This design comes from an exercise in tuning for small area and a short achievable clock period on the open sky130 flow, not from production work. RTL that was checked went through simulation tests only; none was proved equivalent to the original. The series may have gaps, and a smaller design here may also do less where the tests do not look. Function not checked in runs 2, 3 and 12: the RTL went through the layout flow alone.

==> flow/design.v <==
module adder(input [15:0] A, input [15:0] B, input sub, output [16:0] S);
    wire [16:0] c;
    assign c[0] = sub;
    genvar k;
    generate
        for (k = 0; k < 16; k = k + 1) begin : fa
            wire b = B[k] ^ sub;
            assign S[k]   = A[k] ^ b ^ c[k];
            assign c[k+1] = (A[k] & b) | (A[k] & c[k]) | (b & c[k]);
        end
    endgenerate
    assign S[16] = c[16];
endmodule
module multiplier(input [15:0] A, input [15:0] B, output [31:0] P);
    wire [31:0] S [0:15];
    wire [32:0] C [0:15];
    genvar i, j, k;
    generate
        for (k = 0; k < 32; k = k + 1) begin : r0
            if (k < 16) begin : in
                assign S[0][k] = A[k] & B[0];
            end else begin : out
                assign S[0][k] = 1'b0;
            end
        end
        assign C[0] = 33'd0;
        for (j = 1; j < 16; j = j + 1) begin : row
            for (k = 0; k < 33; k = k + 1) begin : col
                if (k < 32 && (k < j || k > j + 15)) begin : pass
                    assign S[j][k] = S[j-1][k];
                end
                if (k <= j || k > j + 16) begin : pc
                    assign C[j][k] = (k <= j) ? 1'b0 : C[j-1][k];
                end
                if (k >= j && k <= j + 15) begin : add
                    wire a = A[k-j] & B[j];
                    wire b = S[j-1][k];
                    wire c = C[j-1][k];
                    assign S[j][k]   = a ^ b ^ c;
                    assign C[j][k+1] = (a & b) | (a & c) | (b & c);
                end
            end
        end
        wire [16:0] rc;
        assign rc[0] = 1'b0;
        for (k = 0; k < 16; k = k + 1) begin : fin
            assign P[k] = S[15][k];
            wire a = S[15][k+16];
            wire b = C[15][k+16];
            assign P[k+16] = a ^ b ^ rc[k];
            assign rc[k+1] = (a & b) | (a & rc[k]) | (b & rc[k]);
        end
    endgenerate
endmodule
module dividor(
    input  [15:0] A,
    input  [15:0] B,
    output [15:0] Q,
    output [15:0] R
);
    wire [17:0] b1 = {2'b00, B};
    wire [17:0] b2 = {1'b0, B, 1'b0};
    wire [17:0] b3 = b1 + b2;
    wire [17:0] nb1 = ~b1;
    wire [17:0] nb2 = ~b2;
    wire [17:0] nb3 = ~b3;
    wire [15:0] r16 = A;
    wire [1:0] x14 = r16[15:14];
    wire [1:0] y14m1 = nb1[1:0];
    wire [1:0] p14m1 = x14 ^ y14m1;
    wire [1:0] g14m1;
    assign g14m1[0] = x14[0] | y14m1[0];
    assign g14m1[1:1] = x14[1:1] & y14m1[1:1];
    wire G14m1_0 = g14m1[1] | (p14m1[1] & g14m1[0]);
    wire [1:0] d14m1;
    assign d14m1[0] = ~p14m1[0];
    assign d14m1[1] = p14m1[1] ^ g14m1[0];
    wire ge14m1 = (B <= 16'd3) & G14m1_0;
    wire [1:0] y14m2 = nb2[1:0];
    wire [1:0] p14m2 = x14 ^ y14m2;
    wire [1:0] g14m2;
    assign g14m2[0] = x14[0] | y14m2[0];
    assign g14m2[1:1] = x14[1:1] & y14m2[1:1];
    wire G14m2_0 = g14m2[1] | (p14m2[1] & g14m2[0]);
    wire [1:0] d14m2;
    assign d14m2[0] = ~p14m2[0];
    assign d14m2[1] = p14m2[1] ^ g14m2[0];
    wire ge14m2 = (B <= 16'd1) & G14m2_0;
    wire [1:0] y14m3 = nb3[1:0];
    wire [1:0] p14m3 = x14 ^ y14m3;
    wire [1:0] g14m3;
    assign g14m3[0] = x14[0] | y14m3[0];
    assign g14m3[1:1] = x14[1:1] & y14m3[1:1];
    wire G14m3_0 = g14m3[1] | (p14m3[1] & g14m3[0]);
    wire [1:0] d14m3;
    assign d14m3[0] = ~p14m3[0];
    assign d14m3[1] = p14m3[1] ^ g14m3[0];
    wire ge14m3 = (B <= 16'd1) & G14m3_0;
    wire s14m3 = ge14m3;
    wire s14m2 = ge14m2 & ~ge14m3;
    wire s14m1 = ge14m1 & ~ge14m2;
    wire s14m0 = ~ge14m1;
    assign Q[15] = ge14m2;
    assign Q[14] = ge14m3 | s14m1;
    wire [1:0] n14 = ({2{s14m3}} & d14m3) | ({2{s14m2}} & d14m2) | ({2{s14m1}} & d14m1) | ({2{s14m0}} & x14);
    wire [15:0] r14 = {n14, r16[13:0]};
    wire [3:0] x12 = r14[15:12];
    wire [3:0] y12m1 = nb1[3:0];
    wire [3:0] p12m1 = x12 ^ y12m1;
    wire [3:0] g12m1;
    assign g12m1[0] = x12[0] | y12m1[0];
    assign g12m1[3:1] = x12[3:1] & y12m1[3:1];
    wire G12m1_0 = g12m1[1] | (p12m1[1] & g12m1[0]);
    wire G12m1_1 = g12m1[3] | (p12m1[3] & g12m1[2]);
    wire P12m1_1 = p12m1[3] & p12m1[2];
    wire G12m1_2 = G12m1_1 | (P12m1_1 & G12m1_0);
    wire G12m1_3 = g12m1[2] | (p12m1[2] & G12m1_0);
    wire [3:0] d12m1;
    assign d12m1[0] = ~p12m1[0];
    assign d12m1[1] = p12m1[1] ^ g12m1[0];
    assign d12m1[2] = p12m1[2] ^ G12m1_0;
    assign d12m1[3] = p12m1[3] ^ G12m1_3;
    wire ge12m1 = (B <= 16'd15) & G12m1_2;
    wire [3:0] y12m2 = nb2[3:0];
    wire [3:0] p12m2 = x12 ^ y12m2;
    wire [3:0] g12m2;
    assign g12m2[0] = x12[0] | y12m2[0];
    assign g12m2[3:1] = x12[3:1] & y12m2[3:1];
    wire G12m2_0 = g12m2[1] | (p12m2[1] & g12m2[0]);
    wire G12m2_1 = g12m2[3] | (p12m2[3] & g12m2[2]);
    wire P12m2_1 = p12m2[3] & p12m2[2];
    wire G12m2_2 = G12m2_1 | (P12m2_1 & G12m2_0);
    wire G12m2_3 = g12m2[2] | (p12m2[2] & G12m2_0);
    wire [3:0] d12m2;
    assign d12m2[0] = ~p12m2[0];
    assign d12m2[1] = p12m2[1] ^ g12m2[0];
    assign d12m2[2] = p12m2[2] ^ G12m2_0;
    assign d12m2[3] = p12m2[3] ^ G12m2_3;
    wire ge12m2 = (B <= 16'd7) & G12m2_2;
    wire [3:0] y12m3 = nb3[3:0];
    wire [3:0] p12m3 = x12 ^ y12m3;
    wire [3:0] g12m3;
    assign g12m3[0] = x12[0] | y12m3[0];
    assign g12m3[3:1] = x12[3:1] & y12m3[3:1];
    wire G12m3_0 = g12m3[1] | (p12m3[1] & g12m3[0]);
    wire G12m3_1 = g12m3[3] | (p12m3[3] & g12m3[2]);
    wire P12m3_1 = p12m3[3] & p12m3[2];
    wire G12m3_2 = G12m3_1 | (P12m3_1 & G12m3_0);
    wire G12m3_3 = g12m3[2] | (p12m3[2] & G12m3_0);
    wire [3:0] d12m3;
    assign d12m3[0] = ~p12m3[0];
    assign d12m3[1] = p12m3[1] ^ g12m3[0];
    assign d12m3[2] = p12m3[2] ^ G12m3_0;
    assign d12m3[3] = p12m3[3] ^ G12m3_3;
    wire ge12m3 = (B <= 16'd5) & G12m3_2;
    wire s12m3 = ge12m3;
    wire s12m2 = ge12m2 & ~ge12m3;
    wire s12m1 = ge12m1 & ~ge12m2;
    wire s12m0 = ~ge12m1;
    assign Q[13] = ge12m2;
    assign Q[12] = ge12m3 | s12m1;
    wire [3:0] n12 = ({4{s12m3}} & d12m3) | ({4{s12m2}} & d12m2) | ({4{s12m1}} & d12m1) | ({4{s12m0}} & x12);
    wire [15:0] r12 = {n12, r14[11:0]};
    wire [5:0] x10 = r12[15:10];
    wire [5:0] y10m1 = nb1[5:0];
    wire [5:0] p10m1 = x10 ^ y10m1;
    wire [5:0] g10m1;
    assign g10m1[0] = x10[0] | y10m1[0];
    assign g10m1[5:1] = x10[5:1] & y10m1[5:1];
    wire G10m1_0 = g10m1[1] | (p10m1[1] & g10m1[0]);
    wire G10m1_1 = g10m1[3] | (p10m1[3] & g10m1[2]);
    wire P10m1_1 = p10m1[3] & p10m1[2];
    wire G10m1_2 = g10m1[5] | (p10m1[5] & g10m1[4]);
    wire P10m1_2 = p10m1[5] & p10m1[4];
    wire G10m1_3 = G10m1_1 | (P10m1_1 & G10m1_0);
    wire G10m1_4 = G10m1_2 | (P10m1_2 & G10m1_3);
    wire G10m1_5 = g10m1[2] | (p10m1[2] & G10m1_0);
    wire G10m1_6 = g10m1[4] | (p10m1[4] & G10m1_3);
    wire [5:0] d10m1;
    assign d10m1[0] = ~p10m1[0];
    assign d10m1[1] = p10m1[1] ^ g10m1[0];
    assign d10m1[2] = p10m1[2] ^ G10m1_0;
    assign d10m1[3] = p10m1[3] ^ G10m1_5;
    assign d10m1[4] = p10m1[4] ^ G10m1_3;
    assign d10m1[5] = p10m1[5] ^ G10m1_6;
    wire ge10m1 = (B <= 16'd63) & G10m1_4;
    wire [5:0] y10m2 = nb2[5:0];
    wire [5:0] p10m2 = x10 ^ y10m2;
    wire [5:0] g10m2;
    assign g10m2[0] = x10[0] | y10m2[0];
    assign g10m2[5:1] = x10[5:1] & y10m2[5:1];
    wire G10m2_0 = g10m2[1] | (p10m2[1] & g10m2[0]);
    wire G10m2_1 = g10m2[3] | (p10m2[3] & g10m2[2]);
    wire P10m2_1 = p10m2[3] & p10m2[2];
    wire G10m2_2 = g10m2[5] | (p10m2[5] & g10m2[4]);
    wire P10m2_2 = p10m2[5] & p10m2[4];
    wire G10m2_3 = G10m2_1 | (P10m2_1 & G10m2_0);
    wire G10m2_4 = G10m2_2 | (P10m2_2 & G10m2_3);
    wire G10m2_5 = g10m2[2] | (p10m2[2] & G10m2_0);
    wire G10m2_6 = g10m2[4] | (p10m2[4] & G10m2_3);
    wire [5:0] d10m2;
    assign d10m2[0] = ~p10m2[0];
    assign d10m2[1] = p10m2[1] ^ g10m2[0];
    assign d10m2[2] = p10m2[2] ^ G10m2_0;
    assign d10m2[3] = p10m2[3] ^ G10m2_5;
    assign d10m2[4] = p10m2[4] ^ G10m2_3;
    assign d10m2[5] = p10m2[5] ^ G10m2_6;
    wire ge10m2 = (B <= 16'd31) & G10m2_4;
    wire [5:0] y10m3 = nb3[5:0];
    wire [5:0] p10m3 = x10 ^ y10m3;
    wire [5:0] g10m3;
    assign g10m3[0] = x10[0] | y10m3[0];
    assign g10m3[5:1] = x10[5:1] & y10m3[5:1];
    wire G10m3_0 = g10m3[1] | (p10m3[1] & g10m3[0]);
    wire G10m3_1 = g10m3[3] | (p10m3[3] & g10m3[2]);
    wire P10m3_1 = p10m3[3] & p10m3[2];
    wire G10m3_2 = g10m3[5] | (p10m3[5] & g10m3[4]);
    wire P10m3_2 = p10m3[5] & p10m3[4];
    wire G10m3_3 = G10m3_1 | (P10m3_1 & G10m3_0);
    wire G10m3_4 = G10m3_2 | (P10m3_2 & G10m3_3);
    wire G10m3_5 = g10m3[2] | (p10m3[2] & G10m3_0);
    wire G10m3_6 = g10m3[4] | (p10m3[4] & G10m3_3);
    wire [5:0] d10m3;
    assign d10m3[0] = ~p10m3[0];
    assign d10m3[1] = p10m3[1] ^ g10m3[0];
    assign d10m3[2] = p10m3[2] ^ G10m3_0;
    assign d10m3[3] = p10m3[3] ^ G10m3_5;
    assign d10m3[4] = p10m3[4] ^ G10m3_3;
    assign d10m3[5] = p10m3[5] ^ G10m3_6;
    wire ge10m3 = (B <= 16'd21) & G10m3_4;
    wire s10m3 = ge10m3;
    wire s10m2 = ge10m2 & ~ge10m3;
    wire s10m1 = ge10m1 & ~ge10m2;
    wire s10m0 = ~ge10m1;
    assign Q[11] = ge10m2;
    assign Q[10] = ge10m3 | s10m1;
    wire [5:0] n10 = ({6{s10m3}} & d10m3) | ({6{s10m2}} & d10m2) | ({6{s10m1}} & d10m1) | ({6{s10m0}} & x10);
    wire [15:0] r10 = {n10, r12[9:0]};
    wire [7:0] x8 = r10[15:8];
    wire [7:0] y8m1 = nb1[7:0];
    wire [7:0] p8m1 = x8 ^ y8m1;
    wire [7:0] g8m1;
    assign g8m1[0] = x8[0] | y8m1[0];
    assign g8m1[7:1] = x8[7:1] & y8m1[7:1];
    wire G8m1_0 = g8m1[1] | (p8m1[1] & g8m1[0]);
    wire G8m1_1 = g8m1[3] | (p8m1[3] & g8m1[2]);
    wire P8m1_1 = p8m1[3] & p8m1[2];
    wire G8m1_2 = g8m1[5] | (p8m1[5] & g8m1[4]);
    wire P8m1_2 = p8m1[5] & p8m1[4];
    wire G8m1_3 = g8m1[7] | (p8m1[7] & g8m1[6]);
    wire P8m1_3 = p8m1[7] & p8m1[6];
    wire G8m1_4 = G8m1_1 | (P8m1_1 & G8m1_0);
    wire G8m1_5 = G8m1_3 | (P8m1_3 & G8m1_2);
    wire P8m1_5 = P8m1_3 & P8m1_2;
    wire G8m1_6 = G8m1_5 | (P8m1_5 & G8m1_4);
    wire G8m1_7 = G8m1_2 | (P8m1_2 & G8m1_4);
    wire G8m1_8 = g8m1[2] | (p8m1[2] & G8m1_0);
    wire G8m1_9 = g8m1[4] | (p8m1[4] & G8m1_4);
    wire G8m1_10 = g8m1[6] | (p8m1[6] & G8m1_7);
    wire [7:0] d8m1;
    assign d8m1[0] = ~p8m1[0];
    assign d8m1[1] = p8m1[1] ^ g8m1[0];
    assign d8m1[2] = p8m1[2] ^ G8m1_0;
    assign d8m1[3] = p8m1[3] ^ G8m1_8;
    assign d8m1[4] = p8m1[4] ^ G8m1_4;
    assign d8m1[5] = p8m1[5] ^ G8m1_9;
    assign d8m1[6] = p8m1[6] ^ G8m1_7;
    assign d8m1[7] = p8m1[7] ^ G8m1_10;
    wire ge8m1 = (B <= 16'd255) & G8m1_6;
    wire [7:0] y8m2 = nb2[7:0];
    wire [7:0] p8m2 = x8 ^ y8m2;
    wire [7:0] g8m2;
    assign g8m2[0] = x8[0] | y8m2[0];
    assign g8m2[7:1] = x8[7:1] & y8m2[7:1];
    wire G8m2_0 = g8m2[1] | (p8m2[1] & g8m2[0]);
    wire G8m2_1 = g8m2[3] | (p8m2[3] & g8m2[2]);
    wire P8m2_1 = p8m2[3] & p8m2[2];
    wire G8m2_2 = g8m2[5] | (p8m2[5] & g8m2[4]);
    wire P8m2_2 = p8m2[5] & p8m2[4];
    wire G8m2_3 = g8m2[7] | (p8m2[7] & g8m2[6]);
    wire P8m2_3 = p8m2[7] & p8m2[6];
    wire G8m2_4 = G8m2_1 | (P8m2_1 & G8m2_0);
    wire G8m2_5 = G8m2_3 | (P8m2_3 & G8m2_2);
    wire P8m2_5 = P8m2_3 & P8m2_2;
    wire G8m2_6 = G8m2_5 | (P8m2_5 & G8m2_4);
    wire G8m2_7 = G8m2_2 | (P8m2_2 & G8m2_4);
    wire G8m2_8 = g8m2[2] | (p8m2[2] & G8m2_0);
    wire G8m2_9 = g8m2[4] | (p8m2[4] & G8m2_4);
    wire G8m2_10 = g8m2[6] | (p8m2[6] & G8m2_7);
    wire [7:0] d8m2;
    assign d8m2[0] = ~p8m2[0];
    assign d8m2[1] = p8m2[1] ^ g8m2[0];
    assign d8m2[2] = p8m2[2] ^ G8m2_0;
    assign d8m2[3] = p8m2[3] ^ G8m2_8;
    assign d8m2[4] = p8m2[4] ^ G8m2_4;
    assign d8m2[5] = p8m2[5] ^ G8m2_9;
    assign d8m2[6] = p8m2[6] ^ G8m2_7;
    assign d8m2[7] = p8m2[7] ^ G8m2_10;
    wire ge8m2 = (B <= 16'd127) & G8m2_6;
    wire [7:0] y8m3 = nb3[7:0];
    wire [7:0] p8m3 = x8 ^ y8m3;
    wire [7:0] g8m3;
    assign g8m3[0] = x8[0] | y8m3[0];
    assign g8m3[7:1] = x8[7:1] & y8m3[7:1];
    wire G8m3_0 = g8m3[1] | (p8m3[1] & g8m3[0]);
    wire G8m3_1 = g8m3[3] | (p8m3[3] & g8m3[2]);
    wire P8m3_1 = p8m3[3] & p8m3[2];
    wire G8m3_2 = g8m3[5] | (p8m3[5] & g8m3[4]);
    wire P8m3_2 = p8m3[5] & p8m3[4];
    wire G8m3_3 = g8m3[7] | (p8m3[7] & g8m3[6]);
    wire P8m3_3 = p8m3[7] & p8m3[6];
    wire G8m3_4 = G8m3_1 | (P8m3_1 & G8m3_0);
    wire G8m3_5 = G8m3_3 | (P8m3_3 & G8m3_2);
    wire P8m3_5 = P8m3_3 & P8m3_2;
    wire G8m3_6 = G8m3_5 | (P8m3_5 & G8m3_4);
    wire G8m3_7 = G8m3_2 | (P8m3_2 & G8m3_4);
    wire G8m3_8 = g8m3[2] | (p8m3[2] & G8m3_0);
    wire G8m3_9 = g8m3[4] | (p8m3[4] & G8m3_4);
    wire G8m3_10 = g8m3[6] | (p8m3[6] & G8m3_7);
    wire [7:0] d8m3;
    assign d8m3[0] = ~p8m3[0];
    assign d8m3[1] = p8m3[1] ^ g8m3[0];
    assign d8m3[2] = p8m3[2] ^ G8m3_0;
    assign d8m3[3] = p8m3[3] ^ G8m3_8;
    assign d8m3[4] = p8m3[4] ^ G8m3_4;
    assign d8m3[5] = p8m3[5] ^ G8m3_9;
    assign d8m3[6] = p8m3[6] ^ G8m3_7;
    assign d8m3[7] = p8m3[7] ^ G8m3_10;
    wire ge8m3 = (B <= 16'd85) & G8m3_6;
    wire s8m3 = ge8m3;
    wire s8m2 = ge8m2 & ~ge8m3;
    wire s8m1 = ge8m1 & ~ge8m2;
    wire s8m0 = ~ge8m1;
    assign Q[9] = ge8m2;
    assign Q[8] = ge8m3 | s8m1;
    wire [7:0] n8 = ({8{s8m3}} & d8m3) | ({8{s8m2}} & d8m2) | ({8{s8m1}} & d8m1) | ({8{s8m0}} & x8);
    wire [15:0] r8 = {n8, r10[7:0]};
    wire [9:0] x6 = r8[15:6];
    wire [9:0] y6m1 = nb1[9:0];
    wire [9:0] p6m1 = x6 ^ y6m1;
    wire [9:0] g6m1;
    assign g6m1[0] = x6[0] | y6m1[0];
    assign g6m1[9:1] = x6[9:1] & y6m1[9:1];
    wire G6m1_0 = g6m1[1] | (p6m1[1] & g6m1[0]);
    wire G6m1_1 = g6m1[3] | (p6m1[3] & g6m1[2]);
    wire P6m1_1 = p6m1[3] & p6m1[2];
    wire G6m1_2 = g6m1[5] | (p6m1[5] & g6m1[4]);
    wire P6m1_2 = p6m1[5] & p6m1[4];
    wire G6m1_3 = g6m1[7] | (p6m1[7] & g6m1[6]);
    wire P6m1_3 = p6m1[7] & p6m1[6];
    wire G6m1_4 = g6m1[9] | (p6m1[9] & g6m1[8]);
    wire P6m1_4 = p6m1[9] & p6m1[8];
    wire G6m1_5 = G6m1_1 | (P6m1_1 & G6m1_0);
    wire G6m1_6 = G6m1_3 | (P6m1_3 & G6m1_2);
    wire P6m1_6 = P6m1_3 & P6m1_2;
    wire G6m1_7 = G6m1_6 | (P6m1_6 & G6m1_5);
    wire G6m1_8 = G6m1_2 | (P6m1_2 & G6m1_5);
    wire G6m1_9 = G6m1_4 | (P6m1_4 & G6m1_7);
    wire G6m1_10 = g6m1[2] | (p6m1[2] & G6m1_0);
    wire G6m1_11 = g6m1[4] | (p6m1[4] & G6m1_5);
    wire G6m1_12 = g6m1[6] | (p6m1[6] & G6m1_8);
    wire G6m1_13 = g6m1[8] | (p6m1[8] & G6m1_7);
    wire [9:0] d6m1;
    assign d6m1[0] = ~p6m1[0];
    assign d6m1[1] = p6m1[1] ^ g6m1[0];
    assign d6m1[2] = p6m1[2] ^ G6m1_0;
    assign d6m1[3] = p6m1[3] ^ G6m1_10;
    assign d6m1[4] = p6m1[4] ^ G6m1_5;
    assign d6m1[5] = p6m1[5] ^ G6m1_11;
    assign d6m1[6] = p6m1[6] ^ G6m1_8;
    assign d6m1[7] = p6m1[7] ^ G6m1_12;
    assign d6m1[8] = p6m1[8] ^ G6m1_7;
    assign d6m1[9] = p6m1[9] ^ G6m1_13;
    wire ge6m1 = (B <= 16'd1023) & G6m1_9;
    wire [9:0] y6m2 = nb2[9:0];
    wire [9:0] p6m2 = x6 ^ y6m2;
    wire [9:0] g6m2;
    assign g6m2[0] = x6[0] | y6m2[0];
    assign g6m2[9:1] = x6[9:1] & y6m2[9:1];
    wire G6m2_0 = g6m2[1] | (p6m2[1] & g6m2[0]);
    wire G6m2_1 = g6m2[3] | (p6m2[3] & g6m2[2]);
    wire P6m2_1 = p6m2[3] & p6m2[2];
    wire G6m2_2 = g6m2[5] | (p6m2[5] & g6m2[4]);
    wire P6m2_2 = p6m2[5] & p6m2[4];
    wire G6m2_3 = g6m2[7] | (p6m2[7] & g6m2[6]);
    wire P6m2_3 = p6m2[7] & p6m2[6];
    wire G6m2_4 = g6m2[9] | (p6m2[9] & g6m2[8]);
    wire P6m2_4 = p6m2[9] & p6m2[8];
    wire G6m2_5 = G6m2_1 | (P6m2_1 & G6m2_0);
    wire G6m2_6 = G6m2_3 | (P6m2_3 & G6m2_2);
    wire P6m2_6 = P6m2_3 & P6m2_2;
    wire G6m2_7 = G6m2_6 | (P6m2_6 & G6m2_5);
    wire G6m2_8 = G6m2_2 | (P6m2_2 & G6m2_5);
    wire G6m2_9 = G6m2_4 | (P6m2_4 & G6m2_7);
    wire G6m2_10 = g6m2[2] | (p6m2[2] & G6m2_0);
    wire G6m2_11 = g6m2[4] | (p6m2[4] & G6m2_5);
    wire G6m2_12 = g6m2[6] | (p6m2[6] & G6m2_8);
    wire G6m2_13 = g6m2[8] | (p6m2[8] & G6m2_7);
    wire [9:0] d6m2;
    assign d6m2[0] = ~p6m2[0];
    assign d6m2[1] = p6m2[1] ^ g6m2[0];
    assign d6m2[2] = p6m2[2] ^ G6m2_0;
    assign d6m2[3] = p6m2[3] ^ G6m2_10;
    assign d6m2[4] = p6m2[4] ^ G6m2_5;
    assign d6m2[5] = p6m2[5] ^ G6m2_11;
    assign d6m2[6] = p6m2[6] ^ G6m2_8;
    assign d6m2[7] = p6m2[7] ^ G6m2_12;
    assign d6m2[8] = p6m2[8] ^ G6m2_7;
    assign d6m2[9] = p6m2[9] ^ G6m2_13;
    wire ge6m2 = (B <= 16'd511) & G6m2_9;
    wire [9:0] y6m3 = nb3[9:0];
    wire [9:0] p6m3 = x6 ^ y6m3;
    wire [9:0] g6m3;
    assign g6m3[0] = x6[0] | y6m3[0];
    assign g6m3[9:1] = x6[9:1] & y6m3[9:1];
    wire G6m3_0 = g6m3[1] | (p6m3[1] & g6m3[0]);
    wire G6m3_1 = g6m3[3] | (p6m3[3] & g6m3[2]);
    wire P6m3_1 = p6m3[3] & p6m3[2];
    wire G6m3_2 = g6m3[5] | (p6m3[5] & g6m3[4]);
    wire P6m3_2 = p6m3[5] & p6m3[4];
    wire G6m3_3 = g6m3[7] | (p6m3[7] & g6m3[6]);
    wire P6m3_3 = p6m3[7] & p6m3[6];
    wire G6m3_4 = g6m3[9] | (p6m3[9] & g6m3[8]);
    wire P6m3_4 = p6m3[9] & p6m3[8];
    wire G6m3_5 = G6m3_1 | (P6m3_1 & G6m3_0);
    wire G6m3_6 = G6m3_3 | (P6m3_3 & G6m3_2);
    wire P6m3_6 = P6m3_3 & P6m3_2;
    wire G6m3_7 = G6m3_6 | (P6m3_6 & G6m3_5);
    wire G6m3_8 = G6m3_2 | (P6m3_2 & G6m3_5);
    wire G6m3_9 = G6m3_4 | (P6m3_4 & G6m3_7);
    wire G6m3_10 = g6m3[2] | (p6m3[2] & G6m3_0);
    wire G6m3_11 = g6m3[4] | (p6m3[4] & G6m3_5);
    wire G6m3_12 = g6m3[6] | (p6m3[6] & G6m3_8);
    wire G6m3_13 = g6m3[8] | (p6m3[8] & G6m3_7);
    wire [9:0] d6m3;
    assign d6m3[0] = ~p6m3[0];
    assign d6m3[1] = p6m3[1] ^ g6m3[0];
    assign d6m3[2] = p6m3[2] ^ G6m3_0;
    assign d6m3[3] = p6m3[3] ^ G6m3_10;
    assign d6m3[4] = p6m3[4] ^ G6m3_5;
    assign d6m3[5] = p6m3[5] ^ G6m3_11;
    assign d6m3[6] = p6m3[6] ^ G6m3_8;
    assign d6m3[7] = p6m3[7] ^ G6m3_12;
    assign d6m3[8] = p6m3[8] ^ G6m3_7;
    assign d6m3[9] = p6m3[9] ^ G6m3_13;
    wire ge6m3 = (B <= 16'd341) & G6m3_9;
    wire s6m3 = ge6m3;
    wire s6m2 = ge6m2 & ~ge6m3;
    wire s6m1 = ge6m1 & ~ge6m2;
    wire s6m0 = ~ge6m1;
    assign Q[7] = ge6m2;
    assign Q[6] = ge6m3 | s6m1;
    wire [9:0] n6 = ({10{s6m3}} & d6m3) | ({10{s6m2}} & d6m2) | ({10{s6m1}} & d6m1) | ({10{s6m0}} & x6);
    wire [15:0] r6 = {n6, r8[5:0]};
    wire [11:0] x4 = r6[15:4];
    wire [11:0] y4m1 = nb1[11:0];
    wire [11:0] p4m1 = x4 ^ y4m1;
    wire [11:0] g4m1;
    assign g4m1[0] = x4[0] | y4m1[0];
    assign g4m1[11:1] = x4[11:1] & y4m1[11:1];
    wire G4m1_0 = g4m1[1] | (p4m1[1] & g4m1[0]);
    wire G4m1_1 = g4m1[3] | (p4m1[3] & g4m1[2]);
    wire P4m1_1 = p4m1[3] & p4m1[2];
    wire G4m1_2 = g4m1[5] | (p4m1[5] & g4m1[4]);
    wire P4m1_2 = p4m1[5] & p4m1[4];
    wire G4m1_3 = g4m1[7] | (p4m1[7] & g4m1[6]);
    wire P4m1_3 = p4m1[7] & p4m1[6];
    wire G4m1_4 = g4m1[9] | (p4m1[9] & g4m1[8]);
    wire P4m1_4 = p4m1[9] & p4m1[8];
    wire G4m1_5 = g4m1[11] | (p4m1[11] & g4m1[10]);
    wire P4m1_5 = p4m1[11] & p4m1[10];
    wire G4m1_6 = G4m1_1 | (P4m1_1 & G4m1_0);
    wire G4m1_7 = G4m1_3 | (P4m1_3 & G4m1_2);
    wire P4m1_7 = P4m1_3 & P4m1_2;
    wire G4m1_8 = G4m1_5 | (P4m1_5 & G4m1_4);
    wire P4m1_8 = P4m1_5 & P4m1_4;
    wire G4m1_9 = G4m1_7 | (P4m1_7 & G4m1_6);
    wire G4m1_10 = G4m1_8 | (P4m1_8 & G4m1_9);
    wire G4m1_11 = G4m1_2 | (P4m1_2 & G4m1_6);
    wire G4m1_12 = G4m1_4 | (P4m1_4 & G4m1_9);
    wire G4m1_13 = g4m1[2] | (p4m1[2] & G4m1_0);
    wire G4m1_14 = g4m1[4] | (p4m1[4] & G4m1_6);
    wire G4m1_15 = g4m1[6] | (p4m1[6] & G4m1_11);
    wire G4m1_16 = g4m1[8] | (p4m1[8] & G4m1_9);
    wire G4m1_17 = g4m1[10] | (p4m1[10] & G4m1_12);
    wire [11:0] d4m1;
    assign d4m1[0] = ~p4m1[0];
    assign d4m1[1] = p4m1[1] ^ g4m1[0];
    assign d4m1[2] = p4m1[2] ^ G4m1_0;
    assign d4m1[3] = p4m1[3] ^ G4m1_13;
    assign d4m1[4] = p4m1[4] ^ G4m1_6;
    assign d4m1[5] = p4m1[5] ^ G4m1_14;
    assign d4m1[6] = p4m1[6] ^ G4m1_11;
    assign d4m1[7] = p4m1[7] ^ G4m1_15;
    assign d4m1[8] = p4m1[8] ^ G4m1_9;
    assign d4m1[9] = p4m1[9] ^ G4m1_16;
    assign d4m1[10] = p4m1[10] ^ G4m1_12;
    assign d4m1[11] = p4m1[11] ^ G4m1_17;
    wire ge4m1 = (B <= 16'd4095) & G4m1_10;
    wire [11:0] y4m2 = nb2[11:0];
    wire [11:0] p4m2 = x4 ^ y4m2;
    wire [11:0] g4m2;
    assign g4m2[0] = x4[0] | y4m2[0];
    assign g4m2[11:1] = x4[11:1] & y4m2[11:1];
    wire G4m2_0 = g4m2[1] | (p4m2[1] & g4m2[0]);
    wire G4m2_1 = g4m2[3] | (p4m2[3] & g4m2[2]);
    wire P4m2_1 = p4m2[3] & p4m2[2];
    wire G4m2_2 = g4m2[5] | (p4m2[5] & g4m2[4]);
    wire P4m2_2 = p4m2[5] & p4m2[4];
    wire G4m2_3 = g4m2[7] | (p4m2[7] & g4m2[6]);
    wire P4m2_3 = p4m2[7] & p4m2[6];
    wire G4m2_4 = g4m2[9] | (p4m2[9] & g4m2[8]);
    wire P4m2_4 = p4m2[9] & p4m2[8];
    wire G4m2_5 = g4m2[11] | (p4m2[11] & g4m2[10]);
    wire P4m2_5 = p4m2[11] & p4m2[10];
    wire G4m2_6 = G4m2_1 | (P4m2_1 & G4m2_0);
    wire G4m2_7 = G4m2_3 | (P4m2_3 & G4m2_2);
    wire P4m2_7 = P4m2_3 & P4m2_2;
    wire G4m2_8 = G4m2_5 | (P4m2_5 & G4m2_4);
    wire P4m2_8 = P4m2_5 & P4m2_4;
    wire G4m2_9 = G4m2_7 | (P4m2_7 & G4m2_6);
    wire G4m2_10 = G4m2_8 | (P4m2_8 & G4m2_9);
    wire G4m2_11 = G4m2_2 | (P4m2_2 & G4m2_6);
    wire G4m2_12 = G4m2_4 | (P4m2_4 & G4m2_9);
    wire G4m2_13 = g4m2[2] | (p4m2[2] & G4m2_0);
    wire G4m2_14 = g4m2[4] | (p4m2[4] & G4m2_6);
    wire G4m2_15 = g4m2[6] | (p4m2[6] & G4m2_11);
    wire G4m2_16 = g4m2[8] | (p4m2[8] & G4m2_9);
    wire G4m2_17 = g4m2[10] | (p4m2[10] & G4m2_12);
    wire [11:0] d4m2;
    assign d4m2[0] = ~p4m2[0];
    assign d4m2[1] = p4m2[1] ^ g4m2[0];
    assign d4m2[2] = p4m2[2] ^ G4m2_0;
    assign d4m2[3] = p4m2[3] ^ G4m2_13;
    assign d4m2[4] = p4m2[4] ^ G4m2_6;
    assign d4m2[5] = p4m2[5] ^ G4m2_14;
    assign d4m2[6] = p4m2[6] ^ G4m2_11;
    assign d4m2[7] = p4m2[7] ^ G4m2_15;
    assign d4m2[8] = p4m2[8] ^ G4m2_9;
    assign d4m2[9] = p4m2[9] ^ G4m2_16;
    assign d4m2[10] = p4m2[10] ^ G4m2_12;
    assign d4m2[11] = p4m2[11] ^ G4m2_17;
    wire ge4m2 = (B <= 16'd2047) & G4m2_10;
    wire [11:0] y4m3 = nb3[11:0];
    wire [11:0] p4m3 = x4 ^ y4m3;
    wire [11:0] g4m3;
    assign g4m3[0] = x4[0] | y4m3[0];
    assign g4m3[11:1] = x4[11:1] & y4m3[11:1];
    wire G4m3_0 = g4m3[1] | (p4m3[1] & g4m3[0]);
    wire G4m3_1 = g4m3[3] | (p4m3[3] & g4m3[2]);
    wire P4m3_1 = p4m3[3] & p4m3[2];
    wire G4m3_2 = g4m3[5] | (p4m3[5] & g4m3[4]);
    wire P4m3_2 = p4m3[5] & p4m3[4];
    wire G4m3_3 = g4m3[7] | (p4m3[7] & g4m3[6]);
    wire P4m3_3 = p4m3[7] & p4m3[6];
    wire G4m3_4 = g4m3[9] | (p4m3[9] & g4m3[8]);
    wire P4m3_4 = p4m3[9] & p4m3[8];
    wire G4m3_5 = g4m3[11] | (p4m3[11] & g4m3[10]);
    wire P4m3_5 = p4m3[11] & p4m3[10];
    wire G4m3_6 = G4m3_1 | (P4m3_1 & G4m3_0);
    wire G4m3_7 = G4m3_3 | (P4m3_3 & G4m3_2);
    wire P4m3_7 = P4m3_3 & P4m3_2;
    wire G4m3_8 = G4m3_5 | (P4m3_5 & G4m3_4);
    wire P4m3_8 = P4m3_5 & P4m3_4;
    wire G4m3_9 = G4m3_7 | (P4m3_7 & G4m3_6);
    wire G4m3_10 = G4m3_8 | (P4m3_8 & G4m3_9);
    wire G4m3_11 = G4m3_2 | (P4m3_2 & G4m3_6);
    wire G4m3_12 = G4m3_4 | (P4m3_4 & G4m3_9);
    wire G4m3_13 = g4m3[2] | (p4m3[2] & G4m3_0);
    wire G4m3_14 = g4m3[4] | (p4m3[4] & G4m3_6);
    wire G4m3_15 = g4m3[6] | (p4m3[6] & G4m3_11);
    wire G4m3_16 = g4m3[8] | (p4m3[8] & G4m3_9);
    wire G4m3_17 = g4m3[10] | (p4m3[10] & G4m3_12);
    wire [11:0] d4m3;
    assign d4m3[0] = ~p4m3[0];
    assign d4m3[1] = p4m3[1] ^ g4m3[0];
    assign d4m3[2] = p4m3[2] ^ G4m3_0;
    assign d4m3[3] = p4m3[3] ^ G4m3_13;
    assign d4m3[4] = p4m3[4] ^ G4m3_6;
    assign d4m3[5] = p4m3[5] ^ G4m3_14;
    assign d4m3[6] = p4m3[6] ^ G4m3_11;
    assign d4m3[7] = p4m3[7] ^ G4m3_15;
    assign d4m3[8] = p4m3[8] ^ G4m3_9;
    assign d4m3[9] = p4m3[9] ^ G4m3_16;
    assign d4m3[10] = p4m3[10] ^ G4m3_12;
    assign d4m3[11] = p4m3[11] ^ G4m3_17;
    wire ge4m3 = (B <= 16'd1365) & G4m3_10;
    wire s4m3 = ge4m3;
    wire s4m2 = ge4m2 & ~ge4m3;
    wire s4m1 = ge4m1 & ~ge4m2;
    wire s4m0 = ~ge4m1;
    assign Q[5] = ge4m2;
    assign Q[4] = ge4m3 | s4m1;
    wire [11:0] n4 = ({12{s4m3}} & d4m3) | ({12{s4m2}} & d4m2) | ({12{s4m1}} & d4m1) | ({12{s4m0}} & x4);
    wire [15:0] r4 = {n4, r6[3:0]};
    wire [13:0] x2 = r4[15:2];
    wire [13:0] y2m1 = nb1[13:0];
    wire [13:0] p2m1 = x2 ^ y2m1;
    wire [13:0] g2m1;
    assign g2m1[0] = x2[0] | y2m1[0];
    assign g2m1[13:1] = x2[13:1] & y2m1[13:1];
    wire G2m1_0 = g2m1[1] | (p2m1[1] & g2m1[0]);
    wire G2m1_1 = g2m1[3] | (p2m1[3] & g2m1[2]);
    wire P2m1_1 = p2m1[3] & p2m1[2];
    wire G2m1_2 = g2m1[5] | (p2m1[5] & g2m1[4]);
    wire P2m1_2 = p2m1[5] & p2m1[4];
    wire G2m1_3 = g2m1[7] | (p2m1[7] & g2m1[6]);
    wire P2m1_3 = p2m1[7] & p2m1[6];
    wire G2m1_4 = g2m1[9] | (p2m1[9] & g2m1[8]);
    wire P2m1_4 = p2m1[9] & p2m1[8];
    wire G2m1_5 = g2m1[11] | (p2m1[11] & g2m1[10]);
    wire P2m1_5 = p2m1[11] & p2m1[10];
    wire G2m1_6 = g2m1[13] | (p2m1[13] & g2m1[12]);
    wire P2m1_6 = p2m1[13] & p2m1[12];
    wire G2m1_7 = G2m1_1 | (P2m1_1 & G2m1_0);
    wire G2m1_8 = G2m1_3 | (P2m1_3 & G2m1_2);
    wire P2m1_8 = P2m1_3 & P2m1_2;
    wire G2m1_9 = G2m1_5 | (P2m1_5 & G2m1_4);
    wire P2m1_9 = P2m1_5 & P2m1_4;
    wire G2m1_10 = G2m1_8 | (P2m1_8 & G2m1_7);
    wire G2m1_11 = G2m1_9 | (P2m1_9 & G2m1_10);
    wire G2m1_12 = G2m1_2 | (P2m1_2 & G2m1_7);
    wire G2m1_13 = G2m1_4 | (P2m1_4 & G2m1_10);
    wire G2m1_14 = G2m1_6 | (P2m1_6 & G2m1_11);
    wire G2m1_15 = g2m1[2] | (p2m1[2] & G2m1_0);
    wire G2m1_16 = g2m1[4] | (p2m1[4] & G2m1_7);
    wire G2m1_17 = g2m1[6] | (p2m1[6] & G2m1_12);
    wire G2m1_18 = g2m1[8] | (p2m1[8] & G2m1_10);
    wire G2m1_19 = g2m1[10] | (p2m1[10] & G2m1_13);
    wire G2m1_20 = g2m1[12] | (p2m1[12] & G2m1_11);
    wire [13:0] d2m1;
    assign d2m1[0] = ~p2m1[0];
    assign d2m1[1] = p2m1[1] ^ g2m1[0];
    assign d2m1[2] = p2m1[2] ^ G2m1_0;
    assign d2m1[3] = p2m1[3] ^ G2m1_15;
    assign d2m1[4] = p2m1[4] ^ G2m1_7;
    assign d2m1[5] = p2m1[5] ^ G2m1_16;
    assign d2m1[6] = p2m1[6] ^ G2m1_12;
    assign d2m1[7] = p2m1[7] ^ G2m1_17;
    assign d2m1[8] = p2m1[8] ^ G2m1_10;
    assign d2m1[9] = p2m1[9] ^ G2m1_18;
    assign d2m1[10] = p2m1[10] ^ G2m1_13;
    assign d2m1[11] = p2m1[11] ^ G2m1_19;
    assign d2m1[12] = p2m1[12] ^ G2m1_11;
    assign d2m1[13] = p2m1[13] ^ G2m1_20;
    wire ge2m1 = (B <= 16'd16383) & G2m1_14;
    wire [13:0] y2m2 = nb2[13:0];
    wire [13:0] p2m2 = x2 ^ y2m2;
    wire [13:0] g2m2;
    assign g2m2[0] = x2[0] | y2m2[0];
    assign g2m2[13:1] = x2[13:1] & y2m2[13:1];
    wire G2m2_0 = g2m2[1] | (p2m2[1] & g2m2[0]);
    wire G2m2_1 = g2m2[3] | (p2m2[3] & g2m2[2]);
    wire P2m2_1 = p2m2[3] & p2m2[2];
    wire G2m2_2 = g2m2[5] | (p2m2[5] & g2m2[4]);
    wire P2m2_2 = p2m2[5] & p2m2[4];
    wire G2m2_3 = g2m2[7] | (p2m2[7] & g2m2[6]);
    wire P2m2_3 = p2m2[7] & p2m2[6];
    wire G2m2_4 = g2m2[9] | (p2m2[9] & g2m2[8]);
    wire P2m2_4 = p2m2[9] & p2m2[8];
    wire G2m2_5 = g2m2[11] | (p2m2[11] & g2m2[10]);
    wire P2m2_5 = p2m2[11] & p2m2[10];
    wire G2m2_6 = g2m2[13] | (p2m2[13] & g2m2[12]);
    wire P2m2_6 = p2m2[13] & p2m2[12];
    wire G2m2_7 = G2m2_1 | (P2m2_1 & G2m2_0);
    wire G2m2_8 = G2m2_3 | (P2m2_3 & G2m2_2);
    wire P2m2_8 = P2m2_3 & P2m2_2;
    wire G2m2_9 = G2m2_5 | (P2m2_5 & G2m2_4);
    wire P2m2_9 = P2m2_5 & P2m2_4;
    wire G2m2_10 = G2m2_8 | (P2m2_8 & G2m2_7);
    wire G2m2_11 = G2m2_9 | (P2m2_9 & G2m2_10);
    wire G2m2_12 = G2m2_2 | (P2m2_2 & G2m2_7);
    wire G2m2_13 = G2m2_4 | (P2m2_4 & G2m2_10);
    wire G2m2_14 = G2m2_6 | (P2m2_6 & G2m2_11);
    wire G2m2_15 = g2m2[2] | (p2m2[2] & G2m2_0);
    wire G2m2_16 = g2m2[4] | (p2m2[4] & G2m2_7);
    wire G2m2_17 = g2m2[6] | (p2m2[6] & G2m2_12);
    wire G2m2_18 = g2m2[8] | (p2m2[8] & G2m2_10);
    wire G2m2_19 = g2m2[10] | (p2m2[10] & G2m2_13);
    wire G2m2_20 = g2m2[12] | (p2m2[12] & G2m2_11);
    wire [13:0] d2m2;
    assign d2m2[0] = ~p2m2[0];
    assign d2m2[1] = p2m2[1] ^ g2m2[0];
    assign d2m2[2] = p2m2[2] ^ G2m2_0;
    assign d2m2[3] = p2m2[3] ^ G2m2_15;
    assign d2m2[4] = p2m2[4] ^ G2m2_7;
    assign d2m2[5] = p2m2[5] ^ G2m2_16;
    assign d2m2[6] = p2m2[6] ^ G2m2_12;
    assign d2m2[7] = p2m2[7] ^ G2m2_17;
    assign d2m2[8] = p2m2[8] ^ G2m2_10;
    assign d2m2[9] = p2m2[9] ^ G2m2_18;
    assign d2m2[10] = p2m2[10] ^ G2m2_13;
    assign d2m2[11] = p2m2[11] ^ G2m2_19;
    assign d2m2[12] = p2m2[12] ^ G2m2_11;
    assign d2m2[13] = p2m2[13] ^ G2m2_20;
    wire ge2m2 = (B <= 16'd8191) & G2m2_14;
    wire [13:0] y2m3 = nb3[13:0];
    wire [13:0] p2m3 = x2 ^ y2m3;
    wire [13:0] g2m3;
    assign g2m3[0] = x2[0] | y2m3[0];
    assign g2m3[13:1] = x2[13:1] & y2m3[13:1];
    wire G2m3_0 = g2m3[1] | (p2m3[1] & g2m3[0]);
    wire G2m3_1 = g2m3[3] | (p2m3[3] & g2m3[2]);
    wire P2m3_1 = p2m3[3] & p2m3[2];
    wire G2m3_2 = g2m3[5] | (p2m3[5] & g2m3[4]);
    wire P2m3_2 = p2m3[5] & p2m3[4];
    wire G2m3_3 = g2m3[7] | (p2m3[7] & g2m3[6]);
    wire P2m3_3 = p2m3[7] & p2m3[6];
    wire G2m3_4 = g2m3[9] | (p2m3[9] & g2m3[8]);
    wire P2m3_4 = p2m3[9] & p2m3[8];
    wire G2m3_5 = g2m3[11] | (p2m3[11] & g2m3[10]);
    wire P2m3_5 = p2m3[11] & p2m3[10];
    wire G2m3_6 = g2m3[13] | (p2m3[13] & g2m3[12]);
    wire P2m3_6 = p2m3[13] & p2m3[12];
    wire G2m3_7 = G2m3_1 | (P2m3_1 & G2m3_0);
    wire G2m3_8 = G2m3_3 | (P2m3_3 & G2m3_2);
    wire P2m3_8 = P2m3_3 & P2m3_2;
    wire G2m3_9 = G2m3_5 | (P2m3_5 & G2m3_4);
    wire P2m3_9 = P2m3_5 & P2m3_4;
    wire G2m3_10 = G2m3_8 | (P2m3_8 & G2m3_7);
    wire G2m3_11 = G2m3_9 | (P2m3_9 & G2m3_10);
    wire G2m3_12 = G2m3_2 | (P2m3_2 & G2m3_7);
    wire G2m3_13 = G2m3_4 | (P2m3_4 & G2m3_10);
    wire G2m3_14 = G2m3_6 | (P2m3_6 & G2m3_11);
    wire G2m3_15 = g2m3[2] | (p2m3[2] & G2m3_0);
    wire G2m3_16 = g2m3[4] | (p2m3[4] & G2m3_7);
    wire G2m3_17 = g2m3[6] | (p2m3[6] & G2m3_12);
    wire G2m3_18 = g2m3[8] | (p2m3[8] & G2m3_10);
    wire G2m3_19 = g2m3[10] | (p2m3[10] & G2m3_13);
    wire G2m3_20 = g2m3[12] | (p2m3[12] & G2m3_11);
    wire [13:0] d2m3;
    assign d2m3[0] = ~p2m3[0];
    assign d2m3[1] = p2m3[1] ^ g2m3[0];
    assign d2m3[2] = p2m3[2] ^ G2m3_0;
    assign d2m3[3] = p2m3[3] ^ G2m3_15;
    assign d2m3[4] = p2m3[4] ^ G2m3_7;
    assign d2m3[5] = p2m3[5] ^ G2m3_16;
    assign d2m3[6] = p2m3[6] ^ G2m3_12;
    assign d2m3[7] = p2m3[7] ^ G2m3_17;
    assign d2m3[8] = p2m3[8] ^ G2m3_10;
    assign d2m3[9] = p2m3[9] ^ G2m3_18;
    assign d2m3[10] = p2m3[10] ^ G2m3_13;
    assign d2m3[11] = p2m3[11] ^ G2m3_19;
    assign d2m3[12] = p2m3[12] ^ G2m3_11;
    assign d2m3[13] = p2m3[13] ^ G2m3_20;
    wire ge2m3 = (B <= 16'd5461) & G2m3_14;
    wire s2m3 = ge2m3;
    wire s2m2 = ge2m2 & ~ge2m3;
    wire s2m1 = ge2m1 & ~ge2m2;
    wire s2m0 = ~ge2m1;
    assign Q[3] = ge2m2;
    assign Q[2] = ge2m3 | s2m1;
    wire [13:0] n2 = ({14{s2m3}} & d2m3) | ({14{s2m2}} & d2m2) | ({14{s2m1}} & d2m1) | ({14{s2m0}} & x2);
    wire [15:0] r2 = {n2, r4[1:0]};
    wire [15:0] x0 = r2[15:0];
    wire [15:0] y0m1 = nb1[15:0];
    wire [15:0] p0m1 = x0 ^ y0m1;
    wire [15:0] g0m1;
    assign g0m1[0] = x0[0] | y0m1[0];
    assign g0m1[15:1] = x0[15:1] & y0m1[15:1];
    wire G0m1_0 = g0m1[1] | (p0m1[1] & g0m1[0]);
    wire G0m1_1 = g0m1[3] | (p0m1[3] & g0m1[2]);
    wire P0m1_1 = p0m1[3] & p0m1[2];
    wire G0m1_2 = g0m1[5] | (p0m1[5] & g0m1[4]);
    wire P0m1_2 = p0m1[5] & p0m1[4];
    wire G0m1_3 = g0m1[7] | (p0m1[7] & g0m1[6]);
    wire P0m1_3 = p0m1[7] & p0m1[6];
    wire G0m1_4 = g0m1[9] | (p0m1[9] & g0m1[8]);
    wire P0m1_4 = p0m1[9] & p0m1[8];
    wire G0m1_5 = g0m1[11] | (p0m1[11] & g0m1[10]);
    wire P0m1_5 = p0m1[11] & p0m1[10];
    wire G0m1_6 = g0m1[13] | (p0m1[13] & g0m1[12]);
    wire P0m1_6 = p0m1[13] & p0m1[12];
    wire G0m1_7 = g0m1[15] | (p0m1[15] & g0m1[14]);
    wire P0m1_7 = p0m1[15] & p0m1[14];
    wire G0m1_8 = G0m1_1 | (P0m1_1 & G0m1_0);
    wire G0m1_9 = G0m1_3 | (P0m1_3 & G0m1_2);
    wire P0m1_9 = P0m1_3 & P0m1_2;
    wire G0m1_10 = G0m1_5 | (P0m1_5 & G0m1_4);
    wire P0m1_10 = P0m1_5 & P0m1_4;
    wire G0m1_11 = G0m1_7 | (P0m1_7 & G0m1_6);
    wire P0m1_11 = P0m1_7 & P0m1_6;
    wire G0m1_12 = G0m1_9 | (P0m1_9 & G0m1_8);
    wire G0m1_13 = G0m1_11 | (P0m1_11 & G0m1_10);
    wire P0m1_13 = P0m1_11 & P0m1_10;
    wire G0m1_14 = G0m1_13 | (P0m1_13 & G0m1_12);
    wire G0m1_15 = G0m1_10 | (P0m1_10 & G0m1_12);
    wire G0m1_16 = G0m1_2 | (P0m1_2 & G0m1_8);
    wire G0m1_17 = G0m1_4 | (P0m1_4 & G0m1_12);
    wire G0m1_18 = G0m1_6 | (P0m1_6 & G0m1_15);
    wire G0m1_19 = g0m1[2] | (p0m1[2] & G0m1_0);
    wire G0m1_20 = g0m1[4] | (p0m1[4] & G0m1_8);
    wire G0m1_21 = g0m1[6] | (p0m1[6] & G0m1_16);
    wire G0m1_22 = g0m1[8] | (p0m1[8] & G0m1_12);
    wire G0m1_23 = g0m1[10] | (p0m1[10] & G0m1_17);
    wire G0m1_24 = g0m1[12] | (p0m1[12] & G0m1_15);
    wire G0m1_25 = g0m1[14] | (p0m1[14] & G0m1_18);
    wire [15:0] d0m1;
    assign d0m1[0] = ~p0m1[0];
    assign d0m1[1] = p0m1[1] ^ g0m1[0];
    assign d0m1[2] = p0m1[2] ^ G0m1_0;
    assign d0m1[3] = p0m1[3] ^ G0m1_19;
    assign d0m1[4] = p0m1[4] ^ G0m1_8;
    assign d0m1[5] = p0m1[5] ^ G0m1_20;
    assign d0m1[6] = p0m1[6] ^ G0m1_16;
    assign d0m1[7] = p0m1[7] ^ G0m1_21;
    assign d0m1[8] = p0m1[8] ^ G0m1_12;
    assign d0m1[9] = p0m1[9] ^ G0m1_22;
    assign d0m1[10] = p0m1[10] ^ G0m1_17;
    assign d0m1[11] = p0m1[11] ^ G0m1_23;
    assign d0m1[12] = p0m1[12] ^ G0m1_15;
    assign d0m1[13] = p0m1[13] ^ G0m1_24;
    assign d0m1[14] = p0m1[14] ^ G0m1_18;
    assign d0m1[15] = p0m1[15] ^ G0m1_25;
    wire ge0m1 = 1'b1 & G0m1_14;
    wire [15:0] y0m2 = nb2[15:0];
    wire [15:0] p0m2 = x0 ^ y0m2;
    wire [15:0] g0m2;
    assign g0m2[0] = x0[0] | y0m2[0];
    assign g0m2[15:1] = x0[15:1] & y0m2[15:1];
    wire G0m2_0 = g0m2[1] | (p0m2[1] & g0m2[0]);
    wire G0m2_1 = g0m2[3] | (p0m2[3] & g0m2[2]);
    wire P0m2_1 = p0m2[3] & p0m2[2];
    wire G0m2_2 = g0m2[5] | (p0m2[5] & g0m2[4]);
    wire P0m2_2 = p0m2[5] & p0m2[4];
    wire G0m2_3 = g0m2[7] | (p0m2[7] & g0m2[6]);
    wire P0m2_3 = p0m2[7] & p0m2[6];
    wire G0m2_4 = g0m2[9] | (p0m2[9] & g0m2[8]);
    wire P0m2_4 = p0m2[9] & p0m2[8];
    wire G0m2_5 = g0m2[11] | (p0m2[11] & g0m2[10]);
    wire P0m2_5 = p0m2[11] & p0m2[10];
    wire G0m2_6 = g0m2[13] | (p0m2[13] & g0m2[12]);
    wire P0m2_6 = p0m2[13] & p0m2[12];
    wire G0m2_7 = g0m2[15] | (p0m2[15] & g0m2[14]);
    wire P0m2_7 = p0m2[15] & p0m2[14];
    wire G0m2_8 = G0m2_1 | (P0m2_1 & G0m2_0);
    wire G0m2_9 = G0m2_3 | (P0m2_3 & G0m2_2);
    wire P0m2_9 = P0m2_3 & P0m2_2;
    wire G0m2_10 = G0m2_5 | (P0m2_5 & G0m2_4);
    wire P0m2_10 = P0m2_5 & P0m2_4;
    wire G0m2_11 = G0m2_7 | (P0m2_7 & G0m2_6);
    wire P0m2_11 = P0m2_7 & P0m2_6;
    wire G0m2_12 = G0m2_9 | (P0m2_9 & G0m2_8);
    wire G0m2_13 = G0m2_11 | (P0m2_11 & G0m2_10);
    wire P0m2_13 = P0m2_11 & P0m2_10;
    wire G0m2_14 = G0m2_13 | (P0m2_13 & G0m2_12);
    wire G0m2_15 = G0m2_10 | (P0m2_10 & G0m2_12);
    wire G0m2_16 = G0m2_2 | (P0m2_2 & G0m2_8);
    wire G0m2_17 = G0m2_4 | (P0m2_4 & G0m2_12);
    wire G0m2_18 = G0m2_6 | (P0m2_6 & G0m2_15);
    wire G0m2_19 = g0m2[2] | (p0m2[2] & G0m2_0);
    wire G0m2_20 = g0m2[4] | (p0m2[4] & G0m2_8);
    wire G0m2_21 = g0m2[6] | (p0m2[6] & G0m2_16);
    wire G0m2_22 = g0m2[8] | (p0m2[8] & G0m2_12);
    wire G0m2_23 = g0m2[10] | (p0m2[10] & G0m2_17);
    wire G0m2_24 = g0m2[12] | (p0m2[12] & G0m2_15);
    wire G0m2_25 = g0m2[14] | (p0m2[14] & G0m2_18);
    wire [15:0] d0m2;
    assign d0m2[0] = ~p0m2[0];
    assign d0m2[1] = p0m2[1] ^ g0m2[0];
    assign d0m2[2] = p0m2[2] ^ G0m2_0;
    assign d0m2[3] = p0m2[3] ^ G0m2_19;
    assign d0m2[4] = p0m2[4] ^ G0m2_8;
    assign d0m2[5] = p0m2[5] ^ G0m2_20;
    assign d0m2[6] = p0m2[6] ^ G0m2_16;
    assign d0m2[7] = p0m2[7] ^ G0m2_21;
    assign d0m2[8] = p0m2[8] ^ G0m2_12;
    assign d0m2[9] = p0m2[9] ^ G0m2_22;
    assign d0m2[10] = p0m2[10] ^ G0m2_17;
    assign d0m2[11] = p0m2[11] ^ G0m2_23;
    assign d0m2[12] = p0m2[12] ^ G0m2_15;
    assign d0m2[13] = p0m2[13] ^ G0m2_24;
    assign d0m2[14] = p0m2[14] ^ G0m2_18;
    assign d0m2[15] = p0m2[15] ^ G0m2_25;
    wire ge0m2 = (B <= 16'd32767) & G0m2_14;
    wire [15:0] y0m3 = nb3[15:0];
    wire [15:0] p0m3 = x0 ^ y0m3;
    wire [15:0] g0m3;
    assign g0m3[0] = x0[0] | y0m3[0];
    assign g0m3[15:1] = x0[15:1] & y0m3[15:1];
    wire G0m3_0 = g0m3[1] | (p0m3[1] & g0m3[0]);
    wire G0m3_1 = g0m3[3] | (p0m3[3] & g0m3[2]);
    wire P0m3_1 = p0m3[3] & p0m3[2];
    wire G0m3_2 = g0m3[5] | (p0m3[5] & g0m3[4]);
    wire P0m3_2 = p0m3[5] & p0m3[4];
    wire G0m3_3 = g0m3[7] | (p0m3[7] & g0m3[6]);
    wire P0m3_3 = p0m3[7] & p0m3[6];
    wire G0m3_4 = g0m3[9] | (p0m3[9] & g0m3[8]);
    wire P0m3_4 = p0m3[9] & p0m3[8];
    wire G0m3_5 = g0m3[11] | (p0m3[11] & g0m3[10]);
    wire P0m3_5 = p0m3[11] & p0m3[10];
    wire G0m3_6 = g0m3[13] | (p0m3[13] & g0m3[12]);
    wire P0m3_6 = p0m3[13] & p0m3[12];
    wire G0m3_7 = g0m3[15] | (p0m3[15] & g0m3[14]);
    wire P0m3_7 = p0m3[15] & p0m3[14];
    wire G0m3_8 = G0m3_1 | (P0m3_1 & G0m3_0);
    wire G0m3_9 = G0m3_3 | (P0m3_3 & G0m3_2);
    wire P0m3_9 = P0m3_3 & P0m3_2;
    wire G0m3_10 = G0m3_5 | (P0m3_5 & G0m3_4);
    wire P0m3_10 = P0m3_5 & P0m3_4;
    wire G0m3_11 = G0m3_7 | (P0m3_7 & G0m3_6);
    wire P0m3_11 = P0m3_7 & P0m3_6;
    wire G0m3_12 = G0m3_9 | (P0m3_9 & G0m3_8);
    wire G0m3_13 = G0m3_11 | (P0m3_11 & G0m3_10);
    wire P0m3_13 = P0m3_11 & P0m3_10;
    wire G0m3_14 = G0m3_13 | (P0m3_13 & G0m3_12);
    wire G0m3_15 = G0m3_10 | (P0m3_10 & G0m3_12);
    wire G0m3_16 = G0m3_2 | (P0m3_2 & G0m3_8);
    wire G0m3_17 = G0m3_4 | (P0m3_4 & G0m3_12);
    wire G0m3_18 = G0m3_6 | (P0m3_6 & G0m3_15);
    wire G0m3_19 = g0m3[2] | (p0m3[2] & G0m3_0);
    wire G0m3_20 = g0m3[4] | (p0m3[4] & G0m3_8);
    wire G0m3_21 = g0m3[6] | (p0m3[6] & G0m3_16);
    wire G0m3_22 = g0m3[8] | (p0m3[8] & G0m3_12);
    wire G0m3_23 = g0m3[10] | (p0m3[10] & G0m3_17);
    wire G0m3_24 = g0m3[12] | (p0m3[12] & G0m3_15);
    wire G0m3_25 = g0m3[14] | (p0m3[14] & G0m3_18);
    wire [15:0] d0m3;
    assign d0m3[0] = ~p0m3[0];
    assign d0m3[1] = p0m3[1] ^ g0m3[0];
    assign d0m3[2] = p0m3[2] ^ G0m3_0;
    assign d0m3[3] = p0m3[3] ^ G0m3_19;
    assign d0m3[4] = p0m3[4] ^ G0m3_8;
    assign d0m3[5] = p0m3[5] ^ G0m3_20;
    assign d0m3[6] = p0m3[6] ^ G0m3_16;
    assign d0m3[7] = p0m3[7] ^ G0m3_21;
    assign d0m3[8] = p0m3[8] ^ G0m3_12;
    assign d0m3[9] = p0m3[9] ^ G0m3_22;
    assign d0m3[10] = p0m3[10] ^ G0m3_17;
    assign d0m3[11] = p0m3[11] ^ G0m3_23;
    assign d0m3[12] = p0m3[12] ^ G0m3_15;
    assign d0m3[13] = p0m3[13] ^ G0m3_24;
    assign d0m3[14] = p0m3[14] ^ G0m3_18;
    assign d0m3[15] = p0m3[15] ^ G0m3_25;
    wire ge0m3 = (B <= 16'd21845) & G0m3_14;
    wire s0m3 = ge0m3;
    wire s0m2 = ge0m2 & ~ge0m3;
    wire s0m1 = ge0m1 & ~ge0m2;
    wire s0m0 = ~ge0m1;
    assign Q[1] = ge0m2;
    assign Q[0] = ge0m3 | s0m1;
    wire [15:0] n0 = ({16{s0m3}} & d0m3) | ({16{s0m2}} & d0m2) | ({16{s0m1}} & d0m1) | ({16{s0m0}} & x0);
    wire [15:0] r0 = {n0};
    assign R = r0;
endmodule
`timescale 1ns / 1ps
module Verticle_Partition_ALU(
input [15:0] A, B,
input [2:0] op,
input clk,
input reset,
output reg [31:0] sol
    );
    wire op_add = (op == 3'b000);
    wire op_sub = (op == 3'b001);
    wire op_mul = (op == 3'b010);
    wire op_shr = (op == 3'b011);
    wire op_shl = (op == 3'b100);
    wire op_mod = (op == 3'b101);
    wire op_div = (op == 3'b110);
    wire op_and = (op == 3'b111);
    wire [16:0] as;
    adder u_add (.A(A), .B(B), .sub(op_sub), .S(as));
    wire        sh   = op_shl | op_shr;
    wire [3:0]  sa   = op_shr ? (4'd0 - B[3:0]) : B[3:0];
    wire [15:0] mb   = sh ? (16'd1 << sa) : B;
    wire [31:0] p;
    multiplier u_mul (.A(A), .B(mb), .P(p));
    wire [15:0] q, r;
    dividor u_div (.A(A), .B(B), .Q(q), .R(r));
    wire b_lt16 = ~|B[15:4];
    wire b_lt32 = ~|B[15:5];
    wire s_zero = ~|B[3:0];
    wire b_nz   = ~(b_lt16 & s_zero);
    wire run    = ~reset;
    wire lo_as  = run & (op_add | op_sub);
    wire lo_plo = run & (op_mul | (op_shl & b_lt32 & ~B[4]) | (op_shr & b_lt16 & s_zero));
    wire lo_phi = run & op_shr & b_lt16 & ~s_zero;
    wire lo_r   = run & op_mod & b_nz;
    wire lo_q   = run & op_div & b_nz;
    wire lo_and = run & op_and;
    wire hi_add = run & op_add;
    wire hi_sub = run & op_sub & ~as[16];
    wire hi_phi = run & (op_mul | (op_shl & b_lt32 & ~B[4]));
    wire hi_plo = run & op_shl & b_lt32 & B[4];
    wire [31:0] d;
    assign d[15:0]  = ({16{lo_as}}  & as[15:0])
                    | ({16{lo_plo}} & p[15:0])
                    | ({16{lo_phi}} & p[31:16])
                    | ({16{lo_r}}   & r)
                    | ({16{lo_q}}   & q)
                    | ({16{lo_and}} & (A & B));
    assign d[16]    = (hi_add & as[16]) | hi_sub | (hi_phi & p[16]) | (hi_plo & p[0]);
    assign d[31:17] = {15{hi_sub}} | ({15{hi_phi}} & p[31:17]) | ({15{hi_plo}} & p[15:1]);
    always @(posedge clk)
        sol <= d;
endmodule
==> flow/flow/run.sh <==
#!/bin/bash
# Standard layout (standard.sh), with repair_timing aiming for
# 68 ns of setup slack instead of 0, so that it sizes the critical paths.
set -e
bash standard.sh SETUP_SLACK_MARGIN=68 finish > standard.log 2>&1
==> flow/standard.sh <==
#!/bin/bash
# synth_recipe.tcl (not shown) runs the flow's synth.tcl, then flattens the netlist and writes it again
# the make line also repeats each setting of config.mk as NAME=value (left out here)
make -C /OpenROAD-flow-scripts/flow DESIGN_CONFIG=/design/flow/config.mk WORK_HOME=/design/flow/orfs CLKGATE_MAP_FILE= SYNTH_SCRIPT=/design/flow/synth_recipe.tcl "${@:-finish}"
==> flow/config.mk <==
export PLATFORM = sky130hd
export DESIGN_NAME = Verticle_Partition_ALU
export DESIGN_NICKNAME = Verticle_Partition_ALU
export VERILOG_FILES = /design/flow/design.v
export SDC_FILE = /design/flow/constraint.sdc
export NUM_CORES = 4
export LEC_CHECK = 0
export CAP_MARGIN = 20
export CORE_MARGIN = 2
export CORE_UTILIZATION = 40
export SLEW_MARGIN = 20
==> flow/constraint.sdc <==
create_clock -name core_clock -period 110.0 [get_ports {clk}]
set_input_delay 22.0000 -clock core_clock [delete_from_list [all_inputs] [get_ports {clk}]]
set_output_delay 22.0000 -clock core_clock [all_outputs]
set_load 0.01 [all_outputs]
Run 1, floorplan with the power grid:
Pins as bars on the die edge.
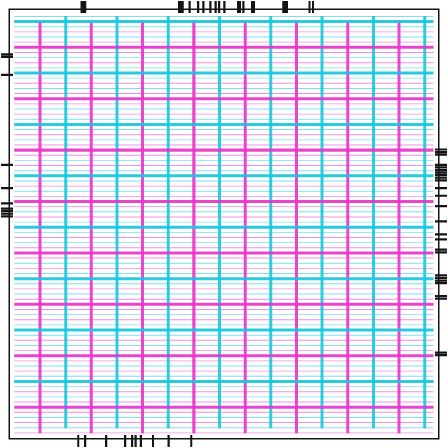
VSS: in magenta. VDD: in cyan.
82 met1 rails follow the rows. 69 signal pins sit on the boundary. 16 straps on met4. The core has 81 rows. 16 straps on met5.

Run 1, cells coloured by class:
Scale bar: 50 µm.
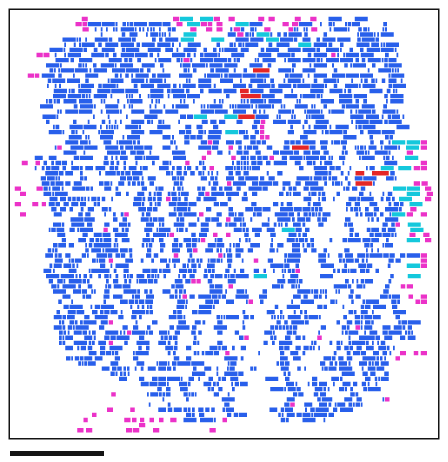
flops: in cyan, cells 32. combinational and other logic: in blue, cells 2,111. other buffers and delay cells: in magenta, cells 135. clock drivers and dummy loads: in red, cells 8.

Run 1, clock wires, drivers and flops:
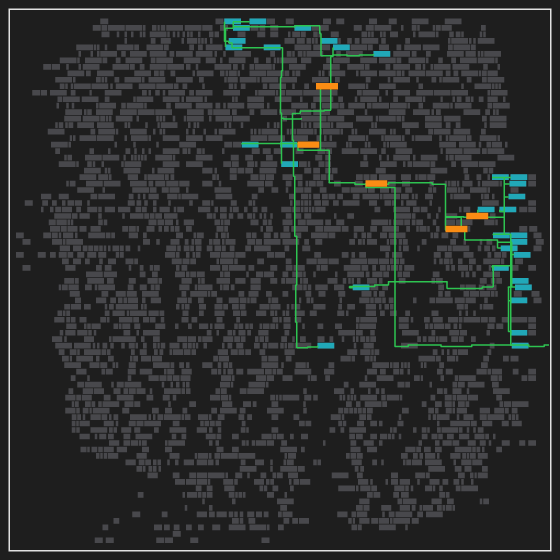
clock drivers: in orange, count 5. clock wires: in green, length 933 µm. flip-flops: in cyan, count 32.
There are 6 routed clock nets.

## run 1: tightest hold or removal path, cell delays in order
cell and delay (ns):
clkdlybuf4s50_1 0.69, nand2_1 0.16, o21ai_0 0.14
## run 1: timing repair
item,4_1_cts,5_1_grt
pin swaps,1,3
cloned,0,2
gates resized for setup,8,21
setup endpoints to repair,16,16
setup buffers,1,9
## run 1: cell usage in the layout (no fill, tap or decap), types with 13 or more instances in the layout
master           instances
buf_4                   67
dfxtp_1                 32
and2_1                 147
inv_1                  228
fa_1                   340
a221o_1                 20
o21ai_0                 84
clkdlybuf4s50_1         68
a21oi_1                101
xnor2_1                 59
or3_1                   15
o21a_1                  32
nor3_1                  29
a21o_1                  39
nand2_1                124
a211oi_1                13
a211o_1                 13
o221ai_1                15
xor2_1                  53
a221oi_1                17
nand2b_1                39
o22ai_1                 25
o211ai_1                17
ha_1                   240
nor2_1                 173
nand3_1                 37
## run 1: per-layer routing
layer / GRT usage, % / vias to the layer above / part of all wire, %
met4: 11.8 / 4 / 4.3
met5: 0 / - / 0.031
met1: 43.4 / 9133 / 43
met2: 46.9 / 899 / 44
li1: - / 7811 / -
met3: 5.31 / 186 / 9.4
==> qor.yml, run 1 <==
critPathTopFamily: "compound AO/OA/AOI/OAI gates"
drtAntennaViolNets: 0
yosys.area.top_type: "fa_1"
synthToLayoutAreaGrowth_pct: 10.6
hold_viol: 0
inverters: 233
place_ws_ns: 66.63
tightest_slew_ns: 1.15
crit_fanout: 20
crit_type: "in -> reg"
seq-cell-share_pct: 2.93
synth_fp_nets: 2834
buffers: 135
crit_cells: 68
drc: 0
worstHoldPathType: "in -> reg"
ios: 69
clock.fmax_mhz: 24.2
ys_seq_area_share_pct: 3.24
wl_um: 77600
layout.nonclk_buf_share_pct: 5.41
grt_usage_pct: 30.7
diodes: 0
cts_max_path_buffers: 2
synth_top_family_by_area: "adder cells"
cp_common_cell: "ha_1"
yosys.area_share.xor_xnor_pct: 5.09
taps: 664
multi_input_area_share_pct: 83.0
htreeDepth: 2
die_w_um: 226
vias: 18000
status: "complete, no violations"
nClkBuffers: 7
rsz0062_at_grt: "false"
seq_area_um2: 641
multi_input_area_um2: 18200
ys_seq_elements: 32
final_core_util_pct: 44.8
cts_tree: "done"
dpl.hpwl_um: 62100
whs_endpoint: "sol[16]"
min_period_ns: 41.24
grt_pass1_vias: 18200
die_y_um: 226
Run 1, finished layout with every layer on:
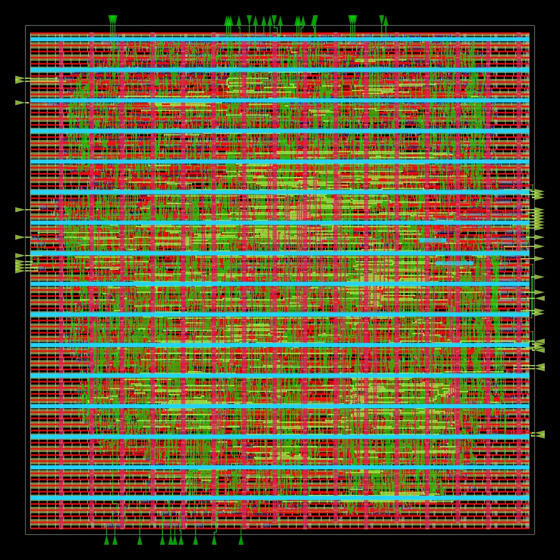

## Run 2: what changed since run 1
--- a/flow/design.v
+++ b/flow/design.v
@@ -36,8 +36,9 @@
                     wire a = A[k-j] & B[j];
                     wire b = S[j-1][k];
                     wire c = C[j-1][k];
-                    assign S[j][k]   = a ^ b ^ c;
-                    assign C[j][k+1] = (a & b) | (a & c) | (b & c);
+                    wire h = a ^ b;
+                    assign S[j][k]   = h ^ c;
+                    assign C[j][k+1] = (a & b) | (h & c);
                 end
             end
         end
@@ -47,8 +48,9 @@
             assign P[k] = S[15][k];
             wire a = S[15][k+16];
             wire b = C[15][k+16];
-            assign P[k+16] = a ^ b ^ rc[k];
-            assign rc[k+1] = (a & b) | (a & rc[k]) | (b & rc[k]);
+            wire h = a ^ b;
+            assign P[k+16] = h ^ rc[k];
+            assign rc[k+1] = (a & b) | (h & rc[k]);
         end
     endgenerate
 endmodule
Run 2, finished layout with every layer on:
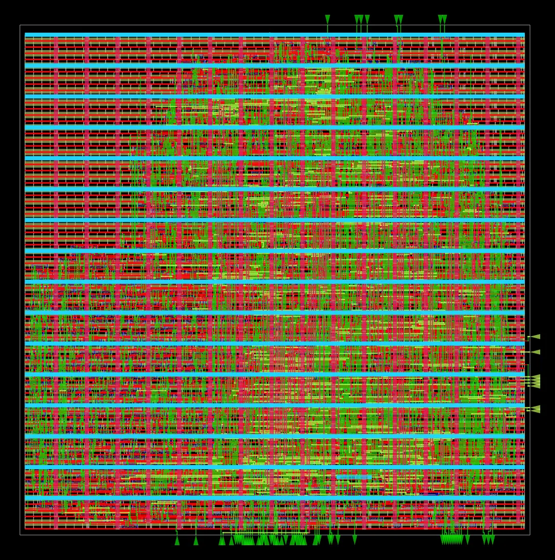
number of primary I/O pins: 69
Die Span Y: 225 µm
Die ar.: 50,400 µm²

Run 2, clock wires, drivers and flops:
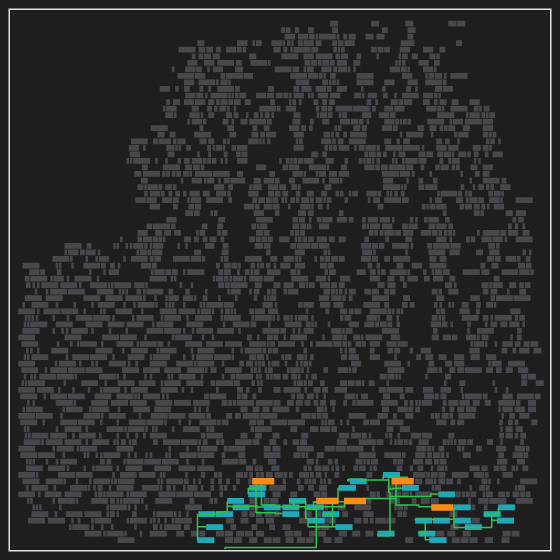
clock wires: in green, length 480 µm. clock drivers: in orange, count 5. flip-flops: in cyan, count 32.
There are 6 routed clock nets.

==> qor.yml, run 2 <==
taps: 615  # -7.4%
grtUsageMet2_pct: 50.1  # +3.3 points
diodes: 1  # +1
synthToLayoutAreaGrowth_pct: 10.1
drc: 0  # unchanged
buffers: 141  # +4.4%
drtAntennaViolNets: 0  # unchanged
crit_type: "in -> reg"
grt_usage_pct: 29.7  # -1.0 points
inverters: 221  # -5.2%
tightest_slew_ns: 1.16  # +0.00963 ns
clock.fmax_mhz: 24.4  # +0.67%
die_w_um: 225  # -0.82%
wl_met3_um: 5120  # -30%
final_core_util_pct: 44.8  # about the same
final_common_cell: "fa_1"
wl_met1_um: 28500  # -14%
yosys.area.top_type: "fa_1"
seq-cell-share_pct: 2.99  # +0.064 points
place_ws_ns: 66.32  # -0.309 ns
worstHoldPathType: "in -> reg"
nClkBuffers: 5  # -2
cts_tree: "done"
dpl.hpwl_um: 60200  # -3.1%
min_period_ns: 40.96  # -0.276 ns
seq_area_um2: 641  # unchanged
ys_seq_area_share_pct: 3.29  # +0.055 points
ys_seq_elements: 32  # unchanged
top_layer: "met5"
drv_slew: 0
wl_met2_um: 35000  # +3.5%
cts_max_path_buffers: 2  # unchanged
use_met3_pct: 4.22  # -1.1 points
status: "complete, no violations"
layout.nonclk_buf_share_pct: 5.75  # +0.34 points
cp_common_cell: "ha_1"
htreeDepth: 2  # unchanged
wl_um: 74100  # -4.5%
multi_input_area_share_pct: 83.1  # +0.10 points
Run 2, cells coloured by class:
Scale bar: 50 µm.
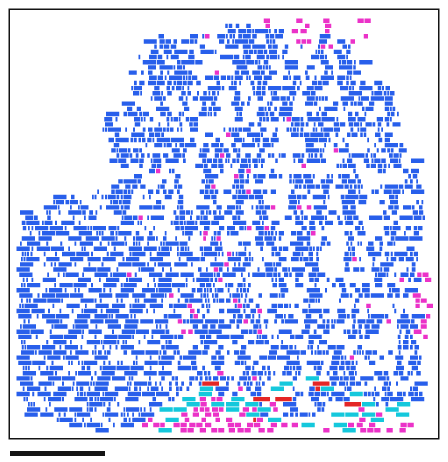
combinational and other logic: in blue, cells 2,109. clock drivers and dummy loads: in red, cells 7. flops: in cyan, cells 32. other buffers and delay cells: in magenta, cells 141.

Run 2, routed metal, one colour a layer:
Scale bar: 50 µm. Only two layers are drawn.
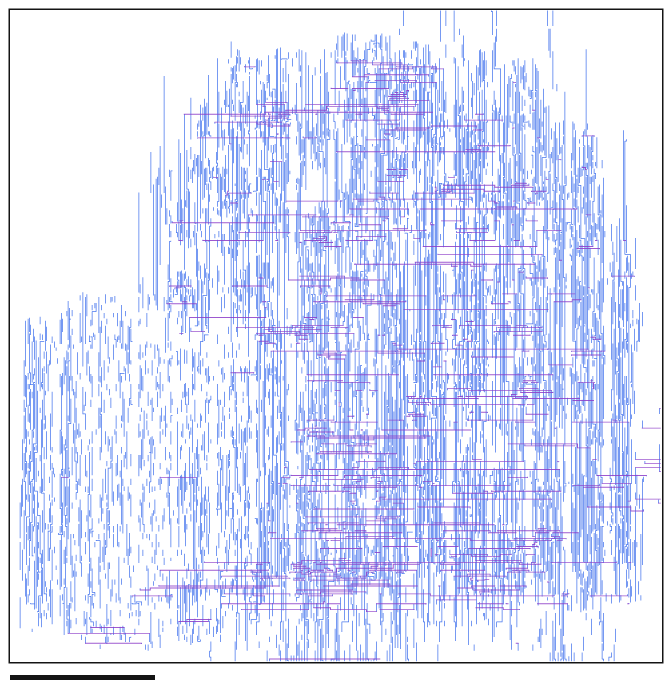
metal 3: in purple, wire length 5,120 µm. metal 2: in blue, wire length 35.0 mm.

[run 2: changes by cell type in the layout (fill, tap and decap cells not counted), moves of 11 or more]
cell | previous run | this run
nor2_1 | 173 | 121
o21ai_1 | 4 | 17
and2_1 | 147 | 61
nand3_1 | 37 | 21
a21oi_1 | 101 | 114
nand2_1 | 124 | 280
nand2b_1 | 39 | 25
inv_1 | 228 | 217
[run 2: worst max-delay path: cells and delay by family]
| kind | cells | cell delay, ns |
|---|---|---|
| AOI/OAI and AO/OA | 33 | 9.50 |
| adders and majority gates | 8 | 2.73 |
| buffers and inverters | 8 | 1.99 |
| and+or+nand+nor | 21 | 4.80 |
[run 2: kinds of logic (layout without fill, tap and decap cells)]
logic type	count (synthesis)	in the layout	synth area share, %
buffers and inverters	301	369	5.91
AO/OA/AOI/OAI	552	552	19.7
adder cells (fa/ha/maj)	582	582	50.5
multiplexers	3	3	0.167
other	0	1	0
flip-flops	32	32	3.29
AND/OR/NAND/NOR	636	636	15.3
XOR/XNOR	115	115	5.17
[run 2: timing repair]
action,in CTS,in global routing
setup buffers,3,1
pin swaps,2,1
hold buffers,0,0
gates resized for setup,6,26
setup endpoints to repair,16,16
hold endpoints to repair,0,0
Run 2, floorplan with the power grid:
Pins as bars on the die edge.
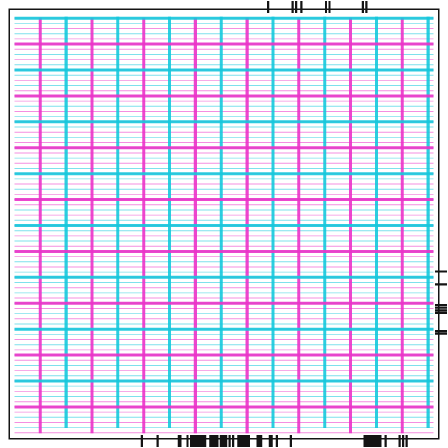

## Run 3: what changed since run 2
--- a/flow/design.v
+++ b/flow/design.v
@@ -991,7 +991,7 @@
                     | ({16{lo_phi}} & p[31:16])
                     | ({16{lo_r}}   & r)
                     | ({16{lo_q}}   & q)
-                    | ({16{lo_and}} & (A & B));
+                    | ({16{lo_and}} & (A & mb));    
     assign d[16]    = (hi_add & as[16]) | hi_sub | (hi_phi & p[16]) | (hi_plo & p[0]);
     assign d[31:17] = {15{hi_sub}} | ({15{hi_phi}} & p[31:17]) | ({15{hi_plo}} & p[15:1]);
     always @(posedge clk)
==> flow/flow/run.sh (replaced) <==
#!/bin/bash
# Standard layout (standard.sh) with two changes:
#  - repair_timing aims for 68 ns of setup slack instead of 0, so that it
#    sizes the critical paths;
#  - the port buffers are sky130_fd_sc_hd__buf_1 (every port still gets one).
set -e
bash standard.sh SETUP_SLACK_MARGIN=68 "BUFFER_PORTS_ARGS=-buffer_cell sky130_fd_sc_hd__buf_1" finish > standard.log 2>&1
Run 3, floorplan with the power grid:
Pins as bars on the die edge.
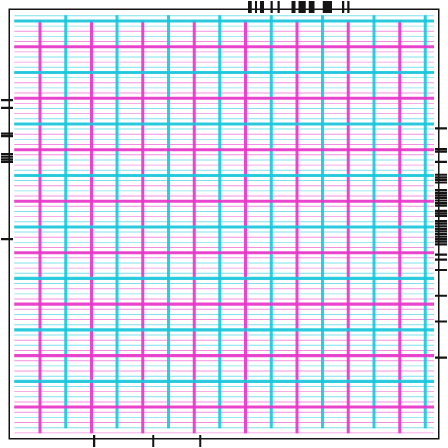
VDD: in cyan. VSS: in magenta.
16 straps on met4. The core has 81 rows. 82 met1 rails follow the rows. 69 signal pins sit on the boundary.

Run 3, cells coloured by class:
Scale bar: 50 µm.
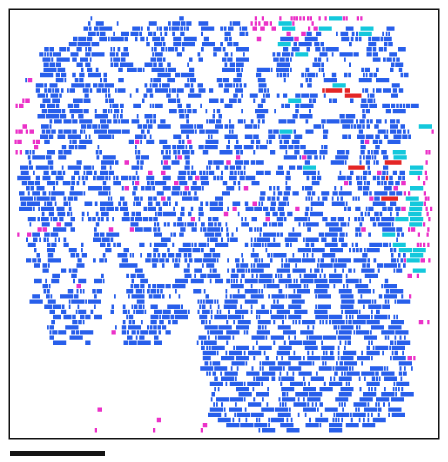
clock drivers and dummy loads: in red, cells 8. other buffers and delay cells: in magenta, cells 133. flops: in cyan, cells 32. combinational and other logic: in blue, cells 2,152.

==> qor.yml, run 3 <==
drtAntennaViolNets: 0  # unchanged
tightest_slew_ns: 1.08  # -0.0847 ns
synthSimpleGateAreaFrac_pct: 15.4  # +0.16 points
min_period_ns: 41.16  # +0.192 ns
crit_type: "in -> reg"
yosysMostFrequentCell: "fa_1"
htreeDepth: 2  # unchanged
drc: 0  # unchanged
wl_met2_um: 32900  # -6.1%
synth_mux_area_share_pct: 0.368  # +0.20 points
grtUsageMet2_pct: 46.6  # -3.5 points
place_ws_ns: 66.05  # -0.263 ns
status: "complete, no violations"
ys_seq_elements: 32  # unchanged
synthTopCellsByArea: "fa_1, ha_1, nand2_1, inv_1, dfxtp_1"
clock-root-buffer: "clkbuf_16"
largest-register: "sol"
cts_max_path_buffers: 2  # unchanged
wl_per_cell_um: 25.4
multi_input_area_um2: 18000
maxCapViolCount: 0
synthAdderAreaFrac_pct: 49.7  # -0.81 points
syn_avg_cell_area_um2: 8.73
cts_tree: "done"
worstHoldPathType: "in -> reg"
drv_slew: 0  # unchanged
ys_seq_area_share_pct: 3.25  # -0.044 points
wl_met3_um: 7020  # +37%
dpl.hpwl_um: 61300  # +1.9%
grt_pass1_vias: 17900
clkTransAtPathRegs_ns: 0.06
hold_buffers: 0  # unchanged
seq_area_um2: 641  # unchanged
wl_met1_um: 33200  # +17%
synth_compound_area_share_pct: 19.8  # +0.077 points
use_met3_pct: 4.50  # +0.28 points
stdcell_count: 2991
clock.fmax_mhz: 24.3  # -0.47%
rsz0062_at_grt: "false"
wl_um: 75900  # +2.4%
grt_usage_pct: 30.1  # +0.34 points
fill_cells: 4962
top_layer: "met4"
synth.cells.most_frequent: "fa_1, nand2_1, inv_1"
synthToLayoutAreaGrowth_pct: 8.03
ios: 69  # unchanged
via_per_inst: 6.03
yosys.area_share.xor_xnor_pct: 5.06  # -0.11 points
dp.cells: 2972
final_common_cell: "fa_1"
fin_area_um2: 21300
synth_top_family_by_area: "adder cells"
yosys.area.top_type: "fa_1"
reg_top3: "sol x32"
Run 3, routed metal, one colour a layer:
Scale bar: 50 µm. Only two layers are drawn.
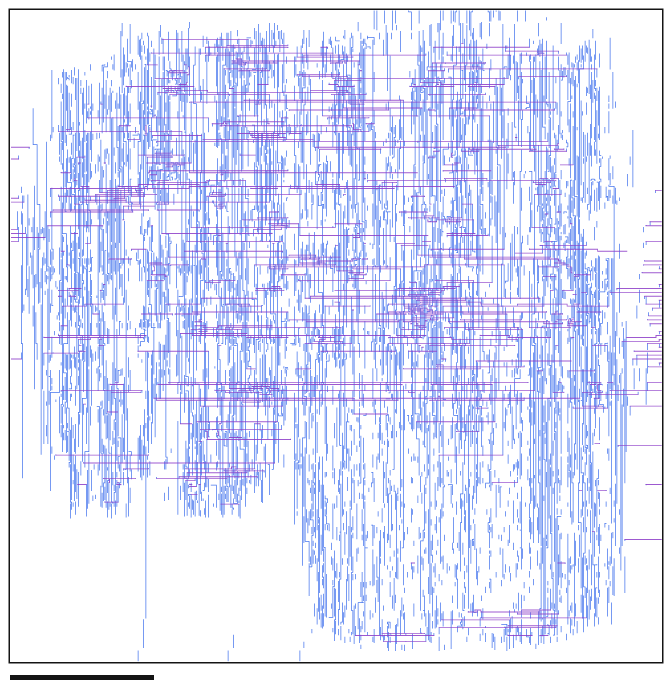
metal 3: in purple, wire length 7,020 µm. metal 2: in blue, wire length 32.9 mm.

Run 3, finished layout with every layer on:
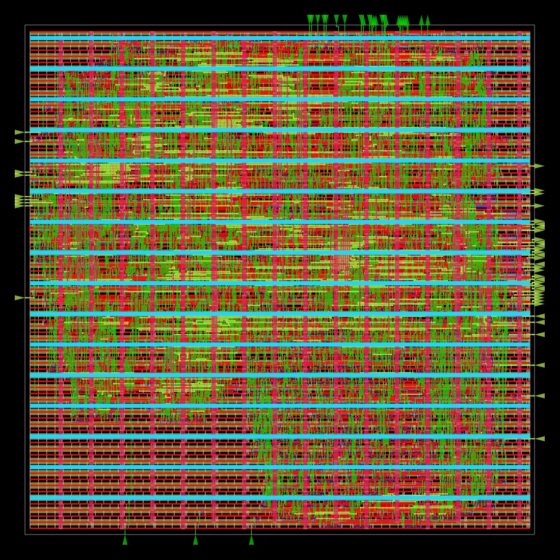
post-route core utilization: 43.6%
Die ar.: 51,100 µm²
Rows: 81
Die W: 226 µm

-- run 3: cell count changes after synthesis, sizes merged, moves of 10 or more --
cell and delta:
a211o -13, a22o +12, nor2 +10, a32oi -12, o21ai -26, nand3 +11, nor3 +13, nand2 -14
inv +33
-- run 3: path summary, 6_finish.rpt --
path	start	cells past startpoint	end	slack [ns]
worst max-delay path	B[7]	69	sol[15]	68.84
worst min-delay path	op[0]	4	sol[16]	22.26
-- run 3: worst max-delay path, delay by kind of cell --
family,cells,cell delay (ns)
AO/OA/AOI/OAI,39,11.58
AND/OR/NAND/NOR,16,3.80
adder cells (fa/ha/maj),8,2.53
buffers and inverters,6,1.32
-- run 3: what timing repair did --
action / 4_1_cts / 5_1_grt
endpoints found under the setup margin: 16 / 16
buffers inserted: 0 / 9
pin swaps: 0 / 2
resized for setup: 10 / 25
-- run 3: final cells by class --
cell class,count,area share (%)
repair buffers,133,3.49
flip-flops and latches,32,3.01
inverters,254,4.51
well taps,664,3.90
diodes,2,0.0235
clock buffers,5,0.587
multi-input cells,1898,84.4
clock inverters,3,0.0880
Run 3, clock wires, drivers and flops:
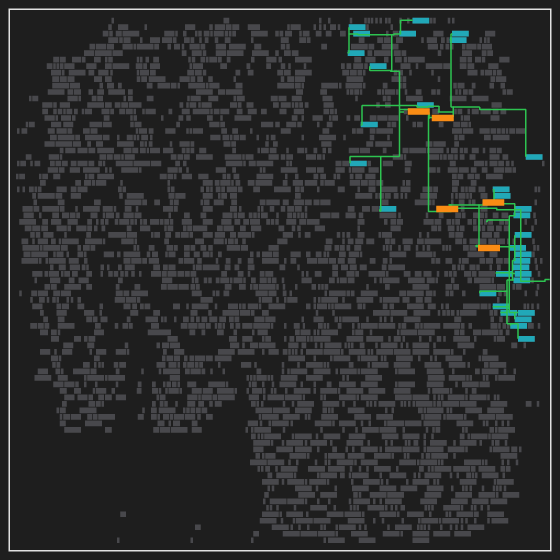

## Run 4: what changed since run 3
--- a/flow/design.v
+++ b/flow/design.v
@@ -42,17 +42,82 @@
                 end
             end
         end
-        wire [16:0] rc;
-        assign rc[0] = 1'b0;
-        for (k = 0; k < 16; k = k + 1) begin : fin
+        for (k = 0; k < 16; k = k + 1) begin : lo
             assign P[k] = S[15][k];
-            wire a = S[15][k+16];
-            wire b = C[15][k+16];
-            wire h = a ^ b;
-            assign P[k+16] = h ^ rc[k];
-            assign rc[k+1] = (a & b) | (h & rc[k]);
         end
     endgenerate
+    wire [15:0] x = S[15][31:16];
+    wire [15:0] y = C[15][31:16];
+    wire [15:0] g = x & y;
+    wire [15:0] p = x ^ y;
+    wire G0 = g[1] | (p[1] & g[0]);
+    wire Q0 = p[1] & p[0];
+    wire G1 = g[3] | (p[3] & g[2]);
+    wire Q1 = p[3] & p[2];
+    wire G2 = g[5] | (p[5] & g[4]);
+    wire Q2 = p[5] & p[4];
+    wire G3 = g[7] | (p[7] & g[6]);
+    wire Q3 = p[7] & p[6];
+    wire G4 = g[9] | (p[9] & g[8]);
+    wire Q4 = p[9] & p[8];
+    wire G5 = g[11] | (p[11] & g[10]);
+    wire Q5 = p[11] & p[10];
+    wire G6 = g[13] | (p[13] & g[12]);
+    wire Q6 = p[13] & p[12];
+    wire G7 = g[15] | (p[15] & g[14]);
+    wire Q7 = p[15] & p[14];
+    wire G8 = G1 | (Q1 & G0);
+    wire Q8 = Q1 & Q0;
+    wire G9 = G3 | (Q3 & G2);
+    wire Q9 = Q3 & Q2;
+    wire G10 = G5 | (Q5 & G4);
+    wire Q10 = Q5 & Q4;
+    wire G11 = G7 | (Q7 & G6);
+    wire Q11 = Q7 & Q6;
+    wire G12 = G9 | (Q9 & G8);
+    wire Q12 = Q9 & Q8;
+    wire G13 = G11 | (Q11 & G10);
+    wire Q13 = Q11 & Q10;
+    wire G14 = G13 | (Q13 & G12);
+    wire Q14 = Q13 & Q12;
+    wire G15 = G10 | (Q10 & G12);
+    wire Q15 = Q10 & Q12;
+    wire G16 = G2 | (Q2 & G8);
+    wire Q16 = Q2 & Q8;
+    wire G17 = G4 | (Q4 & G12);
+    wire Q17 = Q4 & Q12;
+    wire G18 = G6 | (Q6 & G15);
+    wire Q18 = Q6 & Q15;
+    wire G19 = g[2] | (p[2] & G0);
+    wire Q19 = p[2] & Q0;
+    wire G20 = g[4] | (p[4] & G8);
+    wire Q20 = p[4] & Q8;
+    wire G21 = g[6] | (p[6] & G16);
+    wire Q21 = p[6] & Q16;
+    wire G22 = g[8] | (p[8] & G12);
+    wire Q22 = p[8] & Q12;
+    wire G23 = g[10] | (p[10] & G17);
+    wire Q23 = p[10] & Q17;
+    wire G24 = g[12] | (p[12] & G15);
+    wire Q24 = p[12] & Q15;
+    wire G25 = g[14] | (p[14] & G18);
+    wire Q25 = p[14] & Q18;
+    assign P[16] = p[0];
+    assign P[17] = p[1] ^ g[0];
+    assign P[18] = p[2] ^ G0;
+    assign P[19] = p[3] ^ G19;
+    assign P[20] = p[4] ^ G8;
+    assign P[21] = p[5] ^ G20;
+    assign P[22] = p[6] ^ G16;
+    assign P[23] = p[7] ^ G21;
+    assign P[24] = p[8] ^ G12;
+    assign P[25] = p[9] ^ G22;
+    assign P[26] = p[10] ^ G17;
+    assign P[27] = p[11] ^ G23;
+    assign P[28] = p[12] ^ G15;
+    assign P[29] = p[13] ^ G24;
+    assign P[30] = p[14] ^ G18;
+    assign P[31] = p[15] ^ G25;
 endmodule
 module dividor(
     input  [15:0] A,
==> flow/flow/run.sh (replaced) <==
#!/bin/bash
# Standard layout (standard.sh) with two changes:
#  - repair_timing aims for 74 ns of setup slack instead of 0, so that it
#    sizes the critical paths;
#  - the port buffers are sky130_fd_sc_hd__buf_1 (every port still gets one).
set -e
bash standard.sh SETUP_SLACK_MARGIN=74 "BUFFER_PORTS_ARGS=-buffer_cell sky130_fd_sc_hd__buf_1" finish > standard.log 2>&1
Run 4, clock wires, drivers and flops:
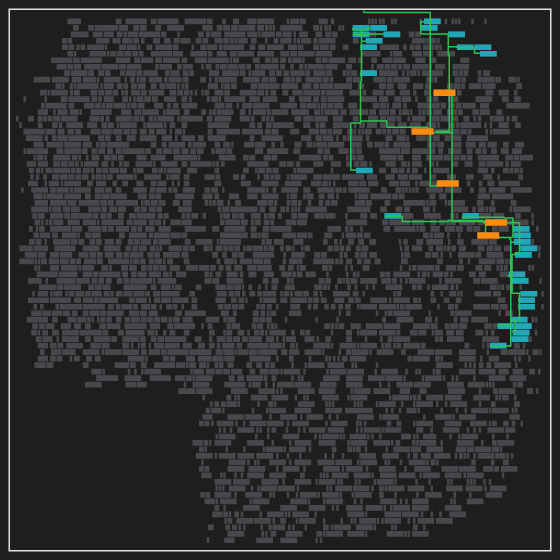
flip-flops: in cyan, count 32. clock wires: in green, length 635 µm. clock drivers: in orange, count 5.
There are 6 routed clock nets.

Run 4, floorplan with the power grid:
Pins as bars on the die edge.
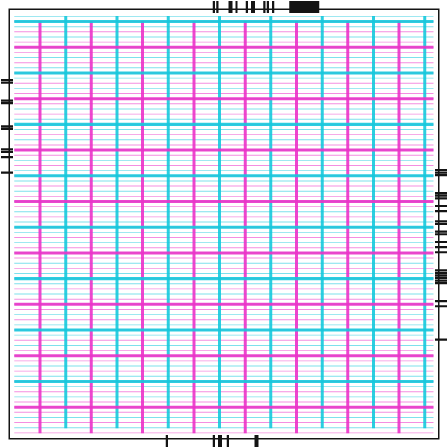
VSS: in magenta. VDD: in cyan.
16 straps on met5. The core has 81 rows. 16 straps on met4.

==> qor.yml, run 4 <==
status: "complete, no violations"
yosys.area.top_type: "fa_1"
grt_pass1_vias: 20200  # +13%
worstSetupEndpoint: "sol[15]"
clkTransAtPathRegs_ns: 0.06  # about the same
ys_seq_area_share_pct: 3.24  # -0.0092 points
ys_seq_elements: 32  # unchanged
drtAntennaViolNets: 0  # unchanged
wl_per_cell_um: 25.7  # +1.3%
final_common_cell: "fa_1"
multi_input_area_um2: 21000  # +17%
grtUsageMet2_pct: 49.4  # +2.8 points
wl_met1_um: 35100  # +5.8%
crit_start: "B[0]"
htreeDepth: 2  # unchanged
cts-resized-gates: 378  # +368
hold_buffers: 0  # unchanged
place_ws_ns: 68.27  # +2.22 ns
drv_slew: 0  # unchanged
cts_tree: "done"
wl_um: 85400  # +12%
grt_usage_pct: 33.0  # +2.9 points
worstHoldPathType: "in -> reg"
num_rows: 81  # unchanged
clock-root-buffer: "clkbuf_16"
die_w_um: 226  # +0.14%
crit_type: "in -> reg"
maxCapViolCount: 0  # unchanged
fill_cells: 4306  # -13%
dp.cells: 2982  # +0.34%
Run 4, cells coloured by class:
Scale bar: 50 µm.
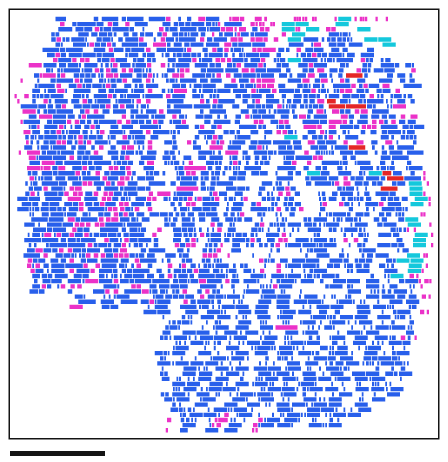
clock drivers and dummy loads: in red, cells 8. flops: in cyan, cells 32. other buffers and delay cells: in magenta, cells 455. combinational and other logic: in blue, cells 2,161.

Run 4, routed metal, one colour a layer:
Scale bar: 50 µm. Only two layers are drawn.
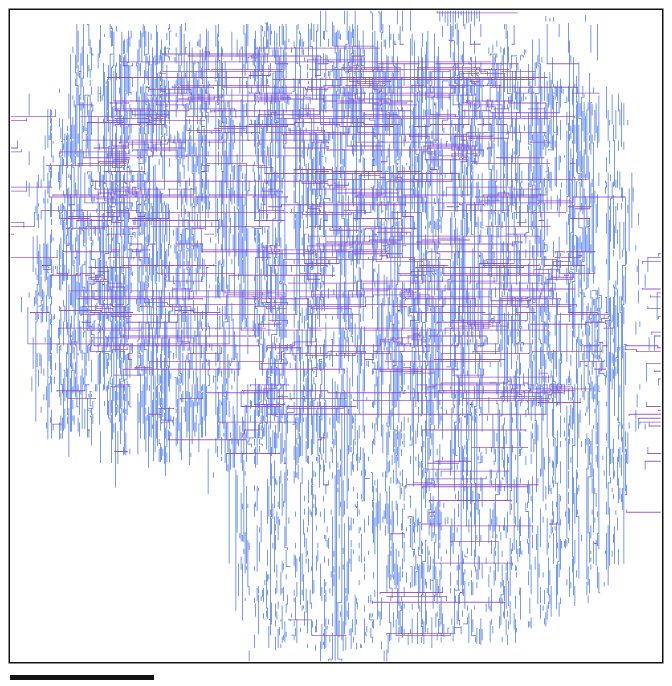
metal 2: in blue, wire length 36.1 mm. metal 3: in purple, wire length 9,590 µm.

==> run 4: final cells by class <==
class	instances	area share (%)
Clock buffer	7	0.558
Timing Repair Buffer	455	13.5
Multi-Input combinational cell	1910	76.9
Sequential cell	32	2.34
Tap cell	664	3.04
Clock inverter	1	0.110
Inverter	251	3.57
Antenna cell	1	0.00915
==> run 4: cells by family after synthesis <==
kind of cell,after synthesis,synth area share (%)
adder cells (fa/ha/maj),586,49.7
buffers and inverters,331,6.37
flip-flops,32,3.24
XOR/XNOR,119,5.27
AO/OA/AOI/OAI,569,20.4
multiplexers,2,0.101
AND/OR/NAND/NOR,626,14.9
==> run 4: critical path, delay by kind of cell <==
kind | cells | cell delay (ns)
AO/OA/AOI/OAI | 36 | 7.30
XOR/XNOR | 2 | 0.32
adder cells (fa/ha/maj) | 10 | 2.67
buffers and inverters | 12 | 1.65
multiplexers | 1 | 0.27
AND/OR/NAND/NOR | 12 | 2.49
Run 4, finished layout with every layer on:
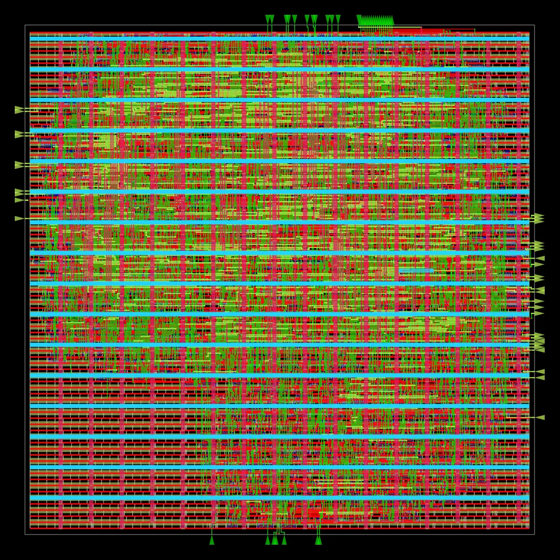

## Run 5: what changed since run 4
==> flow/flow/run.sh (replaced) <==
#!/bin/bash
# Standard layout (standard.sh) with two changes:
#  - repair_timing aims for 71 ns of setup slack instead of 0, so that it
#    sizes the critical paths;
#  - the port buffers are sky130_fd_sc_hd__buf_1 (every port still gets one).
set -e
bash standard.sh SETUP_SLACK_MARGIN=71 "BUFFER_PORTS_ARGS=-buffer_cell sky130_fd_sc_hd__buf_1" finish > standard.log 2>&1
--- a/flow/config.mk
+++ b/flow/config.mk
@@ -7,5 +7,6 @@
 export LEC_CHECK = 0
 export CAP_MARGIN = 20
 export CORE_MARGIN = 2
-export CORE_UTILIZATION = 40
+export CORE_UTILIZATION = 70
+export PLACE_DENSITY = 0.72
 export SLEW_MARGIN = 20
Run 5, finished layout with every layer on:
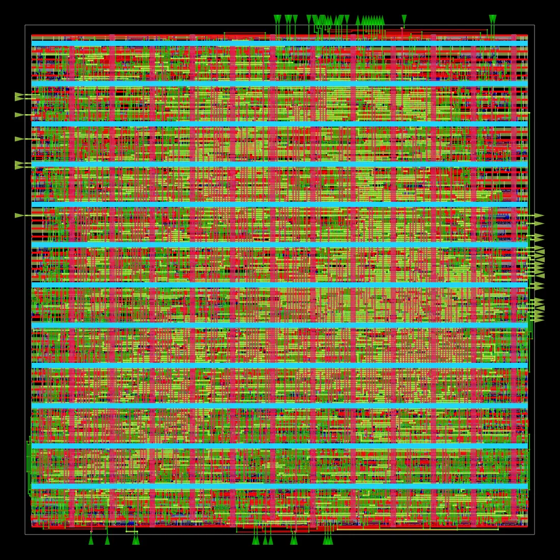
final wirelength: 78,400 µm
Die ar.: 29,600 µm²
post-route core utilization: 78.5%

Run 5, clock wires, drivers and flops:
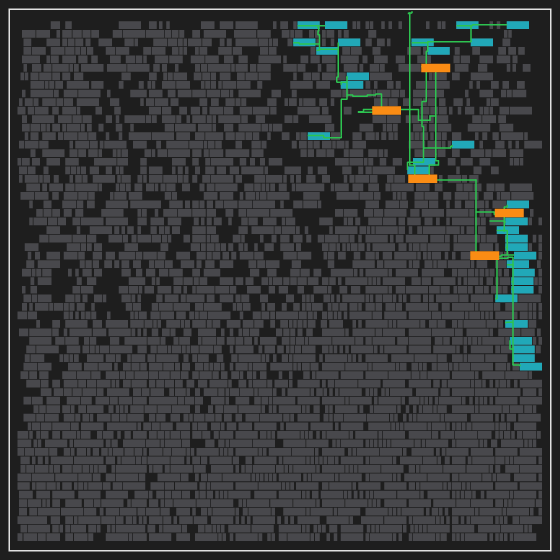
clock wires: in green, length 504 µm. clock drivers: in orange, count 5. flip-flops: in cyan, count 32.
There are 6 routed clock nets.

Run 5, routed metal, one colour a layer:
Scale bar: 50 µm. Only two layers are drawn.
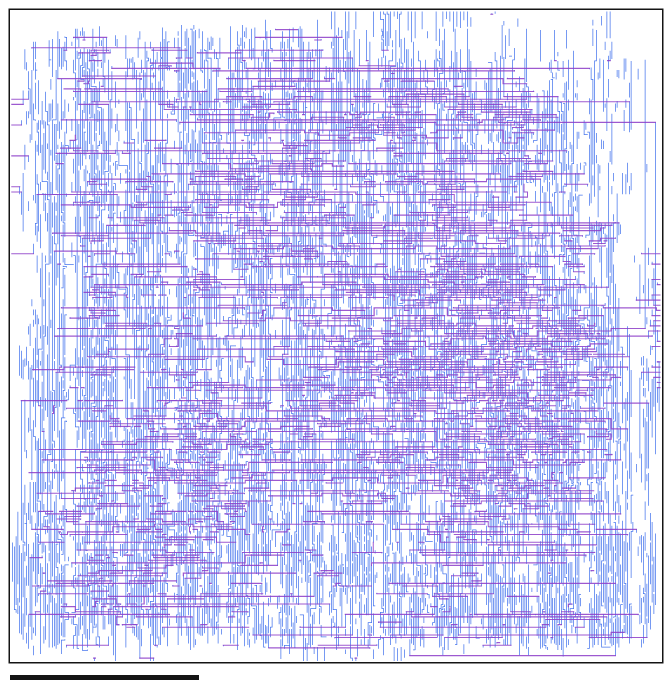
metal 2: in blue, wire length 31.6 mm. metal 3: in purple, wire length 13,300 µm.

Run 5, floorplan with the power grid:
Pins as bars on the die edge.
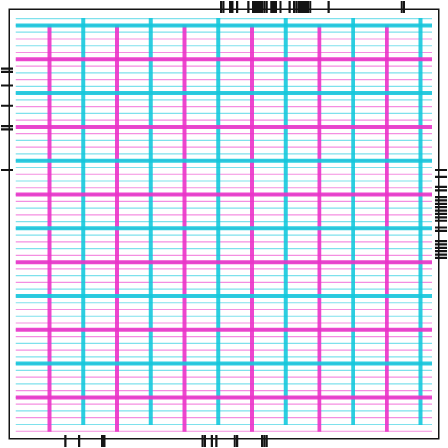
VDD: in cyan. VSS: in magenta.
12 straps on met4. 12 straps on met5. 62 met1 rails follow the rows. 69 signal pins sit on the boundary.

==> qor.yml, run 5 <==
status: "complete, no violations"
htreeDepth: 2  # unchanged
synth_warnings: 2
grt_overflow: 0
drv_slew: 0  # unchanged
grt_max_degree: 23
drtPass1Iterations: 12
grt_pass1_vias: 19900  # -1.4%
clock-root-buffer: "clkbuf_16"
wl_per_cell_um: 28.6  # +11%
critical_path_buf_inv_count: 12  # unchanged
final_common_cell: "fa_1"
yosys.area_share.xor_xnor_pct: 5.27  # unchanged
grt_usage_pct: 52.5  # +19 points
synthAdderAreaFrac_pct: 49.7  # unchanged
layout-drive-gt1-share_pct: 10.6
synth_cell_type_count: 91
min_period_ns: 39.30
postSynth.asyncResetShare_pct: 0
ys_seq_elements: 32  # unchanged
synthFlopType: "dfxtp_1"
largest-register: "sol"
maxCapViolCount: 0  # unchanged
num_rows: 61  # -25%
crit_cells: 77  # +5.5%
place_ws_ns: 67.16  # -1.11 ns
grtUsageMet2_pct: 76.2  # +27 points
die_y_um: 172
clock.fmax_mhz: 25.4
dp.cells: 2688  # -9.9%
drtAntennaViolNets: 0  # unchanged
critPathTopFamily: "compound AO/OA/AOI/OAI gates"
synth_mux_area_share_pct: 0.101  # unchanged
ys_seq_area_share_pct: 3.24  # unchanged
synth_compound_area_share_pct: 20.4  # unchanged
fin_nets: 2980
yosys.area.top_type: "fa_1"
worstHoldPathType: "in -> reg"
die_w_um: 172  # -24%
crit_type: "in -> reg"
cts_tree: "done"
initial_core_util_pct: 71.2
clkTransAtPathRegs_ns: 0.06  # about the same
crit_start: "B[8]"
synth_top_family_by_area: "adder cells"
cp_common_cell: "buf_4"
syn_avg_cell_area_um2: 8.74
synth.cells.most_frequent: "fa_1, nand2_1, ha_1"
synthSimpleGateAreaFrac_pct: 14.9  # unchanged
run 5: cell type report:
| cell class | instances | area, µm² |
|---|---|---|
| diodes | 6 | 15.0 |
| clock buffers | 8 | 146 |
| fillers | 1808 | 5970 |
| inverters | 251 | 972 |
| multi-input cells | 1903 | 18500 |
| flip-flops and latches | 32 | 641 |
| well taps | 378 | 473 |
| repair buffers | 164 | 1020 |
run 5: per-layer routing:
metal	part of all wire [%]	routed length [µm]	vias up
met5	0	0	-
met3	17	13300	650
met2	40	31600	1985
met4	9.9	7740	0
li1	-	-	8052
met1	33	25800	9444
run 5: path summary, 6_finish.rpt:
path,endpoint
min,sol[16]
max,sol[14]
run 5: timing repair:
action                     in CTS  in global routing
gates cloned                    0                  1
pin swaps                      14                 17
setup endpoints to repair      16                 16
buffers inserted               17                 22
gates resized for setup        76                 77
hold buffers                    0                  0
Run 5, cells coloured by class:
Scale bar: 50 µm.
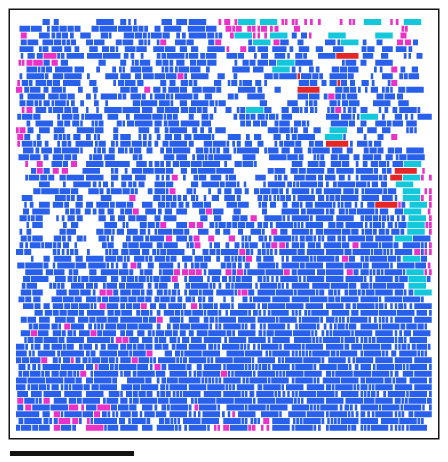

## Run 6: what changed since run 5
--- a/flow/config.mk
+++ b/flow/config.mk
@@ -7,6 +7,5 @@
 export LEC_CHECK = 0
 export CAP_MARGIN = 20
 export CORE_MARGIN = 2
-export CORE_UTILIZATION = 70
-export PLACE_DENSITY = 0.72
+export CORE_UTILIZATION = 50
 export SLEW_MARGIN = 20
Run 6, cells coloured by class:
Scale bar: 50 µm.
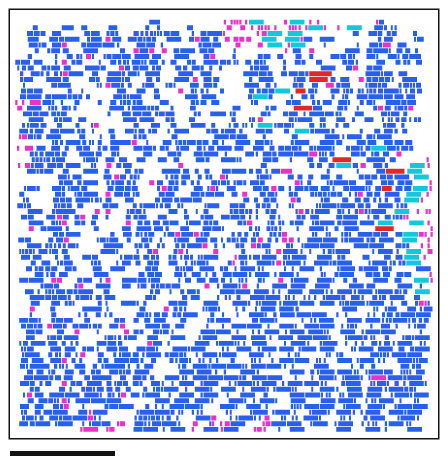
combinational and other logic: in blue, cells 2,153. other buffers and delay cells: in magenta, cells 182. clock drivers and dummy loads: in red, cells 8. flops: in cyan, cells 32.

Run 6, routed metal, one colour a layer:
Scale bar: 50 µm. Only two layers are drawn.
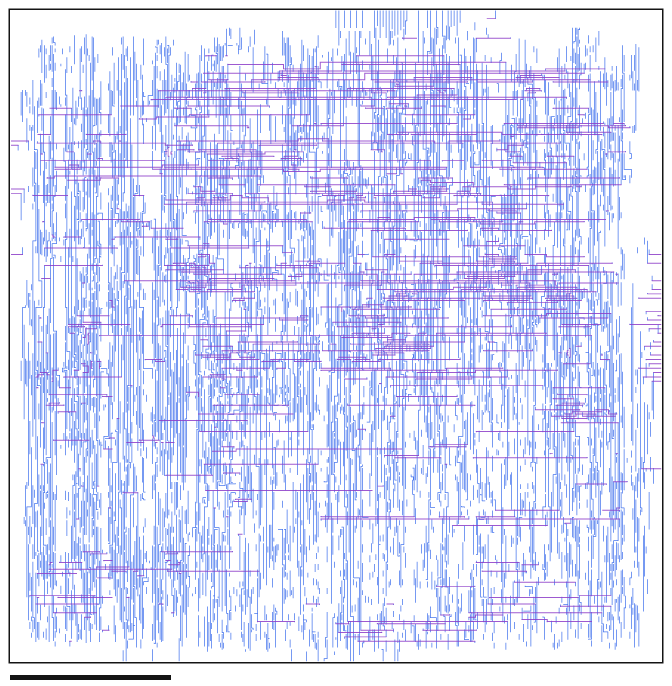
metal 2: in blue, wire length 33.4 mm. metal 3: in purple, wire length 8,030 µm.

Run 6, floorplan with the power grid:
Pins as bars on the die edge.
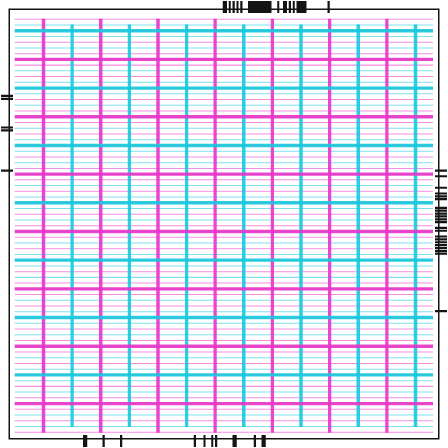
VDD: in cyan. VSS: in magenta.
14 straps on met4. 14 straps on met5. 73 met1 rails follow the rows.

Run 6, clock wires, drivers and flops:
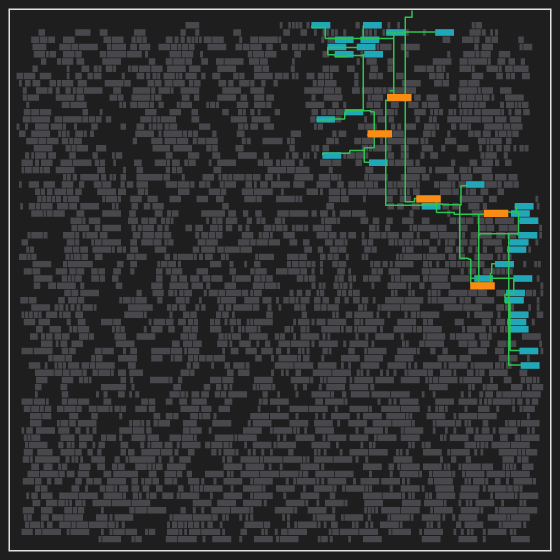
clock drivers: in orange, count 5. flip-flops: in cyan, count 32. clock wires: in green, length 631 µm.
There are 6 routed clock nets.

==> qor.yml, run 6 <==
final_common_cell: "fa_1"
grt_max_degree: 23  # unchanged
fin_nets: 2997  # +0.57%
synth_warnings: 2  # unchanged
synth.cells.most_frequent: "fa_1, nand2_1, ha_1"
clock.fmax_mhz: 26.0  # +2.3%
yosys.area_share.xor_xnor_pct: 5.27  # unchanged
synthSimpleGateAreaFrac_pct: 14.9  # unchanged
rsz0062_at_grt: "false"
wl_um: 78300  # about the same
syn_avg_cell_area_um2: 8.74  # unchanged
hold_viol: 0
synthFlopType: "dfxtp_1"
status: "complete, no violations"
grt_overflow: 0  # unchanged
cp_common_cell: "ha_1"
hold_buffers: 0  # unchanged
synthAdderAreaFrac_pct: 49.7  # unchanged
synth_top_family_by_area: "adder cells"
ys_seq_elements: 32  # unchanged
synth.top_cell.area_share_pct: 33.8
post_cts_buffers: 17  # unchanged
place_ws_ns: 65.99  # -1.16 ns
dieArea_um2: 41200  # +39%
crit_type: "in -> reg"
synth_cell_type_count: 91  # unchanged
drtPass1Iterations: 8  # -4
die_y_um: 203  # +18%
cts_tree: "done"
synthToLayoutAreaGrowth_pct: 11.8
htreeDepth: 2  # unchanged
initial_core_util_pct: 51.0  # -20 points
grt_usage_pct: 38.5  # -14 points
min_period_ns: 38.41  # -0.883 ns
dp.cells: 2840  # +5.7%
drv_slew: 0  # unchanged
ys_seq_area_share_pct: 3.24  # unchanged
synth_mux_area_share_pct: 0.101  # unchanged
wl_per_cell_um: 27.1  # -5.3%
drtAntennaViolNets: 0  # unchanged
grt_pass1_vias: 18700  # -6.2%
worstHoldPathType: "in -> reg"
maxCapViolCount: 0  # unchanged
clkTransAtPathRegs_ns: 0.06  # about the same
## run 6: changes by cell type in the layout (fill, tap and decap cells not counted), sizes merged
cell / delta
buf: +20
diode: -5
clkbuf: -3
bufinv: +1
clkinvlp: -1
inv: +1
o22ai: -1
## run 6: cell type report
class	count	area (µm²)
antenna	1	2.50
clock buffer	7	153
clock inverter	1	30.0
fill	3593	16700
inverter	251	968
multi-input combinational	1902	18500
sequential	32	641
tap	518	648
timing repair buffer	182	1170
## run 6: worst max-delay path by stage
stage / startpoint / slack, ns / endpoint / cells after the start
final: B[3] / 71.59 / sol[10] / 68
after global routing: B[8] / 70.88 / sol[9] / 74
after CTS: B[1] / 71.00 / sol[10] / 70
after detailed placement: B[8] / 65.99 / sol[4] / 68
after global placement: B[8] / 66.44 / sol[4] / 68
after floorplan: B[1] / 71.42 / sol[13] / 68
## run 6: critical path, delay by kind of cell
family | cells | cell delay, ns
compound gates | 34 | 8.04
simple gates | 17 | 4.16
fa+ha+maj | 8 | 2.67
buf+inv | 9 | 1.67
## run 6: metal layers
layer	share of wire [%]	track usage [%]
met1	42	54.2
met2	43	57.8
met3	10	7.00
met4	5.2	17.4
met5	0.014	0
Run 6, finished layout with every layer on:
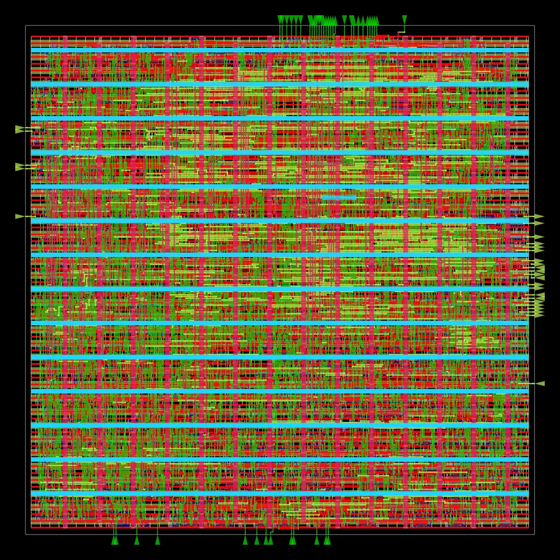

## Run 7: what changed since run 6
--- a/flow/config.mk
+++ b/flow/config.mk
@@ -7,5 +7,5 @@
 export LEC_CHECK = 0
 export CAP_MARGIN = 20
 export CORE_MARGIN = 2
-export CORE_UTILIZATION = 50
+export CORE_UTILIZATION = 40
 export SLEW_MARGIN = 20
Run 7, finished layout with every layer on:
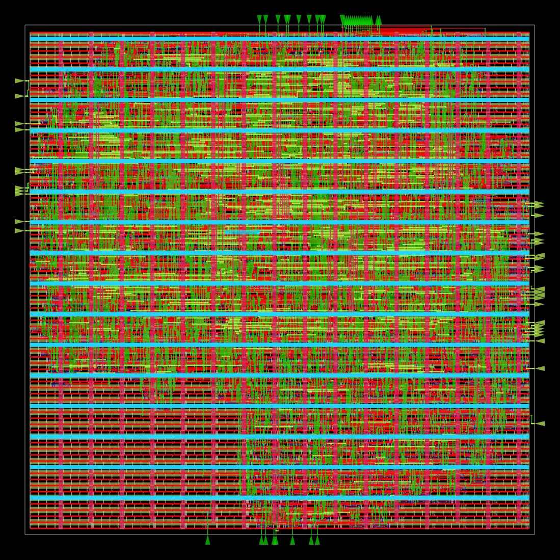
final cell count without fillers: 3,057
Die ar.: 51,300 µm²

Run 7, floorplan with the power grid:
Pins as bars on the die edge.
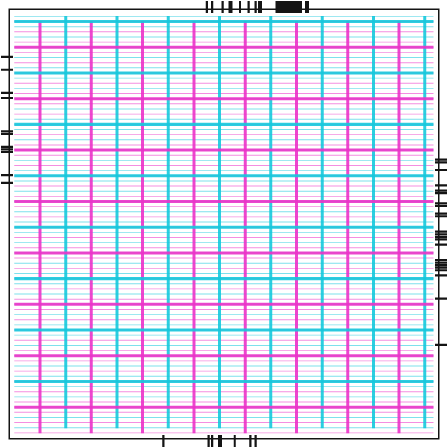
VSS: in magenta. VDD: in cyan.
The core has 81 rows. 69 signal pins sit on the boundary. 16 straps on met4. 16 straps on met5. 82 met1 rails follow the rows.

==> qor.yml, run 7 <==
status: "complete, no violations"
synth.top_cell.area_share_pct: 33.8  # unchanged
crit_type: "in -> reg"
critPathTopFamily: "compound AO/OA/AOI/OAI gates"
synthSimpleGateAreaFrac_pct: 14.9  # unchanged
wl_per_cell_um: 25.8  # -4.8%
synth_warnings: 2  # unchanged
syn_avg_cell_area_um2: 8.74  # unchanged
cp_common_cell: "ha_1"
synth_top_family_by_area: "adder cells"
final_common_cell: "fa_1"
synth.cells.most_frequent: "fa_1, nand2_1, ha_1"
synth_cell_type_count: 91  # unchanged
yosys.area_share.xor_xnor_pct: 5.27  # unchanged
core_area_um2: 48800
cts_tree: "done"
ys_seq_area_share_pct: 3.24  # unchanged
critical_path_buf_inv_count: 9  # unchanged
die_y_um: 226  # +12%
ys_seq_elements: 32  # unchanged
place_ws_ns: 66.15  # +0.157 ns
min_period_ns: 38.41  # -0.00180 ns
drv_slew: 0  # unchanged
grt_overflow: 0  # unchanged
maxCapViolCount: 0  # unchanged
rsz0062_at_grt: "false"
drtPass1Iterations: 6  # -2
grt_pass1_wl_um: 118000
clock.fmax_mhz: 26.0  # about the same
hold_viol: 0  # unchanged
drtAntennaViolNets: 0  # unchanged
worstHoldPathType: "in -> reg"
synth_mux_area_share_pct: 0.101  # unchanged
htreeDepth: 2  # unchanged
hold_buffers: 0  # unchanged
grt_usage_pct: 30.9  # -7.6 points
clkTransAtPathRegs_ns: 0.07  # about the same
dp.cells: 2987  # +5.2%
wl_um: 78800  # +0.53%
fin_nets: 3015  # +0.60%
Run 7, routed metal, one colour a layer:
Scale bar: 50 µm. Only two layers are drawn.
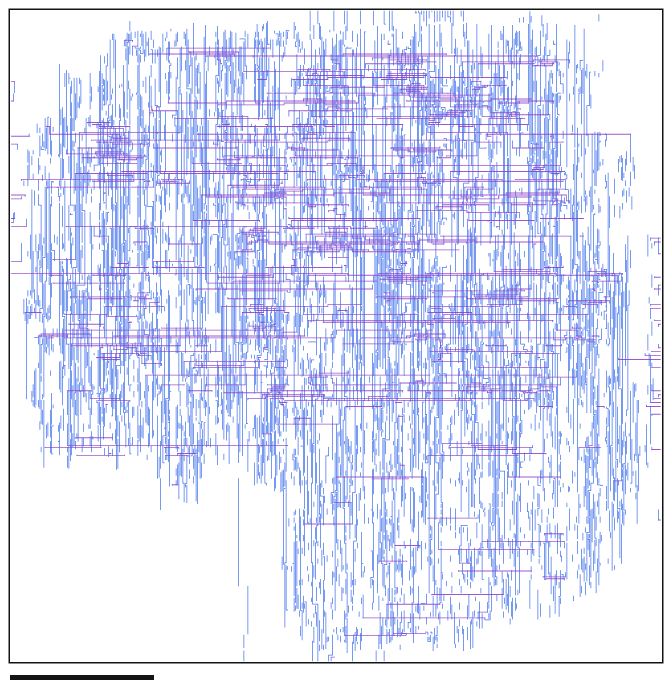
metal 3: in purple, wire length 7,900 µm. metal 2: in blue, wire length 33.9 mm.

Run 7, clock wires, drivers and flops:
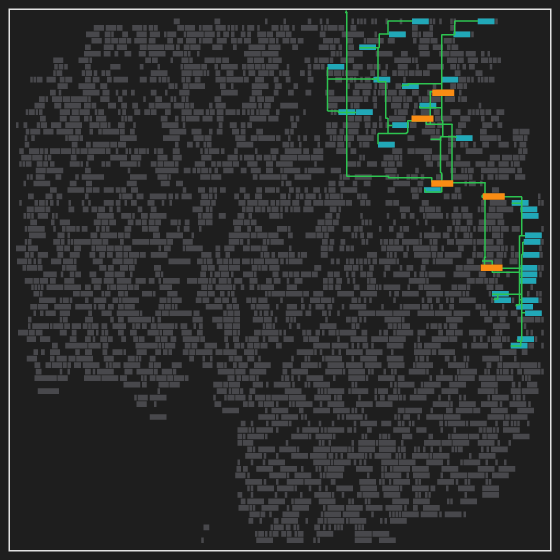
clock wires: in green, length 680 µm. flip-flops: in cyan, count 32. clock drivers: in orange, count 5.
There are 6 routed clock nets.

## run 7: cell counts after synthesis
No cell type changed its count.
## run 7: timing repair
action                     4_1_cts  5_1_grt
gates cloned                     1        0
pin swaps                        8       20
setup endpoints to repair       16       16
gates resized for setup         78       78
buffers inserted                15       46
## run 7: routing by layer
metal | part of all wire, % | GRT usage, % | up-vias | wire (µm)
li1 | - | - | 8094 | -
met1 | 44 | 44.8 | 9229 | 34400
met2 | 43 | 47.1 | 1010 | 33900
met3 | 10 | 5.30 | 148 | 7900
met4 | 3.3 | 8.85 | 2 | 2590
met5 | 0.017 | 0 | - | 13
## run 7: area by class of cell
| type | count | area, µm² |
|---|---|---|
| Inverter | 251 | 972 |
| Sequential cell | 32 | 641 |
| Clock buffer | 7 | 153 |
| Fill cell | 4849 | 26400 |
| Tap cell | 664 | 831 |
| Antenna cell | 1 | 2.50 |
| Timing Repair Buffer | 199 | 1290 |
| Multi-Input combinational cell | 1903 | 18600 |
## run 7: final timing paths
check / start / to / slack (ns) / cells after the start
max: B[14] / sol[9] / 71.59 / 75
min: op[0] / sol[16] / 22.32 / 4
Run 7, cells coloured by class:
Scale bar: 50 µm.
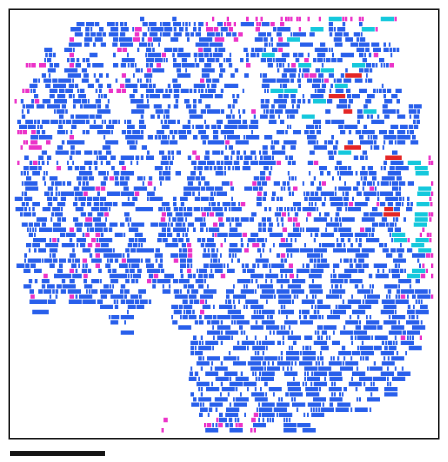

## Run 8: what changed since run 7
--- a/flow/config.mk
+++ b/flow/config.mk
@@ -7,5 +7,5 @@
 export LEC_CHECK = 0
 export CAP_MARGIN = 20
 export CORE_MARGIN = 2
-export CORE_UTILIZATION = 40
+export CORE_UTILIZATION = 60
 export SLEW_MARGIN = 20
Run 8, cells coloured by class:
Scale bar: 50 µm.
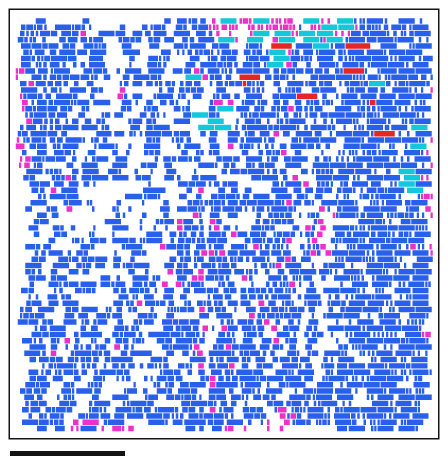
flops: in cyan, cells 32. clock drivers and dummy loads: in red, cells 8. combinational and other logic: in blue, cells 2,153. other buffers and delay cells: in magenta, cells 164.

Run 8, clock wires, drivers and flops:
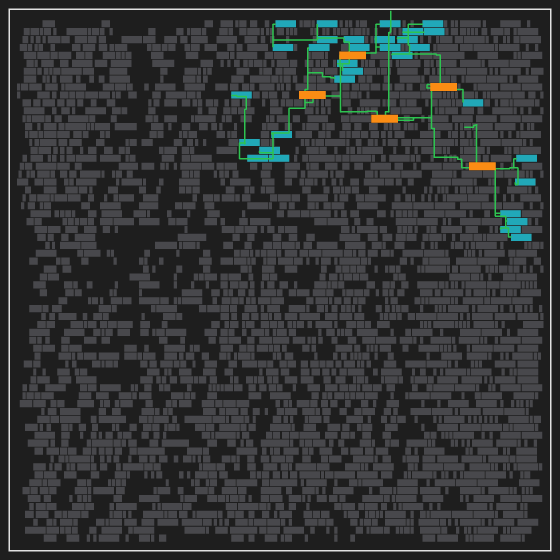
clock drivers: in orange, count 5. flip-flops: in cyan, count 32. clock wires: in green, length 504 µm.
There are 6 routed clock nets.

Run 8, routed metal, one colour a layer:
Scale bar: 50 µm. Only two layers are drawn.
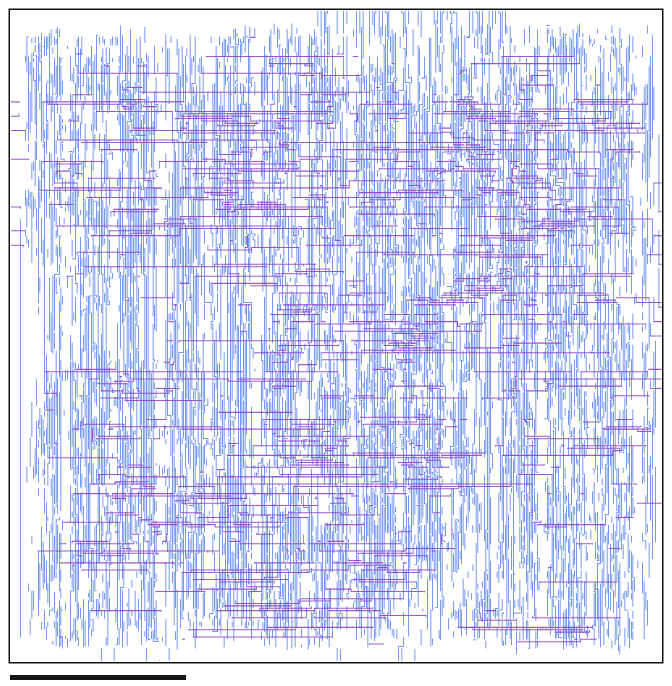
metal 2: in blue, wire length 34.4 mm. metal 3: in purple, wire length 7,440 µm.

Run 8, finished layout with every layer on:
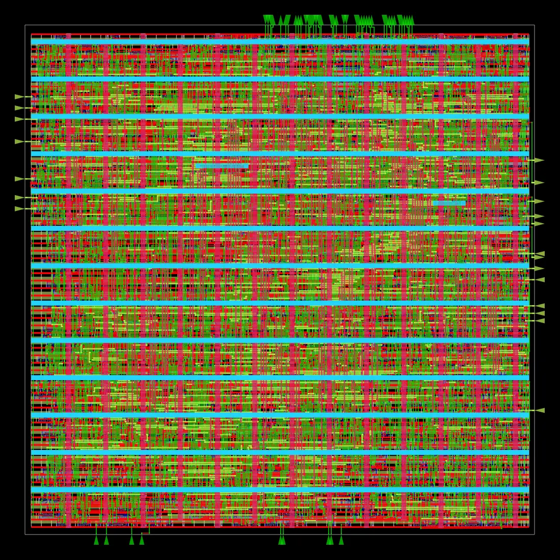
final cell count without fillers: 2,802
final wirelength: 76,500 µm
Die ar.: 34,500 µm²
Rows: 66

==> qor.yml, run 8 <==
status: "complete, no violations"
drtAntennaViolNets: 0  # unchanged
drtPass1Iterations: 7  # +1
top_layer: "met5"
synth_warnings: 2  # unchanged
synth_cell_type_count: 91  # unchanged
holdPathStages: 4  # unchanged
use_met1_pct: 56.0  # +11 points
crit_cells: 68  # -9.3%
crit_start: "B[12]"
grt_busiest_layer: "met2"
seq_area_um2: 641  # unchanged
hold_viol: 0  # unchanged
hold_buffers: 0  # unchanged
cts_tree: "done"
maxCapViolCount: 0  # unchanged
dp.cells: 2763  # -7.5%
die_y_um: 186  # -18%
fin_nets: 2979  # -1.2%
htreeDepth: 2  # unchanged
min_period_ns: 38.47  # +0.0643 ns
wl_met1_um: 28200  # -18%
core_area_um2: 32500  # -33%
worstSetupEndpoint: "sol[10]"
synth_top_family_by_area: "adder cells"
wl_met3_um: 7440  # -5.8%
min-delay-start: "op[0]"
drv_slew: 0  # unchanged
grtUsageMet2_pct: 71.3  # +24 points
wl_met2_um: 34400  # +1.7%
multi_input_area_um2: 18400  # -0.72%
clkTransAtPathRegs_ns: 0.06  # about the same
ys_seq_elements: 32  # unchanged
worstHoldPathType: "in -> reg"
grt_overflow: 0  # unchanged
synth_mux_area_share_pct: 0.101  # unchanged
fill_cells: 2748  # -43%
grt_pass1_wl_um: 115000  # -2.7%
[run 8: cell count changes in the layout (fill, tap and decap cells not counted), moves of 4 or more]
cell / delta
buf_4: -29
buf_6: -4
nand3_1: +4
nand3_2: -4
o21ai_1: +4
[run 8: area by class of cell]
class	count	share of cell area [%]
Inverter	251	4.41
Sequential cell	32	2.94
Antenna cell	3	0.0345
Multi-Input combinational cell	1902	84.7
Timing Repair Buffer	164	4.63
Tap cell	442	2.54
Clock inverter	3	0.195
Clock buffer	5	0.574
[run 8: through the flow]
stage          worst slack [ns]  util [%]  cell area, µm²
3_5_place_dp              67.01      64.0           20800
3_3_place_gp              67.56      64.0           20800
2_1_floorplan             71.42         -           19800
5_1_grt                   70.95      66.9           21800
4_1_cts                   71.00      65.8           21400
6_report                  71.53      67.0           21800
[run 8: what timing repair did]
item / 4_1_cts / 5_1_grt
setup buffers: 15 / 13
endpoints found under the hold margin: 0 / 0
pin swaps: 8 / 15
setup endpoints to repair: 16 / 16
resized for setup: 73 / 66
## Run 9: what changed since run 8
--- a/flow/config.mk
+++ b/flow/config.mk
@@ -5,7 +5,7 @@
 export SDC_FILE = /design/flow/constraint.sdc
 export NUM_CORES = 4
 export LEC_CHECK = 0
-export CAP_MARGIN = 20
+export CAP_MARGIN = 0
 export CORE_MARGIN = 2
 export CORE_UTILIZATION = 60
-export SLEW_MARGIN = 20
+export SLEW_MARGIN = 0
Run 9, clock wires, drivers and flops:
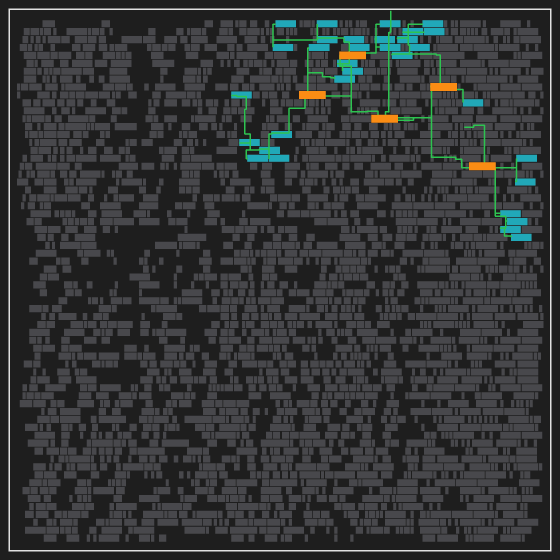
clock wires: in green, length 493 µm. flip-flops: in cyan, count 32. clock drivers: in orange, count 5.
There are 6 routed clock nets.

Run 9, finished layout with every layer on:
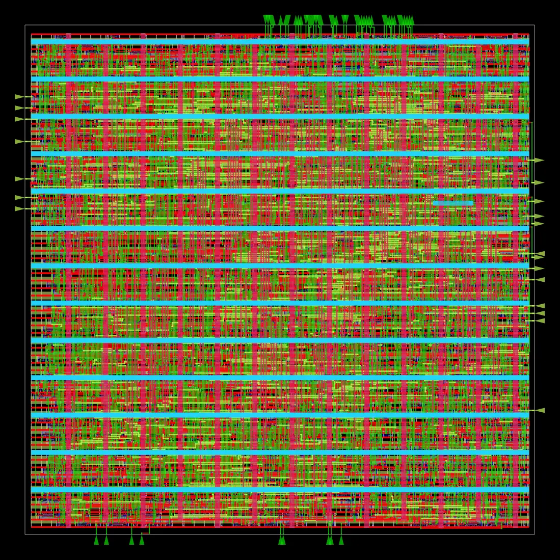
Die W: 186 µm
final wirelength: 76,800 µm
post-route core utilization: 67.0%
Post-Layout Inst Area: 21,800 µm²

==> qor.yml, run 9 <==
worstSetupEndpoint: "sol[12]"
grt_overflow: 0  # unchanged
grt_pass1_wl_um: 115000  # unchanged
hold_viol: 0  # unchanged
status: "complete, no violations"
top_layer: "met5"
min_period_ns: 38.48  # +0.000600 ns
crit_start: "B[12]"
clkTransAtPathRegs_ns: 0.06  # about the same
dieArea_um2: 34500  # unchanged
ys_seq_elements: 32  # unchanged
core_area_um2: 32500  # unchanged
htreeDepth: 2  # unchanged
drtAntennaViolNets: 0  # unchanged
use_met1_pct: 56.0  # unchanged
cts_tree: "done"
maxCapViolCount: 0  # unchanged
crit_cells: 72  # +5.9%
fill_cells: 2749  # +0.036%
holdPathStages: 4  # unchanged
worstHoldPathType: "in -> reg"
Run 9, floorplan with the power grid:
Pins as bars on the die edge.
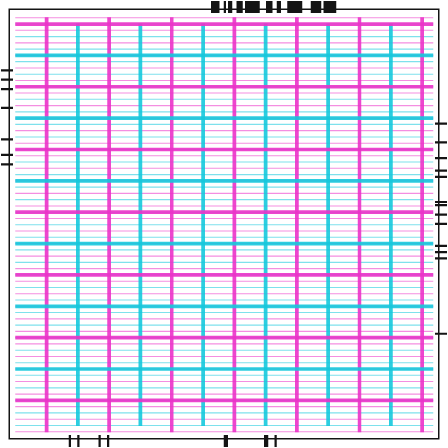
VSS: in magenta. VDD: in cyan.
13 straps on met5. 69 signal pins sit on the boundary. 13 straps on met4.

Run 9, routed metal, one colour a layer:
Scale bar: 50 µm. Only two layers are drawn.
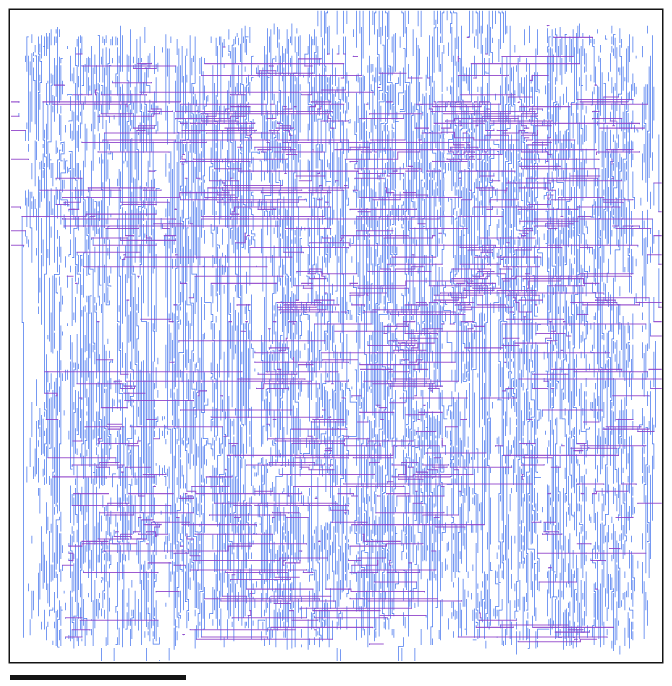
metal 2: in blue, wire length 34.4 mm. metal 3: in purple, wire length 7,680 µm.

run 9: cell counts after synthesis:
Identical to the previous run, type by type.
run 9: area by class of cell:
class	count	share of cell area [%]
multi-input combinational	1902	84.7
timing repair buffer	164	4.62
inverter	251	4.41
sequential	32	2.94
tap	442	2.54
clock buffer	5	0.574
clock inverter	3	0.195
antenna	3	0.0345
run 9: worst min-delay path by stage:
stage | end | from | slack (ns)
2_1_floorplan | sol[16] | op[0] | 22.25
3_3_place_gp | sol[5] | sol[5] | 22.39
3_5_place_dp | sol[0] | sol[0] | 22.39
4_1_cts | sol[2] | A[2] | 22.34
5_1_grt | sol[2] | A[2] | 22.38
6_report | sol[2] | A[2] | 22.36
run 9: metrics by stage:
stage	std cells	setup WS (ns)	instance area [µm²]	utilization, %
2_1_floorplan	2265	71.42	19800	-
3_3_place_gp	2763	67.56	20800	64.0
3_5_place_dp	2763	67.01	20800	64.0
4_1_cts	2786	71.00	21400	65.8
5_1_grt	2799	70.95	21800	66.9
6_report	2802	71.52	21800	67.0
run 9: what timing repair did:
item	CTS	global route
buffers inserted	15	13
resized for setup	73	66
setup endpoints to repair	16	16
pin swaps	8	15
Run 9, cells coloured by class:
Scale bar: 50 µm.
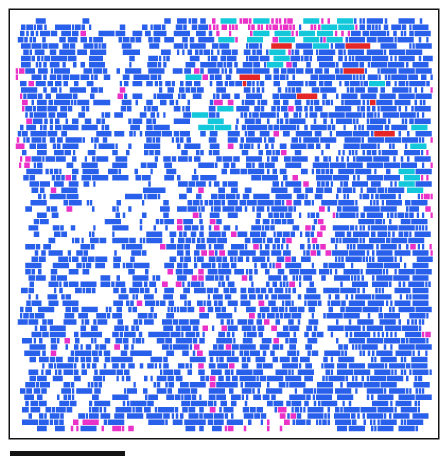

## Run 10: what changed since run 9
==> flow/flow/run.sh (replaced) <==
#!/bin/bash
# Standard layout (standard.sh) with two changes:
#  - repair_timing aims for 70 ns of setup slack instead of 0, so that it
#    sizes the critical paths;
#  - the port buffers are sky130_fd_sc_hd__buf_1 (every port still gets one).
set -e
bash standard.sh SETUP_SLACK_MARGIN=70 "BUFFER_PORTS_ARGS=-buffer_cell sky130_fd_sc_hd__buf_1" finish > standard.log 2>&1
--- a/flow/config.mk
+++ b/flow/config.mk
@@ -5,7 +5,7 @@
 export SDC_FILE = /design/flow/constraint.sdc
 export NUM_CORES = 4
 export LEC_CHECK = 0
-export CAP_MARGIN = 0
+export CAP_MARGIN = 20
 export CORE_MARGIN = 2
 export CORE_UTILIZATION = 60
-export SLEW_MARGIN = 0
+export SLEW_MARGIN = 20
Run 10, cells coloured by class:
Scale bar: 50 µm.
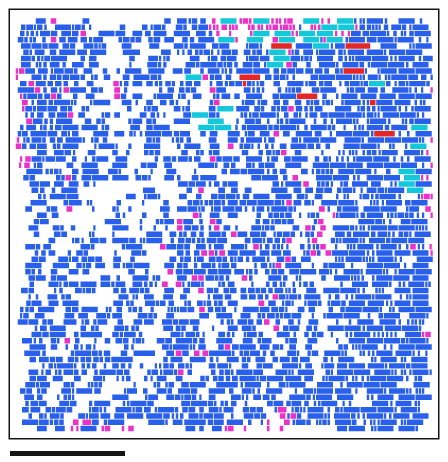
flops: in cyan, cells 32. clock drivers and dummy loads: in red, cells 8. other buffers and delay cells: in magenta, cells 160. combinational and other logic: in blue, cells 2,153.

Run 10, finished layout with every layer on:
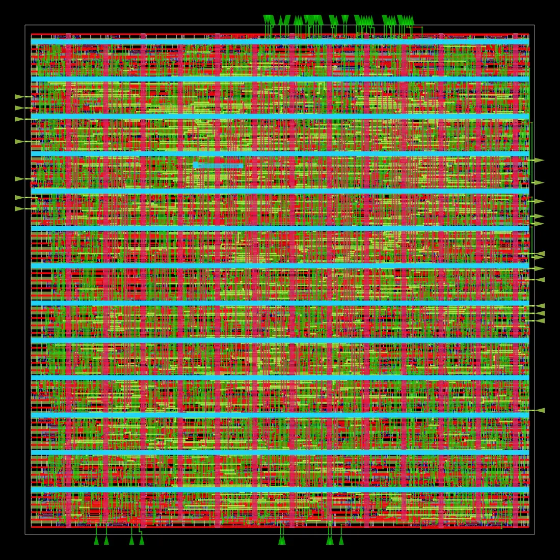
final cell count without fillers: 2,795
final wirelength: 76,400 µm
Die Span Y: 186 µm

==> qor.yml, run 10 <==
seq_cells: 32  # unchanged
taps: 442  # unchanged
buffers: 160  # -2.4%
place_ws_ns: 67.01  # unchanged
core_area_um2: 32500  # unchanged
status: "complete, no violations"
diodes: 0  # -3
largest_cell_class: "multi-input gates"
grt_overflow: 0  # unchanged
cts_tree: "done"
inverters: 251  # unchanged
multi_input_area_share_pct: 84.8  # +0.11 points
clkTransAtPathRegs_ns: 0.06  # about the same
crit_cells: 72  # unchanged
min_period_ns: 39.36  # +0.887 ns
clock.fmax_mhz: 25.4
finalWorstSetupSlack_ns: 70.64  # -0.887 ns
dieArea_um2: 34500  # unchanged
hold_viol: 0  # unchanged
clock-root-buffer: "clkbuf_16"
die_w_um: 186  # unchanged
nMultiInputCombCells: 1902  # unchanged
postSynth.asyncResetShare_pct: 0
fill_cells: 2760  # +0.40%
htreeDepth: 2  # unchanged
worstHoldPathType: "in -> reg"
post-route-period-util_pct: 35.8
cp_common_cell: "ha_1"
nClkBuffers: 5  # unchanged
use_met3_pct: 8.45
maxCapViolCount: 0  # unchanged
drtAntennaViolNets: 0  # unchanged
place_congestion: 1.08
crit_type: "in -> reg"
io_buffers: 68
seq-cell-share_pct: 2.97  # +0.029 points
layout.nonclk_buf_share_pct: 4.44  # -0.18 points
critical_path_buf_inv_count: 8
top_layer: "met5"
holdPathStages: 4  # unchanged
final_core_util_pct: 66.3  # -0.65 points
ys_seq_elements: 32  # unchanged
Run 10, routed metal, one colour a layer:
Scale bar: 50 µm. Only two layers are drawn.
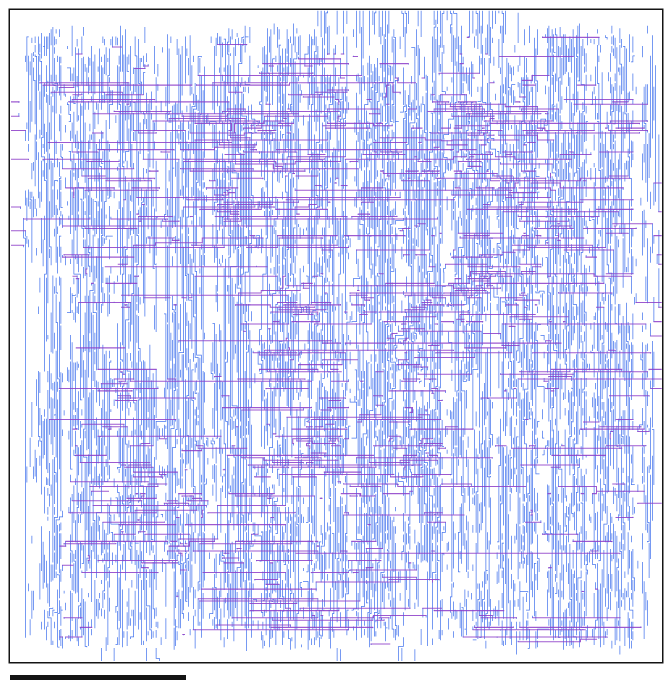
metal 3: in purple, wire length 7,810 µm. metal 2: in blue, wire length 34.0 mm.

Run 10, clock wires, drivers and flops:
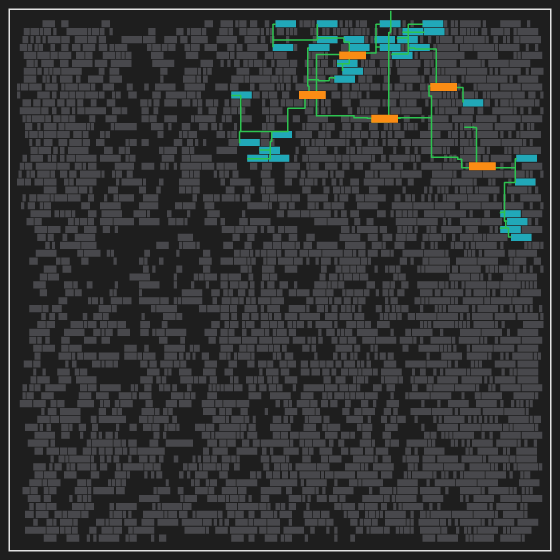
clock drivers: in orange, count 5. clock wires: in green, length 489 µm. flip-flops: in cyan, count 32.
There are 6 routed clock nets.

-- run 10: stage by stage --
stage          cell area (µm²)  cells  hold slack [ns]
6_report                 21600   2795            22.38
5_1_grt                  21600   2795            22.38
4_1_cts                  21200   2777            22.34
3_5_place_dp             20800   2763            22.39
3_3_place_gp             20800   2763            22.39
2_1_floorplan            19800   2265            22.25
-- run 10: what timing repair did --
item / CTS / global route
buffers inserted: 6 / 18
pin swaps: 2 / 7
gates resized for setup: 48 / 51
setup endpoints to repair: 16 / 16
endpoints found under the hold margin: 0 / 0
hold buffers: 0 / 0
-- run 10: worst paths after layout --
path	from	to	slack, ns
max	B[14]	sol[10]	70.64
min	A[2]	sol[2]	22.38
-- run 10: cell families after synthesis --
group,Yosys count,share of synthesized area (%)
and+or+nand+nor,626,14.9
adders and majority gates,586,49.7
AOI/OAI and AO/OA,569,20.4
buffers and inverters,331,6.37
xor gates and xnor gates,119,5.27
DFF,32,3.24
muxes,2,0.101
## Run 11: what changed since run 10
==> flow/flow/run.sh (replaced) <==
#!/bin/bash
# Standard layout (standard.sh) with two changes:
#  - repair_timing aims for 72 ns of setup slack instead of 0, so that it
#    sizes the critical paths;
#  - the port buffers are sky130_fd_sc_hd__buf_1 (every port still gets one).
set -e
bash standard.sh SETUP_SLACK_MARGIN=72 "BUFFER_PORTS_ARGS=-buffer_cell sky130_fd_sc_hd__buf_1" finish > standard.log 2>&1
Run 11, cells coloured by class:
Scale bar: 50 µm.
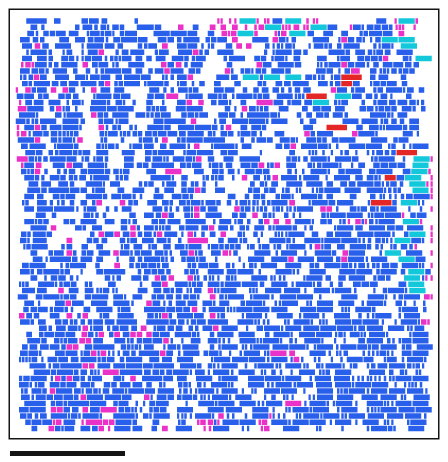
clock drivers and dummy loads: in red, cells 7. flops: in cyan, cells 32. combinational and other logic: in blue, cells 2,155. other buffers and delay cells: in magenta, cells 232.

Run 11, clock wires, drivers and flops:
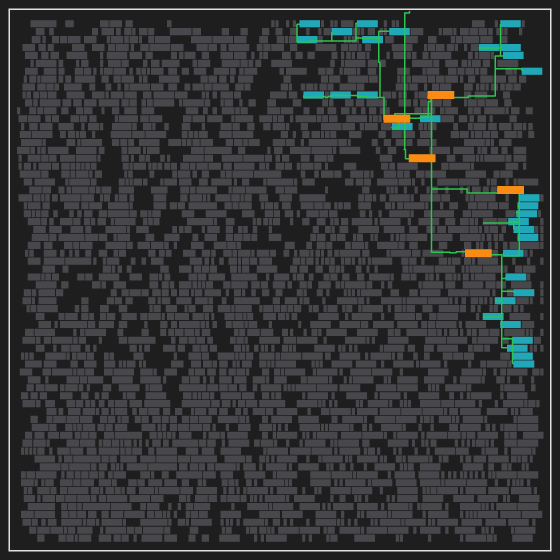
clock wires: in green, length 488 µm. flip-flops: in cyan, count 32. clock drivers: in orange, count 5.
There are 6 routed clock nets.

==> qor.yml, run 11 <==
clkTransAtPathRegs_ns: 0.06  # about the same
status: "complete, no violations"
core_area_um2: 32500  # unchanged
diodes: 1  # +1
drtAntennaViolNets: 0  # unchanged
seq_cells: 32  # unchanged
min_period_ns: 37.92  # -1.45 ns
crit_type: "in -> reg"
nMultiInputCombCells: 1904  # +0.11%
postPlaceCellArea_um2: 20800  # -0.11%
cp_common_cell: "buf_4"
nClkBuffers: 7  # +2
fill_cells: 2656  # -3.8%
seq-cell-share_pct: 2.79  # -0.18 points
worstSetupEndpoint: "sol[11]"
die_y_um: 186  # unchanged
dieArea_um2: 34500  # unchanged
holdWs_ns: 22.29  # -0.0819 ns
fin_nets: 3049
crit_start: "B[7]"
worstHoldPathType: "in -> reg"
io_buffers: 68  # unchanged
htreeDepth: 2  # unchanged
clock-root-buffer: "clkbuf_16"
ys_seq_elements: 32  # unchanged
clock.fmax_mhz: 26.4  # +3.8%
place_ws_ns: 66.30  # -0.712 ns
grt_overflow: 0  # unchanged
buffers: 232  # +45%
multi_input_area_share_pct: 82.9  # -1.9 points
critical_path_buf_inv_count: 11  # +3
layout.nonclk_buf_share_pct: 7.05  # +2.6 points
fin_area_um2: 23000  # +6.4%
grt_pass1_vias: 19400
final_core_util_pct: 70.6  # +4.3 points
place_congestion: 1.04  # -3.3%
wl_um: 78300  # +2.5%
die_w_um: 186  # unchanged
hold_viol: 0  # unchanged
dp.cells: 2758  # -0.18%
whs_endpoint: "sol[16]"
inverters: 251  # unchanged
holdPathStages: 4  # unchanged
Run 11, routed metal, one colour a layer:
Scale bar: 50 µm. Only two layers are drawn.
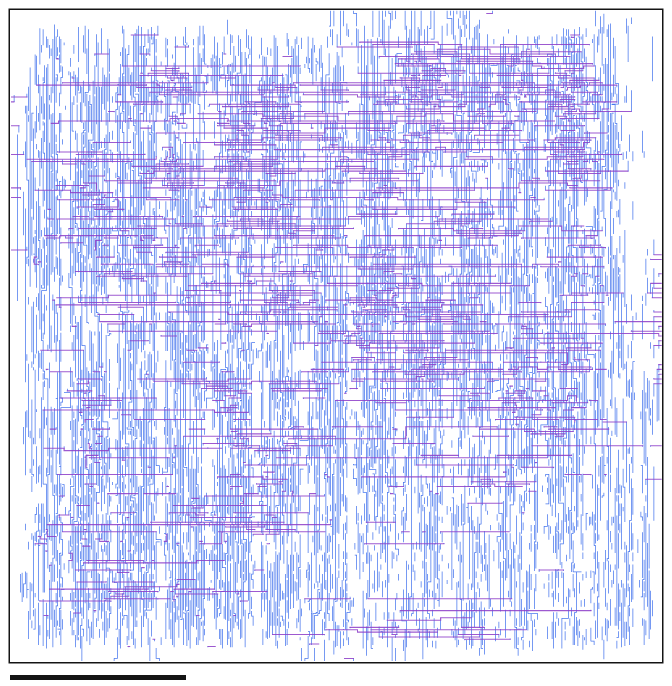
metal 2: in blue, wire length 33.0 mm. metal 3: in purple, wire length 10,000 µm.

Run 11, floorplan with the power grid:
Pins as bars on the die edge.
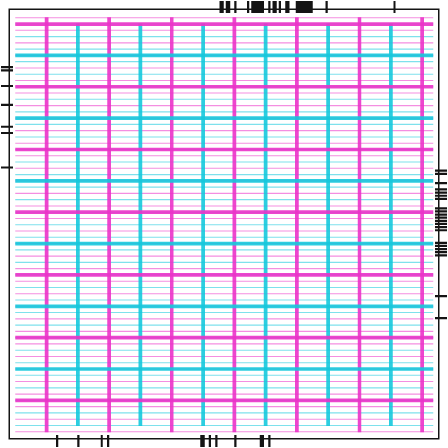
VDD: in cyan. VSS: in magenta.
13 straps on met4. The core has 66 rows. 13 straps on met5. 67 met1 rails follow the rows. 69 signal pins sit on the boundary.

[run 11: cell counts after synthesis]
No cell type changed its count.
[run 11: routing by layer]
metal	global-route usage, %	part of all wire (%)	vias to the layer above
met5	0.593	0	-
met4	27.1	8.0	0
met3	12.3	13	414
met2	68.7	42	1424
met1	58.2	37	9516
li1	-	-	8166
[run 11: worst min-delay path, stage by stage]
cell	delay, ns
buf_1	0.20
xor2_1	0.18
a22oi_1	0.08
nand2_1	0.07
[run 11: cell families (layout without fill, tap and decap cells)]
group / after synthesis / after routing / share of synthesized area, %
compound gates: 569 / 571 / 20.4
xor+xnor: 119 / 119 / 5.27
fa+ha+maj: 586 / 586 / 49.7
buf+inv: 331 / 490 / 6.37
flops: 32 / 32 / 3.24
mux: 2 / 2 / 0.101
other cells: 0 / 1 / 0
simple gates: 626 / 626 / 14.9
[run 11: timing repair]
| item | 4_1_cts | 5_1_grt |
|---|---|---|
| pin swaps | 24 | 43 |
| hold buffers | 0 | 0 |
| gates resized for setup | 146 | 116 |
| gates cloned | 1 | 2 |
| endpoints found under the hold margin | 0 | 0 |
| endpoints found under the setup margin | 16 | 16 |
| setup buffers | 30 | 70 |
Run 11, finished layout with every layer on:
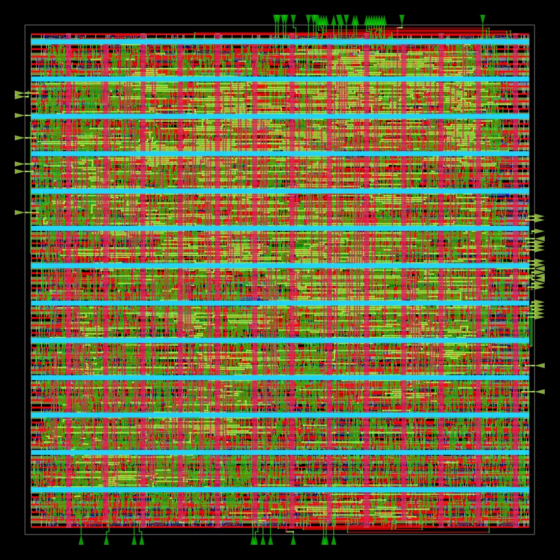

--- run 12: outline of the changes from run 11 ---
flow/design.v: 1064 -> 1477 lines; modules unchanged: 1
  multiplier: edited, 108 -> 41 lines
  dividor: edited, 891 -> 1371 lines
  Verticle_Partition_ALU: edited, 51 -> 51 lines
==> module Verticle_Partition_ALU as of run 12 <==
module Verticle_Partition_ALU(
input [15:0] A, B,
input [2:0] op,
input clk,
input reset,
output reg [31:0] sol
    );
    wire op_add = (op == 3'b000);
    wire op_sub = (op == 3'b001);
    wire op_mul = (op == 3'b010);
    wire op_shr = (op == 3'b011);
    wire op_shl = (op == 3'b100);
    wire op_mod = (op == 3'b101);
    wire op_div = (op == 3'b110);
    wire op_and = (op == 3'b111);
    wire [16:0] as;
    adder u_add (.A(A), .B(B), .sub(op_sub), .S(as));
    wire        sh   = op_shl | op_shr;
    wire [3:0]  sa   = op_shr ? (4'd0 - B[3:0]) : B[3:0];
    wire [15:0] mb   = sh ? (16'd1 << sa) : B;
    wire [31:0] p;
    multiplier u_mul (.A(A), .B(mb), .P(p));
    wire [15:0] q, r;
    dividor u_div (.A(A), .B(B), .Q(q), .R(r));
    wire b_lt16 = ~|B[15:4];
    wire b_lt32 = ~|B[15:5];
    wire s_zero = ~|B[3:0];
    wire b_nz   = ~(b_lt16 & s_zero);
    wire run    = ~reset;
    wire lo_as  = run & (op_add | op_sub);
    wire lo_plo = run & (op_mul | (op_shl & b_lt32 & ~B[4]) | (op_shr & b_lt16 & s_zero));
    wire lo_phi = run & op_shr & b_lt16 & ~s_zero;
    wire lo_r   = run & op_mod & b_nz;
    wire lo_q   = run & op_div & b_nz;
    wire lo_and = run & op_and;
    wire hi_add = run & op_add;
    wire hi_sub = run & op_sub & ~as[16];
    wire hi_phi = run & (op_mul | (op_shl & b_lt32 & ~B[4]));
    wire hi_plo = run & op_shl & b_lt32 & B[4];
    wire [31:0] d;
    assign d[15:0]  = ({16{lo_as}}  & as[15:0])
                    | ({16{lo_plo}} & p[15:0])
                    | ({16{lo_phi}} & p[31:16])
                    | ({16{lo_r}}   & r)
                    | ({16{lo_q}}   & q)
                    | ({16{lo_and}} & (A & B));
    assign d[16]    = (hi_add & as[16]) | hi_sub | (hi_phi & p[16]) | (hi_plo & p[0]);
    assign d[31:17] = {15{hi_sub}} | ({15{hi_phi}} & p[31:17]) | ({15{hi_plo}} & p[15:1]);
    always @(posedge clk)
        sol <= d;
endmodule
==> module multiplier as of run 12 <==
module multiplier(input [15:0] A, input [15:0] B, output [31:0] P);
    wire [31:0] S [0:15];
    wire [32:0] C [0:15];
    genvar i, j, k;
    generate
        for (k = 0; k < 32; k = k + 1) begin : r0
            if (k < 16) begin : in
                assign S[0][k] = A[k] & B[0];
            end else begin : out
                assign S[0][k] = 1'b0;
            end
        end
        assign C[0] = 33'd0;
        for (j = 1; j < 16; j = j + 1) begin : row
            for (k = 0; k < 33; k = k + 1) begin : col
                if (k < 32 && (k < j || k > j + 15)) begin : pass
                    assign S[j][k] = S[j-1][k];
                end
                if (k <= j || k > j + 16) begin : pc
                    assign C[j][k] = (k <= j) ? 1'b0 : C[j-1][k];
                end
                if (k >= j && k <= j + 15) begin : add
                    wire a = A[k-j] & B[j];
                    wire b = S[j-1][k];
                    wire c = C[j-1][k];
                    assign S[j][k]   = a ^ b ^ c;
                    assign C[j][k+1] = (a & b) | (a & c) | (b & c);
                end
            end
        end
        wire [16:0] rc;
        assign rc[0] = 1'b0;
        for (k = 0; k < 16; k = k + 1) begin : fin
            assign P[k] = S[15][k];
            wire a = S[15][k+16];
            wire b = C[15][k+16];
            assign P[k+16] = a ^ b ^ rc[k];
            assign rc[k+1] = (a & b) | (a & rc[k]) | (b & rc[k]);
        end
    endgenerate
endmodule
==> flow/flow/run.sh (replaced) <==
#!/bin/bash
# Standard layout (standard.sh), with repair_timing aiming for
# 68 ns of setup slack instead of 0, so that it sizes the critical paths.
set -e
bash standard.sh SETUP_SLACK_MARGIN=68 finish > standard.log 2>&1
--- a/flow/config.mk
+++ b/flow/config.mk
@@ -8,4 +8,4 @@
 export CAP_MARGIN = 20
 export CORE_MARGIN = 2
-export CORE_UTILIZATION = 60
+export CORE_UTILIZATION = 40
 export SLEW_MARGIN = 20
Run 12, finished layout with every layer on:
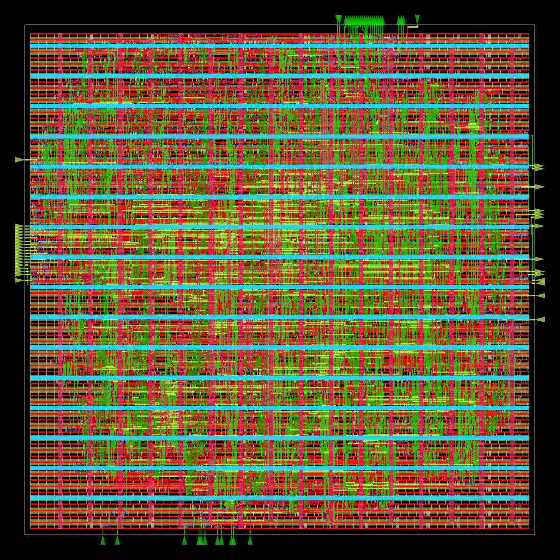
final wirelength: 79,800 µm
Die Span Y: 230 µm
post-route core utilization: 45.0%
Die ar.: 52,800 µm²
Post-Layout Inst Area: 22,600 µm²

Run 12, floorplan with the power grid:
Pins as bars on the die edge.
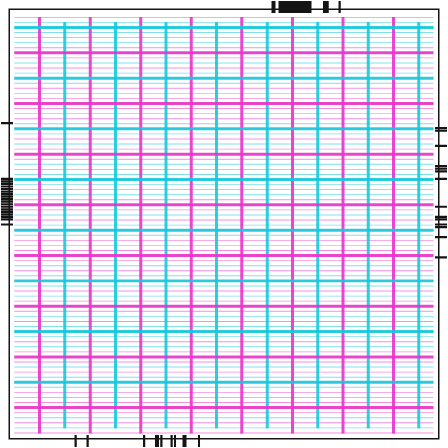
VSS: in magenta. VDD: in cyan.
69 signal pins sit on the boundary. 83 met1 rails follow the rows.

==> qor.yml, run 12 <==
synth.cells.most_frequent: "ha_1, fa_1, nor2_1"
use_met1_pct: 40.6  # -18 points
inverters: 206  # -18%
wl_met1_um: 34500  # +19%
seq_cells: 32  # unchanged
worstHoldPathType: "in -> reg"
postSynth.asyncResetShare_pct: 0
cts-resized-gates: 29  # -80%
hold_buffers: 0  # unchanged
diodes: 2  # +1
grtUsageMet2_pct: 48.3  # -20 points
place_congestion: 0.992  # -5.0%
core_area_um2: 50200  # +54%
critical_path_buf_inv_count: 5  # -6
reg_top3: "sol x32"
min_period_ns: 41.22  # +3.31 ns
layout.nonclk_buf_share_pct: 5.20  # -1.8 points
clock-root-buffer: "clkbuf_16"
hold_viol: 0  # unchanged
place_ws_ns: 65.25  # -1.05 ns
nMultiInputCombCells: 2172  # +14%
wl_met2_um: 35400  # +7.2%
seq-cell-share_pct: 2.84  # +0.049 points
seq_area_um2: 641
fill_cells: 5064  # +91%
grt_overflow: 0  # unchanged
top_layer: "met4"
wl_met3_um: 6200  # -38%
fin_nets: 3104  # +1.8%
ys_seq_elements: 32  # unchanged
post_cts_buffers: 15  # -50%
clock.fmax_mhz: 24.3  # -8.0%
die_w_um: 230  # +24%
buffers: 131  # -44%
clkTransAtPathRegs_ns: 0.06  # about the same
crit_type: "in -> reg"
post-route-period-util_pct: 37.5
holdWs_ns: 22.70  # +0.411 ns
drt_iter0_drc: 1711
drtAntennaViolNets: 0  # unchanged
status: "complete, no violations"
use_met3_pct: 3.55  # -8.8 points
grt_pass1_vias: 19900  # +2.7%
io_buffers: 68  # unchanged
cp_common_cell: "ha_1"
grt_busiest_layer: "met2"
nClkBuffers: 5  # -2
htreeDepth: 2  # unchanged
Run 12, cells coloured by class:
Scale bar: 50 µm.
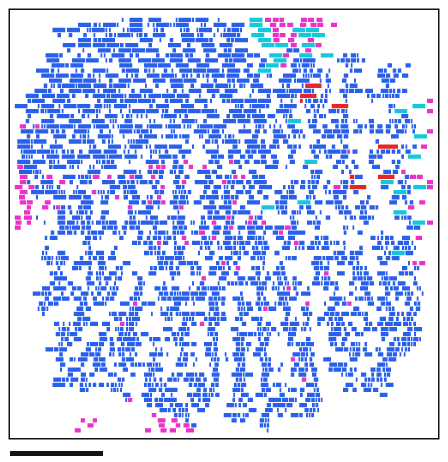
combinational and other logic: in blue, cells 2,378. clock drivers and dummy loads: in red, cells 8. other buffers and delay cells: in magenta, cells 131. flops: in cyan, cells 32.

Run 12, routed metal, one colour a layer:
Scale bar: 50 µm. Only two layers are drawn.
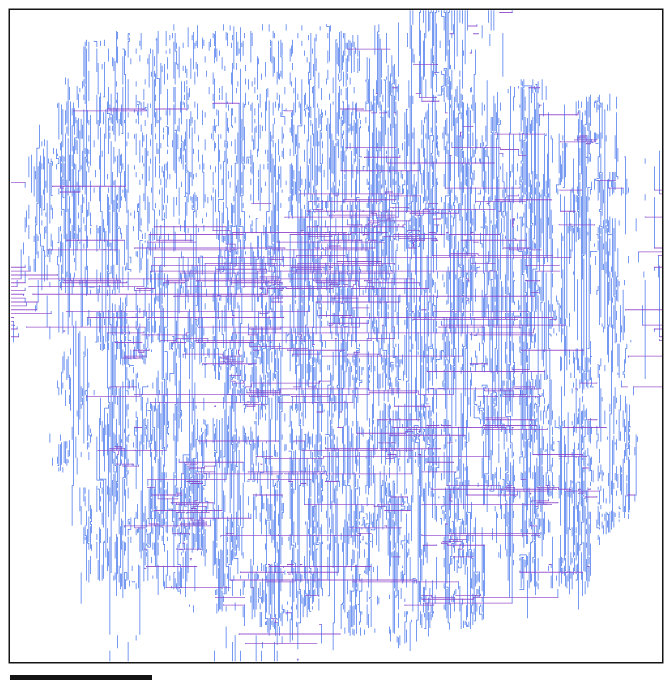
metal 3: in purple, wire length 6,200 µm. metal 2: in blue, wire length 35.4 mm.

## run 12: changes by cell type in the layout (fill, tap and decap cells not counted), moves of 62 or more
cell,before,now
nand2_1,263,168
clkdlybuf4s50_1,0,62
fa_1,334,256
buf_4,152,60
o21ai_0,60,124
nor2_1,102,224
buf_1,66,0
## run 12: through the flow
| step | instances | area (µm²) |
|---|---|---|
| 3_3_place_gp | 3192 | 22000 |
| 4_1_cts | 3216 | 22400 |
| 6_report | 3223 | 22600 |
| 2_1_floorplan | 2481 | 20400 |
| 5_1_grt | 3222 | 22600 |
| 3_5_place_dp | 3193 | 22000 |
## run 12: path summary, 6_finish.rpt
path | start | to | slack (ns) | cells after the start
worst max-delay path | B[8] | sol[8] | 68.78 | 69
worst min-delay path | A[0] | sol[16] | 22.70 | 3
## run 12: cell families (layout without fill, tap and decap cells)
family	count (synthesis)	count (layout)	share of synthesized area [%]
buf+inv	277	345	5.19
other cells	0	2	0
compound gates	687	687	23.8
xor+xnor	154	154	6.62
flops	32	32	3.14
simple gates	803	803	19.5
mux	9	9	0.454
fa+ha+maj	519	519	41.3

## re-timing with driven ports
The results above use ideal ports. As a check the final layouts listed here were re-extracted and re-timed, cells and wires unchanged. Step 1 (the two cells are an assumption about what drives the block):
set clk [get_ports {clk}]
set_driving_cell -lib_cell sky130_fd_sc_hd__clkbuf_16 $clk
set_driving_cell -lib_cell sky130_fd_sc_hd__buf_2 [delete_from_list [all_inputs] $clk]
Step 2 moves the port delays by t, midway between the first and last clock arrival at a register: inputs arrive t later, outputs are due t later. That takes back most of the time a late clock gives input paths. Slacks: ideal ports / drivers / drivers and shift; pairs: ideal ports / drivers.
run | t, ns | setup WS [ns] | slew at the worst register clock pin (ns) | worst slew at a driven data input, ns | pins driven straight from the clock port
run 1 | 0.349 | 68.761 / 68.792 / 68.443 | 0.08 / 0.08 | 0.04 | 1
run 2 | 0.308 | 69.037 / 69.040 / 68.731 | 0.06 / 0.06 | 0.05 | 1
run 3 | 0.322 | 68.845 / 68.860 / 68.539 | 0.07 / 0.07 | 0.04 | 1
run 4 | 0.325 | 73.351 / 73.359 / 73.034 | 0.06 / 0.06 | 0.10 | 1
run 5 | 0.317 | 70.705 / 70.714 / 70.397 | 0.06 / 0.06 | 0.09 | 1
run 6 | 0.325 | 71.588 / 71.602 / 71.277 | 0.06 / 0.06 | 0.08 | 1
run 7 | 0.330 | 71.589 / 71.609 / 71.279 | 0.07 / 0.07 | 0.13 | 1
run 8 | 0.316 | 71.525 / 71.526 / 71.210 | 0.06 / 0.06 | 0.07 | 1
run 9 | 0.316 | 71.525 / 71.526 / 71.210 | 0.06 / 0.06 | 0.07 | 1
run 10 | 0.317 | 70.638 / 70.641 / 70.324 | 0.06 / 0.06 | 0.07 | 1
run 11 | 0.310 | 72.085 / 72.094 / 71.783 | 0.06 / 0.06 | 0.09 | 1
run 12 | 0.319 | 68.780 / 68.786 / 68.467 | 0.06 / 0.06 | 0.12 | 1
After both steps every run listed still meets setup and hold. The setup slack of run 1, which loses most, moves by +0.031 ns with the drivers and by -0.318 ns with both steps.
